This design comes from an exercise in tuning for small area on the open sky130 flow, not from production work.
RTL that was checked went through simulation tests only; none was proved equivalent to the original.
Not every run is shown, and edits may drop behaviour that the tests do not exercise.
The RTL of runs 4 to 7 was laid out without a check of its function.
The flow treats the clock pin as an ideal source, which a real chip does not have.

==> flow/flow/run.sh <==
#!/bin/bash
# Standard ORFS layout (standard.sh, unchanged synthesis), with
# - the port buffers made of the smallest buffer cell instead of the default pick,
# - the buffers that synthesis put on submodule outputs removed at floorplan,
set -euo pipefail
export BUFFER_PORTS_ARGS="-buffer_cell sky130_fd_sc_hd__buf_1"
export REMOVE_ABC_BUFFERS=1
L=orfs/logs/sky130hd/maxer/base

bash standard.sh place > make_place.log 2>&1
for buf in clkbuf_4 clkbuf_8 clkbuf_16; do
  export CTS_ARGS="-sink_clustering_enable -repair_clock_nets -root_buf sky130_fd_sc_hd__$buf -buf_list sky130_fd_sc_hd__$buf -dont_use_dummy_load"
  bash standard.sh cts > make_cts_$buf.log 2>&1
  openroad -no_init -exit flow/clk_slew.tcl > clk_slew_$buf.log 2>&1
  slew=$(awk '/^CLK_SLEW_PS/ {print $2}' clk_slew_$buf.log)
  echo "clock buffers $buf: worst flip-flop clock slew ${slew} ps"
  if awk -v s="$slew" 'BEGIN { exit !(s != "" && s <= 125) }'; then break; fi
  cp $L/4_1_cts.log cts_$buf.log || true
  bash standard.sh clean_cts > make_clean_cts_$buf.log 2>&1
done
bash standard.sh finish > make_finish.log 2>&1
==> flow/flow/clk_slew.tcl <==
# Worst slew at the flip-flop clock pins of the clock tree just built.
set P $::env(FLOW_HOME)/platforms/sky130hd
read_liberty $P/lib/sky130_fd_sc_hd__tt_025C_1v80.lib
read_db orfs/results/sky130hd/maxer/base/4_cts.odb
read_sdc orfs/results/sky130hd/maxer/base/4_cts.sdc
source $P/setRC.tcl
set_propagated_clock [all_clocks]
estimate_parasitics -placement
set mx 0
foreach p [get_pins -hierarchical */CLK] {
  set s [get_property $p slew_max]
  if { $s > $mx } { set mx $s }
}
puts "CLK_SLEW_PS [expr { $mx * 1000.0 }]"
==> flow/standard.sh <==
#!/bin/bash
# synth_recipe.tcl (not shown) runs the flow's synth.tcl, then flattens the netlist and writes it again
# the make line also repeats each setting of config.mk as NAME=value (left out here)
make -C /OpenROAD-flow-scripts/flow DESIGN_CONFIG=/design/flow/config.mk WORK_HOME=/design/flow/orfs CLKGATE_MAP_FILE= SYNTH_SCRIPT=/design/flow/synth_recipe.tcl "${@:-finish}"
==> flow/config.mk <==
export PLATFORM = sky130hd
export DESIGN_NAME = maxer
export DESIGN_NICKNAME = maxer
export VERILOG_FILES = /design/flow/design.v
export SDC_FILE = /design/flow/constraint.sdc
export NUM_CORES = 4
export LEC_CHECK = 0
export CAP_MARGIN = 20
export CORE_MARGIN = 2
export CORE_UTILIZATION = 22
export SLEW_MARGIN = 20
export SYNTH_HIERARCHICAL = 1
==> flow/constraint.sdc <==
create_clock -name core_clock -period 7.0 [get_ports {clk}]
set_input_delay 1.4000 -clock core_clock [delete_from_list [all_inputs] [get_ports {clk}]]
set_output_delay 1.4000 -clock core_clock [all_outputs]
set_load 0.01 [all_outputs]
==> flow/design.v <==
`timescale 1ns/1ps
module div_by_3(
    input  [7:0] p,
    output [24-1:0] op
    );
  wire m67 = p[7] | p[6];
  wire s1748, c1749;
  fa u_s1748 (.a(p[0]), .b(p[2]), .c(p[4]), .s(s1748), .co(c1749));
  wire s1750, c1751;
  ha u_s1750 (.a(m67), .b(s1748), .s(s1750), .co(c1751));
  wire s1752, c1753;
  fa u_s1752 (.a(p[1]), .b(p[3]), .c(p[5]), .s(s1752), .co(c1753));
  wire s1754, c1755;
  fa u_s1754 (.a(p[7]), .b(c1749), .c(s1752), .s(s1754), .co(c1755));
  wire s1756, c1757;
  ha u_s1756 (.a(c1751), .b(s1754), .s(s1756), .co(c1757));
  wire s1758, c1759;
  fa u_s1758 (.a(p[2]), .b(p[4]), .c(p[6]), .s(s1758), .co(c1759));
  wire s1760, c1761;
  fa u_s1760 (.a(c1753), .b(s1758), .c(c1755), .s(s1760), .co(c1761));
  wire s1762, c1763;
  ha u_s1762 (.a(c1757), .b(s1760), .s(s1762), .co(c1763));
  wire s1764, c1765;
  fa u_s1764 (.a(p[3]), .b(p[5]), .c(p[7]), .s(s1764), .co(c1765));
  wire s1766, c1767;
  fa u_s1766 (.a(c1759), .b(s1764), .c(c1761), .s(s1766), .co(c1767));
  wire s1768, c1769;
  ha u_s1768 (.a(c1763), .b(s1766), .s(s1768), .co(c1769));
  wire s1770, c1771;
  fa u_s1770 (.a(p[4]), .b(p[6]), .c(c1765), .s(s1770), .co(c1771));
  wire s1772, c1773;
  fa u_s1772 (.a(s1770), .b(c1767), .c(c1769), .s(s1772), .co(c1773));
  wire s1774, c1775;
  fa u_s1774 (.a(p[5]), .b(p[7]), .c(c1771), .s(s1774), .co(c1775));
  wire s1776, c1777;
  ha u_s1776 (.a(s1774), .b(c1773), .s(s1776), .co(c1777));
  wire s1778, c1779;
  fa u_s1778 (.a(p[6]), .b(c1775), .c(c1777), .s(s1778), .co(c1779));
  wire x1780 = p[7] | c1779;
  assign op = {{(24-8){1'b0}}, x1780, s1778, s1776, s1772, s1768, s1762, s1756, s1750};
endmodule
module maxer(
    input clk,
    input rst,
    input maxing,
    input [784-1:0] ips_gen_out,
    output reg start_ips_gen,
    output reg next_ips_gen,
    output reg maxer_valid,
    output [24-1:0] threshold
    );
  wire s1, c2;
  fa u_s1 (.a(ips_gen_out[0]), .b(ips_gen_out[1]), .c(ips_gen_out[2]), .s(s1), .co(c2));
  wire s3, c4;
  fa u_s3 (.a(ips_gen_out[3]), .b(ips_gen_out[4]), .c(ips_gen_out[5]), .s(s3), .co(c4));
  wire s5, c6;
  fa u_s5 (.a(ips_gen_out[6]), .b(ips_gen_out[7]), .c(ips_gen_out[8]), .s(s5), .co(c6));
  wire s7, c8;
  fa u_s7 (.a(ips_gen_out[9]), .b(ips_gen_out[10]), .c(ips_gen_out[11]), .s(s7), .co(c8));
  wire s9, c10;
  fa u_s9 (.a(ips_gen_out[12]), .b(ips_gen_out[13]), .c(ips_gen_out[14]), .s(s9), .co(c10));
  wire s11, c12;
  fa u_s11 (.a(ips_gen_out[15]), .b(ips_gen_out[16]), .c(ips_gen_out[17]), .s(s11), .co(c12));
  wire s13, c14;
  fa u_s13 (.a(ips_gen_out[18]), .b(ips_gen_out[19]), .c(ips_gen_out[20]), .s(s13), .co(c14));
  wire s15, c16;
  fa u_s15 (.a(ips_gen_out[21]), .b(ips_gen_out[22]), .c(ips_gen_out[23]), .s(s15), .co(c16));
  wire s17, c18;
  fa u_s17 (.a(ips_gen_out[24]), .b(ips_gen_out[25]), .c(ips_gen_out[26]), .s(s17), .co(c18));
  wire s19, c20;
  fa u_s19 (.a(ips_gen_out[27]), .b(ips_gen_out[28]), .c(ips_gen_out[29]), .s(s19), .co(c20));
  wire s21, c22;
  fa u_s21 (.a(ips_gen_out[30]), .b(ips_gen_out[31]), .c(s1), .s(s21), .co(c22));
  wire s23, c24;
  fa u_s23 (.a(s3), .b(s5), .c(s7), .s(s23), .co(c24));
  wire s25, c26;
  fa u_s25 (.a(s9), .b(s11), .c(s13), .s(s25), .co(c26));
  wire s27, c28;
  fa u_s27 (.a(s15), .b(s17), .c(s19), .s(s27), .co(c28));
  wire s29, c30;
  fa u_s29 (.a(s21), .b(s23), .c(s25), .s(s29), .co(c30));
  wire s31, c32;
  ha u_s31 (.a(s27), .b(s29), .s(s31), .co(c32));
  wire s33, c34;
  fa u_s33 (.a(c2), .b(c4), .c(c6), .s(s33), .co(c34));
  wire s35, c36;
  fa u_s35 (.a(c8), .b(c10), .c(c12), .s(s35), .co(c36));
  wire s37, c38;
  fa u_s37 (.a(c14), .b(c16), .c(c18), .s(s37), .co(c38));
  wire s39, c40;
  fa u_s39 (.a(c20), .b(c22), .c(c24), .s(s39), .co(c40));
  wire s41, c42;
  fa u_s41 (.a(c26), .b(c28), .c(s33), .s(s41), .co(c42));
  wire s43, c44;
  fa u_s43 (.a(s35), .b(s37), .c(s39), .s(s43), .co(c44));
  wire s45, c46;
  fa u_s45 (.a(c30), .b(s41), .c(c32), .s(s45), .co(c46));
  wire s47, c48;
  ha u_s47 (.a(s43), .b(s45), .s(s47), .co(c48));
  wire s49, c50;
  fa u_s49 (.a(c34), .b(c36), .c(c38), .s(s49), .co(c50));
  wire s51, c52;
  fa u_s51 (.a(c40), .b(c42), .c(s49), .s(s51), .co(c52));
  wire s53, c54;
  fa u_s53 (.a(c44), .b(s51), .c(c46), .s(s53), .co(c54));
  wire s55, c56;
  ha u_s55 (.a(c48), .b(s53), .s(s55), .co(c56));
  wire s57, c58;
  fa u_s57 (.a(c50), .b(c52), .c(c54), .s(s57), .co(c58));
  wire s59, c60;
  ha u_s59 (.a(c56), .b(s57), .s(s59), .co(c60));
  wire x61 = c58 ^ c60;
  wire s62, c63;
  fa u_s62 (.a(ips_gen_out[32]), .b(ips_gen_out[33]), .c(ips_gen_out[34]), .s(s62), .co(c63));
  wire s64, c65;
  fa u_s64 (.a(ips_gen_out[35]), .b(ips_gen_out[36]), .c(ips_gen_out[37]), .s(s64), .co(c65));
  wire s66, c67;
  fa u_s66 (.a(ips_gen_out[38]), .b(ips_gen_out[39]), .c(ips_gen_out[40]), .s(s66), .co(c67));
  wire s68, c69;
  fa u_s68 (.a(ips_gen_out[41]), .b(ips_gen_out[42]), .c(ips_gen_out[43]), .s(s68), .co(c69));
  wire s70, c71;
  fa u_s70 (.a(ips_gen_out[44]), .b(ips_gen_out[45]), .c(ips_gen_out[46]), .s(s70), .co(c71));
  wire s72, c73;
  fa u_s72 (.a(ips_gen_out[47]), .b(ips_gen_out[48]), .c(ips_gen_out[49]), .s(s72), .co(c73));
  wire s74, c75;
  fa u_s74 (.a(ips_gen_out[50]), .b(ips_gen_out[51]), .c(ips_gen_out[52]), .s(s74), .co(c75));
  wire s76, c77;
  fa u_s76 (.a(ips_gen_out[53]), .b(ips_gen_out[54]), .c(ips_gen_out[55]), .s(s76), .co(c77));
  wire s78, c79;
  fa u_s78 (.a(ips_gen_out[56]), .b(ips_gen_out[57]), .c(ips_gen_out[58]), .s(s78), .co(c79));
  wire s80, c81;
  fa u_s80 (.a(ips_gen_out[59]), .b(ips_gen_out[60]), .c(ips_gen_out[61]), .s(s80), .co(c81));
  wire s82, c83;
  fa u_s82 (.a(ips_gen_out[62]), .b(ips_gen_out[63]), .c(s62), .s(s82), .co(c83));
  wire s84, c85;
  fa u_s84 (.a(s64), .b(s66), .c(s68), .s(s84), .co(c85));
  wire s86, c87;
  fa u_s86 (.a(s70), .b(s72), .c(s74), .s(s86), .co(c87));
  wire s88, c89;
  fa u_s88 (.a(s76), .b(s78), .c(s80), .s(s88), .co(c89));
  wire s90, c91;
  fa u_s90 (.a(s82), .b(s84), .c(s86), .s(s90), .co(c91));
  wire s92, c93;
  ha u_s92 (.a(s88), .b(s90), .s(s92), .co(c93));
  wire s94, c95;
  fa u_s94 (.a(c63), .b(c65), .c(c67), .s(s94), .co(c95));
  wire s96, c97;
  fa u_s96 (.a(c69), .b(c71), .c(c73), .s(s96), .co(c97));
  wire s98, c99;
  fa u_s98 (.a(c75), .b(c77), .c(c79), .s(s98), .co(c99));
  wire s100, c101;
  fa u_s100 (.a(c81), .b(c83), .c(c85), .s(s100), .co(c101));
  wire s102, c103;
  fa u_s102 (.a(c87), .b(c89), .c(s94), .s(s102), .co(c103));
  wire s104, c105;
  fa u_s104 (.a(s96), .b(s98), .c(s100), .s(s104), .co(c105));
  wire s106, c107;
  fa u_s106 (.a(c91), .b(s102), .c(c93), .s(s106), .co(c107));
  wire s108, c109;
  ha u_s108 (.a(s104), .b(s106), .s(s108), .co(c109));
  wire s110, c111;
  fa u_s110 (.a(c95), .b(c97), .c(c99), .s(s110), .co(c111));
  wire s112, c113;
  fa u_s112 (.a(c101), .b(c103), .c(s110), .s(s112), .co(c113));
  wire s114, c115;
  fa u_s114 (.a(c105), .b(s112), .c(c107), .s(s114), .co(c115));
  wire s116, c117;
  ha u_s116 (.a(c109), .b(s114), .s(s116), .co(c117));
  wire s118, c119;
  fa u_s118 (.a(c111), .b(c113), .c(c115), .s(s118), .co(c119));
  wire s120, c121;
  ha u_s120 (.a(c117), .b(s118), .s(s120), .co(c121));
  wire x122 = c119 ^ c121;
  wire s123, c124;
  fa u_s123 (.a(ips_gen_out[64]), .b(ips_gen_out[65]), .c(ips_gen_out[66]), .s(s123), .co(c124));
  wire s125, c126;
  fa u_s125 (.a(ips_gen_out[67]), .b(ips_gen_out[68]), .c(ips_gen_out[69]), .s(s125), .co(c126));
  wire s127, c128;
  fa u_s127 (.a(ips_gen_out[70]), .b(ips_gen_out[71]), .c(ips_gen_out[72]), .s(s127), .co(c128));
  wire s129, c130;
  fa u_s129 (.a(ips_gen_out[73]), .b(ips_gen_out[74]), .c(ips_gen_out[75]), .s(s129), .co(c130));
  wire s131, c132;
  fa u_s131 (.a(ips_gen_out[76]), .b(ips_gen_out[77]), .c(ips_gen_out[78]), .s(s131), .co(c132));
  wire s133, c134;
  fa u_s133 (.a(ips_gen_out[79]), .b(ips_gen_out[80]), .c(ips_gen_out[81]), .s(s133), .co(c134));
  wire s135, c136;
  fa u_s135 (.a(ips_gen_out[82]), .b(ips_gen_out[83]), .c(ips_gen_out[84]), .s(s135), .co(c136));
  wire s137, c138;
  fa u_s137 (.a(ips_gen_out[85]), .b(ips_gen_out[86]), .c(ips_gen_out[87]), .s(s137), .co(c138));
  wire s139, c140;
  fa u_s139 (.a(ips_gen_out[88]), .b(ips_gen_out[89]), .c(ips_gen_out[90]), .s(s139), .co(c140));
  wire s141, c142;
  fa u_s141 (.a(ips_gen_out[91]), .b(ips_gen_out[92]), .c(ips_gen_out[93]), .s(s141), .co(c142));
  wire s143, c144;
  fa u_s143 (.a(ips_gen_out[94]), .b(ips_gen_out[95]), .c(s123), .s(s143), .co(c144));
  wire s145, c146;
  fa u_s145 (.a(s125), .b(s127), .c(s129), .s(s145), .co(c146));
  wire s147, c148;
  fa u_s147 (.a(s131), .b(s133), .c(s135), .s(s147), .co(c148));
  wire s149, c150;
  fa u_s149 (.a(s137), .b(s139), .c(s141), .s(s149), .co(c150));
  wire s151, c152;
  fa u_s151 (.a(s143), .b(s145), .c(s147), .s(s151), .co(c152));
  wire s153, c154;
  ha u_s153 (.a(s149), .b(s151), .s(s153), .co(c154));
  wire s155, c156;
  fa u_s155 (.a(c124), .b(c126), .c(c128), .s(s155), .co(c156));
  wire s157, c158;
  fa u_s157 (.a(c130), .b(c132), .c(c134), .s(s157), .co(c158));
  wire s159, c160;
  fa u_s159 (.a(c136), .b(c138), .c(c140), .s(s159), .co(c160));
  wire s161, c162;
  fa u_s161 (.a(c142), .b(c144), .c(c146), .s(s161), .co(c162));
  wire s163, c164;
  fa u_s163 (.a(c148), .b(c150), .c(s155), .s(s163), .co(c164));
  wire s165, c166;
  fa u_s165 (.a(s157), .b(s159), .c(s161), .s(s165), .co(c166));
  wire s167, c168;
  fa u_s167 (.a(c152), .b(s163), .c(c154), .s(s167), .co(c168));
  wire s169, c170;
  ha u_s169 (.a(s165), .b(s167), .s(s169), .co(c170));
  wire s171, c172;
  fa u_s171 (.a(c156), .b(c158), .c(c160), .s(s171), .co(c172));
  wire s173, c174;
  fa u_s173 (.a(c162), .b(c164), .c(s171), .s(s173), .co(c174));
  wire s175, c176;
  fa u_s175 (.a(c166), .b(s173), .c(c168), .s(s175), .co(c176));
  wire s177, c178;
  ha u_s177 (.a(c170), .b(s175), .s(s177), .co(c178));
  wire s179, c180;
  fa u_s179 (.a(c172), .b(c174), .c(c176), .s(s179), .co(c180));
  wire s181, c182;
  ha u_s181 (.a(c178), .b(s179), .s(s181), .co(c182));
  wire x183 = c180 ^ c182;
  wire s184, c185;
  fa u_s184 (.a(ips_gen_out[96]), .b(ips_gen_out[97]), .c(ips_gen_out[98]), .s(s184), .co(c185));
  wire s186, c187;
  fa u_s186 (.a(ips_gen_out[99]), .b(ips_gen_out[100]), .c(ips_gen_out[101]), .s(s186), .co(c187));
  wire s188, c189;
  fa u_s188 (.a(ips_gen_out[102]), .b(ips_gen_out[103]), .c(ips_gen_out[104]), .s(s188), .co(c189));
  wire s190, c191;
  fa u_s190 (.a(ips_gen_out[105]), .b(ips_gen_out[106]), .c(ips_gen_out[107]), .s(s190), .co(c191));
  wire s192, c193;
  fa u_s192 (.a(ips_gen_out[108]), .b(ips_gen_out[109]), .c(ips_gen_out[110]), .s(s192), .co(c193));
  wire s194, c195;
  fa u_s194 (.a(ips_gen_out[111]), .b(ips_gen_out[112]), .c(ips_gen_out[113]), .s(s194), .co(c195));
  wire s196, c197;
  fa u_s196 (.a(ips_gen_out[114]), .b(ips_gen_out[115]), .c(ips_gen_out[116]), .s(s196), .co(c197));
  wire s198, c199;
  fa u_s198 (.a(ips_gen_out[117]), .b(ips_gen_out[118]), .c(ips_gen_out[119]), .s(s198), .co(c199));
  wire s200, c201;
  fa u_s200 (.a(ips_gen_out[120]), .b(ips_gen_out[121]), .c(ips_gen_out[122]), .s(s200), .co(c201));
  wire s202, c203;
  fa u_s202 (.a(ips_gen_out[123]), .b(ips_gen_out[124]), .c(ips_gen_out[125]), .s(s202), .co(c203));
  wire s204, c205;
  fa u_s204 (.a(ips_gen_out[126]), .b(ips_gen_out[127]), .c(s184), .s(s204), .co(c205));
  wire s206, c207;
  fa u_s206 (.a(s186), .b(s188), .c(s190), .s(s206), .co(c207));
  wire s208, c209;
  fa u_s208 (.a(s192), .b(s194), .c(s196), .s(s208), .co(c209));
  wire s210, c211;
  fa u_s210 (.a(s198), .b(s200), .c(s202), .s(s210), .co(c211));
  wire s212, c213;
  fa u_s212 (.a(s204), .b(s206), .c(s208), .s(s212), .co(c213));
  wire s214, c215;
  ha u_s214 (.a(s210), .b(s212), .s(s214), .co(c215));
  wire s216, c217;
  fa u_s216 (.a(c185), .b(c187), .c(c189), .s(s216), .co(c217));
  wire s218, c219;
  fa u_s218 (.a(c191), .b(c193), .c(c195), .s(s218), .co(c219));
  wire s220, c221;
  fa u_s220 (.a(c197), .b(c199), .c(c201), .s(s220), .co(c221));
  wire s222, c223;
  fa u_s222 (.a(c203), .b(c205), .c(c207), .s(s222), .co(c223));
  wire s224, c225;
  fa u_s224 (.a(c209), .b(c211), .c(s216), .s(s224), .co(c225));
  wire s226, c227;
  fa u_s226 (.a(s218), .b(s220), .c(s222), .s(s226), .co(c227));
  wire s228, c229;
  fa u_s228 (.a(c213), .b(s224), .c(c215), .s(s228), .co(c229));
  wire s230, c231;
  ha u_s230 (.a(s226), .b(s228), .s(s230), .co(c231));
  wire s232, c233;
  fa u_s232 (.a(c217), .b(c219), .c(c221), .s(s232), .co(c233));
  wire s234, c235;
  fa u_s234 (.a(c223), .b(c225), .c(s232), .s(s234), .co(c235));
  wire s236, c237;
  fa u_s236 (.a(c227), .b(s234), .c(c229), .s(s236), .co(c237));
  wire s238, c239;
  ha u_s238 (.a(c231), .b(s236), .s(s238), .co(c239));
  wire s240, c241;
  fa u_s240 (.a(c233), .b(c235), .c(c237), .s(s240), .co(c241));
  wire s242, c243;
  ha u_s242 (.a(c239), .b(s240), .s(s242), .co(c243));
  wire x244 = c241 ^ c243;
  wire s245, c246;
  fa u_s245 (.a(ips_gen_out[128]), .b(ips_gen_out[129]), .c(ips_gen_out[130]), .s(s245), .co(c246));
  wire s247, c248;
  fa u_s247 (.a(ips_gen_out[131]), .b(ips_gen_out[132]), .c(ips_gen_out[133]), .s(s247), .co(c248));
  wire s249, c250;
  fa u_s249 (.a(ips_gen_out[134]), .b(ips_gen_out[135]), .c(ips_gen_out[136]), .s(s249), .co(c250));
  wire s251, c252;
  fa u_s251 (.a(ips_gen_out[137]), .b(ips_gen_out[138]), .c(ips_gen_out[139]), .s(s251), .co(c252));
  wire s253, c254;
  fa u_s253 (.a(ips_gen_out[140]), .b(ips_gen_out[141]), .c(ips_gen_out[142]), .s(s253), .co(c254));
  wire s255, c256;
  fa u_s255 (.a(ips_gen_out[143]), .b(ips_gen_out[144]), .c(ips_gen_out[145]), .s(s255), .co(c256));
  wire s257, c258;
  fa u_s257 (.a(ips_gen_out[146]), .b(ips_gen_out[147]), .c(ips_gen_out[148]), .s(s257), .co(c258));
  wire s259, c260;
  fa u_s259 (.a(ips_gen_out[149]), .b(ips_gen_out[150]), .c(ips_gen_out[151]), .s(s259), .co(c260));
  wire s261, c262;
  fa u_s261 (.a(ips_gen_out[152]), .b(ips_gen_out[153]), .c(ips_gen_out[154]), .s(s261), .co(c262));
  wire s263, c264;
  fa u_s263 (.a(ips_gen_out[155]), .b(ips_gen_out[156]), .c(ips_gen_out[157]), .s(s263), .co(c264));
  wire s265, c266;
  fa u_s265 (.a(ips_gen_out[158]), .b(ips_gen_out[159]), .c(s245), .s(s265), .co(c266));
  wire s267, c268;
  fa u_s267 (.a(s247), .b(s249), .c(s251), .s(s267), .co(c268));
  wire s269, c270;
  fa u_s269 (.a(s253), .b(s255), .c(s257), .s(s269), .co(c270));
  wire s271, c272;
  fa u_s271 (.a(s259), .b(s261), .c(s263), .s(s271), .co(c272));
  wire s273, c274;
  fa u_s273 (.a(s265), .b(s267), .c(s269), .s(s273), .co(c274));
  wire s275, c276;
  ha u_s275 (.a(s271), .b(s273), .s(s275), .co(c276));
  wire s277, c278;
  fa u_s277 (.a(c246), .b(c248), .c(c250), .s(s277), .co(c278));
  wire s279, c280;
  fa u_s279 (.a(c252), .b(c254), .c(c256), .s(s279), .co(c280));
  wire s281, c282;
  fa u_s281 (.a(c258), .b(c260), .c(c262), .s(s281), .co(c282));
  wire s283, c284;
  fa u_s283 (.a(c264), .b(c266), .c(c268), .s(s283), .co(c284));
  wire s285, c286;
  fa u_s285 (.a(c270), .b(c272), .c(s277), .s(s285), .co(c286));
  wire s287, c288;
  fa u_s287 (.a(s279), .b(s281), .c(s283), .s(s287), .co(c288));
  wire s289, c290;
  fa u_s289 (.a(c274), .b(s285), .c(c276), .s(s289), .co(c290));
  wire s291, c292;
  ha u_s291 (.a(s287), .b(s289), .s(s291), .co(c292));
  wire s293, c294;
  fa u_s293 (.a(c278), .b(c280), .c(c282), .s(s293), .co(c294));
  wire s295, c296;
  fa u_s295 (.a(c284), .b(c286), .c(s293), .s(s295), .co(c296));
  wire s297, c298;
  fa u_s297 (.a(c288), .b(s295), .c(c290), .s(s297), .co(c298));
  wire s299, c300;
  ha u_s299 (.a(c292), .b(s297), .s(s299), .co(c300));
  wire s301, c302;
  fa u_s301 (.a(c294), .b(c296), .c(c298), .s(s301), .co(c302));
  wire s303, c304;
  ha u_s303 (.a(c300), .b(s301), .s(s303), .co(c304));
  wire x305 = c302 ^ c304;
  wire s306, c307;
  fa u_s306 (.a(ips_gen_out[160]), .b(ips_gen_out[161]), .c(ips_gen_out[162]), .s(s306), .co(c307));
  wire s308, c309;
  fa u_s308 (.a(ips_gen_out[163]), .b(ips_gen_out[164]), .c(ips_gen_out[165]), .s(s308), .co(c309));
  wire s310, c311;
  fa u_s310 (.a(ips_gen_out[166]), .b(ips_gen_out[167]), .c(ips_gen_out[168]), .s(s310), .co(c311));
  wire s312, c313;
  fa u_s312 (.a(ips_gen_out[169]), .b(ips_gen_out[170]), .c(ips_gen_out[171]), .s(s312), .co(c313));
  wire s314, c315;
  fa u_s314 (.a(ips_gen_out[172]), .b(ips_gen_out[173]), .c(ips_gen_out[174]), .s(s314), .co(c315));
  wire s316, c317;
  fa u_s316 (.a(ips_gen_out[175]), .b(ips_gen_out[176]), .c(ips_gen_out[177]), .s(s316), .co(c317));
  wire s318, c319;
  fa u_s318 (.a(ips_gen_out[178]), .b(ips_gen_out[179]), .c(ips_gen_out[180]), .s(s318), .co(c319));
  wire s320, c321;
  fa u_s320 (.a(ips_gen_out[181]), .b(ips_gen_out[182]), .c(ips_gen_out[183]), .s(s320), .co(c321));
  wire s322, c323;
  fa u_s322 (.a(ips_gen_out[184]), .b(ips_gen_out[185]), .c(ips_gen_out[186]), .s(s322), .co(c323));
  wire s324, c325;
  fa u_s324 (.a(ips_gen_out[187]), .b(ips_gen_out[188]), .c(ips_gen_out[189]), .s(s324), .co(c325));
  wire s326, c327;
  fa u_s326 (.a(ips_gen_out[190]), .b(ips_gen_out[191]), .c(s306), .s(s326), .co(c327));
  wire s328, c329;
  fa u_s328 (.a(s308), .b(s310), .c(s312), .s(s328), .co(c329));
  wire s330, c331;
  fa u_s330 (.a(s314), .b(s316), .c(s318), .s(s330), .co(c331));
  wire s332, c333;
  fa u_s332 (.a(s320), .b(s322), .c(s324), .s(s332), .co(c333));
  wire s334, c335;
  fa u_s334 (.a(s326), .b(s328), .c(s330), .s(s334), .co(c335));
  wire s336, c337;
  ha u_s336 (.a(s332), .b(s334), .s(s336), .co(c337));
  wire s338, c339;
  fa u_s338 (.a(c307), .b(c309), .c(c311), .s(s338), .co(c339));
  wire s340, c341;
  fa u_s340 (.a(c313), .b(c315), .c(c317), .s(s340), .co(c341));
  wire s342, c343;
  fa u_s342 (.a(c319), .b(c321), .c(c323), .s(s342), .co(c343));
  wire s344, c345;
  fa u_s344 (.a(c325), .b(c327), .c(c329), .s(s344), .co(c345));
  wire s346, c347;
  fa u_s346 (.a(c331), .b(c333), .c(s338), .s(s346), .co(c347));
  wire s348, c349;
  fa u_s348 (.a(s340), .b(s342), .c(s344), .s(s348), .co(c349));
  wire s350, c351;
  fa u_s350 (.a(c335), .b(s346), .c(c337), .s(s350), .co(c351));
  wire s352, c353;
  ha u_s352 (.a(s348), .b(s350), .s(s352), .co(c353));
  wire s354, c355;
  fa u_s354 (.a(c339), .b(c341), .c(c343), .s(s354), .co(c355));
  wire s356, c357;
  fa u_s356 (.a(c345), .b(c347), .c(s354), .s(s356), .co(c357));
  wire s358, c359;
  fa u_s358 (.a(c349), .b(s356), .c(c351), .s(s358), .co(c359));
  wire s360, c361;
  ha u_s360 (.a(c353), .b(s358), .s(s360), .co(c361));
  wire s362, c363;
  fa u_s362 (.a(c355), .b(c357), .c(c359), .s(s362), .co(c363));
  wire s364, c365;
  ha u_s364 (.a(c361), .b(s362), .s(s364), .co(c365));
  wire x366 = c363 ^ c365;
  wire s367, c368;
  fa u_s367 (.a(ips_gen_out[192]), .b(ips_gen_out[193]), .c(ips_gen_out[194]), .s(s367), .co(c368));
  wire s369, c370;
  fa u_s369 (.a(ips_gen_out[195]), .b(ips_gen_out[196]), .c(ips_gen_out[197]), .s(s369), .co(c370));
  wire s371, c372;
  fa u_s371 (.a(ips_gen_out[198]), .b(ips_gen_out[199]), .c(ips_gen_out[200]), .s(s371), .co(c372));
  wire s373, c374;
  fa u_s373 (.a(ips_gen_out[201]), .b(ips_gen_out[202]), .c(ips_gen_out[203]), .s(s373), .co(c374));
  wire s375, c376;
  fa u_s375 (.a(ips_gen_out[204]), .b(ips_gen_out[205]), .c(ips_gen_out[206]), .s(s375), .co(c376));
  wire s377, c378;
  fa u_s377 (.a(ips_gen_out[207]), .b(ips_gen_out[208]), .c(ips_gen_out[209]), .s(s377), .co(c378));
  wire s379, c380;
  fa u_s379 (.a(ips_gen_out[210]), .b(ips_gen_out[211]), .c(ips_gen_out[212]), .s(s379), .co(c380));
  wire s381, c382;
  fa u_s381 (.a(ips_gen_out[213]), .b(ips_gen_out[214]), .c(ips_gen_out[215]), .s(s381), .co(c382));
  wire s383, c384;
  fa u_s383 (.a(ips_gen_out[216]), .b(ips_gen_out[217]), .c(ips_gen_out[218]), .s(s383), .co(c384));
  wire s385, c386;
  fa u_s385 (.a(ips_gen_out[219]), .b(ips_gen_out[220]), .c(ips_gen_out[221]), .s(s385), .co(c386));
  wire s387, c388;
  fa u_s387 (.a(ips_gen_out[222]), .b(ips_gen_out[223]), .c(s367), .s(s387), .co(c388));
  wire s389, c390;
  fa u_s389 (.a(s369), .b(s371), .c(s373), .s(s389), .co(c390));
  wire s391, c392;
  fa u_s391 (.a(s375), .b(s377), .c(s379), .s(s391), .co(c392));
  wire s393, c394;
  fa u_s393 (.a(s381), .b(s383), .c(s385), .s(s393), .co(c394));
  wire s395, c396;
  fa u_s395 (.a(s387), .b(s389), .c(s391), .s(s395), .co(c396));
  wire s397, c398;
  ha u_s397 (.a(s393), .b(s395), .s(s397), .co(c398));
  wire s399, c400;
  fa u_s399 (.a(c368), .b(c370), .c(c372), .s(s399), .co(c400));
  wire s401, c402;
  fa u_s401 (.a(c374), .b(c376), .c(c378), .s(s401), .co(c402));
  wire s403, c404;
  fa u_s403 (.a(c380), .b(c382), .c(c384), .s(s403), .co(c404));
  wire s405, c406;
  fa u_s405 (.a(c386), .b(c388), .c(c390), .s(s405), .co(c406));
  wire s407, c408;
  fa u_s407 (.a(c392), .b(c394), .c(s399), .s(s407), .co(c408));
  wire s409, c410;
  fa u_s409 (.a(s401), .b(s403), .c(s405), .s(s409), .co(c410));
  wire s411, c412;
  fa u_s411 (.a(c396), .b(s407), .c(c398), .s(s411), .co(c412));
  wire s413, c414;
  ha u_s413 (.a(s409), .b(s411), .s(s413), .co(c414));
  wire s415, c416;
  fa u_s415 (.a(c400), .b(c402), .c(c404), .s(s415), .co(c416));
  wire s417, c418;
  fa u_s417 (.a(c406), .b(c408), .c(s415), .s(s417), .co(c418));
  wire s419, c420;
  fa u_s419 (.a(c410), .b(s417), .c(c412), .s(s419), .co(c420));
  wire s421, c422;
  ha u_s421 (.a(c414), .b(s419), .s(s421), .co(c422));
  wire s423, c424;
  fa u_s423 (.a(c416), .b(c418), .c(c420), .s(s423), .co(c424));
  wire s425, c426;
  ha u_s425 (.a(c422), .b(s423), .s(s425), .co(c426));
  wire x427 = c424 ^ c426;
  wire s428, c429;
  fa u_s428 (.a(ips_gen_out[224]), .b(ips_gen_out[225]), .c(ips_gen_out[226]), .s(s428), .co(c429));
  wire s430, c431;
  fa u_s430 (.a(ips_gen_out[227]), .b(ips_gen_out[228]), .c(ips_gen_out[229]), .s(s430), .co(c431));
  wire s432, c433;
  fa u_s432 (.a(ips_gen_out[230]), .b(ips_gen_out[231]), .c(ips_gen_out[232]), .s(s432), .co(c433));
  wire s434, c435;
  fa u_s434 (.a(ips_gen_out[233]), .b(ips_gen_out[234]), .c(ips_gen_out[235]), .s(s434), .co(c435));
  wire s436, c437;
  fa u_s436 (.a(ips_gen_out[236]), .b(ips_gen_out[237]), .c(ips_gen_out[238]), .s(s436), .co(c437));
  wire s438, c439;
  fa u_s438 (.a(ips_gen_out[239]), .b(ips_gen_out[240]), .c(ips_gen_out[241]), .s(s438), .co(c439));
  wire s440, c441;
  fa u_s440 (.a(ips_gen_out[242]), .b(ips_gen_out[243]), .c(ips_gen_out[244]), .s(s440), .co(c441));
  wire s442, c443;
  fa u_s442 (.a(ips_gen_out[245]), .b(ips_gen_out[246]), .c(ips_gen_out[247]), .s(s442), .co(c443));
  wire s444, c445;
  fa u_s444 (.a(ips_gen_out[248]), .b(ips_gen_out[249]), .c(ips_gen_out[250]), .s(s444), .co(c445));
  wire s446, c447;
  fa u_s446 (.a(ips_gen_out[251]), .b(ips_gen_out[252]), .c(ips_gen_out[253]), .s(s446), .co(c447));
  wire s448, c449;
  fa u_s448 (.a(ips_gen_out[254]), .b(ips_gen_out[255]), .c(s428), .s(s448), .co(c449));
  wire s450, c451;
  fa u_s450 (.a(s430), .b(s432), .c(s434), .s(s450), .co(c451));
  wire s452, c453;
  fa u_s452 (.a(s436), .b(s438), .c(s440), .s(s452), .co(c453));
  wire s454, c455;
  fa u_s454 (.a(s442), .b(s444), .c(s446), .s(s454), .co(c455));
  wire s456, c457;
  fa u_s456 (.a(s448), .b(s450), .c(s452), .s(s456), .co(c457));
  wire s458, c459;
  ha u_s458 (.a(s454), .b(s456), .s(s458), .co(c459));
  wire s460, c461;
  fa u_s460 (.a(c429), .b(c431), .c(c433), .s(s460), .co(c461));
  wire s462, c463;
  fa u_s462 (.a(c435), .b(c437), .c(c439), .s(s462), .co(c463));
  wire s464, c465;
  fa u_s464 (.a(c441), .b(c443), .c(c445), .s(s464), .co(c465));
  wire s466, c467;
  fa u_s466 (.a(c447), .b(c449), .c(c451), .s(s466), .co(c467));
  wire s468, c469;
  fa u_s468 (.a(c453), .b(c455), .c(s460), .s(s468), .co(c469));
  wire s470, c471;
  fa u_s470 (.a(s462), .b(s464), .c(s466), .s(s470), .co(c471));
  wire s472, c473;
  fa u_s472 (.a(c457), .b(s468), .c(c459), .s(s472), .co(c473));
  wire s474, c475;
  ha u_s474 (.a(s470), .b(s472), .s(s474), .co(c475));
  wire s476, c477;
  fa u_s476 (.a(c461), .b(c463), .c(c465), .s(s476), .co(c477));
  wire s478, c479;
  fa u_s478 (.a(c467), .b(c469), .c(s476), .s(s478), .co(c479));
  wire s480, c481;
  fa u_s480 (.a(c471), .b(s478), .c(c473), .s(s480), .co(c481));
  wire s482, c483;
  ha u_s482 (.a(c475), .b(s480), .s(s482), .co(c483));
  wire s484, c485;
  fa u_s484 (.a(c477), .b(c479), .c(c481), .s(s484), .co(c485));
  wire s486, c487;
  ha u_s486 (.a(c483), .b(s484), .s(s486), .co(c487));
  wire x488 = c485 ^ c487;
  wire s489, c490;
  fa u_s489 (.a(ips_gen_out[256]), .b(ips_gen_out[257]), .c(ips_gen_out[258]), .s(s489), .co(c490));
  wire s491, c492;
  fa u_s491 (.a(ips_gen_out[259]), .b(ips_gen_out[260]), .c(ips_gen_out[261]), .s(s491), .co(c492));
  wire s493, c494;
  fa u_s493 (.a(ips_gen_out[262]), .b(ips_gen_out[263]), .c(ips_gen_out[264]), .s(s493), .co(c494));
  wire s495, c496;
  fa u_s495 (.a(ips_gen_out[265]), .b(ips_gen_out[266]), .c(ips_gen_out[267]), .s(s495), .co(c496));
  wire s497, c498;
  fa u_s497 (.a(ips_gen_out[268]), .b(ips_gen_out[269]), .c(ips_gen_out[270]), .s(s497), .co(c498));
  wire s499, c500;
  fa u_s499 (.a(ips_gen_out[271]), .b(ips_gen_out[272]), .c(ips_gen_out[273]), .s(s499), .co(c500));
  wire s501, c502;
  fa u_s501 (.a(ips_gen_out[274]), .b(ips_gen_out[275]), .c(ips_gen_out[276]), .s(s501), .co(c502));
  wire s503, c504;
  fa u_s503 (.a(ips_gen_out[277]), .b(ips_gen_out[278]), .c(ips_gen_out[279]), .s(s503), .co(c504));
  wire s505, c506;
  fa u_s505 (.a(ips_gen_out[280]), .b(ips_gen_out[281]), .c(ips_gen_out[282]), .s(s505), .co(c506));
  wire s507, c508;
  fa u_s507 (.a(ips_gen_out[283]), .b(ips_gen_out[284]), .c(ips_gen_out[285]), .s(s507), .co(c508));
  wire s509, c510;
  fa u_s509 (.a(ips_gen_out[286]), .b(ips_gen_out[287]), .c(s489), .s(s509), .co(c510));
  wire s511, c512;
  fa u_s511 (.a(s491), .b(s493), .c(s495), .s(s511), .co(c512));
  wire s513, c514;
  fa u_s513 (.a(s497), .b(s499), .c(s501), .s(s513), .co(c514));
  wire s515, c516;
  fa u_s515 (.a(s503), .b(s505), .c(s507), .s(s515), .co(c516));
  wire s517, c518;
  fa u_s517 (.a(s509), .b(s511), .c(s513), .s(s517), .co(c518));
  wire s519, c520;
  ha u_s519 (.a(s515), .b(s517), .s(s519), .co(c520));
  wire s521, c522;
  fa u_s521 (.a(c490), .b(c492), .c(c494), .s(s521), .co(c522));
  wire s523, c524;
  fa u_s523 (.a(c496), .b(c498), .c(c500), .s(s523), .co(c524));
  wire s525, c526;
  fa u_s525 (.a(c502), .b(c504), .c(c506), .s(s525), .co(c526));
  wire s527, c528;
  fa u_s527 (.a(c508), .b(c510), .c(c512), .s(s527), .co(c528));
  wire s529, c530;
  fa u_s529 (.a(c514), .b(c516), .c(s521), .s(s529), .co(c530));
  wire s531, c532;
  fa u_s531 (.a(s523), .b(s525), .c(s527), .s(s531), .co(c532));
  wire s533, c534;
  fa u_s533 (.a(c518), .b(s529), .c(c520), .s(s533), .co(c534));
  wire s535, c536;
  ha u_s535 (.a(s531), .b(s533), .s(s535), .co(c536));
  wire s537, c538;
  fa u_s537 (.a(c522), .b(c524), .c(c526), .s(s537), .co(c538));
  wire s539, c540;
  fa u_s539 (.a(c528), .b(c530), .c(s537), .s(s539), .co(c540));
  wire s541, c542;
  fa u_s541 (.a(c532), .b(s539), .c(c534), .s(s541), .co(c542));
  wire s543, c544;
  ha u_s543 (.a(c536), .b(s541), .s(s543), .co(c544));
  wire s545, c546;
  fa u_s545 (.a(c538), .b(c540), .c(c542), .s(s545), .co(c546));
  wire s547, c548;
  ha u_s547 (.a(c544), .b(s545), .s(s547), .co(c548));
  wire x549 = c546 ^ c548;
  wire s550, c551;
  fa u_s550 (.a(ips_gen_out[288]), .b(ips_gen_out[289]), .c(ips_gen_out[290]), .s(s550), .co(c551));
  wire s552, c553;
  fa u_s552 (.a(ips_gen_out[291]), .b(ips_gen_out[292]), .c(ips_gen_out[293]), .s(s552), .co(c553));
  wire s554, c555;
  fa u_s554 (.a(ips_gen_out[294]), .b(ips_gen_out[295]), .c(ips_gen_out[296]), .s(s554), .co(c555));
  wire s556, c557;
  fa u_s556 (.a(ips_gen_out[297]), .b(ips_gen_out[298]), .c(ips_gen_out[299]), .s(s556), .co(c557));
  wire s558, c559;
  fa u_s558 (.a(ips_gen_out[300]), .b(ips_gen_out[301]), .c(ips_gen_out[302]), .s(s558), .co(c559));
  wire s560, c561;
  fa u_s560 (.a(ips_gen_out[303]), .b(ips_gen_out[304]), .c(ips_gen_out[305]), .s(s560), .co(c561));
  wire s562, c563;
  fa u_s562 (.a(ips_gen_out[306]), .b(ips_gen_out[307]), .c(ips_gen_out[308]), .s(s562), .co(c563));
  wire s564, c565;
  fa u_s564 (.a(ips_gen_out[309]), .b(ips_gen_out[310]), .c(ips_gen_out[311]), .s(s564), .co(c565));
  wire s566, c567;
  fa u_s566 (.a(ips_gen_out[312]), .b(ips_gen_out[313]), .c(ips_gen_out[314]), .s(s566), .co(c567));
  wire s568, c569;
  fa u_s568 (.a(ips_gen_out[315]), .b(ips_gen_out[316]), .c(ips_gen_out[317]), .s(s568), .co(c569));
  wire s570, c571;
  fa u_s570 (.a(ips_gen_out[318]), .b(ips_gen_out[319]), .c(s550), .s(s570), .co(c571));
  wire s572, c573;
  fa u_s572 (.a(s552), .b(s554), .c(s556), .s(s572), .co(c573));
  wire s574, c575;
  fa u_s574 (.a(s558), .b(s560), .c(s562), .s(s574), .co(c575));
  wire s576, c577;
  fa u_s576 (.a(s564), .b(s566), .c(s568), .s(s576), .co(c577));
  wire s578, c579;
  fa u_s578 (.a(s570), .b(s572), .c(s574), .s(s578), .co(c579));
  wire s580, c581;
  ha u_s580 (.a(s576), .b(s578), .s(s580), .co(c581));
  wire s582, c583;
  fa u_s582 (.a(c551), .b(c553), .c(c555), .s(s582), .co(c583));
  wire s584, c585;
  fa u_s584 (.a(c557), .b(c559), .c(c561), .s(s584), .co(c585));
  wire s586, c587;
  fa u_s586 (.a(c563), .b(c565), .c(c567), .s(s586), .co(c587));
  wire s588, c589;
  fa u_s588 (.a(c569), .b(c571), .c(c573), .s(s588), .co(c589));
  wire s590, c591;
  fa u_s590 (.a(c575), .b(c577), .c(s582), .s(s590), .co(c591));
  wire s592, c593;
  fa u_s592 (.a(s584), .b(s586), .c(s588), .s(s592), .co(c593));
  wire s594, c595;
  fa u_s594 (.a(c579), .b(s590), .c(c581), .s(s594), .co(c595));
  wire s596, c597;
  ha u_s596 (.a(s592), .b(s594), .s(s596), .co(c597));
  wire s598, c599;
  fa u_s598 (.a(c583), .b(c585), .c(c587), .s(s598), .co(c599));
  wire s600, c601;
  fa u_s600 (.a(c589), .b(c591), .c(s598), .s(s600), .co(c601));
  wire s602, c603;
  fa u_s602 (.a(c593), .b(s600), .c(c595), .s(s602), .co(c603));
  wire s604, c605;
  ha u_s604 (.a(c597), .b(s602), .s(s604), .co(c605));
  wire s606, c607;
  fa u_s606 (.a(c599), .b(c601), .c(c603), .s(s606), .co(c607));
  wire s608, c609;
  ha u_s608 (.a(c605), .b(s606), .s(s608), .co(c609));
  wire x610 = c607 ^ c609;
  wire s611, c612;
  fa u_s611 (.a(ips_gen_out[320]), .b(ips_gen_out[321]), .c(ips_gen_out[322]), .s(s611), .co(c612));
  wire s613, c614;
  fa u_s613 (.a(ips_gen_out[323]), .b(ips_gen_out[324]), .c(ips_gen_out[325]), .s(s613), .co(c614));
  wire s615, c616;
  fa u_s615 (.a(ips_gen_out[326]), .b(ips_gen_out[327]), .c(ips_gen_out[328]), .s(s615), .co(c616));
  wire s617, c618;
  fa u_s617 (.a(ips_gen_out[329]), .b(ips_gen_out[330]), .c(ips_gen_out[331]), .s(s617), .co(c618));
  wire s619, c620;
  fa u_s619 (.a(ips_gen_out[332]), .b(ips_gen_out[333]), .c(ips_gen_out[334]), .s(s619), .co(c620));
  wire s621, c622;
  fa u_s621 (.a(ips_gen_out[335]), .b(ips_gen_out[336]), .c(ips_gen_out[337]), .s(s621), .co(c622));
  wire s623, c624;
  fa u_s623 (.a(ips_gen_out[338]), .b(ips_gen_out[339]), .c(ips_gen_out[340]), .s(s623), .co(c624));
  wire s625, c626;
  fa u_s625 (.a(ips_gen_out[341]), .b(ips_gen_out[342]), .c(ips_gen_out[343]), .s(s625), .co(c626));
  wire s627, c628;
  fa u_s627 (.a(ips_gen_out[344]), .b(ips_gen_out[345]), .c(ips_gen_out[346]), .s(s627), .co(c628));
  wire s629, c630;
  fa u_s629 (.a(ips_gen_out[347]), .b(ips_gen_out[348]), .c(ips_gen_out[349]), .s(s629), .co(c630));
  wire s631, c632;
  fa u_s631 (.a(ips_gen_out[350]), .b(ips_gen_out[351]), .c(s611), .s(s631), .co(c632));
  wire s633, c634;
  fa u_s633 (.a(s613), .b(s615), .c(s617), .s(s633), .co(c634));
  wire s635, c636;
  fa u_s635 (.a(s619), .b(s621), .c(s623), .s(s635), .co(c636));
  wire s637, c638;
  fa u_s637 (.a(s625), .b(s627), .c(s629), .s(s637), .co(c638));
  wire s639, c640;
  fa u_s639 (.a(s631), .b(s633), .c(s635), .s(s639), .co(c640));
  wire s641, c642;
  ha u_s641 (.a(s637), .b(s639), .s(s641), .co(c642));
  wire s643, c644;
  fa u_s643 (.a(c612), .b(c614), .c(c616), .s(s643), .co(c644));
  wire s645, c646;
  fa u_s645 (.a(c618), .b(c620), .c(c622), .s(s645), .co(c646));
  wire s647, c648;
  fa u_s647 (.a(c624), .b(c626), .c(c628), .s(s647), .co(c648));
  wire s649, c650;
  fa u_s649 (.a(c630), .b(c632), .c(c634), .s(s649), .co(c650));
  wire s651, c652;
  fa u_s651 (.a(c636), .b(c638), .c(s643), .s(s651), .co(c652));
  wire s653, c654;
  fa u_s653 (.a(s645), .b(s647), .c(s649), .s(s653), .co(c654));
  wire s655, c656;
  fa u_s655 (.a(c640), .b(s651), .c(c642), .s(s655), .co(c656));
  wire s657, c658;
  ha u_s657 (.a(s653), .b(s655), .s(s657), .co(c658));
  wire s659, c660;
  fa u_s659 (.a(c644), .b(c646), .c(c648), .s(s659), .co(c660));
  wire s661, c662;
  fa u_s661 (.a(c650), .b(c652), .c(s659), .s(s661), .co(c662));
  wire s663, c664;
  fa u_s663 (.a(c654), .b(s661), .c(c656), .s(s663), .co(c664));
  wire s665, c666;
  ha u_s665 (.a(c658), .b(s663), .s(s665), .co(c666));
  wire s667, c668;
  fa u_s667 (.a(c660), .b(c662), .c(c664), .s(s667), .co(c668));
  wire s669, c670;
  ha u_s669 (.a(c666), .b(s667), .s(s669), .co(c670));
  wire x671 = c668 ^ c670;
  wire s672, c673;
  fa u_s672 (.a(ips_gen_out[352]), .b(ips_gen_out[353]), .c(ips_gen_out[354]), .s(s672), .co(c673));
  wire s674, c675;
  fa u_s674 (.a(ips_gen_out[355]), .b(ips_gen_out[356]), .c(ips_gen_out[357]), .s(s674), .co(c675));
  wire s676, c677;
  fa u_s676 (.a(ips_gen_out[358]), .b(ips_gen_out[359]), .c(ips_gen_out[360]), .s(s676), .co(c677));
  wire s678, c679;
  fa u_s678 (.a(ips_gen_out[361]), .b(ips_gen_out[362]), .c(ips_gen_out[363]), .s(s678), .co(c679));
  wire s680, c681;
  fa u_s680 (.a(ips_gen_out[364]), .b(ips_gen_out[365]), .c(ips_gen_out[366]), .s(s680), .co(c681));
  wire s682, c683;
  fa u_s682 (.a(ips_gen_out[367]), .b(ips_gen_out[368]), .c(ips_gen_out[369]), .s(s682), .co(c683));
  wire s684, c685;
  fa u_s684 (.a(ips_gen_out[370]), .b(ips_gen_out[371]), .c(ips_gen_out[372]), .s(s684), .co(c685));
  wire s686, c687;
  fa u_s686 (.a(ips_gen_out[373]), .b(ips_gen_out[374]), .c(ips_gen_out[375]), .s(s686), .co(c687));
  wire s688, c689;
  fa u_s688 (.a(ips_gen_out[376]), .b(ips_gen_out[377]), .c(ips_gen_out[378]), .s(s688), .co(c689));
  wire s690, c691;
  fa u_s690 (.a(ips_gen_out[379]), .b(ips_gen_out[380]), .c(ips_gen_out[381]), .s(s690), .co(c691));
  wire s692, c693;
  fa u_s692 (.a(ips_gen_out[382]), .b(ips_gen_out[383]), .c(s672), .s(s692), .co(c693));
  wire s694, c695;
  fa u_s694 (.a(s674), .b(s676), .c(s678), .s(s694), .co(c695));
  wire s696, c697;
  fa u_s696 (.a(s680), .b(s682), .c(s684), .s(s696), .co(c697));
  wire s698, c699;
  fa u_s698 (.a(s686), .b(s688), .c(s690), .s(s698), .co(c699));
  wire s700, c701;
  fa u_s700 (.a(s692), .b(s694), .c(s696), .s(s700), .co(c701));
  wire s702, c703;
  ha u_s702 (.a(s698), .b(s700), .s(s702), .co(c703));
  wire s704, c705;
  fa u_s704 (.a(c673), .b(c675), .c(c677), .s(s704), .co(c705));
  wire s706, c707;
  fa u_s706 (.a(c679), .b(c681), .c(c683), .s(s706), .co(c707));
  wire s708, c709;
  fa u_s708 (.a(c685), .b(c687), .c(c689), .s(s708), .co(c709));
  wire s710, c711;
  fa u_s710 (.a(c691), .b(c693), .c(c695), .s(s710), .co(c711));
  wire s712, c713;
  fa u_s712 (.a(c697), .b(c699), .c(s704), .s(s712), .co(c713));
  wire s714, c715;
  fa u_s714 (.a(s706), .b(s708), .c(s710), .s(s714), .co(c715));
  wire s716, c717;
  fa u_s716 (.a(c701), .b(s712), .c(c703), .s(s716), .co(c717));
  wire s718, c719;
  ha u_s718 (.a(s714), .b(s716), .s(s718), .co(c719));
  wire s720, c721;
  fa u_s720 (.a(c705), .b(c707), .c(c709), .s(s720), .co(c721));
  wire s722, c723;
  fa u_s722 (.a(c711), .b(c713), .c(s720), .s(s722), .co(c723));
  wire s724, c725;
  fa u_s724 (.a(c715), .b(s722), .c(c717), .s(s724), .co(c725));
  wire s726, c727;
  ha u_s726 (.a(c719), .b(s724), .s(s726), .co(c727));
  wire s728, c729;
  fa u_s728 (.a(c721), .b(c723), .c(c725), .s(s728), .co(c729));
  wire s730, c731;
  ha u_s730 (.a(c727), .b(s728), .s(s730), .co(c731));
  wire x732 = c729 ^ c731;
  wire s733, c734;
  fa u_s733 (.a(ips_gen_out[384]), .b(ips_gen_out[385]), .c(ips_gen_out[386]), .s(s733), .co(c734));
  wire s735, c736;
  fa u_s735 (.a(ips_gen_out[387]), .b(ips_gen_out[388]), .c(ips_gen_out[389]), .s(s735), .co(c736));
  wire s737, c738;
  fa u_s737 (.a(ips_gen_out[390]), .b(ips_gen_out[391]), .c(ips_gen_out[392]), .s(s737), .co(c738));
  wire s739, c740;
  fa u_s739 (.a(ips_gen_out[393]), .b(ips_gen_out[394]), .c(ips_gen_out[395]), .s(s739), .co(c740));
  wire s741, c742;
  fa u_s741 (.a(ips_gen_out[396]), .b(ips_gen_out[397]), .c(ips_gen_out[398]), .s(s741), .co(c742));
  wire s743, c744;
  fa u_s743 (.a(ips_gen_out[399]), .b(ips_gen_out[400]), .c(ips_gen_out[401]), .s(s743), .co(c744));
  wire s745, c746;
  fa u_s745 (.a(ips_gen_out[402]), .b(ips_gen_out[403]), .c(ips_gen_out[404]), .s(s745), .co(c746));
  wire s747, c748;
  fa u_s747 (.a(ips_gen_out[405]), .b(ips_gen_out[406]), .c(ips_gen_out[407]), .s(s747), .co(c748));
  wire s749, c750;
  fa u_s749 (.a(ips_gen_out[408]), .b(ips_gen_out[409]), .c(ips_gen_out[410]), .s(s749), .co(c750));
  wire s751, c752;
  fa u_s751 (.a(ips_gen_out[411]), .b(ips_gen_out[412]), .c(ips_gen_out[413]), .s(s751), .co(c752));
  wire s753, c754;
  fa u_s753 (.a(ips_gen_out[414]), .b(ips_gen_out[415]), .c(s733), .s(s753), .co(c754));
  wire s755, c756;
  fa u_s755 (.a(s735), .b(s737), .c(s739), .s(s755), .co(c756));
  wire s757, c758;
  fa u_s757 (.a(s741), .b(s743), .c(s745), .s(s757), .co(c758));
  wire s759, c760;
  fa u_s759 (.a(s747), .b(s749), .c(s751), .s(s759), .co(c760));
  wire s761, c762;
  fa u_s761 (.a(s753), .b(s755), .c(s757), .s(s761), .co(c762));
  wire s763, c764;
  ha u_s763 (.a(s759), .b(s761), .s(s763), .co(c764));
  wire s765, c766;
  fa u_s765 (.a(c734), .b(c736), .c(c738), .s(s765), .co(c766));
  wire s767, c768;
  fa u_s767 (.a(c740), .b(c742), .c(c744), .s(s767), .co(c768));
  wire s769, c770;
  fa u_s769 (.a(c746), .b(c748), .c(c750), .s(s769), .co(c770));
  wire s771, c772;
  fa u_s771 (.a(c752), .b(c754), .c(c756), .s(s771), .co(c772));
  wire s773, c774;
  fa u_s773 (.a(c758), .b(c760), .c(s765), .s(s773), .co(c774));
  wire s775, c776;
  fa u_s775 (.a(s767), .b(s769), .c(s771), .s(s775), .co(c776));
  wire s777, c778;
  fa u_s777 (.a(c762), .b(s773), .c(c764), .s(s777), .co(c778));
  wire s779, c780;
  ha u_s779 (.a(s775), .b(s777), .s(s779), .co(c780));
  wire s781, c782;
  fa u_s781 (.a(c766), .b(c768), .c(c770), .s(s781), .co(c782));
  wire s783, c784;
  fa u_s783 (.a(c772), .b(c774), .c(s781), .s(s783), .co(c784));
  wire s785, c786;
  fa u_s785 (.a(c776), .b(s783), .c(c778), .s(s785), .co(c786));
  wire s787, c788;
  ha u_s787 (.a(c780), .b(s785), .s(s787), .co(c788));
  wire s789, c790;
  fa u_s789 (.a(c782), .b(c784), .c(c786), .s(s789), .co(c790));
  wire s791, c792;
  ha u_s791 (.a(c788), .b(s789), .s(s791), .co(c792));
  wire x793 = c790 ^ c792;
  wire s794, c795;
  fa u_s794 (.a(ips_gen_out[416]), .b(ips_gen_out[417]), .c(ips_gen_out[418]), .s(s794), .co(c795));
  wire s796, c797;
  fa u_s796 (.a(ips_gen_out[419]), .b(ips_gen_out[420]), .c(ips_gen_out[421]), .s(s796), .co(c797));
  wire s798, c799;
  fa u_s798 (.a(ips_gen_out[422]), .b(ips_gen_out[423]), .c(ips_gen_out[424]), .s(s798), .co(c799));
  wire s800, c801;
  fa u_s800 (.a(ips_gen_out[425]), .b(ips_gen_out[426]), .c(ips_gen_out[427]), .s(s800), .co(c801));
  wire s802, c803;
  fa u_s802 (.a(ips_gen_out[428]), .b(ips_gen_out[429]), .c(ips_gen_out[430]), .s(s802), .co(c803));
  wire s804, c805;
  fa u_s804 (.a(ips_gen_out[431]), .b(ips_gen_out[432]), .c(ips_gen_out[433]), .s(s804), .co(c805));
  wire s806, c807;
  fa u_s806 (.a(ips_gen_out[434]), .b(ips_gen_out[435]), .c(ips_gen_out[436]), .s(s806), .co(c807));
  wire s808, c809;
  fa u_s808 (.a(ips_gen_out[437]), .b(ips_gen_out[438]), .c(ips_gen_out[439]), .s(s808), .co(c809));
  wire s810, c811;
  fa u_s810 (.a(ips_gen_out[440]), .b(ips_gen_out[441]), .c(ips_gen_out[442]), .s(s810), .co(c811));
  wire s812, c813;
  fa u_s812 (.a(ips_gen_out[443]), .b(ips_gen_out[444]), .c(ips_gen_out[445]), .s(s812), .co(c813));
  wire s814, c815;
  fa u_s814 (.a(ips_gen_out[446]), .b(ips_gen_out[447]), .c(s794), .s(s814), .co(c815));
  wire s816, c817;
  fa u_s816 (.a(s796), .b(s798), .c(s800), .s(s816), .co(c817));
  wire s818, c819;
  fa u_s818 (.a(s802), .b(s804), .c(s806), .s(s818), .co(c819));
  wire s820, c821;
  fa u_s820 (.a(s808), .b(s810), .c(s812), .s(s820), .co(c821));
  wire s822, c823;
  fa u_s822 (.a(s814), .b(s816), .c(s818), .s(s822), .co(c823));
  wire s824, c825;
  ha u_s824 (.a(s820), .b(s822), .s(s824), .co(c825));
  wire s826, c827;
  fa u_s826 (.a(c795), .b(c797), .c(c799), .s(s826), .co(c827));
  wire s828, c829;
  fa u_s828 (.a(c801), .b(c803), .c(c805), .s(s828), .co(c829));
  wire s830, c831;
  fa u_s830 (.a(c807), .b(c809), .c(c811), .s(s830), .co(c831));
  wire s832, c833;
  fa u_s832 (.a(c813), .b(c815), .c(c817), .s(s832), .co(c833));
  wire s834, c835;
  fa u_s834 (.a(c819), .b(c821), .c(s826), .s(s834), .co(c835));
  wire s836, c837;
  fa u_s836 (.a(s828), .b(s830), .c(s832), .s(s836), .co(c837));
  wire s838, c839;
  fa u_s838 (.a(c823), .b(s834), .c(c825), .s(s838), .co(c839));
  wire s840, c841;
  ha u_s840 (.a(s836), .b(s838), .s(s840), .co(c841));
  wire s842, c843;
  fa u_s842 (.a(c827), .b(c829), .c(c831), .s(s842), .co(c843));
  wire s844, c845;
  fa u_s844 (.a(c833), .b(c835), .c(s842), .s(s844), .co(c845));
  wire s846, c847;
  fa u_s846 (.a(c837), .b(s844), .c(c839), .s(s846), .co(c847));
  wire s848, c849;
  ha u_s848 (.a(c841), .b(s846), .s(s848), .co(c849));
  wire s850, c851;
  fa u_s850 (.a(c843), .b(c845), .c(c847), .s(s850), .co(c851));
  wire s852, c853;
  ha u_s852 (.a(c849), .b(s850), .s(s852), .co(c853));
  wire x854 = c851 ^ c853;
  wire s855, c856;
  fa u_s855 (.a(ips_gen_out[448]), .b(ips_gen_out[449]), .c(ips_gen_out[450]), .s(s855), .co(c856));
  wire s857, c858;
  fa u_s857 (.a(ips_gen_out[451]), .b(ips_gen_out[452]), .c(ips_gen_out[453]), .s(s857), .co(c858));
  wire s859, c860;
  fa u_s859 (.a(ips_gen_out[454]), .b(ips_gen_out[455]), .c(ips_gen_out[456]), .s(s859), .co(c860));
  wire s861, c862;
  fa u_s861 (.a(ips_gen_out[457]), .b(ips_gen_out[458]), .c(ips_gen_out[459]), .s(s861), .co(c862));
  wire s863, c864;
  fa u_s863 (.a(ips_gen_out[460]), .b(ips_gen_out[461]), .c(ips_gen_out[462]), .s(s863), .co(c864));
  wire s865, c866;
  fa u_s865 (.a(ips_gen_out[463]), .b(ips_gen_out[464]), .c(ips_gen_out[465]), .s(s865), .co(c866));
  wire s867, c868;
  fa u_s867 (.a(ips_gen_out[466]), .b(ips_gen_out[467]), .c(ips_gen_out[468]), .s(s867), .co(c868));
  wire s869, c870;
  fa u_s869 (.a(ips_gen_out[469]), .b(ips_gen_out[470]), .c(ips_gen_out[471]), .s(s869), .co(c870));
  wire s871, c872;
  fa u_s871 (.a(ips_gen_out[472]), .b(ips_gen_out[473]), .c(ips_gen_out[474]), .s(s871), .co(c872));
  wire s873, c874;
  fa u_s873 (.a(ips_gen_out[475]), .b(ips_gen_out[476]), .c(ips_gen_out[477]), .s(s873), .co(c874));
  wire s875, c876;
  fa u_s875 (.a(ips_gen_out[478]), .b(ips_gen_out[479]), .c(s855), .s(s875), .co(c876));
  wire s877, c878;
  fa u_s877 (.a(s857), .b(s859), .c(s861), .s(s877), .co(c878));
  wire s879, c880;
  fa u_s879 (.a(s863), .b(s865), .c(s867), .s(s879), .co(c880));
  wire s881, c882;
  fa u_s881 (.a(s869), .b(s871), .c(s873), .s(s881), .co(c882));
  wire s883, c884;
  fa u_s883 (.a(s875), .b(s877), .c(s879), .s(s883), .co(c884));
  wire s885, c886;
  ha u_s885 (.a(s881), .b(s883), .s(s885), .co(c886));
  wire s887, c888;
  fa u_s887 (.a(c856), .b(c858), .c(c860), .s(s887), .co(c888));
  wire s889, c890;
  fa u_s889 (.a(c862), .b(c864), .c(c866), .s(s889), .co(c890));
  wire s891, c892;
  fa u_s891 (.a(c868), .b(c870), .c(c872), .s(s891), .co(c892));
  wire s893, c894;
  fa u_s893 (.a(c874), .b(c876), .c(c878), .s(s893), .co(c894));
  wire s895, c896;
  fa u_s895 (.a(c880), .b(c882), .c(s887), .s(s895), .co(c896));
  wire s897, c898;
  fa u_s897 (.a(s889), .b(s891), .c(s893), .s(s897), .co(c898));
  wire s899, c900;
  fa u_s899 (.a(c884), .b(s895), .c(c886), .s(s899), .co(c900));
  wire s901, c902;
  ha u_s901 (.a(s897), .b(s899), .s(s901), .co(c902));
  wire s903, c904;
  fa u_s903 (.a(c888), .b(c890), .c(c892), .s(s903), .co(c904));
  wire s905, c906;
  fa u_s905 (.a(c894), .b(c896), .c(s903), .s(s905), .co(c906));
  wire s907, c908;
  fa u_s907 (.a(c898), .b(s905), .c(c900), .s(s907), .co(c908));
  wire s909, c910;
  ha u_s909 (.a(c902), .b(s907), .s(s909), .co(c910));
  wire s911, c912;
  fa u_s911 (.a(c904), .b(c906), .c(c908), .s(s911), .co(c912));
  wire s913, c914;
  ha u_s913 (.a(c910), .b(s911), .s(s913), .co(c914));
  wire x915 = c912 ^ c914;
  wire s916, c917;
  fa u_s916 (.a(ips_gen_out[480]), .b(ips_gen_out[481]), .c(ips_gen_out[482]), .s(s916), .co(c917));
  wire s918, c919;
  fa u_s918 (.a(ips_gen_out[483]), .b(ips_gen_out[484]), .c(ips_gen_out[485]), .s(s918), .co(c919));
  wire s920, c921;
  fa u_s920 (.a(ips_gen_out[486]), .b(ips_gen_out[487]), .c(ips_gen_out[488]), .s(s920), .co(c921));
  wire s922, c923;
  fa u_s922 (.a(ips_gen_out[489]), .b(ips_gen_out[490]), .c(ips_gen_out[491]), .s(s922), .co(c923));
  wire s924, c925;
  fa u_s924 (.a(ips_gen_out[492]), .b(ips_gen_out[493]), .c(ips_gen_out[494]), .s(s924), .co(c925));
  wire s926, c927;
  fa u_s926 (.a(ips_gen_out[495]), .b(ips_gen_out[496]), .c(ips_gen_out[497]), .s(s926), .co(c927));
  wire s928, c929;
  fa u_s928 (.a(ips_gen_out[498]), .b(ips_gen_out[499]), .c(ips_gen_out[500]), .s(s928), .co(c929));
  wire s930, c931;
  fa u_s930 (.a(ips_gen_out[501]), .b(ips_gen_out[502]), .c(ips_gen_out[503]), .s(s930), .co(c931));
  wire s932, c933;
  fa u_s932 (.a(ips_gen_out[504]), .b(ips_gen_out[505]), .c(ips_gen_out[506]), .s(s932), .co(c933));
  wire s934, c935;
  fa u_s934 (.a(ips_gen_out[507]), .b(ips_gen_out[508]), .c(ips_gen_out[509]), .s(s934), .co(c935));
  wire s936, c937;
  fa u_s936 (.a(ips_gen_out[510]), .b(ips_gen_out[511]), .c(s916), .s(s936), .co(c937));
  wire s938, c939;
  fa u_s938 (.a(s918), .b(s920), .c(s922), .s(s938), .co(c939));
  wire s940, c941;
  fa u_s940 (.a(s924), .b(s926), .c(s928), .s(s940), .co(c941));
  wire s942, c943;
  fa u_s942 (.a(s930), .b(s932), .c(s934), .s(s942), .co(c943));
  wire s944, c945;
  fa u_s944 (.a(s936), .b(s938), .c(s940), .s(s944), .co(c945));
  wire s946, c947;
  ha u_s946 (.a(s942), .b(s944), .s(s946), .co(c947));
  wire s948, c949;
  fa u_s948 (.a(c917), .b(c919), .c(c921), .s(s948), .co(c949));
  wire s950, c951;
  fa u_s950 (.a(c923), .b(c925), .c(c927), .s(s950), .co(c951));
  wire s952, c953;
  fa u_s952 (.a(c929), .b(c931), .c(c933), .s(s952), .co(c953));
  wire s954, c955;
  fa u_s954 (.a(c935), .b(c937), .c(c939), .s(s954), .co(c955));
  wire s956, c957;
  fa u_s956 (.a(c941), .b(c943), .c(s948), .s(s956), .co(c957));
  wire s958, c959;
  fa u_s958 (.a(s950), .b(s952), .c(s954), .s(s958), .co(c959));
  wire s960, c961;
  fa u_s960 (.a(c945), .b(s956), .c(c947), .s(s960), .co(c961));
  wire s962, c963;
  ha u_s962 (.a(s958), .b(s960), .s(s962), .co(c963));
  wire s964, c965;
  fa u_s964 (.a(c949), .b(c951), .c(c953), .s(s964), .co(c965));
  wire s966, c967;
  fa u_s966 (.a(c955), .b(c957), .c(s964), .s(s966), .co(c967));
  wire s968, c969;
  fa u_s968 (.a(c959), .b(s966), .c(c961), .s(s968), .co(c969));
  wire s970, c971;
  ha u_s970 (.a(c963), .b(s968), .s(s970), .co(c971));
  wire s972, c973;
  fa u_s972 (.a(c965), .b(c967), .c(c969), .s(s972), .co(c973));
  wire s974, c975;
  ha u_s974 (.a(c971), .b(s972), .s(s974), .co(c975));
  wire x976 = c973 ^ c975;
  wire s977, c978;
  fa u_s977 (.a(ips_gen_out[512]), .b(ips_gen_out[513]), .c(ips_gen_out[514]), .s(s977), .co(c978));
  wire s979, c980;
  fa u_s979 (.a(ips_gen_out[515]), .b(ips_gen_out[516]), .c(ips_gen_out[517]), .s(s979), .co(c980));
  wire s981, c982;
  fa u_s981 (.a(ips_gen_out[518]), .b(ips_gen_out[519]), .c(ips_gen_out[520]), .s(s981), .co(c982));
  wire s983, c984;
  fa u_s983 (.a(ips_gen_out[521]), .b(ips_gen_out[522]), .c(ips_gen_out[523]), .s(s983), .co(c984));
  wire s985, c986;
  fa u_s985 (.a(ips_gen_out[524]), .b(ips_gen_out[525]), .c(ips_gen_out[526]), .s(s985), .co(c986));
  wire s987, c988;
  fa u_s987 (.a(ips_gen_out[527]), .b(ips_gen_out[528]), .c(ips_gen_out[529]), .s(s987), .co(c988));
  wire s989, c990;
  fa u_s989 (.a(ips_gen_out[530]), .b(ips_gen_out[531]), .c(ips_gen_out[532]), .s(s989), .co(c990));
  wire s991, c992;
  fa u_s991 (.a(ips_gen_out[533]), .b(ips_gen_out[534]), .c(ips_gen_out[535]), .s(s991), .co(c992));
  wire s993, c994;
  fa u_s993 (.a(ips_gen_out[536]), .b(ips_gen_out[537]), .c(ips_gen_out[538]), .s(s993), .co(c994));
  wire s995, c996;
  fa u_s995 (.a(ips_gen_out[539]), .b(ips_gen_out[540]), .c(ips_gen_out[541]), .s(s995), .co(c996));
  wire s997, c998;
  fa u_s997 (.a(ips_gen_out[542]), .b(ips_gen_out[543]), .c(s977), .s(s997), .co(c998));
  wire s999, c1000;
  fa u_s999 (.a(s979), .b(s981), .c(s983), .s(s999), .co(c1000));
  wire s1001, c1002;
  fa u_s1001 (.a(s985), .b(s987), .c(s989), .s(s1001), .co(c1002));
  wire s1003, c1004;
  fa u_s1003 (.a(s991), .b(s993), .c(s995), .s(s1003), .co(c1004));
  wire s1005, c1006;
  fa u_s1005 (.a(s997), .b(s999), .c(s1001), .s(s1005), .co(c1006));
  wire s1007, c1008;
  ha u_s1007 (.a(s1003), .b(s1005), .s(s1007), .co(c1008));
  wire s1009, c1010;
  fa u_s1009 (.a(c978), .b(c980), .c(c982), .s(s1009), .co(c1010));
  wire s1011, c1012;
  fa u_s1011 (.a(c984), .b(c986), .c(c988), .s(s1011), .co(c1012));
  wire s1013, c1014;
  fa u_s1013 (.a(c990), .b(c992), .c(c994), .s(s1013), .co(c1014));
  wire s1015, c1016;
  fa u_s1015 (.a(c996), .b(c998), .c(c1000), .s(s1015), .co(c1016));
  wire s1017, c1018;
  fa u_s1017 (.a(c1002), .b(c1004), .c(s1009), .s(s1017), .co(c1018));
  wire s1019, c1020;
  fa u_s1019 (.a(s1011), .b(s1013), .c(s1015), .s(s1019), .co(c1020));
  wire s1021, c1022;
  fa u_s1021 (.a(c1006), .b(s1017), .c(c1008), .s(s1021), .co(c1022));
  wire s1023, c1024;
  ha u_s1023 (.a(s1019), .b(s1021), .s(s1023), .co(c1024));
  wire s1025, c1026;
  fa u_s1025 (.a(c1010), .b(c1012), .c(c1014), .s(s1025), .co(c1026));
  wire s1027, c1028;
  fa u_s1027 (.a(c1016), .b(c1018), .c(s1025), .s(s1027), .co(c1028));
  wire s1029, c1030;
  fa u_s1029 (.a(c1020), .b(s1027), .c(c1022), .s(s1029), .co(c1030));
  wire s1031, c1032;
  ha u_s1031 (.a(c1024), .b(s1029), .s(s1031), .co(c1032));
  wire s1033, c1034;
  fa u_s1033 (.a(c1026), .b(c1028), .c(c1030), .s(s1033), .co(c1034));
  wire s1035, c1036;
  ha u_s1035 (.a(c1032), .b(s1033), .s(s1035), .co(c1036));
  wire x1037 = c1034 ^ c1036;
  wire s1038, c1039;
  fa u_s1038 (.a(ips_gen_out[544]), .b(ips_gen_out[545]), .c(ips_gen_out[546]), .s(s1038), .co(c1039));
  wire s1040, c1041;
  fa u_s1040 (.a(ips_gen_out[547]), .b(ips_gen_out[548]), .c(ips_gen_out[549]), .s(s1040), .co(c1041));
  wire s1042, c1043;
  fa u_s1042 (.a(ips_gen_out[550]), .b(ips_gen_out[551]), .c(ips_gen_out[552]), .s(s1042), .co(c1043));
  wire s1044, c1045;
  fa u_s1044 (.a(ips_gen_out[553]), .b(ips_gen_out[554]), .c(ips_gen_out[555]), .s(s1044), .co(c1045));
  wire s1046, c1047;
  fa u_s1046 (.a(ips_gen_out[556]), .b(ips_gen_out[557]), .c(ips_gen_out[558]), .s(s1046), .co(c1047));
  wire s1048, c1049;
  fa u_s1048 (.a(ips_gen_out[559]), .b(ips_gen_out[560]), .c(ips_gen_out[561]), .s(s1048), .co(c1049));
  wire s1050, c1051;
  fa u_s1050 (.a(ips_gen_out[562]), .b(ips_gen_out[563]), .c(ips_gen_out[564]), .s(s1050), .co(c1051));
  wire s1052, c1053;
  fa u_s1052 (.a(ips_gen_out[565]), .b(ips_gen_out[566]), .c(ips_gen_out[567]), .s(s1052), .co(c1053));
  wire s1054, c1055;
  fa u_s1054 (.a(ips_gen_out[568]), .b(ips_gen_out[569]), .c(ips_gen_out[570]), .s(s1054), .co(c1055));
  wire s1056, c1057;
  fa u_s1056 (.a(ips_gen_out[571]), .b(ips_gen_out[572]), .c(ips_gen_out[573]), .s(s1056), .co(c1057));
  wire s1058, c1059;
  fa u_s1058 (.a(ips_gen_out[574]), .b(ips_gen_out[575]), .c(s1038), .s(s1058), .co(c1059));
  wire s1060, c1061;
  fa u_s1060 (.a(s1040), .b(s1042), .c(s1044), .s(s1060), .co(c1061));
  wire s1062, c1063;
  fa u_s1062 (.a(s1046), .b(s1048), .c(s1050), .s(s1062), .co(c1063));
  wire s1064, c1065;
  fa u_s1064 (.a(s1052), .b(s1054), .c(s1056), .s(s1064), .co(c1065));
  wire s1066, c1067;
  fa u_s1066 (.a(s1058), .b(s1060), .c(s1062), .s(s1066), .co(c1067));
  wire s1068, c1069;
  ha u_s1068 (.a(s1064), .b(s1066), .s(s1068), .co(c1069));
  wire s1070, c1071;
  fa u_s1070 (.a(c1039), .b(c1041), .c(c1043), .s(s1070), .co(c1071));
  wire s1072, c1073;
  fa u_s1072 (.a(c1045), .b(c1047), .c(c1049), .s(s1072), .co(c1073));
  wire s1074, c1075;
  fa u_s1074 (.a(c1051), .b(c1053), .c(c1055), .s(s1074), .co(c1075));
  wire s1076, c1077;
  fa u_s1076 (.a(c1057), .b(c1059), .c(c1061), .s(s1076), .co(c1077));
  wire s1078, c1079;
  fa u_s1078 (.a(c1063), .b(c1065), .c(s1070), .s(s1078), .co(c1079));
  wire s1080, c1081;
  fa u_s1080 (.a(s1072), .b(s1074), .c(s1076), .s(s1080), .co(c1081));
  wire s1082, c1083;
  fa u_s1082 (.a(c1067), .b(s1078), .c(c1069), .s(s1082), .co(c1083));
  wire s1084, c1085;
  ha u_s1084 (.a(s1080), .b(s1082), .s(s1084), .co(c1085));
  wire s1086, c1087;
  fa u_s1086 (.a(c1071), .b(c1073), .c(c1075), .s(s1086), .co(c1087));
  wire s1088, c1089;
  fa u_s1088 (.a(c1077), .b(c1079), .c(s1086), .s(s1088), .co(c1089));
  wire s1090, c1091;
  fa u_s1090 (.a(c1081), .b(s1088), .c(c1083), .s(s1090), .co(c1091));
  wire s1092, c1093;
  ha u_s1092 (.a(c1085), .b(s1090), .s(s1092), .co(c1093));
  wire s1094, c1095;
  fa u_s1094 (.a(c1087), .b(c1089), .c(c1091), .s(s1094), .co(c1095));
  wire s1096, c1097;
  ha u_s1096 (.a(c1093), .b(s1094), .s(s1096), .co(c1097));
  wire x1098 = c1095 ^ c1097;
  wire s1099, c1100;
  fa u_s1099 (.a(ips_gen_out[576]), .b(ips_gen_out[577]), .c(ips_gen_out[578]), .s(s1099), .co(c1100));
  wire s1101, c1102;
  fa u_s1101 (.a(ips_gen_out[579]), .b(ips_gen_out[580]), .c(ips_gen_out[581]), .s(s1101), .co(c1102));
  wire s1103, c1104;
  fa u_s1103 (.a(ips_gen_out[582]), .b(ips_gen_out[583]), .c(ips_gen_out[584]), .s(s1103), .co(c1104));
  wire s1105, c1106;
  fa u_s1105 (.a(ips_gen_out[585]), .b(ips_gen_out[586]), .c(ips_gen_out[587]), .s(s1105), .co(c1106));
  wire s1107, c1108;
  fa u_s1107 (.a(ips_gen_out[588]), .b(ips_gen_out[589]), .c(ips_gen_out[590]), .s(s1107), .co(c1108));
  wire s1109, c1110;
  fa u_s1109 (.a(ips_gen_out[591]), .b(ips_gen_out[592]), .c(ips_gen_out[593]), .s(s1109), .co(c1110));
  wire s1111, c1112;
  fa u_s1111 (.a(ips_gen_out[594]), .b(ips_gen_out[595]), .c(ips_gen_out[596]), .s(s1111), .co(c1112));
  wire s1113, c1114;
  fa u_s1113 (.a(ips_gen_out[597]), .b(ips_gen_out[598]), .c(ips_gen_out[599]), .s(s1113), .co(c1114));
  wire s1115, c1116;
  fa u_s1115 (.a(ips_gen_out[600]), .b(ips_gen_out[601]), .c(ips_gen_out[602]), .s(s1115), .co(c1116));
  wire s1117, c1118;
  fa u_s1117 (.a(ips_gen_out[603]), .b(ips_gen_out[604]), .c(ips_gen_out[605]), .s(s1117), .co(c1118));
  wire s1119, c1120;
  fa u_s1119 (.a(ips_gen_out[606]), .b(ips_gen_out[607]), .c(s1099), .s(s1119), .co(c1120));
  wire s1121, c1122;
  fa u_s1121 (.a(s1101), .b(s1103), .c(s1105), .s(s1121), .co(c1122));
  wire s1123, c1124;
  fa u_s1123 (.a(s1107), .b(s1109), .c(s1111), .s(s1123), .co(c1124));
  wire s1125, c1126;
  fa u_s1125 (.a(s1113), .b(s1115), .c(s1117), .s(s1125), .co(c1126));
  wire s1127, c1128;
  fa u_s1127 (.a(s1119), .b(s1121), .c(s1123), .s(s1127), .co(c1128));
  wire s1129, c1130;
  ha u_s1129 (.a(s1125), .b(s1127), .s(s1129), .co(c1130));
  wire s1131, c1132;
  fa u_s1131 (.a(c1100), .b(c1102), .c(c1104), .s(s1131), .co(c1132));
  wire s1133, c1134;
  fa u_s1133 (.a(c1106), .b(c1108), .c(c1110), .s(s1133), .co(c1134));
  wire s1135, c1136;
  fa u_s1135 (.a(c1112), .b(c1114), .c(c1116), .s(s1135), .co(c1136));
  wire s1137, c1138;
  fa u_s1137 (.a(c1118), .b(c1120), .c(c1122), .s(s1137), .co(c1138));
  wire s1139, c1140;
  fa u_s1139 (.a(c1124), .b(c1126), .c(s1131), .s(s1139), .co(c1140));
  wire s1141, c1142;
  fa u_s1141 (.a(s1133), .b(s1135), .c(s1137), .s(s1141), .co(c1142));
  wire s1143, c1144;
  fa u_s1143 (.a(c1128), .b(s1139), .c(c1130), .s(s1143), .co(c1144));
  wire s1145, c1146;
  ha u_s1145 (.a(s1141), .b(s1143), .s(s1145), .co(c1146));
  wire s1147, c1148;
  fa u_s1147 (.a(c1132), .b(c1134), .c(c1136), .s(s1147), .co(c1148));
  wire s1149, c1150;
  fa u_s1149 (.a(c1138), .b(c1140), .c(s1147), .s(s1149), .co(c1150));
  wire s1151, c1152;
  fa u_s1151 (.a(c1142), .b(s1149), .c(c1144), .s(s1151), .co(c1152));
  wire s1153, c1154;
  ha u_s1153 (.a(c1146), .b(s1151), .s(s1153), .co(c1154));
  wire s1155, c1156;
  fa u_s1155 (.a(c1148), .b(c1150), .c(c1152), .s(s1155), .co(c1156));
  wire s1157, c1158;
  ha u_s1157 (.a(c1154), .b(s1155), .s(s1157), .co(c1158));
  wire x1159 = c1156 ^ c1158;
  wire s1160, c1161;
  fa u_s1160 (.a(ips_gen_out[608]), .b(ips_gen_out[609]), .c(ips_gen_out[610]), .s(s1160), .co(c1161));
  wire s1162, c1163;
  fa u_s1162 (.a(ips_gen_out[611]), .b(ips_gen_out[612]), .c(ips_gen_out[613]), .s(s1162), .co(c1163));
  wire s1164, c1165;
  fa u_s1164 (.a(ips_gen_out[614]), .b(ips_gen_out[615]), .c(ips_gen_out[616]), .s(s1164), .co(c1165));
  wire s1166, c1167;
  fa u_s1166 (.a(ips_gen_out[617]), .b(ips_gen_out[618]), .c(ips_gen_out[619]), .s(s1166), .co(c1167));
  wire s1168, c1169;
  fa u_s1168 (.a(ips_gen_out[620]), .b(ips_gen_out[621]), .c(ips_gen_out[622]), .s(s1168), .co(c1169));
  wire s1170, c1171;
  fa u_s1170 (.a(ips_gen_out[623]), .b(ips_gen_out[624]), .c(ips_gen_out[625]), .s(s1170), .co(c1171));
  wire s1172, c1173;
  fa u_s1172 (.a(ips_gen_out[626]), .b(ips_gen_out[627]), .c(ips_gen_out[628]), .s(s1172), .co(c1173));
  wire s1174, c1175;
  fa u_s1174 (.a(ips_gen_out[629]), .b(ips_gen_out[630]), .c(ips_gen_out[631]), .s(s1174), .co(c1175));
  wire s1176, c1177;
  fa u_s1176 (.a(ips_gen_out[632]), .b(ips_gen_out[633]), .c(ips_gen_out[634]), .s(s1176), .co(c1177));
  wire s1178, c1179;
  fa u_s1178 (.a(ips_gen_out[635]), .b(ips_gen_out[636]), .c(ips_gen_out[637]), .s(s1178), .co(c1179));
  wire s1180, c1181;
  fa u_s1180 (.a(ips_gen_out[638]), .b(ips_gen_out[639]), .c(s1160), .s(s1180), .co(c1181));
  wire s1182, c1183;
  fa u_s1182 (.a(s1162), .b(s1164), .c(s1166), .s(s1182), .co(c1183));
  wire s1184, c1185;
  fa u_s1184 (.a(s1168), .b(s1170), .c(s1172), .s(s1184), .co(c1185));
  wire s1186, c1187;
  fa u_s1186 (.a(s1174), .b(s1176), .c(s1178), .s(s1186), .co(c1187));
  wire s1188, c1189;
  fa u_s1188 (.a(s1180), .b(s1182), .c(s1184), .s(s1188), .co(c1189));
  wire s1190, c1191;
  ha u_s1190 (.a(s1186), .b(s1188), .s(s1190), .co(c1191));
  wire s1192, c1193;
  fa u_s1192 (.a(c1161), .b(c1163), .c(c1165), .s(s1192), .co(c1193));
  wire s1194, c1195;
  fa u_s1194 (.a(c1167), .b(c1169), .c(c1171), .s(s1194), .co(c1195));
  wire s1196, c1197;
  fa u_s1196 (.a(c1173), .b(c1175), .c(c1177), .s(s1196), .co(c1197));
  wire s1198, c1199;
  fa u_s1198 (.a(c1179), .b(c1181), .c(c1183), .s(s1198), .co(c1199));
  wire s1200, c1201;
  fa u_s1200 (.a(c1185), .b(c1187), .c(s1192), .s(s1200), .co(c1201));
  wire s1202, c1203;
  fa u_s1202 (.a(s1194), .b(s1196), .c(s1198), .s(s1202), .co(c1203));
  wire s1204, c1205;
  fa u_s1204 (.a(c1189), .b(s1200), .c(c1191), .s(s1204), .co(c1205));
  wire s1206, c1207;
  ha u_s1206 (.a(s1202), .b(s1204), .s(s1206), .co(c1207));
  wire s1208, c1209;
  fa u_s1208 (.a(c1193), .b(c1195), .c(c1197), .s(s1208), .co(c1209));
  wire s1210, c1211;
  fa u_s1210 (.a(c1199), .b(c1201), .c(s1208), .s(s1210), .co(c1211));
  wire s1212, c1213;
  fa u_s1212 (.a(c1203), .b(s1210), .c(c1205), .s(s1212), .co(c1213));
  wire s1214, c1215;
  ha u_s1214 (.a(c1207), .b(s1212), .s(s1214), .co(c1215));
  wire s1216, c1217;
  fa u_s1216 (.a(c1209), .b(c1211), .c(c1213), .s(s1216), .co(c1217));
  wire s1218, c1219;
  ha u_s1218 (.a(c1215), .b(s1216), .s(s1218), .co(c1219));
  wire x1220 = c1217 ^ c1219;
  wire s1221, c1222;
  fa u_s1221 (.a(ips_gen_out[640]), .b(ips_gen_out[641]), .c(ips_gen_out[642]), .s(s1221), .co(c1222));
  wire s1223, c1224;
  fa u_s1223 (.a(ips_gen_out[643]), .b(ips_gen_out[644]), .c(ips_gen_out[645]), .s(s1223), .co(c1224));
  wire s1225, c1226;
  fa u_s1225 (.a(ips_gen_out[646]), .b(ips_gen_out[647]), .c(ips_gen_out[648]), .s(s1225), .co(c1226));
  wire s1227, c1228;
  fa u_s1227 (.a(ips_gen_out[649]), .b(ips_gen_out[650]), .c(ips_gen_out[651]), .s(s1227), .co(c1228));
  wire s1229, c1230;
  fa u_s1229 (.a(ips_gen_out[652]), .b(ips_gen_out[653]), .c(ips_gen_out[654]), .s(s1229), .co(c1230));
  wire s1231, c1232;
  fa u_s1231 (.a(ips_gen_out[655]), .b(ips_gen_out[656]), .c(ips_gen_out[657]), .s(s1231), .co(c1232));
  wire s1233, c1234;
  fa u_s1233 (.a(ips_gen_out[658]), .b(ips_gen_out[659]), .c(ips_gen_out[660]), .s(s1233), .co(c1234));
  wire s1235, c1236;
  fa u_s1235 (.a(ips_gen_out[661]), .b(ips_gen_out[662]), .c(ips_gen_out[663]), .s(s1235), .co(c1236));
  wire s1237, c1238;
  fa u_s1237 (.a(ips_gen_out[664]), .b(ips_gen_out[665]), .c(ips_gen_out[666]), .s(s1237), .co(c1238));
  wire s1239, c1240;
  fa u_s1239 (.a(ips_gen_out[667]), .b(ips_gen_out[668]), .c(ips_gen_out[669]), .s(s1239), .co(c1240));
  wire s1241, c1242;
  fa u_s1241 (.a(ips_gen_out[670]), .b(ips_gen_out[671]), .c(s1221), .s(s1241), .co(c1242));
  wire s1243, c1244;
  fa u_s1243 (.a(s1223), .b(s1225), .c(s1227), .s(s1243), .co(c1244));
  wire s1245, c1246;
  fa u_s1245 (.a(s1229), .b(s1231), .c(s1233), .s(s1245), .co(c1246));
  wire s1247, c1248;
  fa u_s1247 (.a(s1235), .b(s1237), .c(s1239), .s(s1247), .co(c1248));
  wire s1249, c1250;
  fa u_s1249 (.a(s1241), .b(s1243), .c(s1245), .s(s1249), .co(c1250));
  wire s1251, c1252;
  ha u_s1251 (.a(s1247), .b(s1249), .s(s1251), .co(c1252));
  wire s1253, c1254;
  fa u_s1253 (.a(c1222), .b(c1224), .c(c1226), .s(s1253), .co(c1254));
  wire s1255, c1256;
  fa u_s1255 (.a(c1228), .b(c1230), .c(c1232), .s(s1255), .co(c1256));
  wire s1257, c1258;
  fa u_s1257 (.a(c1234), .b(c1236), .c(c1238), .s(s1257), .co(c1258));
  wire s1259, c1260;
  fa u_s1259 (.a(c1240), .b(c1242), .c(c1244), .s(s1259), .co(c1260));
  wire s1261, c1262;
  fa u_s1261 (.a(c1246), .b(c1248), .c(s1253), .s(s1261), .co(c1262));
  wire s1263, c1264;
  fa u_s1263 (.a(s1255), .b(s1257), .c(s1259), .s(s1263), .co(c1264));
  wire s1265, c1266;
  fa u_s1265 (.a(c1250), .b(s1261), .c(c1252), .s(s1265), .co(c1266));
  wire s1267, c1268;
  ha u_s1267 (.a(s1263), .b(s1265), .s(s1267), .co(c1268));
  wire s1269, c1270;
  fa u_s1269 (.a(c1254), .b(c1256), .c(c1258), .s(s1269), .co(c1270));
  wire s1271, c1272;
  fa u_s1271 (.a(c1260), .b(c1262), .c(s1269), .s(s1271), .co(c1272));
  wire s1273, c1274;
  fa u_s1273 (.a(c1264), .b(s1271), .c(c1266), .s(s1273), .co(c1274));
  wire s1275, c1276;
  ha u_s1275 (.a(c1268), .b(s1273), .s(s1275), .co(c1276));
  wire s1277, c1278;
  fa u_s1277 (.a(c1270), .b(c1272), .c(c1274), .s(s1277), .co(c1278));
  wire s1279, c1280;
  ha u_s1279 (.a(c1276), .b(s1277), .s(s1279), .co(c1280));
  wire x1281 = c1278 ^ c1280;
  wire s1282, c1283;
  fa u_s1282 (.a(ips_gen_out[672]), .b(ips_gen_out[673]), .c(ips_gen_out[674]), .s(s1282), .co(c1283));
  wire s1284, c1285;
  fa u_s1284 (.a(ips_gen_out[675]), .b(ips_gen_out[676]), .c(ips_gen_out[677]), .s(s1284), .co(c1285));
  wire s1286, c1287;
  fa u_s1286 (.a(ips_gen_out[678]), .b(ips_gen_out[679]), .c(ips_gen_out[680]), .s(s1286), .co(c1287));
  wire s1288, c1289;
  fa u_s1288 (.a(ips_gen_out[681]), .b(ips_gen_out[682]), .c(ips_gen_out[683]), .s(s1288), .co(c1289));
  wire s1290, c1291;
  fa u_s1290 (.a(ips_gen_out[684]), .b(ips_gen_out[685]), .c(ips_gen_out[686]), .s(s1290), .co(c1291));
  wire s1292, c1293;
  fa u_s1292 (.a(ips_gen_out[687]), .b(ips_gen_out[688]), .c(ips_gen_out[689]), .s(s1292), .co(c1293));
  wire s1294, c1295;
  fa u_s1294 (.a(ips_gen_out[690]), .b(ips_gen_out[691]), .c(ips_gen_out[692]), .s(s1294), .co(c1295));
  wire s1296, c1297;
  fa u_s1296 (.a(ips_gen_out[693]), .b(ips_gen_out[694]), .c(ips_gen_out[695]), .s(s1296), .co(c1297));
  wire s1298, c1299;
  fa u_s1298 (.a(ips_gen_out[696]), .b(ips_gen_out[697]), .c(ips_gen_out[698]), .s(s1298), .co(c1299));
  wire s1300, c1301;
  fa u_s1300 (.a(ips_gen_out[699]), .b(ips_gen_out[700]), .c(ips_gen_out[701]), .s(s1300), .co(c1301));
  wire s1302, c1303;
  fa u_s1302 (.a(ips_gen_out[702]), .b(ips_gen_out[703]), .c(s1282), .s(s1302), .co(c1303));
  wire s1304, c1305;
  fa u_s1304 (.a(s1284), .b(s1286), .c(s1288), .s(s1304), .co(c1305));
  wire s1306, c1307;
  fa u_s1306 (.a(s1290), .b(s1292), .c(s1294), .s(s1306), .co(c1307));
  wire s1308, c1309;
  fa u_s1308 (.a(s1296), .b(s1298), .c(s1300), .s(s1308), .co(c1309));
  wire s1310, c1311;
  fa u_s1310 (.a(s1302), .b(s1304), .c(s1306), .s(s1310), .co(c1311));
  wire s1312, c1313;
  ha u_s1312 (.a(s1308), .b(s1310), .s(s1312), .co(c1313));
  wire s1314, c1315;
  fa u_s1314 (.a(c1283), .b(c1285), .c(c1287), .s(s1314), .co(c1315));
  wire s1316, c1317;
  fa u_s1316 (.a(c1289), .b(c1291), .c(c1293), .s(s1316), .co(c1317));
  wire s1318, c1319;
  fa u_s1318 (.a(c1295), .b(c1297), .c(c1299), .s(s1318), .co(c1319));
  wire s1320, c1321;
  fa u_s1320 (.a(c1301), .b(c1303), .c(c1305), .s(s1320), .co(c1321));
  wire s1322, c1323;
  fa u_s1322 (.a(c1307), .b(c1309), .c(s1314), .s(s1322), .co(c1323));
  wire s1324, c1325;
  fa u_s1324 (.a(s1316), .b(s1318), .c(s1320), .s(s1324), .co(c1325));
  wire s1326, c1327;
  fa u_s1326 (.a(c1311), .b(s1322), .c(c1313), .s(s1326), .co(c1327));
  wire s1328, c1329;
  ha u_s1328 (.a(s1324), .b(s1326), .s(s1328), .co(c1329));
  wire s1330, c1331;
  fa u_s1330 (.a(c1315), .b(c1317), .c(c1319), .s(s1330), .co(c1331));
  wire s1332, c1333;
  fa u_s1332 (.a(c1321), .b(c1323), .c(s1330), .s(s1332), .co(c1333));
  wire s1334, c1335;
  fa u_s1334 (.a(c1325), .b(s1332), .c(c1327), .s(s1334), .co(c1335));
  wire s1336, c1337;
  ha u_s1336 (.a(c1329), .b(s1334), .s(s1336), .co(c1337));
  wire s1338, c1339;
  fa u_s1338 (.a(c1331), .b(c1333), .c(c1335), .s(s1338), .co(c1339));
  wire s1340, c1341;
  ha u_s1340 (.a(c1337), .b(s1338), .s(s1340), .co(c1341));
  wire x1342 = c1339 ^ c1341;
  wire s1343, c1344;
  fa u_s1343 (.a(ips_gen_out[704]), .b(ips_gen_out[705]), .c(ips_gen_out[706]), .s(s1343), .co(c1344));
  wire s1345, c1346;
  fa u_s1345 (.a(ips_gen_out[707]), .b(ips_gen_out[708]), .c(ips_gen_out[709]), .s(s1345), .co(c1346));
  wire s1347, c1348;
  fa u_s1347 (.a(ips_gen_out[710]), .b(ips_gen_out[711]), .c(ips_gen_out[712]), .s(s1347), .co(c1348));
  wire s1349, c1350;
  fa u_s1349 (.a(ips_gen_out[713]), .b(ips_gen_out[714]), .c(ips_gen_out[715]), .s(s1349), .co(c1350));
  wire s1351, c1352;
  fa u_s1351 (.a(ips_gen_out[716]), .b(ips_gen_out[717]), .c(ips_gen_out[718]), .s(s1351), .co(c1352));
  wire s1353, c1354;
  fa u_s1353 (.a(ips_gen_out[719]), .b(ips_gen_out[720]), .c(ips_gen_out[721]), .s(s1353), .co(c1354));
  wire s1355, c1356;
  fa u_s1355 (.a(ips_gen_out[722]), .b(ips_gen_out[723]), .c(ips_gen_out[724]), .s(s1355), .co(c1356));
  wire s1357, c1358;
  fa u_s1357 (.a(ips_gen_out[725]), .b(ips_gen_out[726]), .c(ips_gen_out[727]), .s(s1357), .co(c1358));
  wire s1359, c1360;
  fa u_s1359 (.a(ips_gen_out[728]), .b(ips_gen_out[729]), .c(ips_gen_out[730]), .s(s1359), .co(c1360));
  wire s1361, c1362;
  fa u_s1361 (.a(ips_gen_out[731]), .b(ips_gen_out[732]), .c(ips_gen_out[733]), .s(s1361), .co(c1362));
  wire s1363, c1364;
  fa u_s1363 (.a(ips_gen_out[734]), .b(ips_gen_out[735]), .c(s1343), .s(s1363), .co(c1364));
  wire s1365, c1366;
  fa u_s1365 (.a(s1345), .b(s1347), .c(s1349), .s(s1365), .co(c1366));
  wire s1367, c1368;
  fa u_s1367 (.a(s1351), .b(s1353), .c(s1355), .s(s1367), .co(c1368));
  wire s1369, c1370;
  fa u_s1369 (.a(s1357), .b(s1359), .c(s1361), .s(s1369), .co(c1370));
  wire s1371, c1372;
  fa u_s1371 (.a(s1363), .b(s1365), .c(s1367), .s(s1371), .co(c1372));
  wire s1373, c1374;
  ha u_s1373 (.a(s1369), .b(s1371), .s(s1373), .co(c1374));
  wire s1375, c1376;
  fa u_s1375 (.a(c1344), .b(c1346), .c(c1348), .s(s1375), .co(c1376));
  wire s1377, c1378;
  fa u_s1377 (.a(c1350), .b(c1352), .c(c1354), .s(s1377), .co(c1378));
  wire s1379, c1380;
  fa u_s1379 (.a(c1356), .b(c1358), .c(c1360), .s(s1379), .co(c1380));
  wire s1381, c1382;
  fa u_s1381 (.a(c1362), .b(c1364), .c(c1366), .s(s1381), .co(c1382));
  wire s1383, c1384;
  fa u_s1383 (.a(c1368), .b(c1370), .c(s1375), .s(s1383), .co(c1384));
  wire s1385, c1386;
  fa u_s1385 (.a(s1377), .b(s1379), .c(s1381), .s(s1385), .co(c1386));
  wire s1387, c1388;
  fa u_s1387 (.a(c1372), .b(s1383), .c(c1374), .s(s1387), .co(c1388));
  wire s1389, c1390;
  ha u_s1389 (.a(s1385), .b(s1387), .s(s1389), .co(c1390));
  wire s1391, c1392;
  fa u_s1391 (.a(c1376), .b(c1378), .c(c1380), .s(s1391), .co(c1392));
  wire s1393, c1394;
  fa u_s1393 (.a(c1382), .b(c1384), .c(s1391), .s(s1393), .co(c1394));
  wire s1395, c1396;
  fa u_s1395 (.a(c1386), .b(s1393), .c(c1388), .s(s1395), .co(c1396));
  wire s1397, c1398;
  ha u_s1397 (.a(c1390), .b(s1395), .s(s1397), .co(c1398));
  wire s1399, c1400;
  fa u_s1399 (.a(c1392), .b(c1394), .c(c1396), .s(s1399), .co(c1400));
  wire s1401, c1402;
  ha u_s1401 (.a(c1398), .b(s1399), .s(s1401), .co(c1402));
  wire x1403 = c1400 ^ c1402;
  wire s1404, c1405;
  fa u_s1404 (.a(ips_gen_out[736]), .b(ips_gen_out[737]), .c(ips_gen_out[738]), .s(s1404), .co(c1405));
  wire s1406, c1407;
  fa u_s1406 (.a(ips_gen_out[739]), .b(ips_gen_out[740]), .c(ips_gen_out[741]), .s(s1406), .co(c1407));
  wire s1408, c1409;
  fa u_s1408 (.a(ips_gen_out[742]), .b(ips_gen_out[743]), .c(ips_gen_out[744]), .s(s1408), .co(c1409));
  wire s1410, c1411;
  fa u_s1410 (.a(ips_gen_out[745]), .b(ips_gen_out[746]), .c(ips_gen_out[747]), .s(s1410), .co(c1411));
  wire s1412, c1413;
  fa u_s1412 (.a(ips_gen_out[748]), .b(ips_gen_out[749]), .c(ips_gen_out[750]), .s(s1412), .co(c1413));
  wire s1414, c1415;
  fa u_s1414 (.a(ips_gen_out[751]), .b(ips_gen_out[752]), .c(ips_gen_out[753]), .s(s1414), .co(c1415));
  wire s1416, c1417;
  fa u_s1416 (.a(ips_gen_out[754]), .b(ips_gen_out[755]), .c(ips_gen_out[756]), .s(s1416), .co(c1417));
  wire s1418, c1419;
  fa u_s1418 (.a(ips_gen_out[757]), .b(ips_gen_out[758]), .c(ips_gen_out[759]), .s(s1418), .co(c1419));
  wire s1420, c1421;
  fa u_s1420 (.a(ips_gen_out[760]), .b(ips_gen_out[761]), .c(ips_gen_out[762]), .s(s1420), .co(c1421));
  wire s1422, c1423;
  fa u_s1422 (.a(ips_gen_out[763]), .b(ips_gen_out[764]), .c(ips_gen_out[765]), .s(s1422), .co(c1423));
  wire s1424, c1425;
  fa u_s1424 (.a(ips_gen_out[766]), .b(ips_gen_out[767]), .c(s1404), .s(s1424), .co(c1425));
  wire s1426, c1427;
  fa u_s1426 (.a(s1406), .b(s1408), .c(s1410), .s(s1426), .co(c1427));
  wire s1428, c1429;
  fa u_s1428 (.a(s1412), .b(s1414), .c(s1416), .s(s1428), .co(c1429));
  wire s1430, c1431;
  fa u_s1430 (.a(s1418), .b(s1420), .c(s1422), .s(s1430), .co(c1431));
  wire s1432, c1433;
  fa u_s1432 (.a(s1424), .b(s1426), .c(s1428), .s(s1432), .co(c1433));
  wire s1434, c1435;
  ha u_s1434 (.a(s1430), .b(s1432), .s(s1434), .co(c1435));
  wire s1436, c1437;
  fa u_s1436 (.a(c1405), .b(c1407), .c(c1409), .s(s1436), .co(c1437));
  wire s1438, c1439;
  fa u_s1438 (.a(c1411), .b(c1413), .c(c1415), .s(s1438), .co(c1439));
  wire s1440, c1441;
  fa u_s1440 (.a(c1417), .b(c1419), .c(c1421), .s(s1440), .co(c1441));
  wire s1442, c1443;
  fa u_s1442 (.a(c1423), .b(c1425), .c(c1427), .s(s1442), .co(c1443));
  wire s1444, c1445;
  fa u_s1444 (.a(c1429), .b(c1431), .c(s1436), .s(s1444), .co(c1445));
  wire s1446, c1447;
  fa u_s1446 (.a(s1438), .b(s1440), .c(s1442), .s(s1446), .co(c1447));
  wire s1448, c1449;
  fa u_s1448 (.a(c1433), .b(s1444), .c(c1435), .s(s1448), .co(c1449));
  wire s1450, c1451;
  ha u_s1450 (.a(s1446), .b(s1448), .s(s1450), .co(c1451));
  wire s1452, c1453;
  fa u_s1452 (.a(c1437), .b(c1439), .c(c1441), .s(s1452), .co(c1453));
  wire s1454, c1455;
  fa u_s1454 (.a(c1443), .b(c1445), .c(s1452), .s(s1454), .co(c1455));
  wire s1456, c1457;
  fa u_s1456 (.a(c1447), .b(s1454), .c(c1449), .s(s1456), .co(c1457));
  wire s1458, c1459;
  ha u_s1458 (.a(c1451), .b(s1456), .s(s1458), .co(c1459));
  wire s1460, c1461;
  fa u_s1460 (.a(c1453), .b(c1455), .c(c1457), .s(s1460), .co(c1461));
  wire s1462, c1463;
  ha u_s1462 (.a(c1459), .b(s1460), .s(s1462), .co(c1463));
  wire x1464 = c1461 ^ c1463;
  wire s1465, c1466;
  fa u_s1465 (.a(ips_gen_out[768]), .b(ips_gen_out[769]), .c(ips_gen_out[770]), .s(s1465), .co(c1466));
  wire s1467, c1468;
  fa u_s1467 (.a(ips_gen_out[771]), .b(ips_gen_out[772]), .c(ips_gen_out[773]), .s(s1467), .co(c1468));
  wire s1469, c1470;
  fa u_s1469 (.a(ips_gen_out[774]), .b(ips_gen_out[775]), .c(ips_gen_out[776]), .s(s1469), .co(c1470));
  wire s1471, c1472;
  fa u_s1471 (.a(ips_gen_out[777]), .b(ips_gen_out[778]), .c(ips_gen_out[779]), .s(s1471), .co(c1472));
  wire s1473, c1474;
  fa u_s1473 (.a(ips_gen_out[780]), .b(ips_gen_out[781]), .c(ips_gen_out[782]), .s(s1473), .co(c1474));
  wire s1475, c1476;
  fa u_s1475 (.a(ips_gen_out[783]), .b(s1465), .c(s1467), .s(s1475), .co(c1476));
  wire s1477, c1478;
  fa u_s1477 (.a(s1469), .b(s1471), .c(s1473), .s(s1477), .co(c1478));
  wire s1479, c1480;
  fa u_s1479 (.a(s1475), .b(s1477), .c(s31), .s(s1479), .co(c1480));
  wire s1481, c1482;
  fa u_s1481 (.a(s92), .b(s153), .c(s214), .s(s1481), .co(c1482));
  wire s1483, c1484;
  fa u_s1483 (.a(s275), .b(s336), .c(s397), .s(s1483), .co(c1484));
  wire s1485, c1486;
  fa u_s1485 (.a(s458), .b(s519), .c(s580), .s(s1485), .co(c1486));
  wire s1487, c1488;
  fa u_s1487 (.a(s641), .b(s702), .c(s763), .s(s1487), .co(c1488));
  wire s1489, c1490;
  fa u_s1489 (.a(s824), .b(s885), .c(s946), .s(s1489), .co(c1490));
  wire s1491, c1492;
  fa u_s1491 (.a(s1007), .b(s1068), .c(s1129), .s(s1491), .co(c1492));
  wire s1493, c1494;
  fa u_s1493 (.a(s1190), .b(s1251), .c(s1312), .s(s1493), .co(c1494));
  wire s1495, c1496;
  fa u_s1495 (.a(s1373), .b(s1434), .c(s1479), .s(s1495), .co(c1496));
  wire s1497, c1498;
  fa u_s1497 (.a(s1481), .b(s1483), .c(s1485), .s(s1497), .co(c1498));
  wire s1499, c1500;
  fa u_s1499 (.a(s1487), .b(s1489), .c(s1491), .s(s1499), .co(c1500));
  wire s1501, c1502;
  fa u_s1501 (.a(s1493), .b(s1495), .c(s1497), .s(s1501), .co(c1502));
  wire s1503, c1504;
  fa u_s1503 (.a(c1466), .b(c1468), .c(c1470), .s(s1503), .co(c1504));
  wire s1505, c1506;
  fa u_s1505 (.a(c1472), .b(c1474), .c(c1476), .s(s1505), .co(c1506));
  wire s1507, c1508;
  fa u_s1507 (.a(c1478), .b(s1503), .c(s1505), .s(s1507), .co(c1508));
  wire s1509, c1510;
  fa u_s1509 (.a(s1507), .b(c1480), .c(c1482), .s(s1509), .co(c1510));
  wire s1511, c1512;
  fa u_s1511 (.a(c1484), .b(c1486), .c(c1488), .s(s1511), .co(c1512));
  wire s1513, c1514;
  fa u_s1513 (.a(c1490), .b(c1492), .c(c1494), .s(s1513), .co(c1514));
  wire s1515, c1516;
  fa u_s1515 (.a(s47), .b(s108), .c(s169), .s(s1515), .co(c1516));
  wire s1517, c1518;
  fa u_s1517 (.a(s230), .b(s291), .c(s352), .s(s1517), .co(c1518));
  wire s1519, c1520;
  fa u_s1519 (.a(s413), .b(s474), .c(s535), .s(s1519), .co(c1520));
  wire s1521, c1522;
  fa u_s1521 (.a(s596), .b(s657), .c(s718), .s(s1521), .co(c1522));
  wire s1523, c1524;
  fa u_s1523 (.a(s779), .b(s840), .c(s901), .s(s1523), .co(c1524));
  wire s1525, c1526;
  fa u_s1525 (.a(s962), .b(s1023), .c(s1084), .s(s1525), .co(c1526));
  wire s1527, c1528;
  fa u_s1527 (.a(s1145), .b(s1206), .c(s1267), .s(s1527), .co(c1528));
  wire s1529, c1530;
  fa u_s1529 (.a(s1328), .b(s1389), .c(s1450), .s(s1529), .co(c1530));
  wire s1531, c1532;
  fa u_s1531 (.a(c1496), .b(s1509), .c(c1498), .s(s1531), .co(c1532));
  wire s1533, c1534;
  fa u_s1533 (.a(c1500), .b(s1511), .c(s1513), .s(s1533), .co(c1534));
  wire s1535, c1536;
  fa u_s1535 (.a(s1515), .b(s1517), .c(s1519), .s(s1535), .co(c1536));
  wire s1537, c1538;
  fa u_s1537 (.a(s1521), .b(s1523), .c(s1525), .s(s1537), .co(c1538));
  wire s1539, c1540;
  fa u_s1539 (.a(s1527), .b(s1529), .c(c1502), .s(s1539), .co(c1540));
  wire s1541, c1542;
  fa u_s1541 (.a(s1531), .b(s1533), .c(s1535), .s(s1541), .co(c1542));
  wire s1543, c1544;
  fa u_s1543 (.a(s1537), .b(s1539), .c(s1541), .s(s1543), .co(c1544));
  wire s1545, c1546;
  fa u_s1545 (.a(c1504), .b(c1506), .c(c1508), .s(s1545), .co(c1546));
  wire s1547, c1548;
  fa u_s1547 (.a(s1545), .b(c1510), .c(c1512), .s(s1547), .co(c1548));
  wire s1549, c1550;
  fa u_s1549 (.a(c1514), .b(s55), .c(s116), .s(s1549), .co(c1550));
  wire s1551, c1552;
  fa u_s1551 (.a(s177), .b(s238), .c(s299), .s(s1551), .co(c1552));
  wire s1553, c1554;
  fa u_s1553 (.a(s360), .b(s421), .c(s482), .s(s1553), .co(c1554));
  wire s1555, c1556;
  fa u_s1555 (.a(s543), .b(s604), .c(s665), .s(s1555), .co(c1556));
  wire s1557, c1558;
  fa u_s1557 (.a(s726), .b(s787), .c(s848), .s(s1557), .co(c1558));
  wire s1559, c1560;
  fa u_s1559 (.a(s909), .b(s970), .c(s1031), .s(s1559), .co(c1560));
  wire s1561, c1562;
  fa u_s1561 (.a(s1092), .b(s1153), .c(s1214), .s(s1561), .co(c1562));
  wire s1563, c1564;
  fa u_s1563 (.a(s1275), .b(s1336), .c(s1397), .s(s1563), .co(c1564));
  wire s1565, c1566;
  fa u_s1565 (.a(s1458), .b(c1516), .c(c1518), .s(s1565), .co(c1566));
  wire s1567, c1568;
  fa u_s1567 (.a(c1520), .b(c1522), .c(c1524), .s(s1567), .co(c1568));
  wire s1569, c1570;
  fa u_s1569 (.a(c1526), .b(c1528), .c(c1530), .s(s1569), .co(c1570));
  wire s1571, c1572;
  fa u_s1571 (.a(c1532), .b(s1547), .c(c1534), .s(s1571), .co(c1572));
  wire s1573, c1574;
  fa u_s1573 (.a(s1549), .b(s1551), .c(s1553), .s(s1573), .co(c1574));
  wire s1575, c1576;
  fa u_s1575 (.a(s1555), .b(s1557), .c(s1559), .s(s1575), .co(c1576));
  wire s1577, c1578;
  fa u_s1577 (.a(s1561), .b(s1563), .c(s1565), .s(s1577), .co(c1578));
  wire s1579, c1580;
  fa u_s1579 (.a(c1536), .b(c1538), .c(s1567), .s(s1579), .co(c1580));
  wire s1581, c1582;
  fa u_s1581 (.a(s1569), .b(c1540), .c(s1571), .s(s1581), .co(c1582));
  wire s1583, c1584;
  fa u_s1583 (.a(s1573), .b(s1575), .c(s1577), .s(s1583), .co(c1584));
  wire s1585, c1586;
  fa u_s1585 (.a(c1542), .b(s1579), .c(s1581), .s(s1585), .co(c1586));
  wire s1587, c1588;
  fa u_s1587 (.a(c1544), .b(s1583), .c(s1585), .s(s1587), .co(c1588));
  wire s1589, c1590;
  fa u_s1589 (.a(c1546), .b(c1548), .c(s59), .s(s1589), .co(c1590));
  wire s1591, c1592;
  fa u_s1591 (.a(s120), .b(s181), .c(s242), .s(s1591), .co(c1592));
  wire s1593, c1594;
  fa u_s1593 (.a(s303), .b(s364), .c(s425), .s(s1593), .co(c1594));
  wire s1595, c1596;
  fa u_s1595 (.a(s486), .b(s547), .c(s608), .s(s1595), .co(c1596));
  wire s1597, c1598;
  fa u_s1597 (.a(s669), .b(s730), .c(s791), .s(s1597), .co(c1598));
  wire s1599, c1600;
  fa u_s1599 (.a(s852), .b(s913), .c(s974), .s(s1599), .co(c1600));
  wire s1601, c1602;
  fa u_s1601 (.a(s1035), .b(s1096), .c(s1157), .s(s1601), .co(c1602));
  wire s1603, c1604;
  fa u_s1603 (.a(s1218), .b(s1279), .c(s1340), .s(s1603), .co(c1604));
  wire s1605, c1606;
  fa u_s1605 (.a(s1401), .b(s1462), .c(c1550), .s(s1605), .co(c1606));
  wire s1607, c1608;
  fa u_s1607 (.a(c1552), .b(c1554), .c(c1556), .s(s1607), .co(c1608));
  wire s1609, c1610;
  fa u_s1609 (.a(c1558), .b(c1560), .c(c1562), .s(s1609), .co(c1610));
  wire s1611, c1612;
  fa u_s1611 (.a(c1564), .b(c1566), .c(c1568), .s(s1611), .co(c1612));
  wire s1613, c1614;
  fa u_s1613 (.a(c1570), .b(c1572), .c(s1589), .s(s1613), .co(c1614));
  wire s1615, c1616;
  fa u_s1615 (.a(s1591), .b(s1593), .c(s1595), .s(s1615), .co(c1616));
  wire s1617, c1618;
  fa u_s1617 (.a(s1597), .b(s1599), .c(s1601), .s(s1617), .co(c1618));
  wire s1619, c1620;
  fa u_s1619 (.a(s1603), .b(s1605), .c(c1574), .s(s1619), .co(c1620));
  wire s1621, c1622;
  fa u_s1621 (.a(c1576), .b(c1578), .c(s1607), .s(s1621), .co(c1622));
  wire s1623, c1624;
  fa u_s1623 (.a(s1609), .b(s1611), .c(c1580), .s(s1623), .co(c1624));
  wire s1625, c1626;
  fa u_s1625 (.a(c1582), .b(s1613), .c(s1615), .s(s1625), .co(c1626));
  wire s1627, c1628;
  fa u_s1627 (.a(s1617), .b(s1619), .c(c1584), .s(s1627), .co(c1628));
  wire s1629, c1630;
  fa u_s1629 (.a(s1621), .b(s1623), .c(c1586), .s(s1629), .co(c1630));
  wire s1631, c1632;
  fa u_s1631 (.a(x61), .b(x122), .c(x183), .s(s1631), .co(c1632));
  wire s1633, c1634;
  fa u_s1633 (.a(x244), .b(x305), .c(x366), .s(s1633), .co(c1634));
  wire s1635, c1636;
  fa u_s1635 (.a(x427), .b(x488), .c(x549), .s(s1635), .co(c1636));
  wire s1637, c1638;
  fa u_s1637 (.a(x610), .b(x671), .c(x732), .s(s1637), .co(c1638));
  wire s1639, c1640;
  fa u_s1639 (.a(x793), .b(x854), .c(x915), .s(s1639), .co(c1640));
  wire s1641, c1642;
  fa u_s1641 (.a(x976), .b(x1037), .c(x1098), .s(s1641), .co(c1642));
  wire s1643, c1644;
  fa u_s1643 (.a(x1159), .b(x1220), .c(x1281), .s(s1643), .co(c1644));
  wire s1645, c1646;
  fa u_s1645 (.a(x1342), .b(x1403), .c(x1464), .s(s1645), .co(c1646));
  wire s1647, c1648;
  fa u_s1647 (.a(c1590), .b(c1592), .c(c1594), .s(s1647), .co(c1648));
  wire s1649, c1650;
  fa u_s1649 (.a(c1596), .b(c1598), .c(c1600), .s(s1649), .co(c1650));
  wire s1651, c1652;
  fa u_s1651 (.a(c1602), .b(c1604), .c(c1606), .s(s1651), .co(c1652));
  wire s1653, c1654;
  fa u_s1653 (.a(c1608), .b(c1610), .c(c1612), .s(s1653), .co(c1654));
  wire s1655, c1656;
  fa u_s1655 (.a(s1631), .b(s1633), .c(s1635), .s(s1655), .co(c1656));
  wire s1657, c1658;
  fa u_s1657 (.a(s1637), .b(s1639), .c(s1641), .s(s1657), .co(c1658));
  wire s1659, c1660;
  fa u_s1659 (.a(s1643), .b(s1645), .c(c1614), .s(s1659), .co(c1660));
  wire s1661, c1662;
  fa u_s1661 (.a(s1647), .b(c1616), .c(c1618), .s(s1661), .co(c1662));
  wire s1663, c1664;
  fa u_s1663 (.a(c1620), .b(s1649), .c(s1651), .s(s1663), .co(c1664));
  wire s1665, c1666;
  fa u_s1665 (.a(c1622), .b(s1653), .c(c1624), .s(s1665), .co(c1666));
  wire s1667, c1668;
  fa u_s1667 (.a(s1655), .b(s1657), .c(s1659), .s(s1667), .co(c1668));
  wire s1669, c1670;
  fa u_s1669 (.a(c1626), .b(s1661), .c(c1628), .s(s1669), .co(c1670));
  wire s1671, c1672;
  fa u_s1671 (.a(c1632), .b(c1634), .c(c1636), .s(s1671), .co(c1672));
  wire s1673, c1674;
  fa u_s1673 (.a(c1638), .b(c1640), .c(c1642), .s(s1673), .co(c1674));
  wire s1675, c1676;
  fa u_s1675 (.a(c1644), .b(c1646), .c(c1648), .s(s1675), .co(c1676));
  wire s1677, c1678;
  fa u_s1677 (.a(c1650), .b(c1652), .c(c1654), .s(s1677), .co(c1678));
  wire s1679, c1680;
  fa u_s1679 (.a(s1671), .b(s1673), .c(c1656), .s(s1679), .co(c1680));
  wire s1681, c1682;
  fa u_s1681 (.a(c1658), .b(c1660), .c(s1675), .s(s1681), .co(c1682));
  wire s1683, c1684;
  fa u_s1683 (.a(c1662), .b(c1664), .c(s1677), .s(s1683), .co(c1684));
  wire s1685, c1686;
  fa u_s1685 (.a(c1672), .b(c1674), .c(c1676), .s(s1685), .co(c1686));
  reg [24:0] r1;
  wire r1_1687 = r1[0];
  wire r1_1688 = r1[1];
  wire r1_1689 = r1[2];
  wire r1_1690 = r1[3];
  wire r1_1691 = r1[4];
  wire r1_1692 = r1[5];
  wire r1_1693 = r1[6];
  wire r1_1694 = r1[7];
  wire r1_1695 = r1[8];
  wire r1_1696 = r1[9];
  wire r1_1697 = r1[10];
  wire r1_1698 = r1[11];
  wire r1_1699 = r1[12];
  wire r1_1700 = r1[13];
  wire r1_1701 = r1[14];
  wire r1_1702 = r1[15];
  wire r1_1703 = r1[16];
  wire r1_1704 = r1[17];
  wire r1_1705 = r1[18];
  wire r1_1706 = r1[19];
  wire r1_1707 = r1[20];
  wire r1_1708 = r1[21];
  wire r1_1709 = r1[22];
  wire r1_1710 = r1[23];
  wire r1_1711 = r1[24];
  always @(posedge clk) r1 <= {c1686, c1684, s1685, c1682, c1680, c1678, s1683, c1670, s1681, c1668, s1679, c1666, s1669, s1667, c1630, s1665, s1663, s1629, c1588, s1627, s1625, s1587, s1543, s1501, s1499};
  wire c1712 = r1_1687 & r1_1688;
  wire c1713 = r1_1689 & c1712;
  wire s1714, c1715;
  ha u_s1714 (.a(r1_1690), .b(c1713), .s(s1714), .co(c1715));
  wire s1716, c1717;
  fa u_s1716 (.a(r1_1691), .b(r1_1692), .c(r1_1693), .s(s1716), .co(c1717));
  wire s1718, c1719;
  fa u_s1718 (.a(r1_1694), .b(s1716), .c(c1715), .s(s1718), .co(c1719));
  wire s1720, c1721;
  fa u_s1720 (.a(r1_1695), .b(r1_1696), .c(r1_1697), .s(s1720), .co(c1721));
  wire s1722, c1723;
  fa u_s1722 (.a(r1_1698), .b(r1_1699), .c(c1717), .s(s1722), .co(c1723));
  wire s1724, c1725;
  fa u_s1724 (.a(s1720), .b(s1722), .c(c1719), .s(s1724), .co(c1725));
  wire s1726, c1727;
  fa u_s1726 (.a(r1_1700), .b(r1_1701), .c(r1_1702), .s(s1726), .co(c1727));
  wire s1728, c1729;
  fa u_s1728 (.a(r1_1703), .b(r1_1704), .c(r1_1705), .s(s1728), .co(c1729));
  wire s1730, c1731;
  fa u_s1730 (.a(c1721), .b(s1726), .c(s1728), .s(s1730), .co(c1731));
  wire s1732, c1733;
  fa u_s1732 (.a(c1723), .b(s1730), .c(c1725), .s(s1732), .co(c1733));
  wire s1734, c1735;
  fa u_s1734 (.a(r1_1706), .b(r1_1707), .c(r1_1708), .s(s1734), .co(c1735));
  wire s1736, c1737;
  fa u_s1736 (.a(r1_1709), .b(r1_1710), .c(c1727), .s(s1736), .co(c1737));
  wire s1738, c1739;
  fa u_s1738 (.a(c1729), .b(s1734), .c(s1736), .s(s1738), .co(c1739));
  wire s1740, c1741;
  fa u_s1740 (.a(c1731), .b(s1738), .c(c1733), .s(s1740), .co(c1741));
  wire s1742, c1743;
  fa u_s1742 (.a(r1_1711), .b(c1735), .c(c1737), .s(s1742), .co(c1743));
  wire s1744, c1745;
  fa u_s1744 (.a(c1739), .b(s1742), .c(c1741), .s(s1744), .co(c1745));
  wire s1746, c1747;
  ha u_s1746 (.a(c1743), .b(c1745), .s(s1746), .co(c1747));
  reg [7:0] tq2, tq3;
  always @(posedge clk) begin
    tq2 <= {c1747, s1746, s1744, s1740, s1732, s1724, s1718, s1714};
    tq3 <= tq2;
  end
  reg [7:0] c;
  reg       m;
  wire hi    = c[7] & c[6];
  wire is207 = hi & c[3] & c[2] & c[1] & c[0];
  wire is206 = hi & c[3] & c[2] & c[1] & ~c[0];
  wire is0   = c == 8'd0;
  wire [7:0] t;      
  assign t[0] = maxing;
  genvar j;
  generate
    for (j = 1; j < 8; j = j + 1) begin : inc
      assign t[j] = t[j-1] & c[j-1];
    end
  endgenerate
  wire w = t[4] & hi;    
  always @(posedge clk, posedge rst) begin
    if (rst) begin
      c <= 8'd0;
      m <= 1'b0;
    end else begin
      m <= maxing;
      c <= {(c[7:6] ^ t[7:6]) & {2{~w}}, c[5] ^ t[5], c[4] ^ (t[4] & ~hi), c[3:0] ^ t[3:0]};
    end
  end
  wire le201 = ~hi | ~c[3] | (~c[2] & ~c[1]);
  wire ge4   = c[7:2] != 6'd0;
  wire le204 = ~hi | ~(c[3] & c[2]) | (~c[1] & ~c[0]);
  wire is4   = c[7:3] == 5'd0 && c[2] && !c[1] && !c[0];
  always @(*) begin
    start_ips_gen = m && c[7:1] == 7'd0 && c[0];
    maxer_valid   = m && is207;
    next_ips_gen  = !is0 && le201;
  end
  reg  [7:0] peak;
  wire [8:0] gt;     
  assign gt[0] = 1'b0;
  genvar i;
  generate
    for (i = 0; i < 8; i = i + 1) begin : cmp
      assign gt[i+1] = (tq3[i] & ~peak[i]) | (tq3[i] & gt[i]) | (~peak[i] & gt[i]);
    end
  endgenerate
  wire load = maxing ? (ge4 && le204 && (is4 || gt[8])) : is206;
  always @(posedge clk)
    if (load)
      peak <= tq3 & {8{maxing}};
  div_by_3 div1(.p(peak), .op(threshold));
endmodule
module fa(input a, input b, input c, output s, output co);
  assign s  = a ^ b ^ c;
  assign co = (a & b) | (a & c) | (b & c);
endmodule
module ha(input a, input b, output s, output co);
  assign s  = a ^ b;
  assign co = a & b;
endmodule
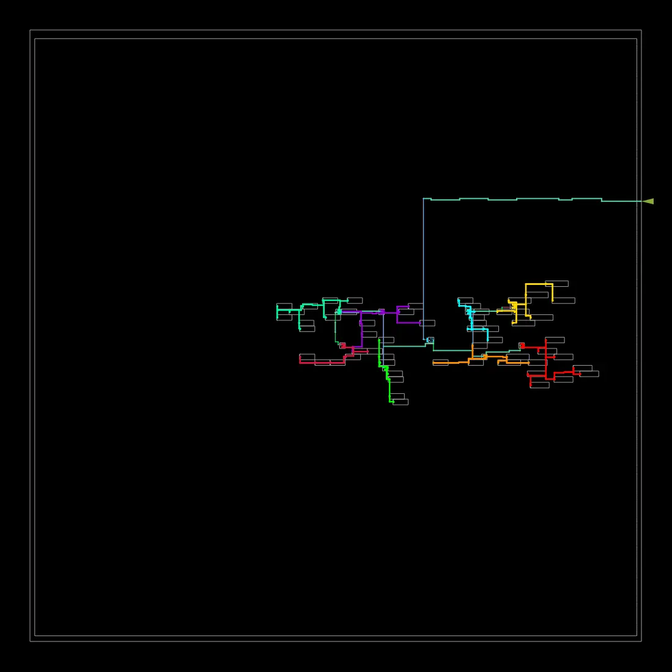
*The clock tree on the layout, run 1*
Root Driver: clkbuf_4
TritonCTS Buffers: 9
sequential cell count: 58
number of H-tree levels: 3

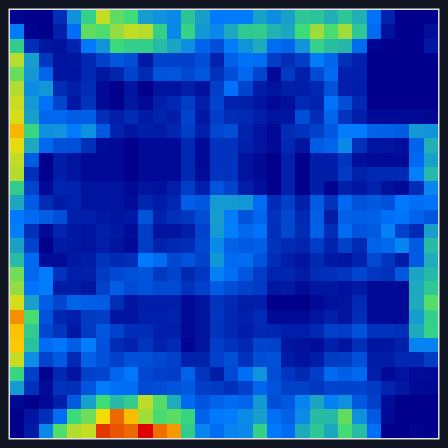
*Wiring heat map, run 1*
30 x 30 tiles, from dark blue (low) to red (high), scaled to the fullest tile. Values are wire area over tile area, all layers added.
nearly empty tiles = 8.1%
mean over tiles = 0.11
densest ninth of the die = south-west

==> notes.md, run 1 <==
portion of netlist area occupied by mux cells=0.0536%; RSZ-0062 raised after global routing=false; final cell area excluding filler cells=23100 um2; routed len/inst=21.0 um; Main synth FF type=dfxtp_1; vias=11.5k; Async S/R FF share, synth=15.5%; NumNets Final=3493; GRT busiest layer=met2; Max FO, Critical Path=1; first-pass GRT wire length=89600 um; period utilization=94.5%; Rows=106; met3 usage=2.40%; DP Area=23000 um2; Tapcells=1134; Crit Path Category=in -> reg; starting density of the core=22.3%; chip height=295 um; Achievable Freq=151 MHz; top-count cell post-synth=fa_1; ranking of synthesized cells by area=fa_1, ha_1, dfxtp_1; crit end category=flop; Syn Inst Count=1032; worst hold path depth=0; Placed Cells incl. Taps=2959; Worst EP required=7.26 ns; CP endpoint=r1[12]; gr usage total=14.5%; vias in the first global route=14.4k; largest family of logic cells by synthesized area=adder cells; synth warn=7; M1 GR Usage=18.3%; Setup WS post-layout=0.382 ns; clk tree area frac=0.293%; Worst Setup Start Kind=input port; Slew Limit Fails=0; post-synth top area share=81.6%; cell accounting for the most synthesized area=fa_1; Yosys reg bits=58; # fillers=8729; compound-cell area share of the yosys netlist=0.449%; Post CTS Setup Buffer Count=0; fin crit period=6.62 ns; commonest cells in the netlist=fa_1, ha_1, dfxtp_1, buf_4, xor2_1; actual slew at the worst max-slew pin=0.523 ns; Non-clk invs=9; path length in cells of the critical path=13; DIE AREA=87200 um2; TritonCTS clock tree=built; initial antenna violation count=11; IO Count=814; reg2reg end=tq2[6]; post-synth cell types=36; simple-gate share of the synthesized area=1.03%; Repair and plain buffers=802; multi-input logic portion of the cell area=74.6%; Max stage delay cell, worst path=fa_1; footprint of the multi-input gates=17200 um2; Slowest Stage Delay on Critical Path=0.59 ns; CP dominant cell by count=fa_1; sequential cell area share=5.58%; total congestion overflow=0; CP cell instances=buf_1 > fa_1 > fa_1 > fa_1 > ha_1 > fa_1 > fa_1 > ha_1 > fa_1 > fa_1 > fa_1 > fa_1 > fa_1; ant diodes=8; family with the most delay on the worst path=adder cells; met3 wire len=3740 um; Starting DRT DRC Count=314; drt pass-1 iters=4; status=no timing/DRC/antenna violations; final wirelength=62500 um; post-DR vias/cell=3.86; register area=1290 um2; # clk buffers=9; most frequent cells in the layout=buf_1, fa_1, ha_1, dfxtp_1, xor2_1; Final Skew=0.0171 ns; number of synthesized flops with an enable pin=8; clock slew at reported path FFs=0.07 ns; DP Wirelength=62600 um; area delta synth->final=23.6%; Fin Setup TNS=0 ns; Worst EP arrival=6.88 ns; Clock Tree Buf Depth=2; setup slack at placement=-0.0723 ns; fin cells=2976; top cell category=multi-input gates; final setup violation count=0; met2 Use GR=26.4%; Multi-input comb cells=956; CORE AREA=83800 um2; Detail Route Antenna Nets=0; final count of hold timing violations=0; CP bufs+invs=1; Hold WC Path Type=reg -> reg; worst hold endpoint=tq3[1]; FF-to-FF Start=r1[4]; Hold Path Origin=tq2[1]; cts hold-fix bufs=0; Sink Count=58; IO Port Bufs=797; max cap viols=0; largest net degree at the start of global routing=13; DRC errors left=0; r2r setup slk=3.76 ns; max FFs per register=25; adder-cell share of the synthesized area=89.2%; Worst Setup SP=ips_gen_out[268]; clock latency (worst-skew pair)=0.40 ns; mapped cell area=18700 um2; highest metal layer with signal wires=met5; buffering overhead=13.1%; Min Hold Slack=0.329 ns; Synth Area in XOR/XNOR=1.17%; Top reg by flops=r1; Avg Cell Area, Syn=18.1 um2; Worst R2R Path Depth=7; metal2 WL=33300 um; commonest non-fill, non-tap cell in the layout=buf_1; Chip Width=295 um
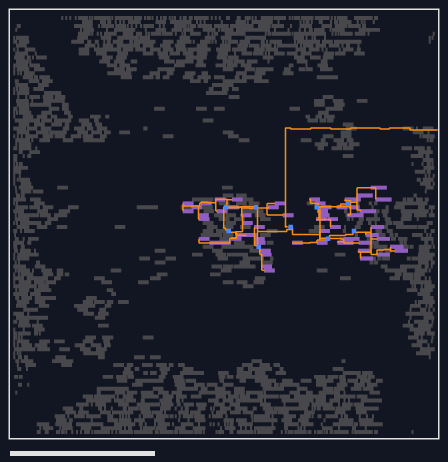
*Clock distribution, run 1*
Scale bar: 100 um.
cells driving clock nets -> blue  # count 9
flip-flops -> purple  # count 58
clock wires -> orange  # length 845 um
routed clock nets = 10

==> inputs of run 2 (changes only) <==
--- a/flow/config.mk
+++ b/flow/config.mk
@@ -8,5 +8,6 @@
 export CAP_MARGIN = 20
 export CORE_MARGIN = 2
 export CORE_UTILIZATION = 22
+export GPL_TIMING_DRIVEN = 0
 export SLEW_MARGIN = 20
 export SYNTH_HIERARCHICAL = 1
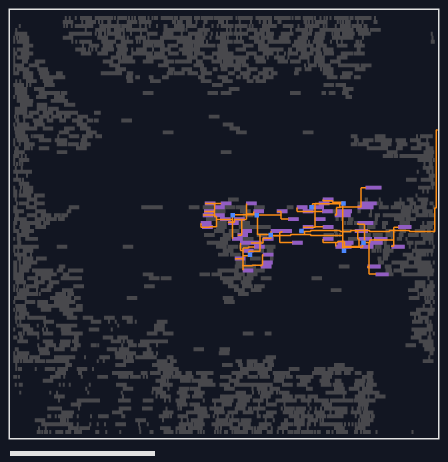
*Clock distribution, run 2*
Scale bar: 100 um.
clock wires -> orange  # length 881 um
cells driving clock nets -> blue  # count 9
flip-flops -> purple  # count 58
routed clock nets = 10

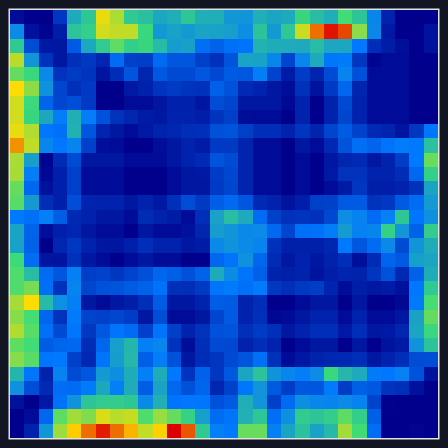
*Wiring heat map, run 2*
30 x 30 tiles, from dark blue (low) to red (high), scaled to the fullest tile. Values are wire area over tile area, all layers added.
tiles over half the peak = 7.3%
nearly empty tiles = 8.4%
densest ninth of the die = south-west
fullest tile = 0.60
mean over tiles = 0.12

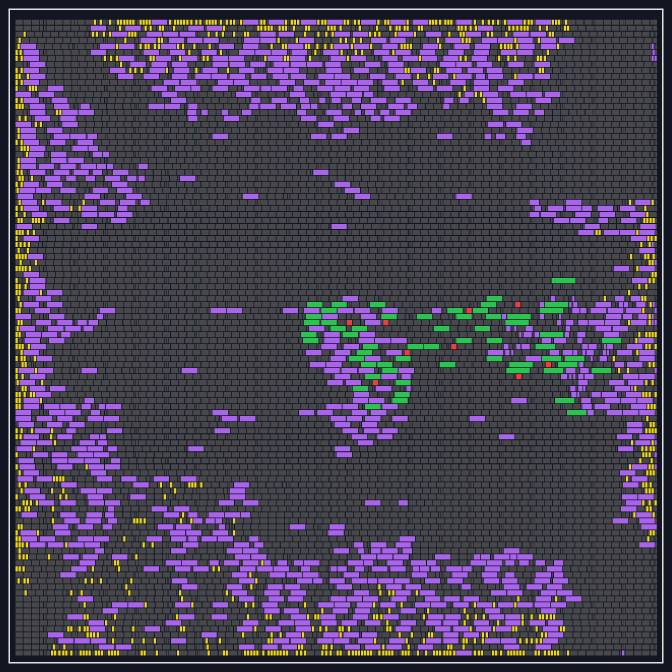
*Placed cells, one color a class, run 2*
Fill, decap, tap and diode cells in gray.
flip-flops -> green  # cells 58
all other logic -> purple  # cells 965
other buffers and delay cells -> yellow  # cells 797
cells driving clock nets -> red  # cells 9

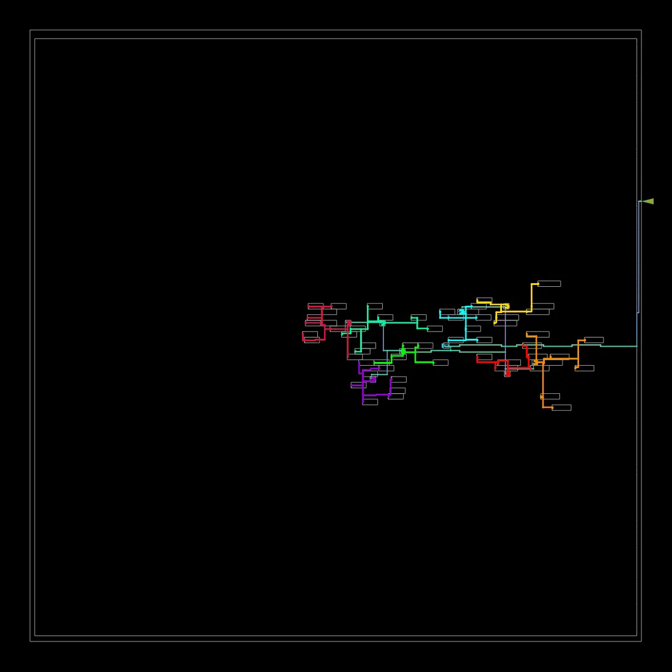
*The clock tree on the layout, run 2*
Sink Count: 58

==> run 2 against run 1 <==
Against the previous run: sequential cell count did not move; worst setup slack got worse by 0.068 ns; clock-buffer cell count did not move; fmax fell by 1.0%; register-to-register slack barely moved; highest routed layer unchanged; sequential share of layout area barely moved.
==> notes.md, run 2 <==
Max FO, Critical Path=1 (unchanged); drt pass-1 iters=4 (unchanged); Syn Inst Count=1032 (unchanged); period utilization=95.5% (was 94.5%); Main synth FF type=dfxtp_1 (unchanged); number of H-tree levels=3 (unchanged); CORE AREA=83800 um2 (unchanged); Final Skew=0.0219 ns (was 0.0171 ns); highest metal layer with signal wires=met5 (unchanged); adder-cell share of the synthesized area=89.2% (unchanged); sequential cell area share=5.59% (was 5.58%); GRT busiest layer=met2 (unchanged); total congestion overflow=0 (unchanged); register area=1290 um2 (unchanged); simple-gate share of the synthesized area=1.03% (unchanged); Achievable Freq=150 MHz (was 151 MHz); commonest non-fill, non-tap cell in the layout=buf_1 (unchanged); CP bufs+invs=1 (unchanged); Root Driver=clkbuf_4 (unchanged); cts hold-fix bufs=0 (unchanged); RSZ-0062 raised after global routing=false (unchanged); # clk buffers=9 (unchanged); buffering overhead=13.0% (was 13.1%); clk tree area frac=0.293% (about the same); Rows=106 (unchanged); Post CTS Setup Buffer Count=0 (unchanged); IO Port Bufs=797 (unchanged); top-count cell post-synth=fa_1 (unchanged); starting density of the core=22.3% (unchanged); FF-to-FF Start=r1[4] (unchanged); vias=11.4k (was 11.5k); CP cell instances=buf_1 > fa_1 > fa_1 > fa_1 > ha_1 > fa_1 > fa_1 > fa_1 > fa_1 > fa_1 > fa_1 > fa_1 (was buf_1 > fa_1 > fa_1 > fa_1 > ha_1 > fa_1 > fa_1 > ha_1 > fa_1 > fa_1 > fa_1 > fa_1 > fa_1); area delta synth->final=23.4% (was 23.6%); chip height=295 um (unchanged); DP Wirelength=64300 um (was 62600 um); reg2reg end=tq2[6] (unchanged); fin cells=2969 (was 2976); family with the most delay on the worst path=adder cells (unchanged); DRC errors left=0 (unchanged); vias in the first global route=14.4k (about the same); cell accounting for the most synthesized area=fa_1 (unchanged); Starting DRT DRC Count=379 (was 314); initial antenna violation count=9 (was 11); Chip Width=295 um (unchanged); CP dominant cell by count=fa_1 (unchanged); largest net degree at the start of global routing=13 (unchanged); Placed Cells incl. Taps=2954 (was 2959); final wirelength=64100 um (was 62500 um); Avg Cell Area, Syn=18.1 um2 (unchanged); DP Area=22900 um2 (was 23000 um2); mapped cell area=18700 um2 (unchanged); M1 GR Usage=18.6% (was 18.3%); sequential cell count=58 (unchanged); final count of hold timing violations=0 (unchanged); crit end category=flop (unchanged); Hold WC Path Type=reg -> reg (unchanged); Synth Area in XOR/XNOR=1.17% (unchanged); # fillers=8724 (was 8729); Worst R2R Path Depth=7 (unchanged); worst hold endpoint=tq3[0] (was tq3[1]); met3 usage=2.68% (was 2.40%); ranking of synthesized cells by area=fa_1, ha_1, dfxtp_1 (unchanged); post-DR vias/cell=3.84 (was 3.86); Slowest Stage Delay on Critical Path=0.59 ns (about the same); setup slack at placement=-0.235 ns (was -0.0723 ns); ant diodes=6 (was 8); Crit Path Category=in -> reg (unchanged); post-synth cell types=36 (unchanged); DIE AREA=87200 um2 (unchanged); multi-input logic portion of the cell area=74.8% (was 74.6%); footprint of the multi-input gates=17200 um2 (unchanged); largest family of logic cells by synthesized area=adder cells (unchanged); metal2 WL=34400 um (was 33300 um); worst hold path depth=0 (unchanged); Max stage delay cell, worst path=fa_1 (unchanged); synth warn=7 (unchanged); Slew Limit Fails=0 (unchanged); Worst EP required=7.27 ns (was 7.26 ns); gr usage total=15.0% (was 14.5%); compound-cell area share of the yosys netlist=0.449% (unchanged); top cell category=multi-input gates (unchanged); Detail Route Antenna Nets=0 (unchanged); met2 Use GR=27.1% (was 26.4%); Min Hold Slack=0.327 ns (was 0.329 ns); max FFs per register=25 (unchanged); Worst EP arrival=6.96 ns (was 6.88 ns); actual slew at the worst max-slew pin=0.511 ns (was 0.523 ns); Setup WS post-layout=0.314 ns (was 0.382 ns); Top reg by flops=r1 (unchanged); max cap viols=0 (unchanged); commonest cells in the netlist=fa_1, ha_1, dfxtp_1, buf_4, xor2_1 (unchanged); CP endpoint=r1[12] (unchanged); number of synthesized flops with an enable pin=8 (unchanged); status=no timing/DRC/antenna violations (unchanged); fin crit period=6.69 ns (was 6.62 ns); Async S/R FF share, synth=15.5% (unchanged); met3 wire len=3900 um (was 3740 um)
==> inputs of run 3 (changes only) <==
--- a/flow/flow/run.sh
+++ b/flow/flow/run.sh
@@ -2,9 +2,11 @@
 # Standard ORFS layout (standard.sh, unchanged synthesis), with
 # - the port buffers made of the smallest buffer cell instead of the default pick,
 # - the buffers that synthesis put on submodule outputs removed at floorplan,
+# - one tie cell for all the constant outputs instead of one per output,
 set -euo pipefail
 export BUFFER_PORTS_ARGS="-buffer_cell sky130_fd_sc_hd__buf_1"
 export REMOVE_ABC_BUFFERS=1
+export SKIP_REPAIR_TIE_FANOUT=1
 L=orfs/logs/sky130hd/maxer/base
 
 bash standard.sh place > make_place.log 2>&1
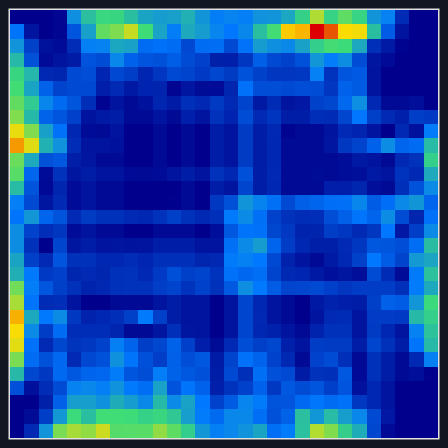
*Wiring heat map, run 3*
30 x 30 tiles, from dark blue (low) to red (high), scaled to the fullest tile. Values are wire area over tile area, all layers added.
mean over tiles = 0.11
tiles over half the peak = 4.8%
nearly empty tiles = 8.9%

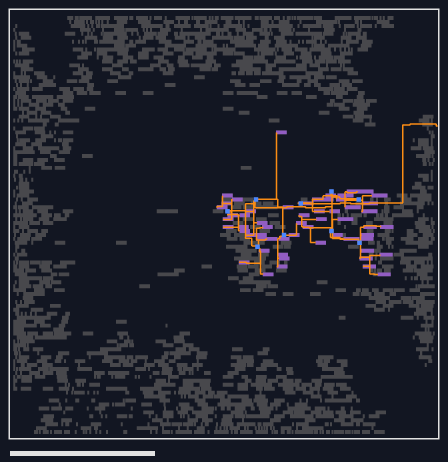
*Clock distribution, run 3*
Scale bar: 100 um.
clock wires -> orange  # length 914 um
flip-flops -> purple  # count 58
cells driving clock nets -> blue  # count 9
routed clock nets = 10

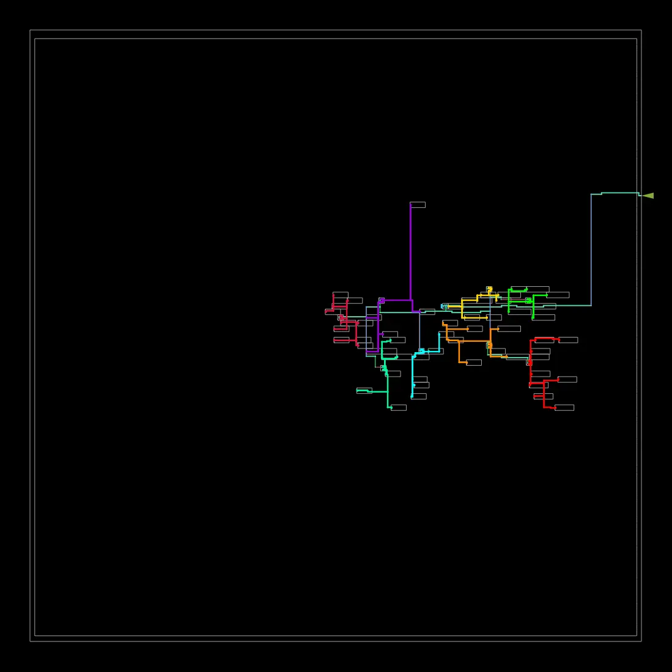
*The clock tree on the layout, run 3*

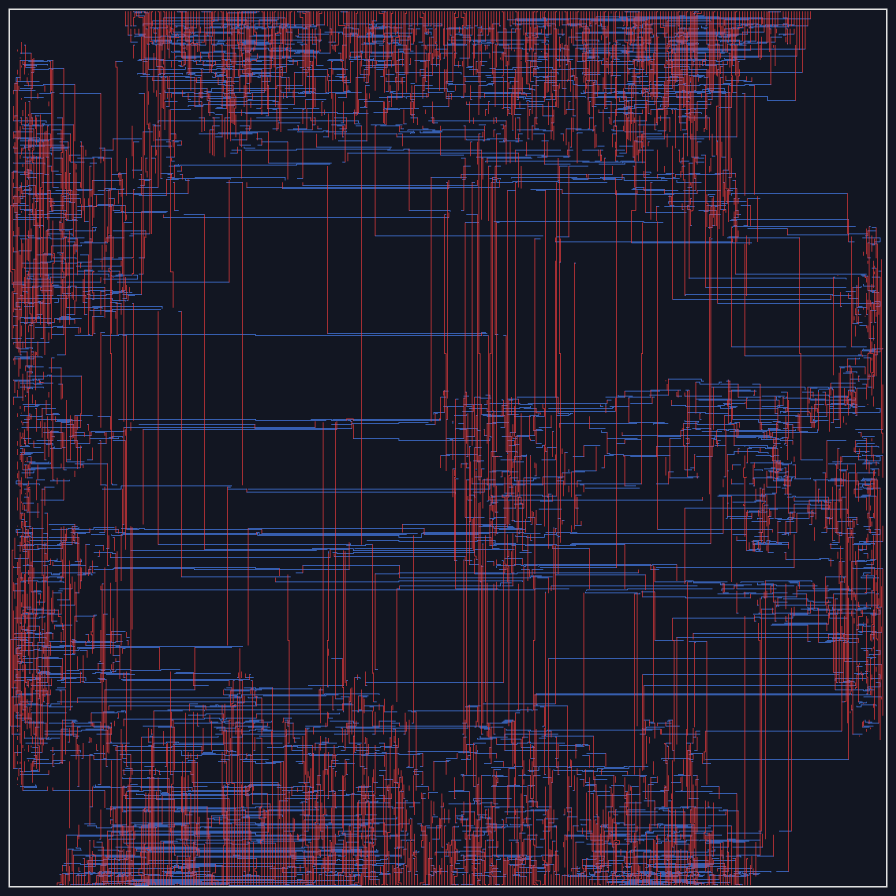
*Routed metal, one color a layer, run 3*
Two of the layers only.
met1 -> blue  # wire length 25.0 mm
met2 -> red  # wire length 34.2 mm

==> run 3 against run 2 <==
Against the previous run: sequential share of layout area about the same; cell area decreased by 0.28%; synthesized cell count stayed put; hold slack lost 0.0091 ns; global-route usage down 0.17 points; sequential cell count unchanged; via count shrank 0.13%; clock skew shrank 0.0035 ns; core utilization fell by 0.076 points; die area did not move.
==> notes.md, run 3 <==
status=no timing/DRC/antenna violations (unchanged); top cell category=multi-input gates (unchanged); M1 GR Usage=18.5% (was 18.6%); crit end category=flop (unchanged); simple-gate share of the synthesized area=1.03% (unchanged); Worst EP arrival=7.03 ns (was 6.96 ns); final cell area excluding filler cells=23000 um2 (about the same); cts hold-fix bufs=0 (unchanged); final count of hold timing violations=0 (unchanged); family with the most delay on the worst path=adder cells (unchanged); Post CTS Setup Buffer Count=0 (unchanged); Synth Area in XOR/XNOR=1.17% (unchanged); Slew Limit Fails=0 (unchanged); sequential cell count=58 (unchanged); RSZ-0062 raised after global routing=false (unchanged); buffering overhead=13.0% (about the same); final setup violation count=0 (unchanged); portion of netlist area occupied by mux cells=0.0536% (unchanged); path length in cells of the critical path=13 (was 12); number of H-tree levels=3 (unchanged); Setup WS post-layout=0.248 ns (was 0.314 ns); post-synth top area share=81.6% (unchanged); CP endpoint=r1[12] (unchanged); met3 wire len=3440 um (was 3900 um); ant diodes=3 (was 6); worst hold endpoint=tq3[0] (unchanged); highest metal layer with signal wires=met5 (unchanged); Hold WC Path Type=reg -> reg (unchanged); Worst R2R Path Depth=7 (unchanged); initial antenna violation count=7 (was 9); Detail Route Antenna Nets=0 (unchanged); total congestion overflow=0 (unchanged); met3 usage=2.60% (was 2.68%); # fillers=8753 (was 8724); Clock Tree Buf Depth=2 (unchanged); area delta synth->final=23.1% (was 23.4%); multi-input logic portion of the cell area=74.7% (was 74.8%); fin cells=2951 (was 2969); register area=1290 um2 (unchanged); Avg Cell Area, Syn=18.1 um2 (unchanged); Achievable Freq=148 MHz (was 150 MHz); number of synthesized flops with an enable pin=8 (unchanged); max cap viols=0 (unchanged); first-pass GRT wire length=90600 um (was 91600 um); Fin Setup TNS=0 ns (unchanged); Placed Cells incl. Taps=2939 (was 2954); Syn Inst Count=1032 (unchanged); chip height=295 um (unchanged); CORE AREA=83800 um2 (unchanged); footprint of the multi-input gates=17200 um2 (about the same); ranking of synthesized cells by area=fa_1, ha_1, dfxtp_1 (unchanged); compound-cell area share of the yosys netlist=0.449% (unchanged); max FFs per register=25 (unchanged); Worst Setup SP=ips_gen_out[1] (was ips_gen_out[236]); vias in the first global route=14.2k (was 14.4k); TritonCTS clock tree=built (unchanged); Worst EP required=7.28 ns (was 7.27 ns); Root Driver=clkbuf_4 (unchanged); drt pass-1 iters=4 (unchanged); period utilization=96.5% (was 95.5%); DP Wirelength=63800 um (was 64300 um); Max FO, Critical Path=1 (unchanged); # clk buffers=9 (unchanged); gr usage total=14.8% (was 15.0%); CP bufs+invs=1 (unchanged); Non-clk invs=9 (unchanged); post-DR vias/cell=3.86 (was 3.84); GRT busiest layer=met2 (unchanged); final wirelength=63600 um (was 64100 um); Min Hold Slack=0.318 ns (was 0.327 ns); DIE AREA=87200 um2 (unchanged); Chip Width=295 um (unchanged); FF-to-FF Start=r1[4] (unchanged)
==> inputs of run 4 (changes only) <==
--- a/flow/design.v
+++ b/flow/design.v
@@ -4,40 +4,40 @@
     output [24-1:0] op
     );
   wire m67 = p[7] | p[6];
+  wire s1746, c1747;
+  fa u_s1746 (.a(p[0]), .b(p[2]), .c(p[4]), .s(s1746), .co(c1747));
   wire s1748, c1749;
-  fa u_s1748 (.a(p[0]), .b(p[2]), .c(p[4]), .s(s1748), .co(c1749));
+  ha u_s1748 (.a(m67), .b(s1746), .s(s1748), .co(c1749));
   wire s1750, c1751;
-  ha u_s1750 (.a(m67), .b(s1748), .s(s1750), .co(c1751));
+  fa u_s1750 (.a(p[1]), .b(p[3]), .c(p[5]), .s(s1750), .co(c1751));
   wire s1752, c1753;
-  fa u_s1752 (.a(p[1]), .b(p[3]), .c(p[5]), .s(s1752), .co(c1753));
+  fa u_s1752 (.a(p[7]), .b(c1747), .c(s1750), .s(s1752), .co(c1753));
   wire s1754, c1755;
-  fa u_s1754 (.a(p[7]), .b(c1749), .c(s1752), .s(s1754), .co(c1755));
+  ha u_s1754 (.a(c1749), .b(s1752), .s(s1754), .co(c1755));
   wire s1756, c1757;
-  ha u_s1756 (.a(c1751), .b(s1754), .s(s1756), .co(c1757));
+  fa u_s1756 (.a(p[2]), .b(p[4]), .c(p[6]), .s(s1756), .co(c1757));
   wire s1758, c1759;
-  fa u_s1758 (.a(p[2]), .b(p[4]), .c(p[6]), .s(s1758), .co(c1759));
+  fa u_s1758 (.a(c1751), .b(s1756), .c(c1753), .s(s1758), .co(c1759));
   wire s1760, c1761;
-  fa u_s1760 (.a(c1753), .b(s1758), .c(c1755), .s(s1760), .co(c1761));
+  ha u_s1760 (.a(c1755), .b(s1758), .s(s1760), .co(c1761));
   wire s1762, c1763;
-  ha u_s1762 (.a(c1757), .b(s1760), .s(s1762), .co(c1763));
+  fa u_s1762 (.a(p[3]), .b(p[5]), .c(p[7]), .s(s1762), .co(c1763));
   wire s1764, c1765;
-  fa u_s1764 (.a(p[3]), .b(p[5]), .c(p[7]), .s(s1764), .co(c1765));
+  fa u_s1764 (.a(c1757), .b(s1762), .c(c1759), .s(s1764), .co(c1765));
   wire s1766, c1767;
-  fa u_s1766 (.a(c1759), .b(s1764), .c(c1761), .s(s1766), .co(c1767));
+  ha u_s1766 (.a(c1761), .b(s1764), .s(s1766), .co(c1767));
   wire s1768, c1769;
-  ha u_s1768 (.a(c1763), .b(s1766), .s(s1768), .co(c1769));
+  fa u_s1768 (.a(p[4]), .b(p[6]), .c(c1763), .s(s1768), .co(c1769));
   wire s1770, c1771;
-  fa u_s1770 (.a(p[4]), .b(p[6]), .c(c1765), .s(s1770), .co(c1771));
+  fa u_s1770 (.a(s1768), .b(c1765), .c(c1767), .s(s1770), .co(c1771));
   wire s1772, c1773;
-  fa u_s1772 (.a(s1770), .b(c1767), .c(c1769), .s(s1772), .co(c1773));
+  fa u_s1772 (.a(p[5]), .b(p[7]), .c(c1769), .s(s1772), .co(c1773));
   wire s1774, c1775;
-  fa u_s1774 (.a(p[5]), .b(p[7]), .c(c1771), .s(s1774), .co(c1775));
+  ha u_s1774 (.a(s1772), .b(c1771), .s(s1774), .co(c1775));
   wire s1776, c1777;
-  ha u_s1776 (.a(s1774), .b(c1773), .s(s1776), .co(c1777));
-  wire s1778, c1779;
-  fa u_s1778 (.a(p[6]), .b(c1775), .c(c1777), .s(s1778), .co(c1779));
-  wire x1780 = p[7] | c1779;
-  assign op = {{(24-8){1'b0}}, x1780, s1778, s1776, s1772, s1768, s1762, s1756, s1750};
+  fa u_s1776 (.a(p[6]), .b(c1773), .c(c1775), .s(s1776), .co(c1777));
+  wire x1778 = p[7] | c1777;
+  assign op = {{(24-8){1'b0}}, x1778, s1776, s1774, s1770, s1766, s1760, s1754, s1748};
 endmodule
 module maxer(
     input clk,
@@ -1720,87 +1720,85 @@
   wire s1669, c1670;
   fa u_s1669 (.a(c1626), .b(s1661), .c(c1628), .s(s1669), .co(c1670));
   wire s1671, c1672;
-  fa u_s1671 (.a(c1632), .b(c1634), .c(c1636), .s(s1671), .co(c1672));
+  fa u_s1671 (.a(s1663), .b(s1665), .c(c1630), .s(s1671), .co(c1672));
   wire s1673, c1674;
-  fa u_s1673 (.a(c1638), .b(c1640), .c(c1642), .s(s1673), .co(c1674));
+  fa u_s1673 (.a(c1632), .b(c1634), .c(c1636), .s(s1673), .co(c1674));
   wire s1675, c1676;
-  fa u_s1675 (.a(c1644), .b(c1646), .c(c1648), .s(s1675), .co(c1676));
+  fa u_s1675 (.a(c1638), .b(c1640), .c(c1642), .s(s1675), .co(c1676));
   wire s1677, c1678;
-  fa u_s1677 (.a(c1650), .b(c1652), .c(c1654), .s(s1677), .co(c1678));
+  fa u_s1677 (.a(c1644), .b(c1646), .c(c1648), .s(s1677), .co(c1678));
   wire s1679, c1680;
-  fa u_s1679 (.a(s1671), .b(s1673), .c(c1656), .s(s1679), .co(c1680));
+  fa u_s1679 (.a(c1650), .b(c1652), .c(c1654), .s(s1679), .co(c1680));
   wire s1681, c1682;
-  fa u_s1681 (.a(c1658), .b(c1660), .c(s1675), .s(s1681), .co(c1682));
+  fa u_s1681 (.a(s1673), .b(s1675), .c(c1656), .s(s1681), .co(c1682));
   wire s1683, c1684;
-  fa u_s1683 (.a(c1662), .b(c1664), .c(s1677), .s(s1683), .co(c1684));
+  fa u_s1683 (.a(c1658), .b(c1660), .c(s1677), .s(s1683), .co(c1684));
   wire s1685, c1686;
-  fa u_s1685 (.a(c1672), .b(c1674), .c(c1676), .s(s1685), .co(c1686));
-  reg [24:0] r1;
-  wire r1_1687 = r1[0];
-  wire r1_1688 = r1[1];
-  wire r1_1689 = r1[2];
-  wire r1_1690 = r1[3];
-  wire r1_1691 = r1[4];
-  wire r1_1692 = r1[5];
-  wire r1_1693 = r1[6];
-  wire r1_1694 = r1[7];
-  wire r1_1695 = r1[8];
-  wire r1_1696 = r1[9];
-  wire r1_1697 = r1[10];
-  wire r1_1698 = r1[11];
-  wire r1_1699 = r1[12];
-  wire r1_1700 = r1[13];
-  wire r1_1701 = r1[14];
-  wire r1_1702 = r1[15];
-  wire r1_1703 = r1[16];
-  wire r1_1704 = r1[17];
-  wire r1_1705 = r1[18];
-  wire r1_1706 = r1[19];
-  wire r1_1707 = r1[20];
-  wire r1_1708 = r1[21];
-  wire r1_1709 = r1[22];
-  wire r1_1710 = r1[23];
-  wire r1_1711 = r1[24];
-  always @(posedge clk) r1 <= {c1686, c1684, s1685, c1682, c1680, c1678, s1683, c1670, s1681, c1668, s1679, c1666, s1669, s1667, c1630, s1665, s1663, s1629, c1588, s1627, s1625, s1587, s1543, s1501, s1499};
-  wire c1712 = r1_1687 & r1_1688;
-  wire c1713 = r1_1689 & c1712;
-  wire s1714, c1715;
-  ha u_s1714 (.a(r1_1690), .b(c1713), .s(s1714), .co(c1715));
+  fa u_s1685 (.a(c1662), .b(c1664), .c(s1679), .s(s1685), .co(c1686));
+  wire s1687, c1688;
+  fa u_s1687 (.a(c1674), .b(c1676), .c(c1678), .s(s1687), .co(c1688));
+  wire s1689, c1690;
+  fa u_s1689 (.a(c1680), .b(c1682), .c(c1684), .s(s1689), .co(c1690));
+  reg [22:0] r1;
+  wire r1_1691 = r1[0];
+  wire r1_1692 = r1[1];
+  wire r1_1693 = r1[2];
+  wire r1_1694 = r1[3];
+  wire r1_1695 = r1[4];
+  wire r1_1696 = r1[5];
+  wire r1_1697 = r1[6];
+  wire r1_1698 = r1[7];
+  wire r1_1699 = r1[8];
+  wire r1_1700 = r1[9];
+  wire r1_1701 = r1[10];
+  wire r1_1702 = r1[11];
+  wire r1_1703 = r1[12];
+  wire r1_1704 = r1[13];
+  wire r1_1705 = r1[14];
+  wire r1_1706 = r1[15];
+  wire r1_1707 = r1[16];
+  wire r1_1708 = r1[17];
+  wire r1_1709 = r1[18];
+  wire r1_1710 = r1[19];
+  wire r1_1711 = r1[20];
+  wire r1_1712 = r1[21];
+  wire r1_1713 = r1[22];
+  always @(posedge clk) r1 <= {c1690, c1688, s1689, c1686, s1687, c1672, s1685, c1670, s1683, c1668, s1681, c1666, s1671, s1669, s1667, s1629, c1588, s1627, s1625, s1587, s1543, s1501, s1499};
+  wire c1714 = r1_1691 & r1_1692;
+  wire c1715 = r1_1693 & c1714;
   wire s1716, c1717;
-  fa u_s1716 (.a(r1_1691), .b(r1_1692), .c(r1_1693), .s(s1716), .co(c1717));
+  ha u_s1716 (.a(r1_1694), .b(c1715), .s(s1716), .co(c1717));
   wire s1718, c1719;
-  fa u_s1718 (.a(r1_1694), .b(s1716), .c(c1715), .s(s1718), .co(c1719));
+  fa u_s1718 (.a(r1_1695), .b(r1_1696), .c(r1_1697), .s(s1718), .co(c1719));
   wire s1720, c1721;
-  fa u_s1720 (.a(r1_1695), .b(r1_1696), .c(r1_1697), .s(s1720), .co(c1721));
+  fa u_s1720 (.a(r1_1698), .b(s1718), .c(c1717), .s(s1720), .co(c1721));
   wire s1722, c1723;
-  fa u_s1722 (.a(r1_1698), .b(r1_1699), .c(c1717), .s(s1722), .co(c1723));
+  fa u_s1722 (.a(r1_1699), .b(r1_1700), .c(r1_1701), .s(s1722), .co(c1723));
   wire s1724, c1725;
-  fa u_s1724 (.a(s1720), .b(s1722), .c(c1719), .s(s1724), .co(c1725));
+  fa u_s1724 (.a(c1719), .b(s1722), .c(c1721), .s(s1724), .co(c1725));
   wire s1726, c1727;
-  fa u_s1726 (.a(r1_1700), .b(r1_1701), .c(r1_1702), .s(s1726), .co(c1727));
+  fa u_s1726 (.a(r1_1702), .b(r1_1703), .c(r1_1704), .s(s1726), .co(c1727));
   wire s1728, c1729;
-  fa u_s1728 (.a(r1_1703), .b(r1_1704), .c(r1_1705), .s(s1728), .co(c1729));
+  fa u_s1728 (.a(r1_1705), .b(r1_1706), .c(r1_1707), .s(s1728), .co(c1729));
   wire s1730, c1731;
-  fa u_s1730 (.a(c1721), .b(s1726), .c(s1728), .s(s1730), .co(c1731));
+  fa u_s1730 (.a(r1_1708), .b(c1723), .c(s1726), .s(s1730), .co(c1731));
   wire s1732, c1733;
-  fa u_s1732 (.a(c1723), .b(s1730), .c(c1725), .s(s1732), .co(c1733));
+  fa u_s1732 (.a(s1728), .b(s1730), .c(c1725), .s(s1732), .co(c1733));
   wire s1734, c1735;
-  fa u_s1734 (.a(r1_1706), .b(r1_1707), .c(r1_1708), .s(s1734), .co(c1735));
+  fa u_s1734 (.a(r1_1709), .b(r1_1710), .c(r1_1711), .s(s1734), .co(c1735));
   wire s1736, c1737;
-  fa u_s1736 (.a(r1_1709), .b(r1_1710), .c(c1727), .s(s1736), .co(c1737));
+  fa u_s1736 (.a(c1727), .b(c1729), .c(s1734), .s(s1736), .co(c1737));
   wire s1738, c1739;
-  fa u_s1738 (.a(c1729), .b(s1734), .c(s1736), .s(s1738), .co(c1739));
+  fa u_s1738 (.a(c1731), .b(s1736), .c(c1733), .s(s1738), .co(c1739));
   wire s1740, c1741;
-  fa u_s1740 (.a(c1731), .b(s1738), .c(c1733), .s(s1740), .co(c1741));
+  fa u_s1740 (.a(r1_1712), .b(r1_1713), .c(c1735), .s(s1740), .co(c1741));
   wire s1742, c1743;
-  fa u_s1742 (.a(r1_1711), .b(c1735), .c(c1737), .s(s1742), .co(c1743));
+  fa u_s1742 (.a(s1740), .b(c1737), .c(c1739), .s(s1742), .co(c1743));
   wire s1744, c1745;
-  fa u_s1744 (.a(c1739), .b(s1742), .c(c1741), .s(s1744), .co(c1745));
-  wire s1746, c1747;
-  ha u_s1746 (.a(c1743), .b(c1745), .s(s1746), .co(c1747));
+  ha u_s1744 (.a(c1741), .b(c1743), .s(s1744), .co(c1745));
   reg [7:0] tq2, tq3;
   always @(posedge clk) begin
-    tq2 <= {c1747, s1746, s1744, s1740, s1732, s1724, s1718, s1714};
+    tq2 <= {c1745, s1744, s1742, s1738, s1732, s1724, s1720, s1716};
     tq3 <= tq2;
   end
   reg [7:0] c;
--- a/flow/flow/run.sh
+++ b/flow/flow/run.sh
@@ -2,11 +2,9 @@
 # Standard ORFS layout (standard.sh, unchanged synthesis), with
 # - the port buffers made of the smallest buffer cell instead of the default pick,
 # - the buffers that synthesis put on submodule outputs removed at floorplan,
-# - one tie cell for all the constant outputs instead of one per output,
 set -euo pipefail
 export BUFFER_PORTS_ARGS="-buffer_cell sky130_fd_sc_hd__buf_1"
 export REMOVE_ABC_BUFFERS=1
-export SKIP_REPAIR_TIE_FANOUT=1
 L=orfs/logs/sky130hd/maxer/base
 
 bash standard.sh place > make_place.log 2>&1
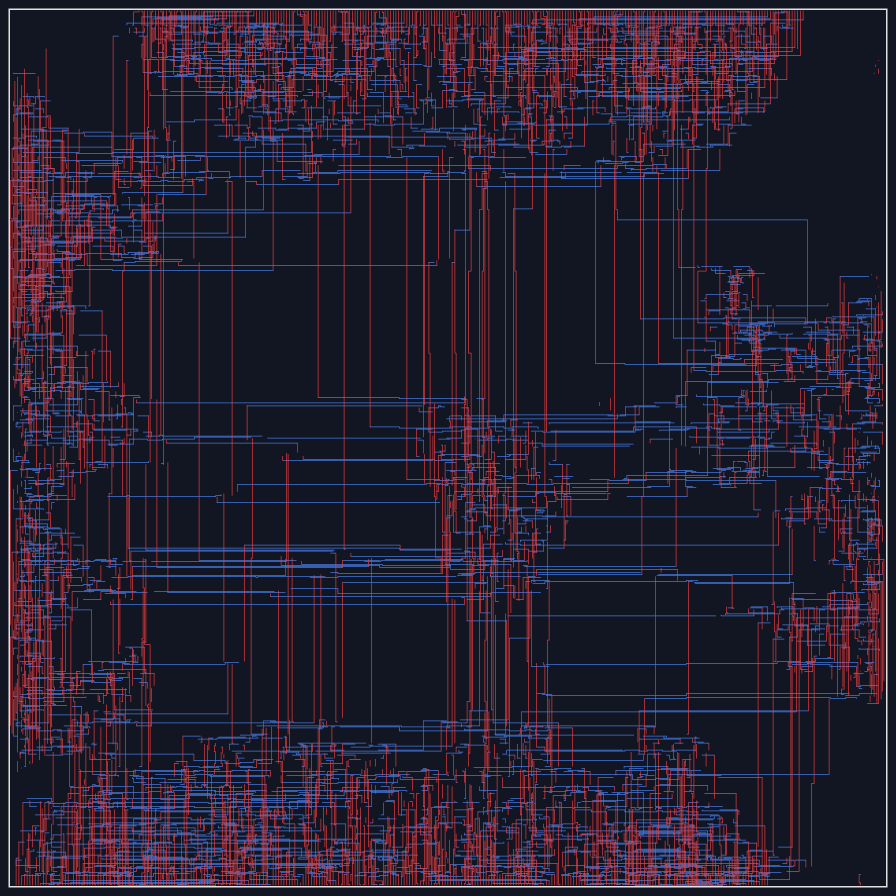
*Routed metal, one color a layer, run 4*
Two of the layers only.
met2 -> red  # wire length 33.0 mm
met1 -> blue  # wire length 25.0 mm

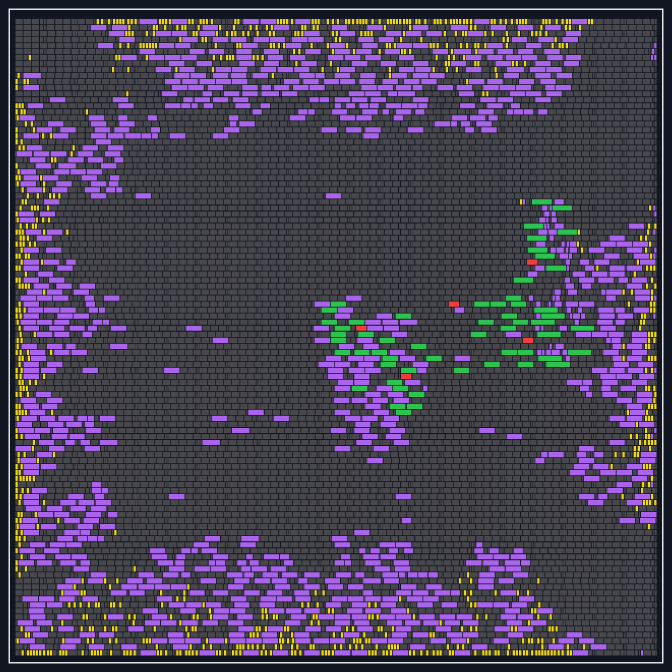
*Placed cells, one color a class, run 4*
Fill, decap, tap and diode cells in gray.
flip-flops -> green  # cells 56
all other logic -> purple  # cells 965
cells driving clock nets -> red  # cells 5
other buffers and delay cells -> yellow  # cells 797

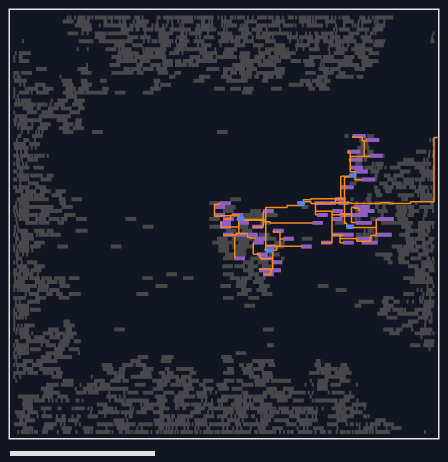
*Clock distribution, run 4*
Scale bar: 100 um.
clock wires -> orange  # length 855 um
flip-flops -> purple  # count 56
cells driving clock nets -> blue  # count 5
routed clock nets = 6

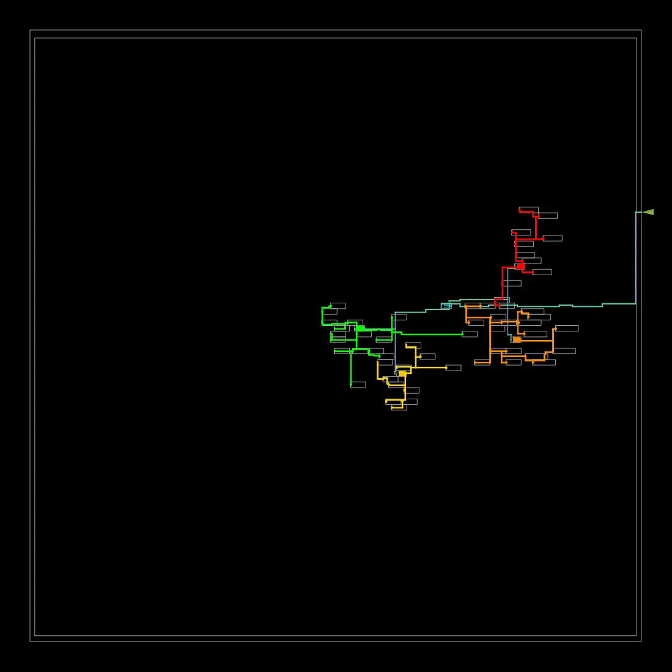
*The clock tree on the layout, run 4*
TritonCTS Buffers: 5
Sink Count: 56
number of H-tree levels: 2
sequential cell count: 56

==> run 4 against run 3 <==
Against the previous run: still clean on timing, DRC and antenna; global-route usage shrank 0.31 points; clock-buffer cell count decreased by 4; via count is 0.68% lower; clock skew is 0.013 ns higher; critical path depth unchanged; register-to-register slack better by 0.08 ns; area after synthesis down 0.21%; largest cell class unchanged; highest routed layer unchanged.
==> notes.md, run 4 <==
top cell category=multi-input gates (unchanged); Avg Cell Area, Syn=18.1 um2 (about the same); clock slew at reported path FFs=0.11 ns (was 0.08 ns); Worst EP arrival=7.10 ns (was 7.03 ns); chip height=295 um (about the same); worst hold path depth=0 (unchanged); vias in the first global route=14.3k (was 14.2k); synth warn=7 (unchanged); cell accounting for the most synthesized area=fa_1 (unchanged); post-synth cell types=36 (unchanged); DIE AREA=87000 um2 (was 87200 um2); Non-clk invs=9 (unchanged); Max stage delay cell, worst path=fa_1 (unchanged); Main synth FF type=dfxtp_1 (unchanged); Placed Cells incl. Taps=2952 (was 2939); Clock Tree Buf Depth=2 (unchanged); compound-cell area share of the yosys netlist=0.450% (was 0.449%); period utilization=98.3% (was 96.5%); Starting DRT DRC Count=323 (was 250); largest net degree at the start of global routing=19 (was 17); top-count cell post-synth=fa_1 (unchanged); CP bufs+invs=1 (unchanged); Worst Setup SP=ips_gen_out[12] (was ips_gen_out[1]); number of synthesized flops with an enable pin=8 (unchanged); max FFs per register=23 (was 25); setup slack at placement=-0.491 ns (was -0.217 ns); Rows=106 (unchanged); actual slew at the worst max-slew pin=0.516 ns (was 0.530 ns); Worst Setup Start Kind=input port (unchanged); r2r setup slk=3.82 ns (was 3.74 ns); adder-cell share of the synthesized area=89.4% (was 89.2%); first-pass GRT wire length=89600 um (was 90600 um); reg2reg end=tq2[6] (unchanged); Root Driver=clkbuf_8 (was clkbuf_4); gr usage total=14.5% (was 14.8%); routed len/inst=20.9 um (was 21.5 um); Chip Width=295 um (about the same); status=no timing/DRC/antenna violations (unchanged); clk tree area frac=0.299% (was 0.294%); TritonCTS clock tree=built (unchanged); clock latency (worst-skew pair)=0.33 ns (was 0.41 ns); CP dominant cell by count=fa_1 (unchanged); Final Skew=0.0318 ns (was 0.0184 ns); Tapcells=1134 (unchanged); NumNets Final=3482 (was 3473); GRT busiest layer=met2 (unchanged); Slowest Stage Delay on Critical Path=0.62 ns (was 0.68 ns); M1 GR Usage=18.8% (was 18.5%); Multi-input comb cells=956 (was 941); CP cell instances=buf_1 > fa_1 > fa_1 > fa_1 > ha_1 > fa_1 > fa_1 > fa_1 > fa_1 > fa_1 > fa_1 > fa_1 > fa_1 (was buf_1 > fa_1 > fa_1 > fa_1 > ha_1 > fa_1 > fa_1 > fa_1 > ha_1 > fa_1 > fa_1 > fa_1 > fa_1); commonest cells in the netlist=fa_1, ha_1, dfxtp_1, buf_4, xor2_1 (unchanged); Achievable Freq=145 MHz (was 148 MHz); CP endpoint=r1[10] (was r1[12]); starting density of the core=22.2% (was 22.3%); Synth Area in XOR/XNOR=1.18% (was 1.17%); Hold WC Path Type=reg -> reg (unchanged); initial antenna violation count=8 (was 7); RSZ-0062 raised after global routing=false (unchanged); ranking of synthesized cells by area=fa_1, ha_1, dfxtp_1 (unchanged); worst hold endpoint=tq3[0] (unchanged); IO Count=814 (unchanged); met3 wire len=3130 um (was 3440 um); met3 usage=1.95% (was 2.60%); CORE AREA=83700 um2 (was 83800 um2); Hold Path Origin=tq2[0] (unchanged); largest family of logic cells by synthesized area=adder cells (unchanged); crit end category=flop (unchanged); Worst R2R Path Depth=7 (unchanged); # fillers=8682 (was 8753); Yosys reg bits=56 (was 58); Crit Path Category=in -> reg (unchanged); total congestion overflow=0 (unchanged); area delta synth->final=23.7% (was 23.1%); footprint of the multi-input gates=17300 um2 (was 17200 um2); post-synth top area share=81.8% (was 81.6%); post-DR vias/cell=3.82 (was 3.86); # clk buffers=5 (was 9); IO Port Bufs=797 (unchanged); path length in cells of the critical path=13 (unchanged); portion of netlist area occupied by mux cells=0.0538% (was 0.0536%); buffering overhead=13.0% (about the same); max cap viols=0 (unchanged); final count of hold timing violations=0 (unchanged); ant diodes=5 (was 3); final setup violation count=0 (unchanged); Top reg by flops=r1 (unchanged); DRC errors left=0 (unchanged); Worst EP required=7.22 ns (was 7.28 ns); vias=11.3k (was 11.4k); sequential cell area share=5.41% (was 5.60%); highest metal layer with signal wires=met5 (unchanged); simple-gate share of the synthesized area=1.03% (about the same); Async S/R FF share, synth=16.1% (was 15.5%); family with the most delay on the worst path=adder cells (unchanged); most frequent cells in the layout=buf_1, fa_1, ha_1, dfxtp_1, xor2_1 (unchanged); Repair and plain buffers=797 (unchanged)
==> inputs of run 5 (changes only) <==
--- a/flow/design.v
+++ b/flow/design.v
@@ -3,41 +3,40 @@
     input  [7:0] p,
     output [24-1:0] op
     );
-  wire m67 = p[7] | p[6];
-  wire s1746, c1747;
-  fa u_s1746 (.a(p[0]), .b(p[2]), .c(p[4]), .s(s1746), .co(c1747));
-  wire s1748, c1749;
-  ha u_s1748 (.a(m67), .b(s1746), .s(s1748), .co(c1749));
-  wire s1750, c1751;
-  fa u_s1750 (.a(p[1]), .b(p[3]), .c(p[5]), .s(s1750), .co(c1751));
-  wire s1752, c1753;
-  fa u_s1752 (.a(p[7]), .b(c1747), .c(s1750), .s(s1752), .co(c1753));
-  wire s1754, c1755;
-  ha u_s1754 (.a(c1749), .b(s1752), .s(s1754), .co(c1755));
-  wire s1756, c1757;
-  fa u_s1756 (.a(p[2]), .b(p[4]), .c(p[6]), .s(s1756), .co(c1757));
-  wire s1758, c1759;
-  fa u_s1758 (.a(c1751), .b(s1756), .c(c1753), .s(s1758), .co(c1759));
-  wire s1760, c1761;
-  ha u_s1760 (.a(c1755), .b(s1758), .s(s1760), .co(c1761));
-  wire s1762, c1763;
-  fa u_s1762 (.a(p[3]), .b(p[5]), .c(p[7]), .s(s1762), .co(c1763));
-  wire s1764, c1765;
-  fa u_s1764 (.a(c1757), .b(s1762), .c(c1759), .s(s1764), .co(c1765));
-  wire s1766, c1767;
-  ha u_s1766 (.a(c1761), .b(s1764), .s(s1766), .co(c1767));
-  wire s1768, c1769;
-  fa u_s1768 (.a(p[4]), .b(p[6]), .c(c1763), .s(s1768), .co(c1769));
-  wire s1770, c1771;
-  fa u_s1770 (.a(s1768), .b(c1765), .c(c1767), .s(s1770), .co(c1771));
-  wire s1772, c1773;
-  fa u_s1772 (.a(p[5]), .b(p[7]), .c(c1769), .s(s1772), .co(c1773));
-  wire s1774, c1775;
-  ha u_s1774 (.a(s1772), .b(c1771), .s(s1774), .co(c1775));
-  wire s1776, c1777;
-  fa u_s1776 (.a(p[6]), .b(c1773), .c(c1775), .s(s1776), .co(c1777));
-  wire x1778 = p[7] | c1777;
-  assign op = {{(24-8){1'b0}}, x1778, s1776, s1774, s1770, s1766, s1760, s1754, s1748};
+  wire s1747, c1748;
+  fa u_s1747 (.a(p[0]), .b(p[2]), .c(p[4]), .s(s1747), .co(c1748));
+  wire s1749, c1750;
+  fa u_s1749 (.a(p[6]), .b(p[7]), .c(s1747), .s(s1749), .co(c1750));
+  wire s1751, c1752;
+  fa u_s1751 (.a(p[1]), .b(p[3]), .c(p[5]), .s(s1751), .co(c1752));
+  wire s1753, c1754;
+  fa u_s1753 (.a(p[7]), .b(c1748), .c(s1751), .s(s1753), .co(c1754));
+  wire s1755, c1756;
+  ha u_s1755 (.a(c1750), .b(s1753), .s(s1755), .co(c1756));
+  wire s1757, c1758;
+  fa u_s1757 (.a(p[2]), .b(p[4]), .c(p[6]), .s(s1757), .co(c1758));
+  wire s1759, c1760;
+  fa u_s1759 (.a(c1752), .b(s1757), .c(c1754), .s(s1759), .co(c1760));
+  wire s1761, c1762;
+  ha u_s1761 (.a(c1756), .b(s1759), .s(s1761), .co(c1762));
+  wire s1763, c1764;
+  fa u_s1763 (.a(p[3]), .b(p[5]), .c(p[7]), .s(s1763), .co(c1764));
+  wire s1765, c1766;
+  fa u_s1765 (.a(c1758), .b(s1763), .c(c1760), .s(s1765), .co(c1766));
+  wire s1767, c1768;
+  ha u_s1767 (.a(c1762), .b(s1765), .s(s1767), .co(c1768));
+  wire s1769, c1770;
+  fa u_s1769 (.a(p[4]), .b(p[6]), .c(c1764), .s(s1769), .co(c1770));
+  wire s1771, c1772;
+  fa u_s1771 (.a(s1769), .b(c1766), .c(c1768), .s(s1771), .co(c1772));
+  wire s1773, c1774;
+  fa u_s1773 (.a(p[5]), .b(p[7]), .c(c1770), .s(s1773), .co(c1774));
+  wire s1775, c1776;
+  ha u_s1775 (.a(s1773), .b(c1772), .s(s1775), .co(c1776));
+  wire s1777, c1778;
+  fa u_s1777 (.a(p[6]), .b(c1774), .c(c1776), .s(s1777), .co(c1778));
+  wire x1779 = p[7] | c1778;
+  assign op = {{(24-8){1'b0}}, x1779, s1777, s1775, s1771, s1767, s1761, s1755, s1749};
 endmodule
 module maxer(
     input clk,
@@ -1737,102 +1736,87 @@
   fa u_s1685 (.a(c1662), .b(c1664), .c(s1679), .s(s1685), .co(c1686));
   wire s1687, c1688;
   fa u_s1687 (.a(c1674), .b(c1676), .c(c1678), .s(s1687), .co(c1688));
-  wire s1689, c1690;
-  fa u_s1689 (.a(c1680), .b(c1682), .c(c1684), .s(s1689), .co(c1690));
-  reg [22:0] r1;
-  wire r1_1691 = r1[0];
-  wire r1_1692 = r1[1];
-  wire r1_1693 = r1[2];
-  wire r1_1694 = r1[3];
-  wire r1_1695 = r1[4];
-  wire r1_1696 = r1[5];
-  wire r1_1697 = r1[6];
-  wire r1_1698 = r1[7];
-  wire r1_1699 = r1[8];
-  wire r1_1700 = r1[9];
-  wire r1_1701 = r1[10];
-  wire r1_1702 = r1[11];
-  wire r1_1703 = r1[12];
-  wire r1_1704 = r1[13];
-  wire r1_1705 = r1[14];
-  wire r1_1706 = r1[15];
-  wire r1_1707 = r1[16];
-  wire r1_1708 = r1[17];
-  wire r1_1709 = r1[18];
-  wire r1_1710 = r1[19];
-  wire r1_1711 = r1[20];
-  wire r1_1712 = r1[21];
-  wire r1_1713 = r1[22];
-  always @(posedge clk) r1 <= {c1690, c1688, s1689, c1686, s1687, c1672, s1685, c1670, s1683, c1668, s1681, c1666, s1671, s1669, s1667, s1629, c1588, s1627, s1625, s1587, s1543, s1501, s1499};
-  wire c1714 = r1_1691 & r1_1692;
-  wire c1715 = r1_1693 & c1714;
-  wire s1716, c1717;
-  ha u_s1716 (.a(r1_1694), .b(c1715), .s(s1716), .co(c1717));
-  wire s1718, c1719;
-  fa u_s1718 (.a(r1_1695), .b(r1_1696), .c(r1_1697), .s(s1718), .co(c1719));
-  wire s1720, c1721;
-  fa u_s1720 (.a(r1_1698), .b(s1718), .c(c1717), .s(s1720), .co(c1721));
-  wire s1722, c1723;
-  fa u_s1722 (.a(r1_1699), .b(r1_1700), .c(r1_1701), .s(s1722), .co(c1723));
-  wire s1724, c1725;
-  fa u_s1724 (.a(c1719), .b(s1722), .c(c1721), .s(s1724), .co(c1725));
-  wire s1726, c1727;
-  fa u_s1726 (.a(r1_1702), .b(r1_1703), .c(r1_1704), .s(s1726), .co(c1727));
-  wire s1728, c1729;
-  fa u_s1728 (.a(r1_1705), .b(r1_1706), .c(r1_1707), .s(s1728), .co(c1729));
-  wire s1730, c1731;
-  fa u_s1730 (.a(r1_1708), .b(c1723), .c(s1726), .s(s1730), .co(c1731));
-  wire s1732, c1733;
-  fa u_s1732 (.a(s1728), .b(s1730), .c(c1725), .s(s1732), .co(c1733));
-  wire s1734, c1735;
-  fa u_s1734 (.a(r1_1709), .b(r1_1710), .c(r1_1711), .s(s1734), .co(c1735));
-  wire s1736, c1737;
-  fa u_s1736 (.a(c1727), .b(c1729), .c(s1734), .s(s1736), .co(c1737));
-  wire s1738, c1739;
-  fa u_s1738 (.a(c1731), .b(s1736), .c(c1733), .s(s1738), .co(c1739));
-  wire s1740, c1741;
-  fa u_s1740 (.a(r1_1712), .b(r1_1713), .c(c1735), .s(s1740), .co(c1741));
-  wire s1742, c1743;
-  fa u_s1742 (.a(s1740), .b(c1737), .c(c1739), .s(s1742), .co(c1743));
-  wire s1744, c1745;
-  ha u_s1744 (.a(c1741), .b(c1743), .s(s1744), .co(c1745));
+  reg [23:0] r1;
+  wire r1_1689 = r1[0];
+  wire r1_1690 = r1[1];
+  wire r1_1691 = r1[2];
+  wire r1_1692 = r1[3];
+  wire r1_1693 = r1[4];
+  wire r1_1694 = r1[5];
+  wire r1_1695 = r1[6];
+  wire r1_1696 = r1[7];
+  wire r1_1697 = r1[8];
+  wire r1_1698 = r1[9];
+  wire r1_1699 = r1[10];
+  wire r1_1700 = r1[11];
+  wire r1_1701 = r1[12];
+  wire r1_1702 = r1[13];
+  wire r1_1703 = r1[14];
+  wire r1_1704 = r1[15];
+  wire r1_1705 = r1[16];
+  wire r1_1706 = r1[17];
+  wire r1_1707 = r1[18];
+  wire r1_1708 = r1[19];
+  wire r1_1709 = r1[20];
+  wire r1_1710 = r1[21];
+  wire r1_1711 = r1[22];
+  wire r1_1712 = r1[23];
+  always @(posedge clk) r1 <= {c1688, c1686, s1687, c1684, c1682, c1680, c1672, s1685, c1670, s1683, c1668, s1681, c1666, s1671, s1669, s1667, s1629, c1588, s1627, s1625, s1587, s1543, s1501, s1499};
+  wire c1713 = r1_1689 & r1_1690;
+  wire c1714 = r1_1691 & c1713;
+  wire s1715, c1716;
+  ha u_s1715 (.a(r1_1692), .b(c1714), .s(s1715), .co(c1716));
+  wire s1717, c1718;
+  fa u_s1717 (.a(r1_1693), .b(r1_1694), .c(r1_1695), .s(s1717), .co(c1718));
+  wire s1719, c1720;
+  fa u_s1719 (.a(r1_1696), .b(s1717), .c(c1716), .s(s1719), .co(c1720));
+  wire s1721, c1722;
+  fa u_s1721 (.a(r1_1697), .b(r1_1698), .c(r1_1699), .s(s1721), .co(c1722));
+  wire s1723, c1724;
+  fa u_s1723 (.a(c1718), .b(s1721), .c(c1720), .s(s1723), .co(c1724));
+  wire s1725, c1726;
+  fa u_s1725 (.a(r1_1700), .b(r1_1701), .c(r1_1702), .s(s1725), .co(c1726));
+  wire s1727, c1728;
+  fa u_s1727 (.a(r1_1703), .b(r1_1704), .c(r1_1705), .s(s1727), .co(c1728));
+  wire s1729, c1730;
+  fa u_s1729 (.a(r1_1706), .b(c1722), .c(s1725), .s(s1729), .co(c1730));
+  wire s1731, c1732;
+  fa u_s1731 (.a(s1727), .b(s1729), .c(c1724), .s(s1731), .co(c1732));
+  wire s1733, c1734;
+  fa u_s1733 (.a(r1_1707), .b(r1_1708), .c(r1_1709), .s(s1733), .co(c1734));
+  wire s1735, c1736;
+  fa u_s1735 (.a(r1_1710), .b(r1_1711), .c(c1726), .s(s1735), .co(c1736));
+  wire s1737, c1738;
+  fa u_s1737 (.a(c1728), .b(s1733), .c(s1735), .s(s1737), .co(c1738));
+  wire s1739, c1740;
+  fa u_s1739 (.a(c1730), .b(s1737), .c(c1732), .s(s1739), .co(c1740));
+  wire s1741, c1742;
+  fa u_s1741 (.a(r1_1712), .b(c1734), .c(c1736), .s(s1741), .co(c1742));
+  wire s1743, c1744;
+  fa u_s1743 (.a(c1738), .b(s1741), .c(c1740), .s(s1743), .co(c1744));
+  wire s1745, c1746;
+  ha u_s1745 (.a(c1742), .b(c1744), .s(s1745), .co(c1746));
   reg [7:0] tq2, tq3;
   always @(posedge clk) begin
-    tq2 <= {c1745, s1744, s1742, s1738, s1732, s1724, s1720, s1716};
+    tq2 <= {c1746, s1745, s1743, s1739, s1731, s1723, s1719, s1715};
     tq3 <= tq2;
   end
   reg [7:0] c;
   reg       m;
-  wire hi    = c[7] & c[6];
-  wire is207 = hi & c[3] & c[2] & c[1] & c[0];
-  wire is206 = hi & c[3] & c[2] & c[1] & ~c[0];
-  wire is0   = c == 8'd0;
-  wire [7:0] t;      
-  assign t[0] = maxing;
-  genvar j;
-  generate
-    for (j = 1; j < 8; j = j + 1) begin : inc
-      assign t[j] = t[j-1] & c[j-1];
-    end
-  endgenerate
-  wire w = t[4] & hi;    
   always @(posedge clk, posedge rst) begin
     if (rst) begin
       c <= 8'd0;
       m <= 1'b0;
     end else begin
       m <= maxing;
-      c <= {(c[7:6] ^ t[7:6]) & {2{~w}}, c[5] ^ t[5], c[4] ^ (t[4] & ~hi), c[3:0] ^ t[3:0]};
+      if (maxing)
+        c <= (c == 8'd207) ? 8'd0 : c + 8'd1;
     end
   end
-  wire le201 = ~hi | ~c[3] | (~c[2] & ~c[1]);
-  wire ge4   = c[7:2] != 6'd0;
-  wire le204 = ~hi | ~(c[3] & c[2]) | (~c[1] & ~c[0]);
-  wire is4   = c[7:3] == 5'd0 && c[2] && !c[1] && !c[0];
   always @(*) begin
-    start_ips_gen = m && c[7:1] == 7'd0 && c[0];
-    maxer_valid   = m && is207;
-    next_ips_gen  = !is0 && le201;
+    start_ips_gen = m && c == 8'd1;
+    maxer_valid   = m && c == 8'd207;
+    next_ips_gen  = c != 8'd0 && c <= 8'd201;
   end
   reg  [7:0] peak;
   wire [8:0] gt;     
@@ -1843,7 +1827,7 @@
       assign gt[i+1] = (tq3[i] & ~peak[i]) | (tq3[i] & gt[i]) | (~peak[i] & gt[i]);
     end
   endgenerate
-  wire load = maxing ? (ge4 && le204 && (is4 || gt[8])) : is206;
+  wire load = maxing ? (c >= 8'd4 && c <= 8'd204 && (c == 8'd4 || gt[8])) : c == 8'd206;
   always @(posedge clk)
     if (load)
       peak <= tq3 & {8{maxing}};
==> flow/flow/run.sh (replaced) <==
#!/bin/bash
# Standard ORFS layout (standard.sh, unchanged synthesis), with
# - the port buffers made of the smallest buffer cell instead of the default pick,
# - a clock tree of mid-size clock buffers and no dummy loads.
set -euo pipefail
export BUFFER_PORTS_ARGS="-buffer_cell sky130_fd_sc_hd__buf_1"
export CTS_ARGS="-sink_clustering_enable -sink_clustering_size 10 -sink_clustering_max_diameter 60 -repair_clock_nets -root_buf sky130_fd_sc_hd__clkbuf_8 -buf_list sky130_fd_sc_hd__clkbuf_8 -dont_use_dummy_load"
bash standard.sh finish > flow_make.log 2>&1
--- a/flow/config.mk
+++ b/flow/config.mk
@@ -8,6 +8,5 @@
 export CAP_MARGIN = 20
 export CORE_MARGIN = 2
 export CORE_UTILIZATION = 22
-export GPL_TIMING_DRIVEN = 0
 export SLEW_MARGIN = 20
 export SYNTH_HIERARCHICAL = 1
removed: flow/flow/clk_slew.tcl
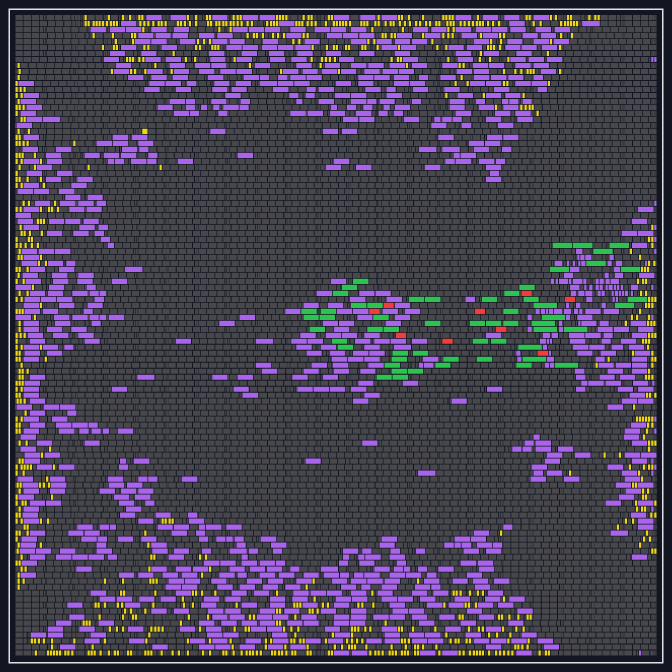
*Placed cells, one color a class, run 5*
Fill, decap, tap and diode cells in gray.
all other logic -> purple  # cells 987
cells driving clock nets -> red  # cells 9
flip-flops -> green  # cells 57
other buffers and delay cells -> yellow  # cells 798

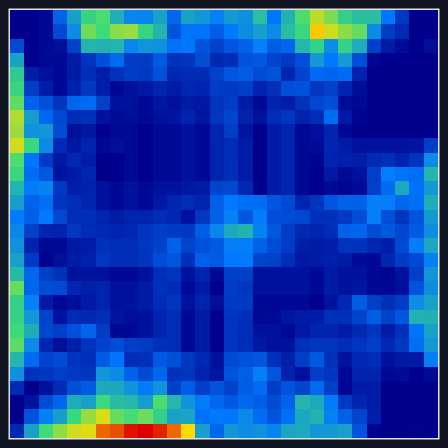
*Wiring heat map, run 5*
30 x 30 tiles, from dark blue (low) to red (high), scaled to the fullest tile. Values are wire area over tile area, all layers added.
mean over tiles = 0.12
tiles over half the peak = 3.8%
fullest tile = 0.77
nearly empty tiles = 18%

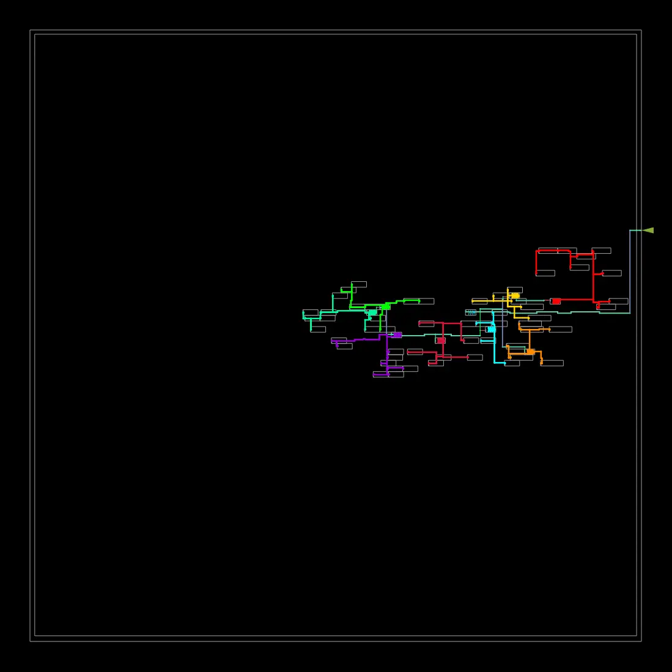
*The clock tree on the layout, run 5*
Root Driver: clkbuf_8
number of H-tree levels: 3
Sink Count: 57
TritonCTS Buffers: 9

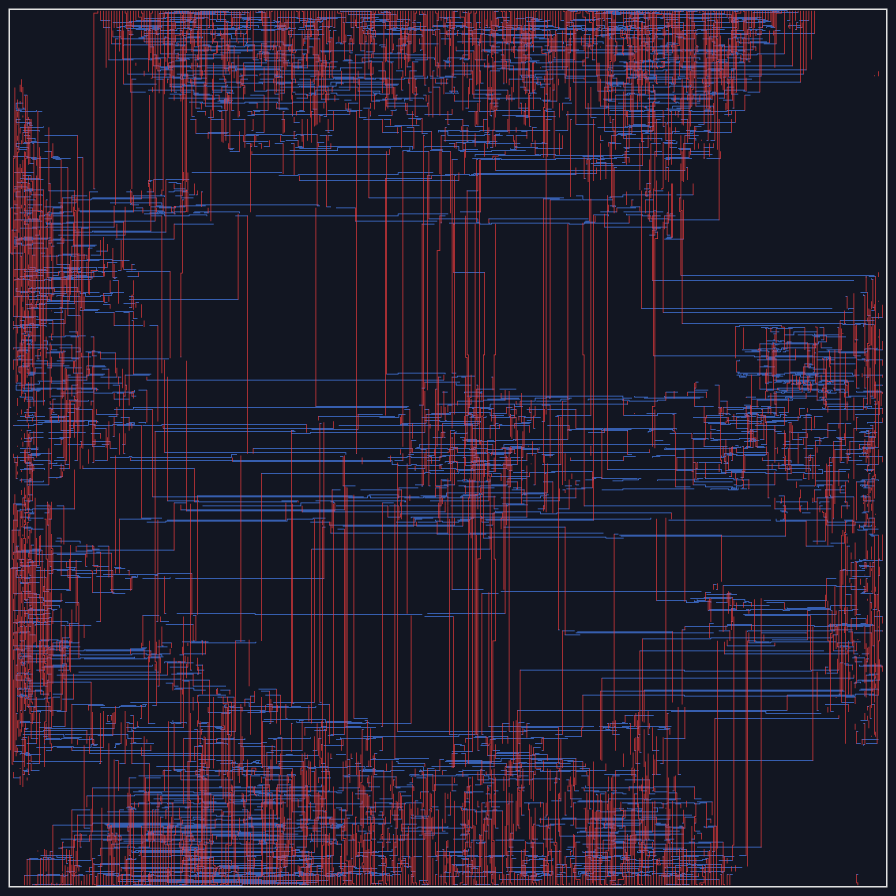
*Routed metal, one color a layer, run 5*
Two of the layers only.
met1 -> blue  # wire length 25.6 mm
met2 -> red  # wire length 33.8 mm

==> run 5 against run 4 <==
Against the previous run: sequential share of layout area about the same; still clean; sequential cell count increased by 1; cell area is 0.80% higher; die area increased by 0.62%; critical path depth did not move; non-clock buffer count rose by 1; clock-buffer cell count grew 4; first-iteration DRC count grew 14%; hold slack gained 0.0032 ns; critical endpoint unchanged.
==> notes.md, run 5 <==
status=no timing/DRC/antenna violations (unchanged); met2 Use GR=26.5% (was 26.2%); fin cells=3005 (was 2962); Placed Cells incl. Taps=2986 (was 2952); DP Wirelength=64000 um (was 62200 um); Worst EP arrival=7.07 ns (was 7.10 ns); Detail Route Antenna Nets=0 (unchanged); max cap viols=0 (unchanged); Chip Width=296 um (was 295 um); Fin Setup TNS=0 ns (unchanged); Rows=107 (was 106); routed len/inst=21.4 um (was 20.9 um); synth warn=7 (unchanged); highest metal layer with signal wires=met5 (unchanged); portion of netlist area occupied by mux cells=0.107% (was 0.0538%); Top reg by flops=r1 (unchanged); gr usage total=14.8% (was 14.5%); buffering overhead=12.9% (was 13.0%); vias in the first global route=14.5k (was 14.3k); Worst Setup SP=ips_gen_out[3] (was ips_gen_out[12]); met3 wire len=3970 um (was 3130 um); Max FO, Critical Path=1 (unchanged); Multi-input comb cells=978 (was 956); multi-input logic portion of the cell area=74.7% (was 74.9%); Min Hold Slack=0.326 ns (was 0.323 ns); simple-gate share of the synthesized area=1.36% (was 1.03%); Crit Path Category=in -> reg (unchanged); Hold Path Origin=tq2[6] (was tq2[0]); largest family of logic cells by synthesized area=adder cells (unchanged); worst hold path depth=0 (unchanged); Worst R2R Path Depth=7 (unchanged); commonest non-fill, non-tap cell in the layout=buf_1 (unchanged); Repair and plain buffers=798 (was 797); IO Count=814 (unchanged); Non-clk invs=9 (unchanged); post-DR vias/cell=3.86 (was 3.82); final wirelength=64200 um (was 62000 um); family with the most delay on the worst path=adder cells (unchanged); commonest cells in the netlist=fa_1, ha_1, dfxtp_1, xor2_1, buf_4 (was fa_1, ha_1, dfxtp_1, buf_4, xor2_1); sequential cell area share=5.45% (was 5.41%); Post CTS Setup Buffer Count=0 (unchanged); Main synth FF type=dfxtp_1 (unchanged); Avg Cell Area, Syn=17.8 um2 (was 18.1 um2); Worst Setup Start Kind=input port (unchanged); starting density of the core=22.1% (was 22.2%); Slowest Stage Delay on Critical Path=0.58 ns (was 0.62 ns); metal2 WL=33800 um (was 33000 um); Max stage delay cell, worst path=fa_1 (unchanged); Yosys reg bits=57 (was 56); Async S/R FF share, synth=15.8% (was 16.1%); vias=11.6k (was 11.3k); post-synth cell types=38 (was 36); clock latency (worst-skew pair)=0.33 ns (about the same); met3 usage=3.20% (was 1.95%); period utilization=97.9% (was 98.3%); compound-cell area share of the yosys netlist=0.534% (was 0.450%); Tapcells=1144 (was 1134); total congestion overflow=0 (unchanged); Starting DRT DRC Count=368 (was 323); fin crit period=6.85 ns (was 6.88 ns); initial antenna violation count=14 (was 8); final cell area excluding filler cells=23200 um2 (was 23000 um2); max FFs per register=24 (was 23); post-synth top area share=81.4% (was 81.8%); adder-cell share of the synthesized area=88.7% (was 89.4%); top cell category=multi-input gates (unchanged); CP dominant cell by count=fa_1 (unchanged); Final Skew=0.0182 ns (was 0.0318 ns); NumNets Final=3509 (was 3482); largest net degree at the start of global routing=22 (was 19); DIE AREA=87500 um2 (was 87000 um2); Syn Inst Count=1055 (was 1030); area delta synth->final=23.9% (was 23.7%); most frequent cells in the layout=buf_1, fa_1, ha_1, dfxtp_1, xor2_1 (unchanged); mapped cell area=18700 um2 (was 18600 um2); CP endpoint=r1[10] (unchanged); ranking of synthesized cells by area=fa_1, ha_1, dfxtp_1 (unchanged); path length in cells of the critical path=13 (unchanged); DRC errors left=0 (unchanged); number of synthesized flops with an enable pin=8 (unchanged); # fillers=8816 (was 8682); top-count cell post-synth=fa_1 (unchanged); IO Port Bufs=797 (unchanged); GRT busiest layer=met2 (unchanged); TritonCTS clock tree=built (unchanged); final setup violation count=0 (unchanged); # clk buffers=9 (was 5); setup slack at placement=-0.454 ns (was -0.491 ns); Achievable Freq=146 MHz (was 145 MHz); clk tree area frac=0.534% (was 0.299%); Worst EP required=7.21 ns (was 7.22 ns); cts hold-fix bufs=0 (unchanged); Synth Area in XOR/XNOR=1.31% (was 1.18%); final count of hold timing violations=0 (unchanged); worst hold endpoint=tq3[6] (was tq3[0]); ant diodes=10 (was 5); CP bufs+invs=1 (unchanged); FF-to-FF Start=r1[4] (unchanged); clock slew at reported path FFs=0.07 ns (was 0.11 ns); Clock Tree Buf Depth=2 (unchanged); CORE AREA=84700 um2 (was 83700 um2); Setup WS post-layout=0.146 ns (was 0.121 ns)
## Run 6: large edit since run 5, in outline
flow/design.v: 1843 -> 1857 lines; modules unchanged: 2
  div_by_3: edited, 39 -> 40 lines
  maxer: edited, 1795 -> 1808 lines
==> module div_by_3 as of run 6 <==
module div_by_3(
    input  [7:0] p,
    output [24-1:0] op
    );
  wire m67 = p[7] | p[6];
  wire s1744, c1745;
  fa u_s1744 (.a(p[0]), .b(p[2]), .c(p[4]), .s(s1744), .co(c1745));
  wire s1746, c1747;
  ha u_s1746 (.a(m67), .b(s1744), .s(s1746), .co(c1747));
  wire s1748, c1749;
  fa u_s1748 (.a(p[1]), .b(p[3]), .c(p[5]), .s(s1748), .co(c1749));
  wire s1750, c1751;
  fa u_s1750 (.a(p[7]), .b(c1745), .c(s1748), .s(s1750), .co(c1751));
  wire s1752, c1753;
  ha u_s1752 (.a(c1747), .b(s1750), .s(s1752), .co(c1753));
  wire s1754, c1755;
  fa u_s1754 (.a(p[2]), .b(p[4]), .c(p[6]), .s(s1754), .co(c1755));
  wire s1756, c1757;
  fa u_s1756 (.a(c1749), .b(s1754), .c(c1751), .s(s1756), .co(c1757));
  wire s1758, c1759;
  ha u_s1758 (.a(c1753), .b(s1756), .s(s1758), .co(c1759));
  wire s1760, c1761;
  fa u_s1760 (.a(p[3]), .b(p[5]), .c(p[7]), .s(s1760), .co(c1761));
  wire s1762, c1763;
  fa u_s1762 (.a(c1755), .b(s1760), .c(c1757), .s(s1762), .co(c1763));
  wire s1764, c1765;
  ha u_s1764 (.a(c1759), .b(s1762), .s(s1764), .co(c1765));
  wire s1766, c1767;
  fa u_s1766 (.a(p[4]), .b(p[6]), .c(c1761), .s(s1766), .co(c1767));
  wire s1768, c1769;
  fa u_s1768 (.a(s1766), .b(c1763), .c(c1765), .s(s1768), .co(c1769));
  wire s1770, c1771;
  fa u_s1770 (.a(p[5]), .b(p[7]), .c(c1767), .s(s1770), .co(c1771));
  wire s1772, c1773;
  ha u_s1772 (.a(s1770), .b(c1769), .s(s1772), .co(c1773));
  wire s1774, c1775;
  fa u_s1774 (.a(p[6]), .b(c1771), .c(c1773), .s(s1774), .co(c1775));
  wire x1776 = p[7] | c1775;
  assign op = {{(24-8){1'b0}}, x1776, s1774, s1772, s1768, s1764, s1758, s1752, s1746};
endmodule
==> flow/flow/run.sh (replaced) <==
#!/bin/bash
# Standard ORFS layout (standard.sh, unchanged synthesis), with
# - the port buffers made of the smallest buffer cell instead of the default pick,
# - the buffers that synthesis put on submodule outputs removed at floorplan,
set -euo pipefail
export BUFFER_PORTS_ARGS="-buffer_cell sky130_fd_sc_hd__buf_1"
export REMOVE_ABC_BUFFERS=1
L=orfs/logs/sky130hd/maxer/base

bash standard.sh place > make_place.log 2>&1
for buf in clkbuf_4 clkbuf_8 clkbuf_16; do
  export CTS_ARGS="-sink_clustering_enable -repair_clock_nets -root_buf sky130_fd_sc_hd__$buf -buf_list sky130_fd_sc_hd__$buf -dont_use_dummy_load"
  bash standard.sh cts > make_cts_$buf.log 2>&1
  openroad -no_init -exit flow/clk_slew.tcl > clk_slew_$buf.log 2>&1
  slew=$(awk '/^CLK_SLEW_PS/ {print $2}' clk_slew_$buf.log)
  echo "clock buffers $buf: worst flip-flop clock slew ${slew} ps"
  if awk -v s="$slew" 'BEGIN { exit !(s != "" && s <= 125) }'; then break; fi
  cp $L/4_1_cts.log cts_$buf.log || true
  bash standard.sh clean_cts > make_clean_cts_$buf.log 2>&1
done
bash standard.sh finish > make_finish.log 2>&1
==> flow/flow/clk_slew.tcl (new file) <==
# Worst slew at the flip-flop clock pins of the clock tree just built.
set P $::env(FLOW_HOME)/platforms/sky130hd
read_liberty $P/lib/sky130_fd_sc_hd__tt_025C_1v80.lib
read_db orfs/results/sky130hd/maxer/base/4_cts.odb
read_sdc orfs/results/sky130hd/maxer/base/4_cts.sdc
source $P/setRC.tcl
set_propagated_clock [all_clocks]
estimate_parasitics -placement
set mx 0
foreach p [get_pins -hierarchical */CLK] {
  set s [get_property $p slew_max]
  if { $s > $mx } { set mx $s }
}
puts "CLK_SLEW_PS [expr { $mx * 1000.0 }]"
--- a/flow/config.mk
+++ b/flow/config.mk
@@ -9,4 +9,5 @@
 export CORE_MARGIN = 2
 export CORE_UTILIZATION = 22
+export GPL_TIMING_DRIVEN = 0
 export SLEW_MARGIN = 20
 export SYNTH_HIERARCHICAL = 1
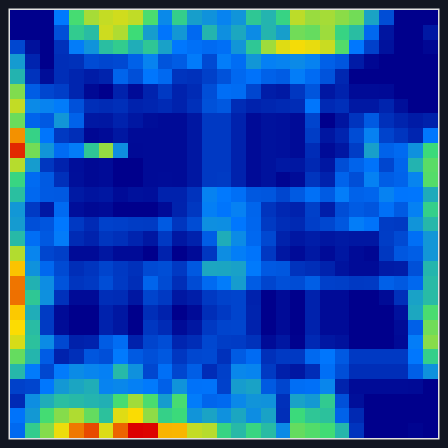
*Wiring heat map, run 6*
29 x 29 tiles, from dark blue (low) to red (high), scaled to the fullest tile. Values are wire area over tile area, all layers added.
nearly empty tiles = 11%
mean over tiles = 0.11
fullest tile = 0.58
densest ninth of the die = south-west
tiles over half the peak = 8.3%

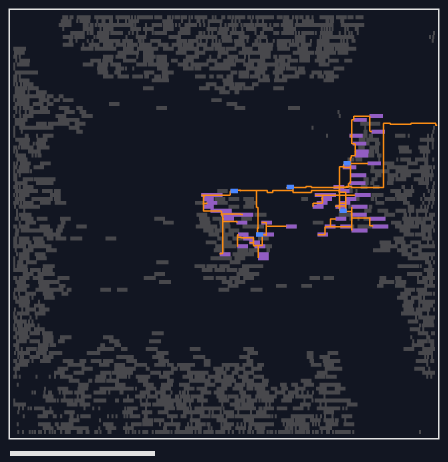
*Clock distribution, run 6*
Scale bar: 100 um.
flip-flops -> purple  # count 54
cells driving clock nets -> blue  # count 5
clock wires -> orange  # length 757 um
routed clock nets = 6

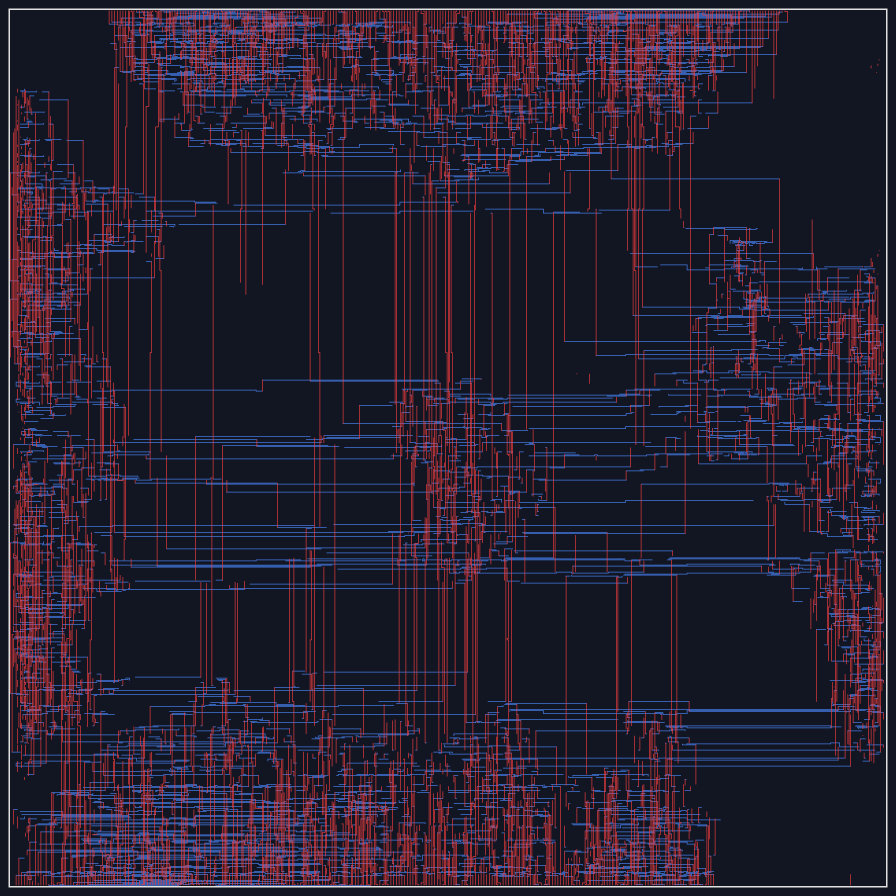
*Routed metal, one color a layer, run 6*
Two of the layers only.
met2 -> red  # wire length 33.3 mm
met1 -> blue  # wire length 24.9 mm

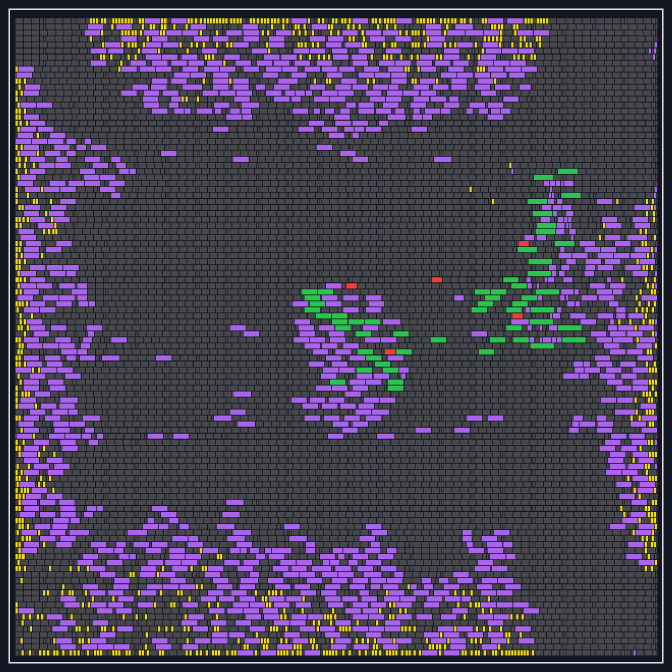
*Placed cells, one color a class, run 6*
Fill, decap, tap and diode cells in gray.
cells driving clock nets -> red  # cells 5
flip-flops -> green  # cells 54
other buffers and delay cells -> yellow  # cells 797
all other logic -> purple  # cells 965

==> run 6 against run 5 <==
Against the previous run: cell area decreased by 0.32%; via count decreased by 2.2%; sequential share of layout area decreased by 0.24 points; first-iteration DRC count decreased by 18%.
==> notes.md, run 6 <==
status=no timing/DRC/antenna violations (unchanged); Max FO, Critical Path=1 (unchanged); commonest non-fill, non-tap cell in the layout=buf_1 (unchanged); final count of hold timing violations=0 (unchanged); CP cell instances=buf_1 > fa_1 > fa_1 > fa_1 > ha_2 > fa_2 > fa_2 > fa_1 > fa_1 > fa_1 > fa_1 > fa_1 > fa_1 (was buf_1 > fa_1 > fa_1 > fa_1 > ha_1 > fa_1 > fa_1 > fa_1 > fa_1 > fa_1 > fa_1 > fa_1 > fa_1); Slowest Stage Delay on Critical Path=0.58 ns (about the same); DIE AREA=86800 um2 (was 87500 um2); DP Wirelength=62400 um (was 64000 um); max cap viols=0 (unchanged); largest net degree at the start of global routing=20 (was 22); adder-cell share of the synthesized area=89.6% (was 88.7%); Worst R2R Path Depth=8 (was 7); portion of netlist area occupied by mux cells=0.0539% (was 0.107%); Max stage delay cell, worst path=fa_1 (unchanged); Syn Inst Count=1028 (was 1055); Worst EP required=7.17 ns (was 7.21 ns); number of H-tree levels=2 (was 3); TritonCTS clock tree=built (unchanged); reg2reg end=tq2[6] (unchanged); Setup WS post-layout=0.118 ns (was 0.146 ns); chip height=295 um (was 296 um); top-count cell post-synth=fa_1 (unchanged); Avg Cell Area, Syn=18.1 um2 (was 17.8 um2); final wirelength=62200 um (was 64200 um); r2r setup slk=4.01 ns (was 3.71 ns); Worst Setup SP=ips_gen_out[259] (was ips_gen_out[3]); Placed Cells incl. Taps=2950 (was 2986); Repair and plain buffers=797 (was 798); Main synth FF type=dfxtp_1 (unchanged); sequential cell count=54 (was 57); # clk buffers=5 (was 9); DP Area=22900 um2 (was 23000 um2); sequential cell area share=5.21% (was 5.45%); # fillers=8680 (was 8816); RSZ-0062 raised after global routing=true (was false); Crit Path Category=in -> reg (unchanged); period utilization=98.3% (was 97.9%); clock latency (worst-skew pair)=0.32 ns (was 0.33 ns); crit end category=flop (unchanged); largest family of logic cells by synthesized area=adder cells (unchanged); Min Hold Slack=0.341 ns (was 0.326 ns); clock slew at reported path FFs=0.11 ns (was 0.07 ns); final cell area excluding filler cells=23100 um2 (was 23200 um2); metal2 WL=33300 um (was 33800 um); Achievable Freq=145 MHz (was 146 MHz); total congestion overflow=0 (unchanged); Final Skew=0.0327 ns (was 0.0182 ns); cts hold-fix bufs=0 (unchanged); Yosys reg bits=54 (was 57); Worst EP arrival=7.05 ns (was 7.07 ns); area delta synth->final=24.6% (was 23.9%); Async S/R FF share, synth=16.7% (was 15.8%); post-synth top area share=82.0% (was 81.4%); Post CTS Setup Buffer Count=0 (unchanged); gr usage total=14.6% (was 14.8%); CP bufs+invs=1 (unchanged); routed len/inst=21.0 um (was 21.4 um); multi-input logic portion of the cell area=75.2% (was 74.7%); ant diodes=8 (was 10); simple-gate share of the synthesized area=1.03% (was 1.36%); Detail Route Antenna Nets=0 (unchanged); vias in the first global route=14.5k (about the same); register area=1210 um2 (was 1270 um2); starting density of the core=22.2% (was 22.1%); synth warn=7 (unchanged); Sink Count=54 (was 57); mapped cell area=18600 um2 (was 18700 um2); TritonCTS Buffers=5 (was 9); vias=11.3k (was 11.6k); first-pass GRT wire length=90300 um (was 92000 um); setup slack at placement=-0.494 ns (was -0.454 ns); CORE AREA=83700 um2 (was 84700 um2); footprint of the multi-input gates=17400 um2 (was 17300 um2); NumNets Final=3480 (was 3509); Root Driver=clkbuf_8 (unchanged); CP dominant cell by count=fa_1 (unchanged); IO Port Bufs=797 (unchanged); most frequent cells in the layout=buf_1, fa_1, ha_1, dfxtp_1, fa_2 (was buf_1, fa_1, ha_1, dfxtp_1, xor2_1); final setup violation count=0 (unchanged); commonest cells in the netlist=fa_1, ha_1, dfxtp_1, buf_4, xor2_1 (was fa_1, ha_1, dfxtp_1, xor2_1, buf_4); worst hold endpoint=tq3[7] (was tq3[6]); number of synthesized flops with an enable pin=8 (unchanged); Clock Tree Buf Depth=2 (unchanged); Hold WC Path Type=reg -> reg (unchanged); fin cells=2963 (was 3005); IO Count=814 (unchanged); initial antenna violation count=12 (was 14); FF-to-FF Start=r1[2] (was r1[4]); Slew Limit Fails=0 (unchanged); Tapcells=1134 (was 1144); cell accounting for the most synthesized area=fa_1 (unchanged); met2 Use GR=26.6% (was 26.5%); compound-cell area share of the yosys netlist=0.451% (was 0.534%); Multi-input comb cells=956 (was 978); clk tree area frac=0.297% (was 0.534%); top cell category=multi-input gates (unchanged); Synth Area in XOR/XNOR=1.18% (was 1.31%); post-synth cell types=36 (was 38); Hold Path Origin=tq2[7] (was tq2[6]); family with the most delay on the worst path=adder cells (unchanged); GRT busiest layer=met2 (unchanged); Top reg by flops=r1 (unchanged); Rows=106 (was 107); ranking of synthesized cells by area=fa_1, ha_1, dfxtp_1 (unchanged); DRC errors left=0 (unchanged); met3 wire len=3280 um (was 3970 um); met3 usage=2.30% (was 3.20%); fin crit period=6.88 ns (was 6.85 ns)
==> run 7: too many edits to list; what changed since run 6 <==
flow/design.v: 1857 -> 1859 lines; modules unchanged: 2
  div_by_3: edited, 40 -> 40 lines
  maxer: edited, 1808 -> 1810 lines
==> module div_by_3 as of run 7 <==
module div_by_3(
    input  [7:0] p,
    output [24-1:0] op
    );
  wire m67 = p[7] | p[6];
  wire s1746, c1747;
  fa u_s1746 (.a(p[0]), .b(p[2]), .c(p[4]), .s(s1746), .co(c1747));
  wire s1748, c1749;
  ha u_s1748 (.a(m67), .b(s1746), .s(s1748), .co(c1749));
  wire s1750, c1751;
  fa u_s1750 (.a(p[1]), .b(p[3]), .c(p[5]), .s(s1750), .co(c1751));
  wire s1752, c1753;
  fa u_s1752 (.a(p[7]), .b(c1747), .c(s1750), .s(s1752), .co(c1753));
  wire s1754, c1755;
  ha u_s1754 (.a(c1749), .b(s1752), .s(s1754), .co(c1755));
  wire s1756, c1757;
  fa u_s1756 (.a(p[2]), .b(p[4]), .c(p[6]), .s(s1756), .co(c1757));
  wire s1758, c1759;
  fa u_s1758 (.a(c1751), .b(s1756), .c(c1753), .s(s1758), .co(c1759));
  wire s1760, c1761;
  ha u_s1760 (.a(c1755), .b(s1758), .s(s1760), .co(c1761));
  wire s1762, c1763;
  fa u_s1762 (.a(p[3]), .b(p[5]), .c(p[7]), .s(s1762), .co(c1763));
  wire s1764, c1765;
  fa u_s1764 (.a(c1757), .b(s1762), .c(c1759), .s(s1764), .co(c1765));
  wire s1766, c1767;
  ha u_s1766 (.a(c1761), .b(s1764), .s(s1766), .co(c1767));
  wire s1768, c1769;
  fa u_s1768 (.a(p[4]), .b(p[6]), .c(c1763), .s(s1768), .co(c1769));
  wire s1770, c1771;
  fa u_s1770 (.a(s1768), .b(c1765), .c(c1767), .s(s1770), .co(c1771));
  wire s1772, c1773;
  fa u_s1772 (.a(p[5]), .b(p[7]), .c(c1769), .s(s1772), .co(c1773));
  wire s1774, c1775;
  ha u_s1774 (.a(s1772), .b(c1771), .s(s1774), .co(c1775));
  wire s1776, c1777;
  fa u_s1776 (.a(p[6]), .b(c1773), .c(c1775), .s(s1776), .co(c1777));
  wire x1778 = p[7] | c1777;
  assign op = {{(24-8){1'b0}}, x1778, s1776, s1774, s1770, s1766, s1760, s1754, s1748};
endmodule
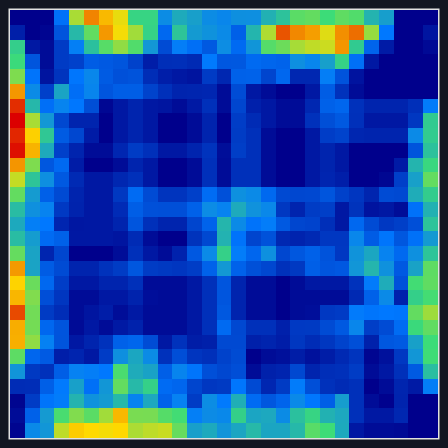
*Wiring heat map, run 7*
29 x 29 tiles, from dark blue (low) to red (high), scaled to the fullest tile. Values are wire area over tile area, all layers added.
emptiest ninth of the die = center
mean over tiles = 0.11
nearly empty tiles = 9.8%

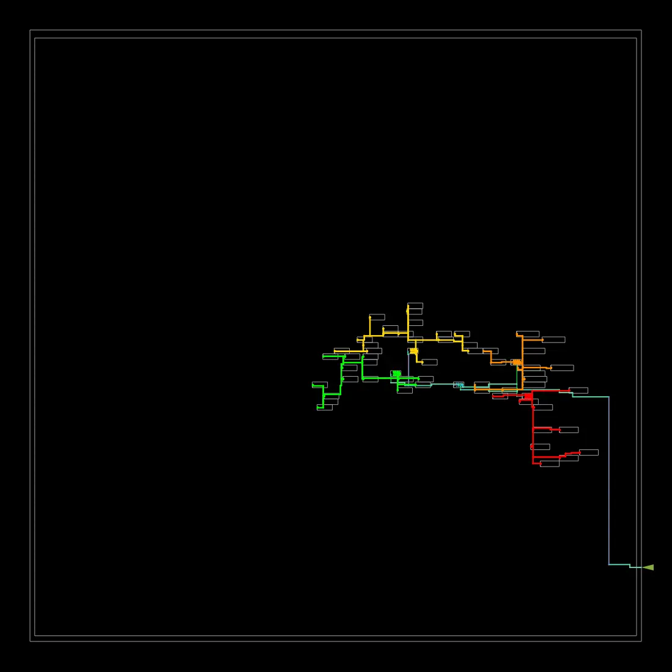
*The clock tree on the layout, run 7*
Sink Count: 56
number of H-tree levels: 2

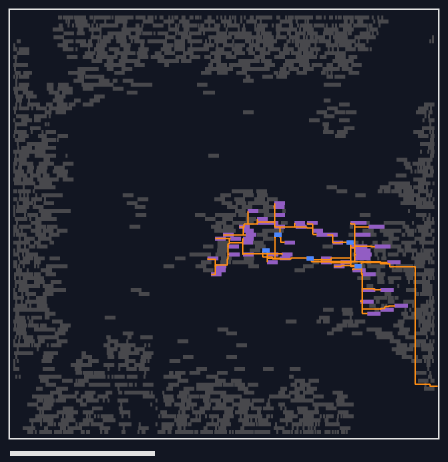
*Clock distribution, run 7*
Scale bar: 100 um.
flip-flops -> purple  # count 56
cells driving clock nets -> blue  # count 5
clock wires -> orange  # length 777 um
routed clock nets = 6

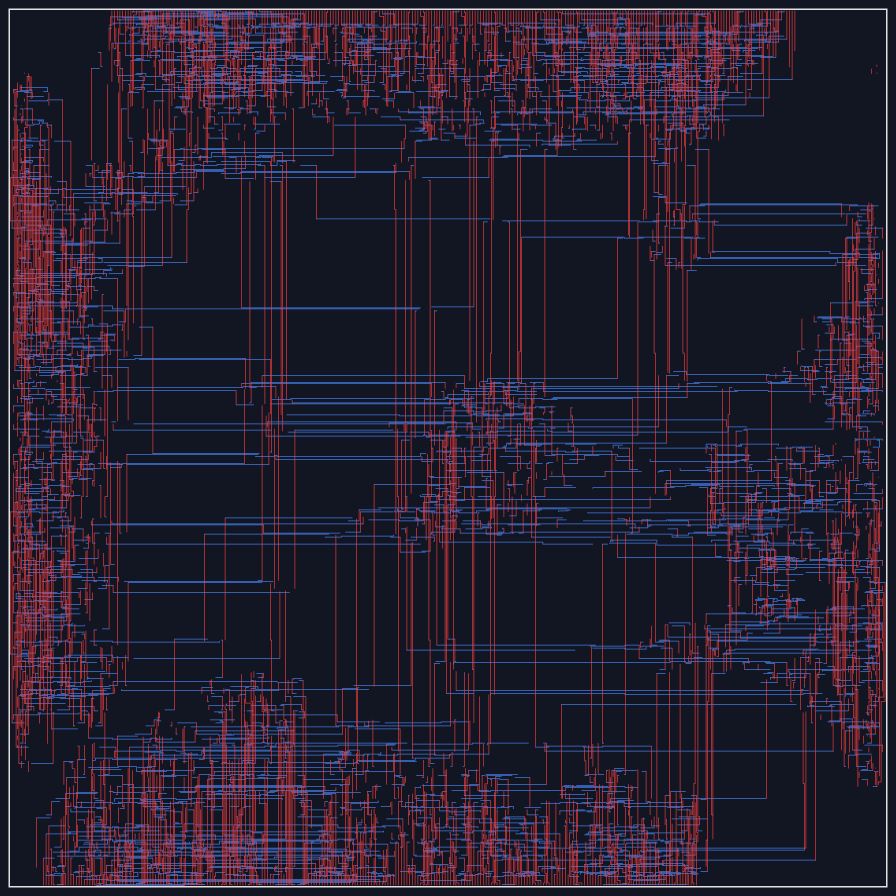
*Routed metal, one color a layer, run 7*
Two of the layers only.
met2 -> red  # wire length 33.2 mm
met1 -> blue  # wire length 24.1 mm

==> run 7 against run 6 <==
Against the previous run: still clean; final cell count grew 0.13%; wire length down 0.23%; hold slack worse by 0.0040 ns; first-iteration DRC count decreased by 0.66%; global-route usage decreased by 0.23 points; fmax rose by 0.46%; register-to-register slack got worse by 0.27 ns; clock-buffer cell count stayed put; clock skew down 0.016 ns.
==> notes.md, run 7 <==
actual slew at the worst max-slew pin=0.501 ns; final count of hold timing violations=0 (unchanged); FF-to-FF Start=r1[4] (was r1[2]); # fillers=8672 (was 8680); simple-gate share of the synthesized area=1.03% (about the same); CP bufs+invs=1 (unchanged); DIE AREA=87000 um2 (was 86800 um2); M1 GR Usage=18.0% (was 18.8%); Top reg by flops=r1 (unchanged); initial antenna violation count=12 (unchanged); GRT busiest layer=met2 (unchanged); reg2reg end=tq2[6] (unchanged); Repair and plain buffers=797 (unchanged); IO Count=814 (unchanged); worst hold endpoint=tq3[4] (was tq3[7]); starting density of the core=22.2% (about the same); Tapcells=1134 (unchanged); highest metal layer with signal wires=met5 (unchanged); register area=1250 um2 (was 1210 um2); crit end category=flop (unchanged); post-DR vias/cell=3.83 (was 3.82); adder-cell share of the synthesized area=89.4% (was 89.6%); TritonCTS clock tree=built (unchanged); largest net degree at the start of global routing=19 (was 20); post-synth cell types=36 (unchanged); Yosys reg bits=56 (was 54); Detail Route Antenna Nets=0 (unchanged); Syn Inst Count=1030 (was 1028); cell accounting for the most synthesized area=fa_1 (unchanged); Async S/R FF share, synth=16.1% (was 16.7%); Setup WS post-layout=0.149 ns (was 0.118 ns); clock latency (worst-skew pair)=0.31 ns (was 0.32 ns); Worst EP arrival=7.04 ns (was 7.05 ns); Fin Setup TNS=0 ns (unchanged); routed len/inst=20.9 um (was 21.0 um); portion of netlist area occupied by mux cells=0.0538% (was 0.0539%); worst hold path depth=0 (unchanged); Main synth FF type=dfxtp_1 (unchanged); gr usage total=14.4% (was 14.6%); most frequent cells in the layout=buf_1, fa_1, ha_1, dfxtp_1, xor2_1 (was buf_1, fa_1, ha_1, dfxtp_1, fa_2); drt pass-1 iters=4 (unchanged); Placed Cells incl. Taps=2952 (was 2950); CP cell instances=buf_1 > fa_1 > fa_1 > fa_1 > fa_1 > fa_1 > fa_1 > fa_1 > fa_1 > fa_1 > fa_1 > fa_1 (was buf_1 > fa_1 > fa_1 > fa_1 > ha_2 > fa_2 > fa_2 > fa_1 > fa_1 > fa_1 > fa_1 > fa_1 > fa_1); fin cells=2967 (was 2963); Starting DRT DRC Count=299 (was 301); area delta synth->final=23.8% (was 24.6%); vias=11.4k (was 11.3k); Worst Setup SP=ips_gen_out[741] (was ips_gen_out[259]); Achievable Freq=146 MHz (was 145 MHz); Max stage delay cell, worst path=fa_1 (unchanged); met3 wire len=3560 um (was 3280 um); ant diodes=10 (was 8); Crit Path Category=in -> reg (unchanged); Slew Limit Fails=0 (unchanged); status=no timing/DRC/antenna violations (unchanged); final cell area excluding filler cells=23000 um2 (was 23100 um2); Non-clk invs=9 (unchanged); path length in cells of the critical path=12 (was 13); # clk buffers=5 (unchanged); vias in the first global route=14.3k (was 14.5k); Synth Area in XOR/XNOR=1.18% (about the same); met2 Use GR=26.2% (was 26.6%); fin crit period=6.85 ns (was 6.88 ns); metal2 WL=33200 um (was 33300 um); DP Area=22900 um2 (about the same); DP Wirelength=62300 um (was 62400 um)
==> inputs of run 8 (changes only) <==
--- a/flow/design.v
+++ b/flow/design.v
@@ -4,40 +4,40 @@
     output [24-1:0] op
     );
   wire m67 = p[7] | p[6];
-  wire s1746, c1747;
-  fa u_s1746 (.a(p[0]), .b(p[2]), .c(p[4]), .s(s1746), .co(c1747));
-  wire s1748, c1749;
-  ha u_s1748 (.a(m67), .b(s1746), .s(s1748), .co(c1749));
-  wire s1750, c1751;
-  fa u_s1750 (.a(p[1]), .b(p[3]), .c(p[5]), .s(s1750), .co(c1751));
-  wire s1752, c1753;
-  fa u_s1752 (.a(p[7]), .b(c1747), .c(s1750), .s(s1752), .co(c1753));
-  wire s1754, c1755;
-  ha u_s1754 (.a(c1749), .b(s1752), .s(s1754), .co(c1755));
-  wire s1756, c1757;
-  fa u_s1756 (.a(p[2]), .b(p[4]), .c(p[6]), .s(s1756), .co(c1757));
-  wire s1758, c1759;
-  fa u_s1758 (.a(c1751), .b(s1756), .c(c1753), .s(s1758), .co(c1759));
-  wire s1760, c1761;
-  ha u_s1760 (.a(c1755), .b(s1758), .s(s1760), .co(c1761));
-  wire s1762, c1763;
-  fa u_s1762 (.a(p[3]), .b(p[5]), .c(p[7]), .s(s1762), .co(c1763));
-  wire s1764, c1765;
-  fa u_s1764 (.a(c1757), .b(s1762), .c(c1759), .s(s1764), .co(c1765));
-  wire s1766, c1767;
-  ha u_s1766 (.a(c1761), .b(s1764), .s(s1766), .co(c1767));
-  wire s1768, c1769;
-  fa u_s1768 (.a(p[4]), .b(p[6]), .c(c1763), .s(s1768), .co(c1769));
-  wire s1770, c1771;
-  fa u_s1770 (.a(s1768), .b(c1765), .c(c1767), .s(s1770), .co(c1771));
-  wire s1772, c1773;
-  fa u_s1772 (.a(p[5]), .b(p[7]), .c(c1769), .s(s1772), .co(c1773));
-  wire s1774, c1775;
-  ha u_s1774 (.a(s1772), .b(c1771), .s(s1774), .co(c1775));
-  wire s1776, c1777;
-  fa u_s1776 (.a(p[6]), .b(c1773), .c(c1775), .s(s1776), .co(c1777));
-  wire x1778 = p[7] | c1777;
-  assign op = {{(24-8){1'b0}}, x1778, s1776, s1774, s1770, s1766, s1760, s1754, s1748};
+  wire s1747, c1748;
+  fa u_s1747 (.a(p[0]), .b(p[2]), .c(p[4]), .s(s1747), .co(c1748));
+  wire s1749, c1750;
+  ha u_s1749 (.a(m67), .b(s1747), .s(s1749), .co(c1750));
+  wire s1751, c1752;
+  fa u_s1751 (.a(p[1]), .b(p[3]), .c(p[5]), .s(s1751), .co(c1752));
+  wire s1753, c1754;
+  fa u_s1753 (.a(p[7]), .b(c1748), .c(s1751), .s(s1753), .co(c1754));
+  wire s1755, c1756;
+  ha u_s1755 (.a(c1750), .b(s1753), .s(s1755), .co(c1756));
+  wire s1757, c1758;
+  fa u_s1757 (.a(p[2]), .b(p[4]), .c(p[6]), .s(s1757), .co(c1758));
+  wire s1759, c1760;
+  fa u_s1759 (.a(c1752), .b(s1757), .c(c1754), .s(s1759), .co(c1760));
+  wire s1761, c1762;
+  ha u_s1761 (.a(c1756), .b(s1759), .s(s1761), .co(c1762));
+  wire s1763, c1764;
+  fa u_s1763 (.a(p[3]), .b(p[5]), .c(p[7]), .s(s1763), .co(c1764));
+  wire s1765, c1766;
+  fa u_s1765 (.a(c1758), .b(s1763), .c(c1760), .s(s1765), .co(c1766));
+  wire s1767, c1768;
+  ha u_s1767 (.a(c1762), .b(s1765), .s(s1767), .co(c1768));
+  wire s1769, c1770;
+  fa u_s1769 (.a(p[4]), .b(p[6]), .c(c1764), .s(s1769), .co(c1770));
+  wire s1771, c1772;
+  fa u_s1771 (.a(s1769), .b(c1766), .c(c1768), .s(s1771), .co(c1772));
+  wire s1773, c1774;
+  fa u_s1773 (.a(p[5]), .b(p[7]), .c(c1770), .s(s1773), .co(c1774));
+  wire s1775, c1776;
+  ha u_s1775 (.a(s1773), .b(c1772), .s(s1775), .co(c1776));
+  wire s1777, c1778;
+  fa u_s1777 (.a(p[6]), .b(c1774), .c(c1776), .s(s1777), .co(c1778));
+  wire x1779 = p[7] | c1778;
+  assign op = {{(24-8){1'b0}}, x1779, s1777, s1775, s1771, s1767, s1761, s1755, s1749};
 endmodule
 module maxer(
     input clk,
@@ -1734,71 +1734,72 @@
   wire s1683, c1684;
   fa u_s1683 (.a(c1662), .b(c1664), .c(s1677), .s(s1683), .co(c1684));
   wire s1685, c1686;
-  fa u_s1685 (.a(c1666), .b(s1679), .c(c1668), .s(s1685), .co(c1686));
+  fa u_s1685 (.a(c1672), .b(c1674), .c(c1676), .s(s1685), .co(c1686));
   wire s1687, c1688;
-  fa u_s1687 (.a(c1672), .b(c1674), .c(c1676), .s(s1687), .co(c1688));
-  wire s1689, c1690;
-  fa u_s1689 (.a(c1678), .b(c1680), .c(c1682), .s(s1689), .co(c1690));
-  reg [22:0] r1;
-  wire r1_1691 = r1[0];
-  wire r1_1692 = r1[1];
-  wire r1_1693 = r1[2];
-  wire r1_1694 = r1[3];
-  wire r1_1695 = r1[4];
-  wire r1_1696 = r1[5];
-  wire r1_1697 = r1[6];
-  wire r1_1698 = r1[7];
-  wire r1_1699 = r1[8];
-  wire r1_1700 = r1[9];
-  wire r1_1701 = r1[10];
-  wire r1_1702 = r1[11];
-  wire r1_1703 = r1[12];
-  wire r1_1704 = r1[13];
-  wire r1_1705 = r1[14];
-  wire r1_1706 = r1[15];
-  wire r1_1707 = r1[16];
-  wire r1_1708 = r1[17];
-  wire r1_1709 = r1[18];
-  wire r1_1710 = r1[19];
-  wire r1_1711 = r1[20];
-  wire r1_1712 = r1[21];
-  wire r1_1713 = r1[22];
-  always @(posedge clk) r1 <= {c1690, c1688, s1689, c1686, c1684, s1687, s1685, s1683, c1670, s1681, s1669, c1630, s1667, s1665, c1628, s1629, c1588, s1627, s1625, s1587, s1543, s1501, s1499};
-  wire c1714 = r1_1691 & r1_1692;
-  wire c1715 = r1_1693 & c1714;
-  wire s1716, c1717;
-  ha u_s1716 (.a(r1_1694), .b(c1715), .s(s1716), .co(c1717));
-  wire s1718, c1719;
-  fa u_s1718 (.a(r1_1695), .b(r1_1696), .c(r1_1697), .s(s1718), .co(c1719));
-  wire s1720, c1721;
-  fa u_s1720 (.a(r1_1698), .b(s1718), .c(c1717), .s(s1720), .co(c1721));
-  wire s1722, c1723;
-  fa u_s1722 (.a(r1_1699), .b(r1_1700), .c(r1_1701), .s(s1722), .co(c1723));
-  wire s1724, c1725;
-  fa u_s1724 (.a(r1_1702), .b(r1_1703), .c(c1719), .s(s1724), .co(c1725));
-  wire s1726, c1727;
-  fa u_s1726 (.a(s1722), .b(s1724), .c(c1721), .s(s1726), .co(c1727));
-  wire s1728, c1729;
-  fa u_s1728 (.a(r1_1704), .b(r1_1705), .c(r1_1706), .s(s1728), .co(c1729));
-  wire s1730, c1731;
-  fa u_s1730 (.a(r1_1707), .b(c1723), .c(s1728), .s(s1730), .co(c1731));
-  wire s1732, c1733;
-  fa u_s1732 (.a(c1725), .b(s1730), .c(c1727), .s(s1732), .co(c1733));
-  wire s1734, c1735;
-  fa u_s1734 (.a(r1_1708), .b(r1_1709), .c(r1_1710), .s(s1734), .co(c1735));
-  wire s1736, c1737;
-  fa u_s1736 (.a(r1_1711), .b(c1729), .c(s1734), .s(s1736), .co(c1737));
-  wire s1738, c1739;
-  fa u_s1738 (.a(c1731), .b(s1736), .c(c1733), .s(s1738), .co(c1739));
-  wire s1740, c1741;
-  fa u_s1740 (.a(r1_1712), .b(r1_1713), .c(c1735), .s(s1740), .co(c1741));
-  wire s1742, c1743;
-  fa u_s1742 (.a(s1740), .b(c1737), .c(c1739), .s(s1742), .co(c1743));
-  wire s1744, c1745;
-  ha u_s1744 (.a(c1741), .b(c1743), .s(s1744), .co(c1745));
+  fa u_s1687 (.a(c1678), .b(c1680), .c(c1682), .s(s1687), .co(c1688));
+  reg [23:0] r1;
+  wire r1_1689 = r1[0];
+  wire r1_1690 = r1[1];
+  wire r1_1691 = r1[2];
+  wire r1_1692 = r1[3];
+  wire r1_1693 = r1[4];
+  wire r1_1694 = r1[5];
+  wire r1_1695 = r1[6];
+  wire r1_1696 = r1[7];
+  wire r1_1697 = r1[8];
+  wire r1_1698 = r1[9];
+  wire r1_1699 = r1[10];
+  wire r1_1700 = r1[11];
+  wire r1_1701 = r1[12];
+  wire r1_1702 = r1[13];
+  wire r1_1703 = r1[14];
+  wire r1_1704 = r1[15];
+  wire r1_1705 = r1[16];
+  wire r1_1706 = r1[17];
+  wire r1_1707 = r1[18];
+  wire r1_1708 = r1[19];
+  wire r1_1709 = r1[20];
+  wire r1_1710 = r1[21];
+  wire r1_1711 = r1[22];
+  wire r1_1712 = r1[23];
+  always @(posedge clk) r1 <= {c1688, c1686, s1687, c1684, s1685, s1683, c1670, s1681, c1668, s1679, c1666, s1669, c1630, s1667, s1665, c1628, s1629, c1588, s1627, s1625, s1587, s1543, s1501, s1499};
+  wire c1713 = r1_1689 & r1_1690;
+  wire c1714 = r1_1691 & c1713;
+  wire s1715, c1716;
+  ha u_s1715 (.a(r1_1692), .b(c1714), .s(s1715), .co(c1716));
+  wire s1717, c1718;
+  fa u_s1717 (.a(r1_1693), .b(r1_1694), .c(r1_1695), .s(s1717), .co(c1718));
+  wire s1719, c1720;
+  fa u_s1719 (.a(r1_1696), .b(s1717), .c(c1716), .s(s1719), .co(c1720));
+  wire s1721, c1722;
+  fa u_s1721 (.a(r1_1697), .b(r1_1698), .c(r1_1699), .s(s1721), .co(c1722));
+  wire s1723, c1724;
+  fa u_s1723 (.a(r1_1700), .b(r1_1701), .c(c1718), .s(s1723), .co(c1724));
+  wire s1725, c1726;
+  fa u_s1725 (.a(s1721), .b(s1723), .c(c1720), .s(s1725), .co(c1726));
+  wire s1727, c1728;
+  fa u_s1727 (.a(r1_1702), .b(r1_1703), .c(r1_1704), .s(s1727), .co(c1728));
+  wire s1729, c1730;
+  fa u_s1729 (.a(r1_1705), .b(r1_1706), .c(r1_1707), .s(s1729), .co(c1730));
+  wire s1731, c1732;
+  fa u_s1731 (.a(c1722), .b(s1727), .c(s1729), .s(s1731), .co(c1732));
+  wire s1733, c1734;
+  fa u_s1733 (.a(c1724), .b(s1731), .c(c1726), .s(s1733), .co(c1734));
+  wire s1735, c1736;
+  fa u_s1735 (.a(r1_1708), .b(r1_1709), .c(r1_1710), .s(s1735), .co(c1736));
+  wire s1737, c1738;
+  fa u_s1737 (.a(c1728), .b(c1730), .c(s1735), .s(s1737), .co(c1738));
+  wire s1739, c1740;
+  fa u_s1739 (.a(c1732), .b(s1737), .c(c1734), .s(s1739), .co(c1740));
+  wire s1741, c1742;
+  fa u_s1741 (.a(r1_1711), .b(r1_1712), .c(c1736), .s(s1741), .co(c1742));
+  wire s1743, c1744;
+  fa u_s1743 (.a(s1741), .b(c1738), .c(c1740), .s(s1743), .co(c1744));
+  wire s1745, c1746;
+  ha u_s1745 (.a(c1742), .b(c1744), .s(s1745), .co(c1746));
   reg [7:0] tq2, tq3;
   always @(posedge clk) begin
-    tq2 <= {c1745, s1744, s1742, s1738, s1732, s1726, s1720, s1716};
+    tq2 <= {c1746, s1745, s1743, s1739, s1733, s1725, s1719, s1715};
     tq3 <= tq2;
   end
   reg [7:0] c;
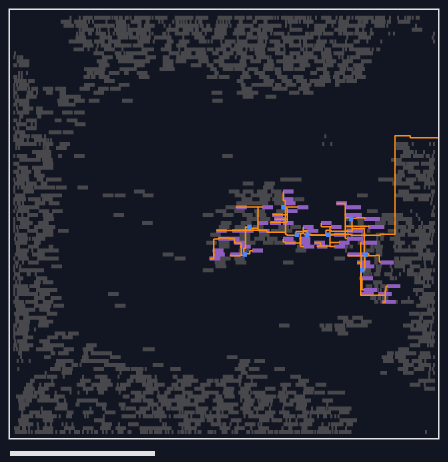
*Clock distribution, run 8*
Scale bar: 100 um.
cells driving clock nets -> blue  # count 9
clock wires -> orange  # length 820 um
flip-flops -> purple  # count 57
routed clock nets = 10

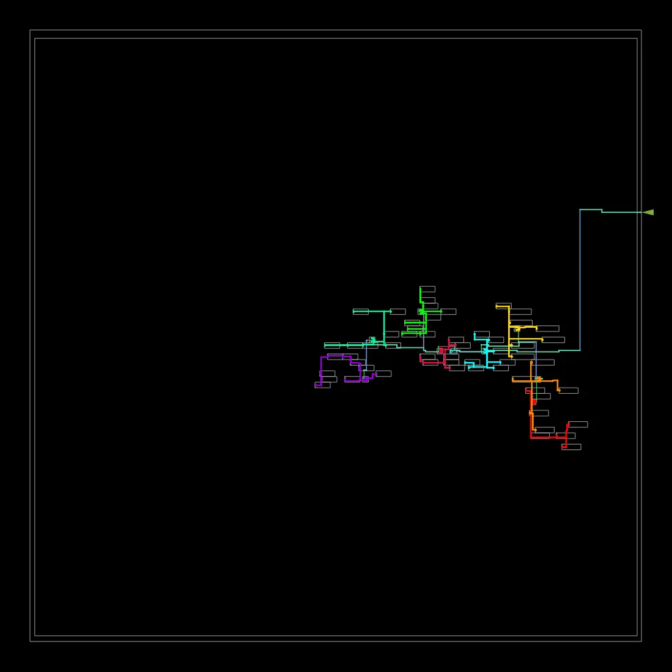
*The clock tree on the layout, run 8*
Sink Count: 57
Root Driver: clkbuf_4
number of H-tree levels: 3
sequential cell count: 57

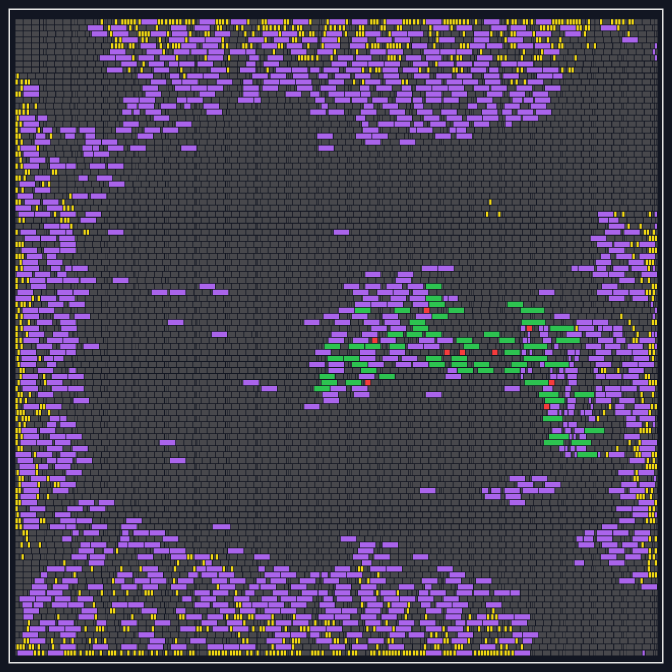
*Placed cells, one color a class, run 8*
Fill, decap, tap and diode cells in gray.
flip-flops -> green  # cells 57
other buffers and delay cells -> yellow  # cells 797
all other logic -> purple  # cells 965
cells driving clock nets -> red  # cells 9

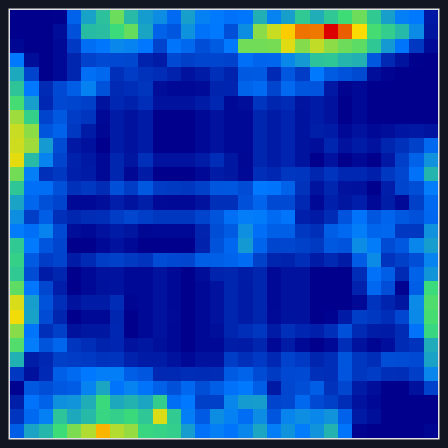
*Wiring heat map, run 8*
30 x 30 tiles, from dark blue (low) to red (high), scaled to the fullest tile. Values are wire area over tile area, all layers added.
nearly empty tiles = 19%
densest ninth of the die = south-west
fullest tile = 0.74

==> run 8 against run 7 <==
Against the previous run: first-iteration DRC count grew 18%; highest routed layer unchanged; critical path type unchanged; non-clock buffer count is the same; clock skew grew 0.0014 ns; still clean on timing, DRC and antenna; wire length grew 0.59%.
==> notes.md, run 8 <==
period utilization=97.6% (was 97.9%); Yosys reg bits=57 (was 56); final cell area excluding filler cells=23000 um2 (about the same); post-synth cell types=36 (unchanged); CP endpoint=r1[3] (was r1[16]); share of cells above drive strength 1=1.04% (was 1.32%); Chip Width=295 um (about the same); top cell category=multi-input gates (unchanged); area delta synth->final=23.5% (was 23.8%); Rows=106 (unchanged); Worst Setup SP=ips_gen_out[102] (was ips_gen_out[741]); highest metal layer with signal wires=met5 (unchanged); routed len/inst=21.0 um (was 20.9 um); synth warn=7 (unchanged); max FFs per register=24 (was 23); RSZ-0062 raised after global routing=false (unchanged); # clk buffers=9 (was 5); Fin Setup TNS=0 ns (unchanged); initial antenna violation count=17 (was 12); met3 wire len=4260 um (was 3560 um); status=no timing/DRC/antenna violations (unchanged); Synth Area in XOR/XNOR=1.17% (was 1.18%); starting density of the core=22.2% (about the same); largest net degree at the start of global routing=13 (was 19); Slowest Stage Delay on Critical Path=0.67 ns (was 0.71 ns); fin cells=2971 (was 2967); Starting DRT DRC Count=354 (was 299); post-DR vias/cell=3.84 (was 3.83); Hold Path Origin=tq2[4] (unchanged); Async S/R FF share, synth=15.8% (was 16.1%); CP dominant cell by count=fa_1 (unchanged); ranking of synthesized cells by area=fa_1, ha_1, dfxtp_1 (unchanged); final setup violation count=0 (unchanged); DP Area=22900 um2 (about the same); compound-cell area share of the yosys netlist=0.450% (about the same); vias=11.4k (about the same); CORE AREA=83800 um2 (was 83700 um2); vias in the first global route=14.0k (was 14.3k); gr usage total=14.4% (about the same); reg2reg end=tq2[6] (unchanged); clock slew at reported path FFs=0.09 ns (about the same); Worst EP required=7.28 ns (was 7.19 ns); cts hold-fix bufs=0 (unchanged); TritonCTS clock tree=built (unchanged); Repair and plain buffers=797 (unchanged); # fillers=8750 (was 8672); Worst EP arrival=7.11 ns (was 7.04 ns); met3 usage=3.29% (was 2.20%); r2r setup slk=3.80 ns (was 3.74 ns); worst hold endpoint=tq3[4] (unchanged); setup slack at placement=-0.344 ns (was -0.422 ns); ant diodes=9 (was 10); met2 Use GR=25.3% (was 26.2%); metal2 WL=32600 um (was 33200 um); worst hold path depth=0 (unchanged); Hold WC Path Type=reg -> reg (unchanged); post-cts resize count=0 (was 1); NumNets Final=3487 (was 3482); Avg Cell Area, Syn=18.1 um2 (about the same); Non-clk invs=9 (unchanged); number of synthesized flops with an enable pin=8 (unchanged); crit end category=flop (unchanged); Setup WS post-layout=0.165 ns (was 0.149 ns); Placed Cells incl. Taps=2953 (was 2952); DP Wirelength=62700 um (was 62300 um); max cap viols=0 (unchanged); footprint of the multi-input gates=17200 um2 (was 17300 um2); adder-cell share of the synthesized area=89.3% (was 89.4%); Max stage delay cell, worst path=fa_1 (unchanged); commonest cells in the netlist=fa_1, ha_1, dfxtp_1, buf_4, xor2_1 (unchanged); Max FO, Critical Path=1 (unchanged); final count of hold timing violations=0 (unchanged); Clock Tree Buf Depth=2 (unchanged); chip height=295 um (about the same); commonest non-fill, non-tap cell in the layout=buf_1 (unchanged); mapped cell area=18600 um2 (about the same); first-pass GRT wire length=88800 um (was 88400 um); Final Skew=0.0184 ns (was 0.0170 ns); actual slew at the worst max-slew pin=0.535 ns (was 0.501 ns); portion of netlist area occupied by mux cells=0.0537% (was 0.0538%); FF-to-FF Start=r1[4] (unchanged); total congestion overflow=0 (unchanged); Post CTS Setup Buffer Count=0 (unchanged); CP cell instances=buf_1 > fa_1 > fa_1 > fa_1 > fa_1 > fa_1 > fa_1 > fa_1 > fa_1 > fa_1 > fa_1 > fa_1 (unchanged); drt pass-1 iters=4 (unchanged); Achievable Freq=146 MHz (about the same); clock latency (worst-skew pair)=0.39 ns (was 0.31 ns); Final Core Density=27.5% (about the same); path length in cells of the critical path=12 (unchanged); final wirelength=62500 um (was 62100 um); simple-gate share of the synthesized area=1.03% (about the same); TritonCTS Buffers=9 (was 5); met1 WL=24500 um (was 24100 um); GRT busiest layer=met2 (unchanged); sequential cell area share=5.50% (was 5.41%); cell accounting for the most synthesized area=fa_1 (unchanged); Min Hold Slack=0.333 ns (was 0.337 ns); family with the most delay on the worst path=adder cells (unchanged); IO Port Bufs=797 (unchanged); Detail Route Antenna Nets=0 (unchanged); Worst R2R Path Depth=7 (unchanged); top-count cell post-synth=fa_1 (unchanged); DRC errors left=0 (unchanged); Multi-input comb cells=956 (unchanged); most frequent cells in the layout=buf_1, fa_1, ha_1, dfxtp_1, xor2_1 (unchanged); multi-input logic portion of the cell area=74.8% (was 74.9%); share of the yosys chip area belonging to registers=6.79% (was 6.69%); Final GP Congestion=0.969 (was 0.946); buffering overhead=13.0% (about the same); Top reg by flops=r1 (unchanged); Main synth FF type=dfxtp_1 (unchanged); fin crit period=6.84 ns (was 6.85 ns); Syn Inst Count=1031 (was 1030); post-synth top area share=81.7% (was 81.8%); clk tree area frac=0.293% (was 0.299%); Slew Limit Fails=0 (unchanged); register area=1270 um2 (was 1250 um2); largest family of logic cells by synthesized area=adder cells (unchanged); Worst Setup Start Kind=input port (unchanged); M1 GR Usage=18.4% (was 18.0%); DIE AREA=87100 um2 (was 87000 um2); relative slew slack=64.4% (was 66.6%); Crit Path Category=in -> reg (unchanged); IO Count=814 (unchanged); Tapcells=1134 (unchanged); CP bufs+invs=1 (unchanged)
==> inputs of run 9 (changes only) <==
--- a/flow/flow/run.sh
+++ b/flow/flow/run.sh
@@ -2,9 +2,11 @@
 # Standard ORFS layout (standard.sh, unchanged synthesis), with
 # - the port buffers made of the smallest buffer cell instead of the default pick,
 # - the buffers that synthesis put on submodule outputs removed at floorplan,
+# - one tie cell for all the constant outputs instead of one per output,
 set -euo pipefail
 export BUFFER_PORTS_ARGS="-buffer_cell sky130_fd_sc_hd__buf_1"
 export REMOVE_ABC_BUFFERS=1
+export SKIP_REPAIR_TIE_FANOUT=1
 L=orfs/logs/sky130hd/maxer/base
 
 bash standard.sh place > make_place.log 2>&1
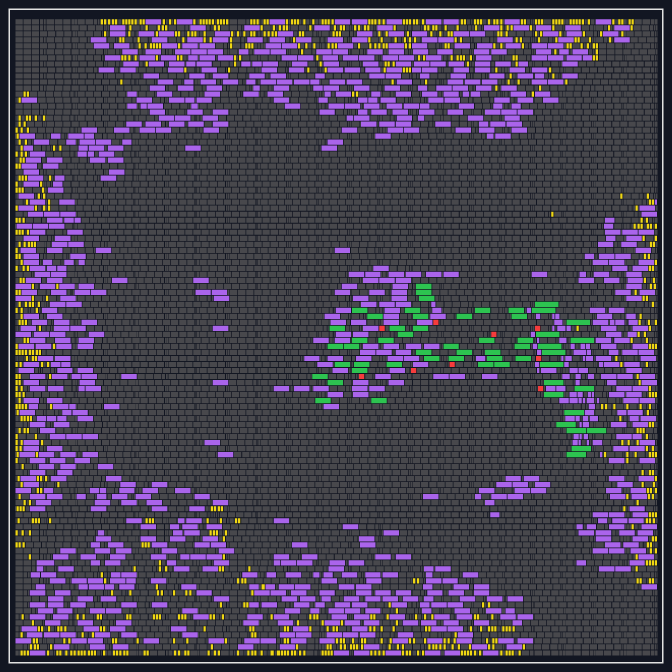
*Placed cells, one color a class, run 9*
Fill, decap, tap and diode cells in gray.
other buffers and delay cells -> yellow  # cells 797
flip-flops -> green  # cells 57
all other logic -> purple  # cells 950
cells driving clock nets -> red  # cells 9

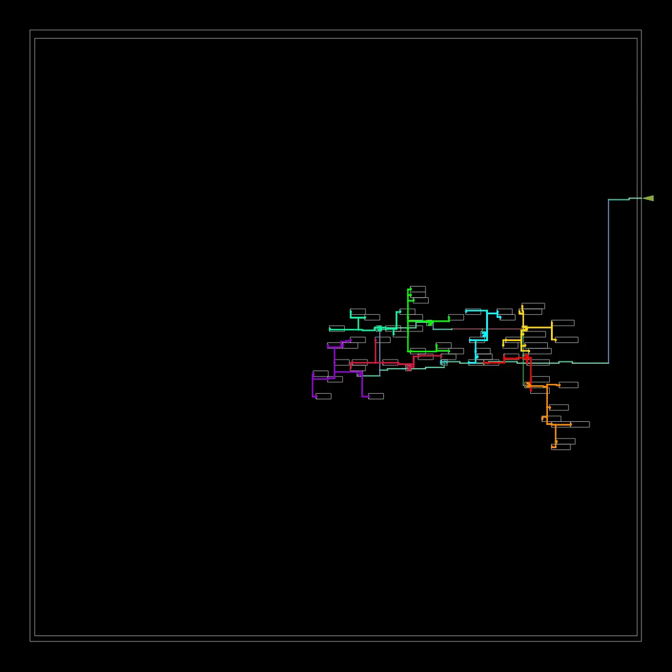
*The clock tree on the layout, run 9*

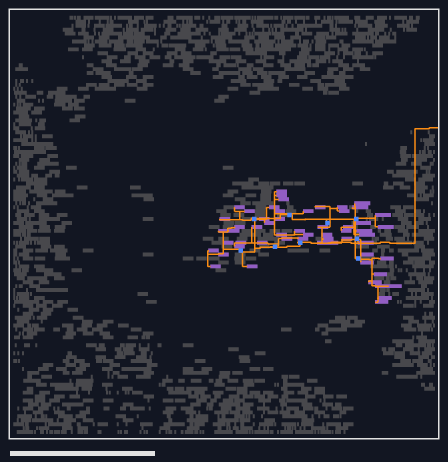
*Clock distribution, run 9*
Scale bar: 100 um.
flip-flops -> purple  # count 57
clock wires -> orange  # length 880 um
cells driving clock nets -> blue  # count 9
routed clock nets = 10

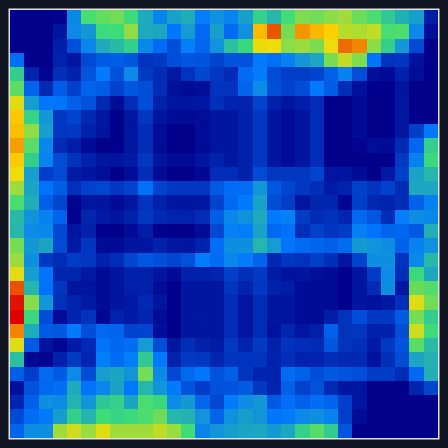
*Wiring heat map, run 9*
30 x 30 tiles, from dark blue (low) to red (high), scaled to the fullest tile. Values are wire area over tile area, all layers added.
emptiest ninth of the die = center
tiles over half the peak = 8.6%
mean over tiles = 0.12
nearly empty tiles = 10%

==> run 9 against run 8 <==
Against the previous run: first-iteration DRC count decreased by 14%; largest cell class unchanged; still clean on timing, DRC and antenna; synthesized cell count unchanged; area after synthesis unchanged; clock skew up 0.0035 ns; highest routed layer unchanged.
==> notes.md, run 9 <==
final wirelength=64000 um (was 62500 um); met1 WL=24700 um (was 24500 um); Worst EP arrival=7.10 ns (was 7.11 ns); Tapcells=1134 (unchanged); Detail Route Antenna Nets=0 (unchanged); final setup violation count=0 (unchanged); status=no timing/DRC/antenna violations (unchanged); post-cts resize count=0 (unchanged); adder-cell share of the synthesized area=89.3% (unchanged); share of cells above drive strength 1=1.16% (was 1.04%); Setup WS post-layout=0.181 ns (was 0.165 ns); max FFs per register=24 (unchanged); compound-cell area share of the yosys netlist=0.450% (unchanged); clock slew at reported path FFs=0.09 ns (about the same); top cell category=multi-input gates (unchanged); clk tree area frac=0.294% (was 0.293%); Fin Setup TNS=0 ns (unchanged); gr usage total=14.8% (was 14.4%); synth warn=7 (unchanged); reg2reg end=tq2[6] (unchanged); fin crit period=6.82 ns (was 6.84 ns); setup slack at placement=-0.366 ns (was -0.344 ns); IO Count=814 (unchanged); Clock Tree Buf Depth=2 (unchanged); simple-gate share of the synthesized area=1.03% (unchanged); largest family of logic cells by synthesized area=adder cells (unchanged); Placed Cells incl. Taps=2938 (was 2953); CP dominant cell by count=fa_1 (unchanged); highest metal layer with signal wires=met5 (unchanged); Yosys reg bits=57 (unchanged); area delta synth->final=23.3% (was 23.5%); M1 GR Usage=18.4% (about the same); number of synthesized flops with an enable pin=8 (unchanged); Starting DRT DRC Count=304 (was 354); max cap viols=0 (unchanged); portion of netlist area occupied by mux cells=0.0537% (unchanged); Final Skew=0.0219 ns (was 0.0184 ns); vias=11.5k (was 11.4k); DRC errors left=0 (unchanged); Root Driver=clkbuf_4 (unchanged); relative slew slack=66.7% (was 64.4%); Repair and plain buffers=797 (unchanged); metal2 WL=34000 um (was 32600 um); met3 wire len=4030 um (was 4260 um); Worst EP required=7.28 ns (about the same); TritonCTS Buffers=9 (unchanged); worst hold endpoint=tq3[5] (was tq3[4]); ant diodes=12 (was 9); Rows=106 (unchanged); CP endpoint=r1[21] (was r1[3]); RSZ-0062 raised after global routing=false (unchanged); starting density of the core=22.2% (unchanged); drt pass-1 iters=4 (unchanged); fin cells=2959 (was 2971); period utilization=97.4% (was 97.6%); routed len/inst=21.6 um (was 21.0 um)

==> gallery <==
Routed metal, one color a layer.
Two of the layers only.
(a)
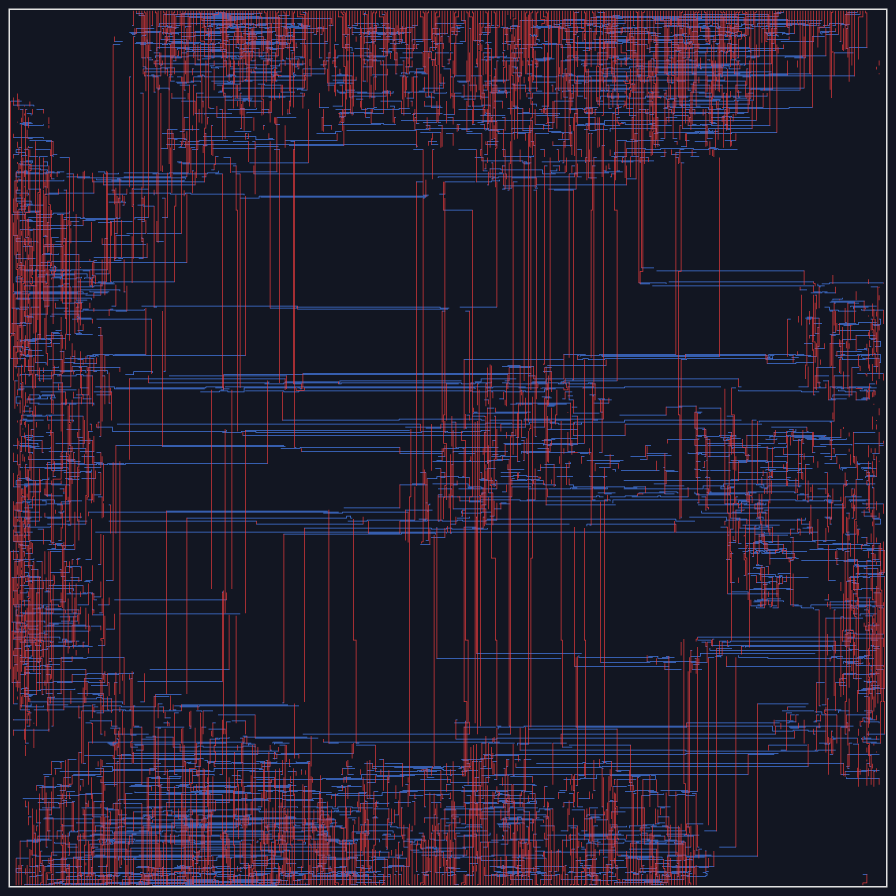
(b)
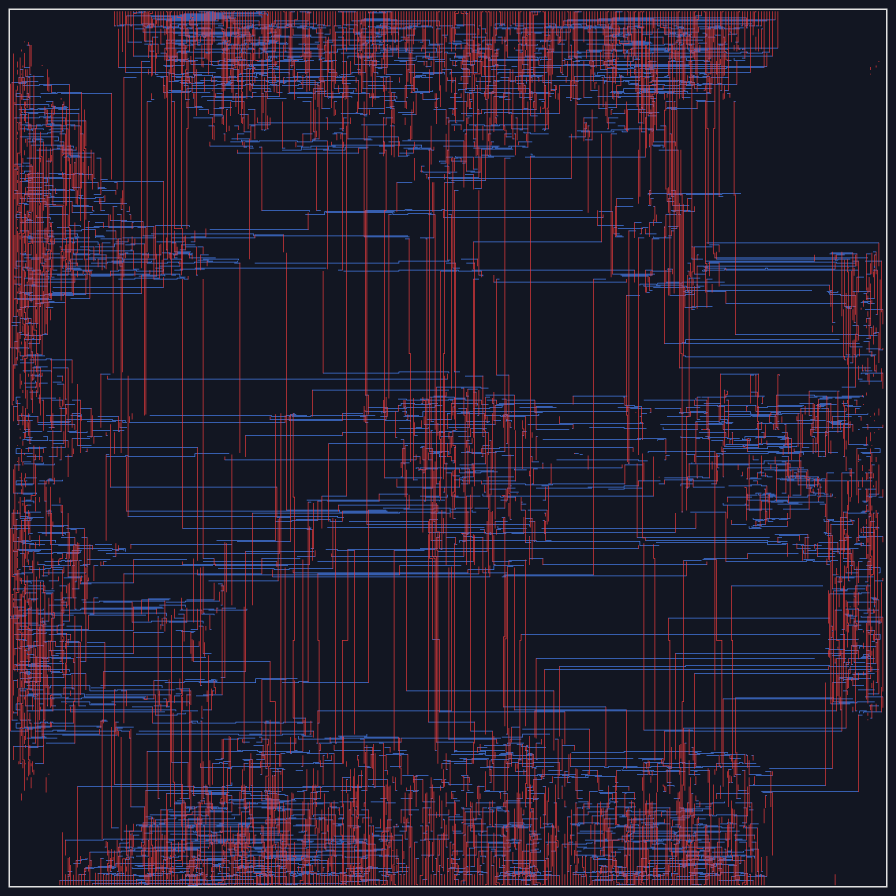
(a) is run 8.
(b) is run 1.

Key to (a):
met2 -> red  # wire length 32.6 mm
met1 -> blue  # wire length 24.5 mm

==> afterwards: timing with drivers on the ports <==
How much do the figures lean on ideal ports? The routed layouts below were timed once more, with nothing changed but the port constraints.
Step 1: set_driving_cell puts a clkbuf_16 on clk and a buf_2 on each other input, an assumption about the parent block.
Step 2, shift: input delay + t, output delay - t, t = (earliest + latest rising clock arrival at the registers) / 2. This alone moves slack from input paths to output paths.
Three values: no drivers, after step 1, after step 2; two values: the first two.
| run | t (ns) | setup slack, ns | cell pins on the clock port's net |
|---|---|---|---|
| run 1 | 0.432 | 0.382 / 0.403 / -0.029 | 1 |
| run 2 | 0.435 | 0.314 / 0.341 / -0.095 | 1 |
| run 3 | 0.440 | 0.248 / 0.262 / -0.178 | 1 |
| run 4 | 0.358 | 0.121 / 0.129 / -0.229 | 1 |
| run 5 | 0.362 | 0.146 / 0.152 / -0.210 | 1 |
| run 6 | 0.347 | 0.118 / 0.134 / -0.212 | 1 |
| run 7 | 0.357 | 0.149 / 0.169 / -0.188 | 1 |
| run 8 | 0.428 | 0.165 / 0.179 / -0.250 | 1 |
| run 9 | 0.426 | 0.181 / 0.197 / -0.229 | 1 |
With both steps, setup timing fails in every run listed, where it was met with ideal ports. The setup slack of run 3, which loses most, moves by +0.014 ns with the drivers and by -0.426 ns with both steps.
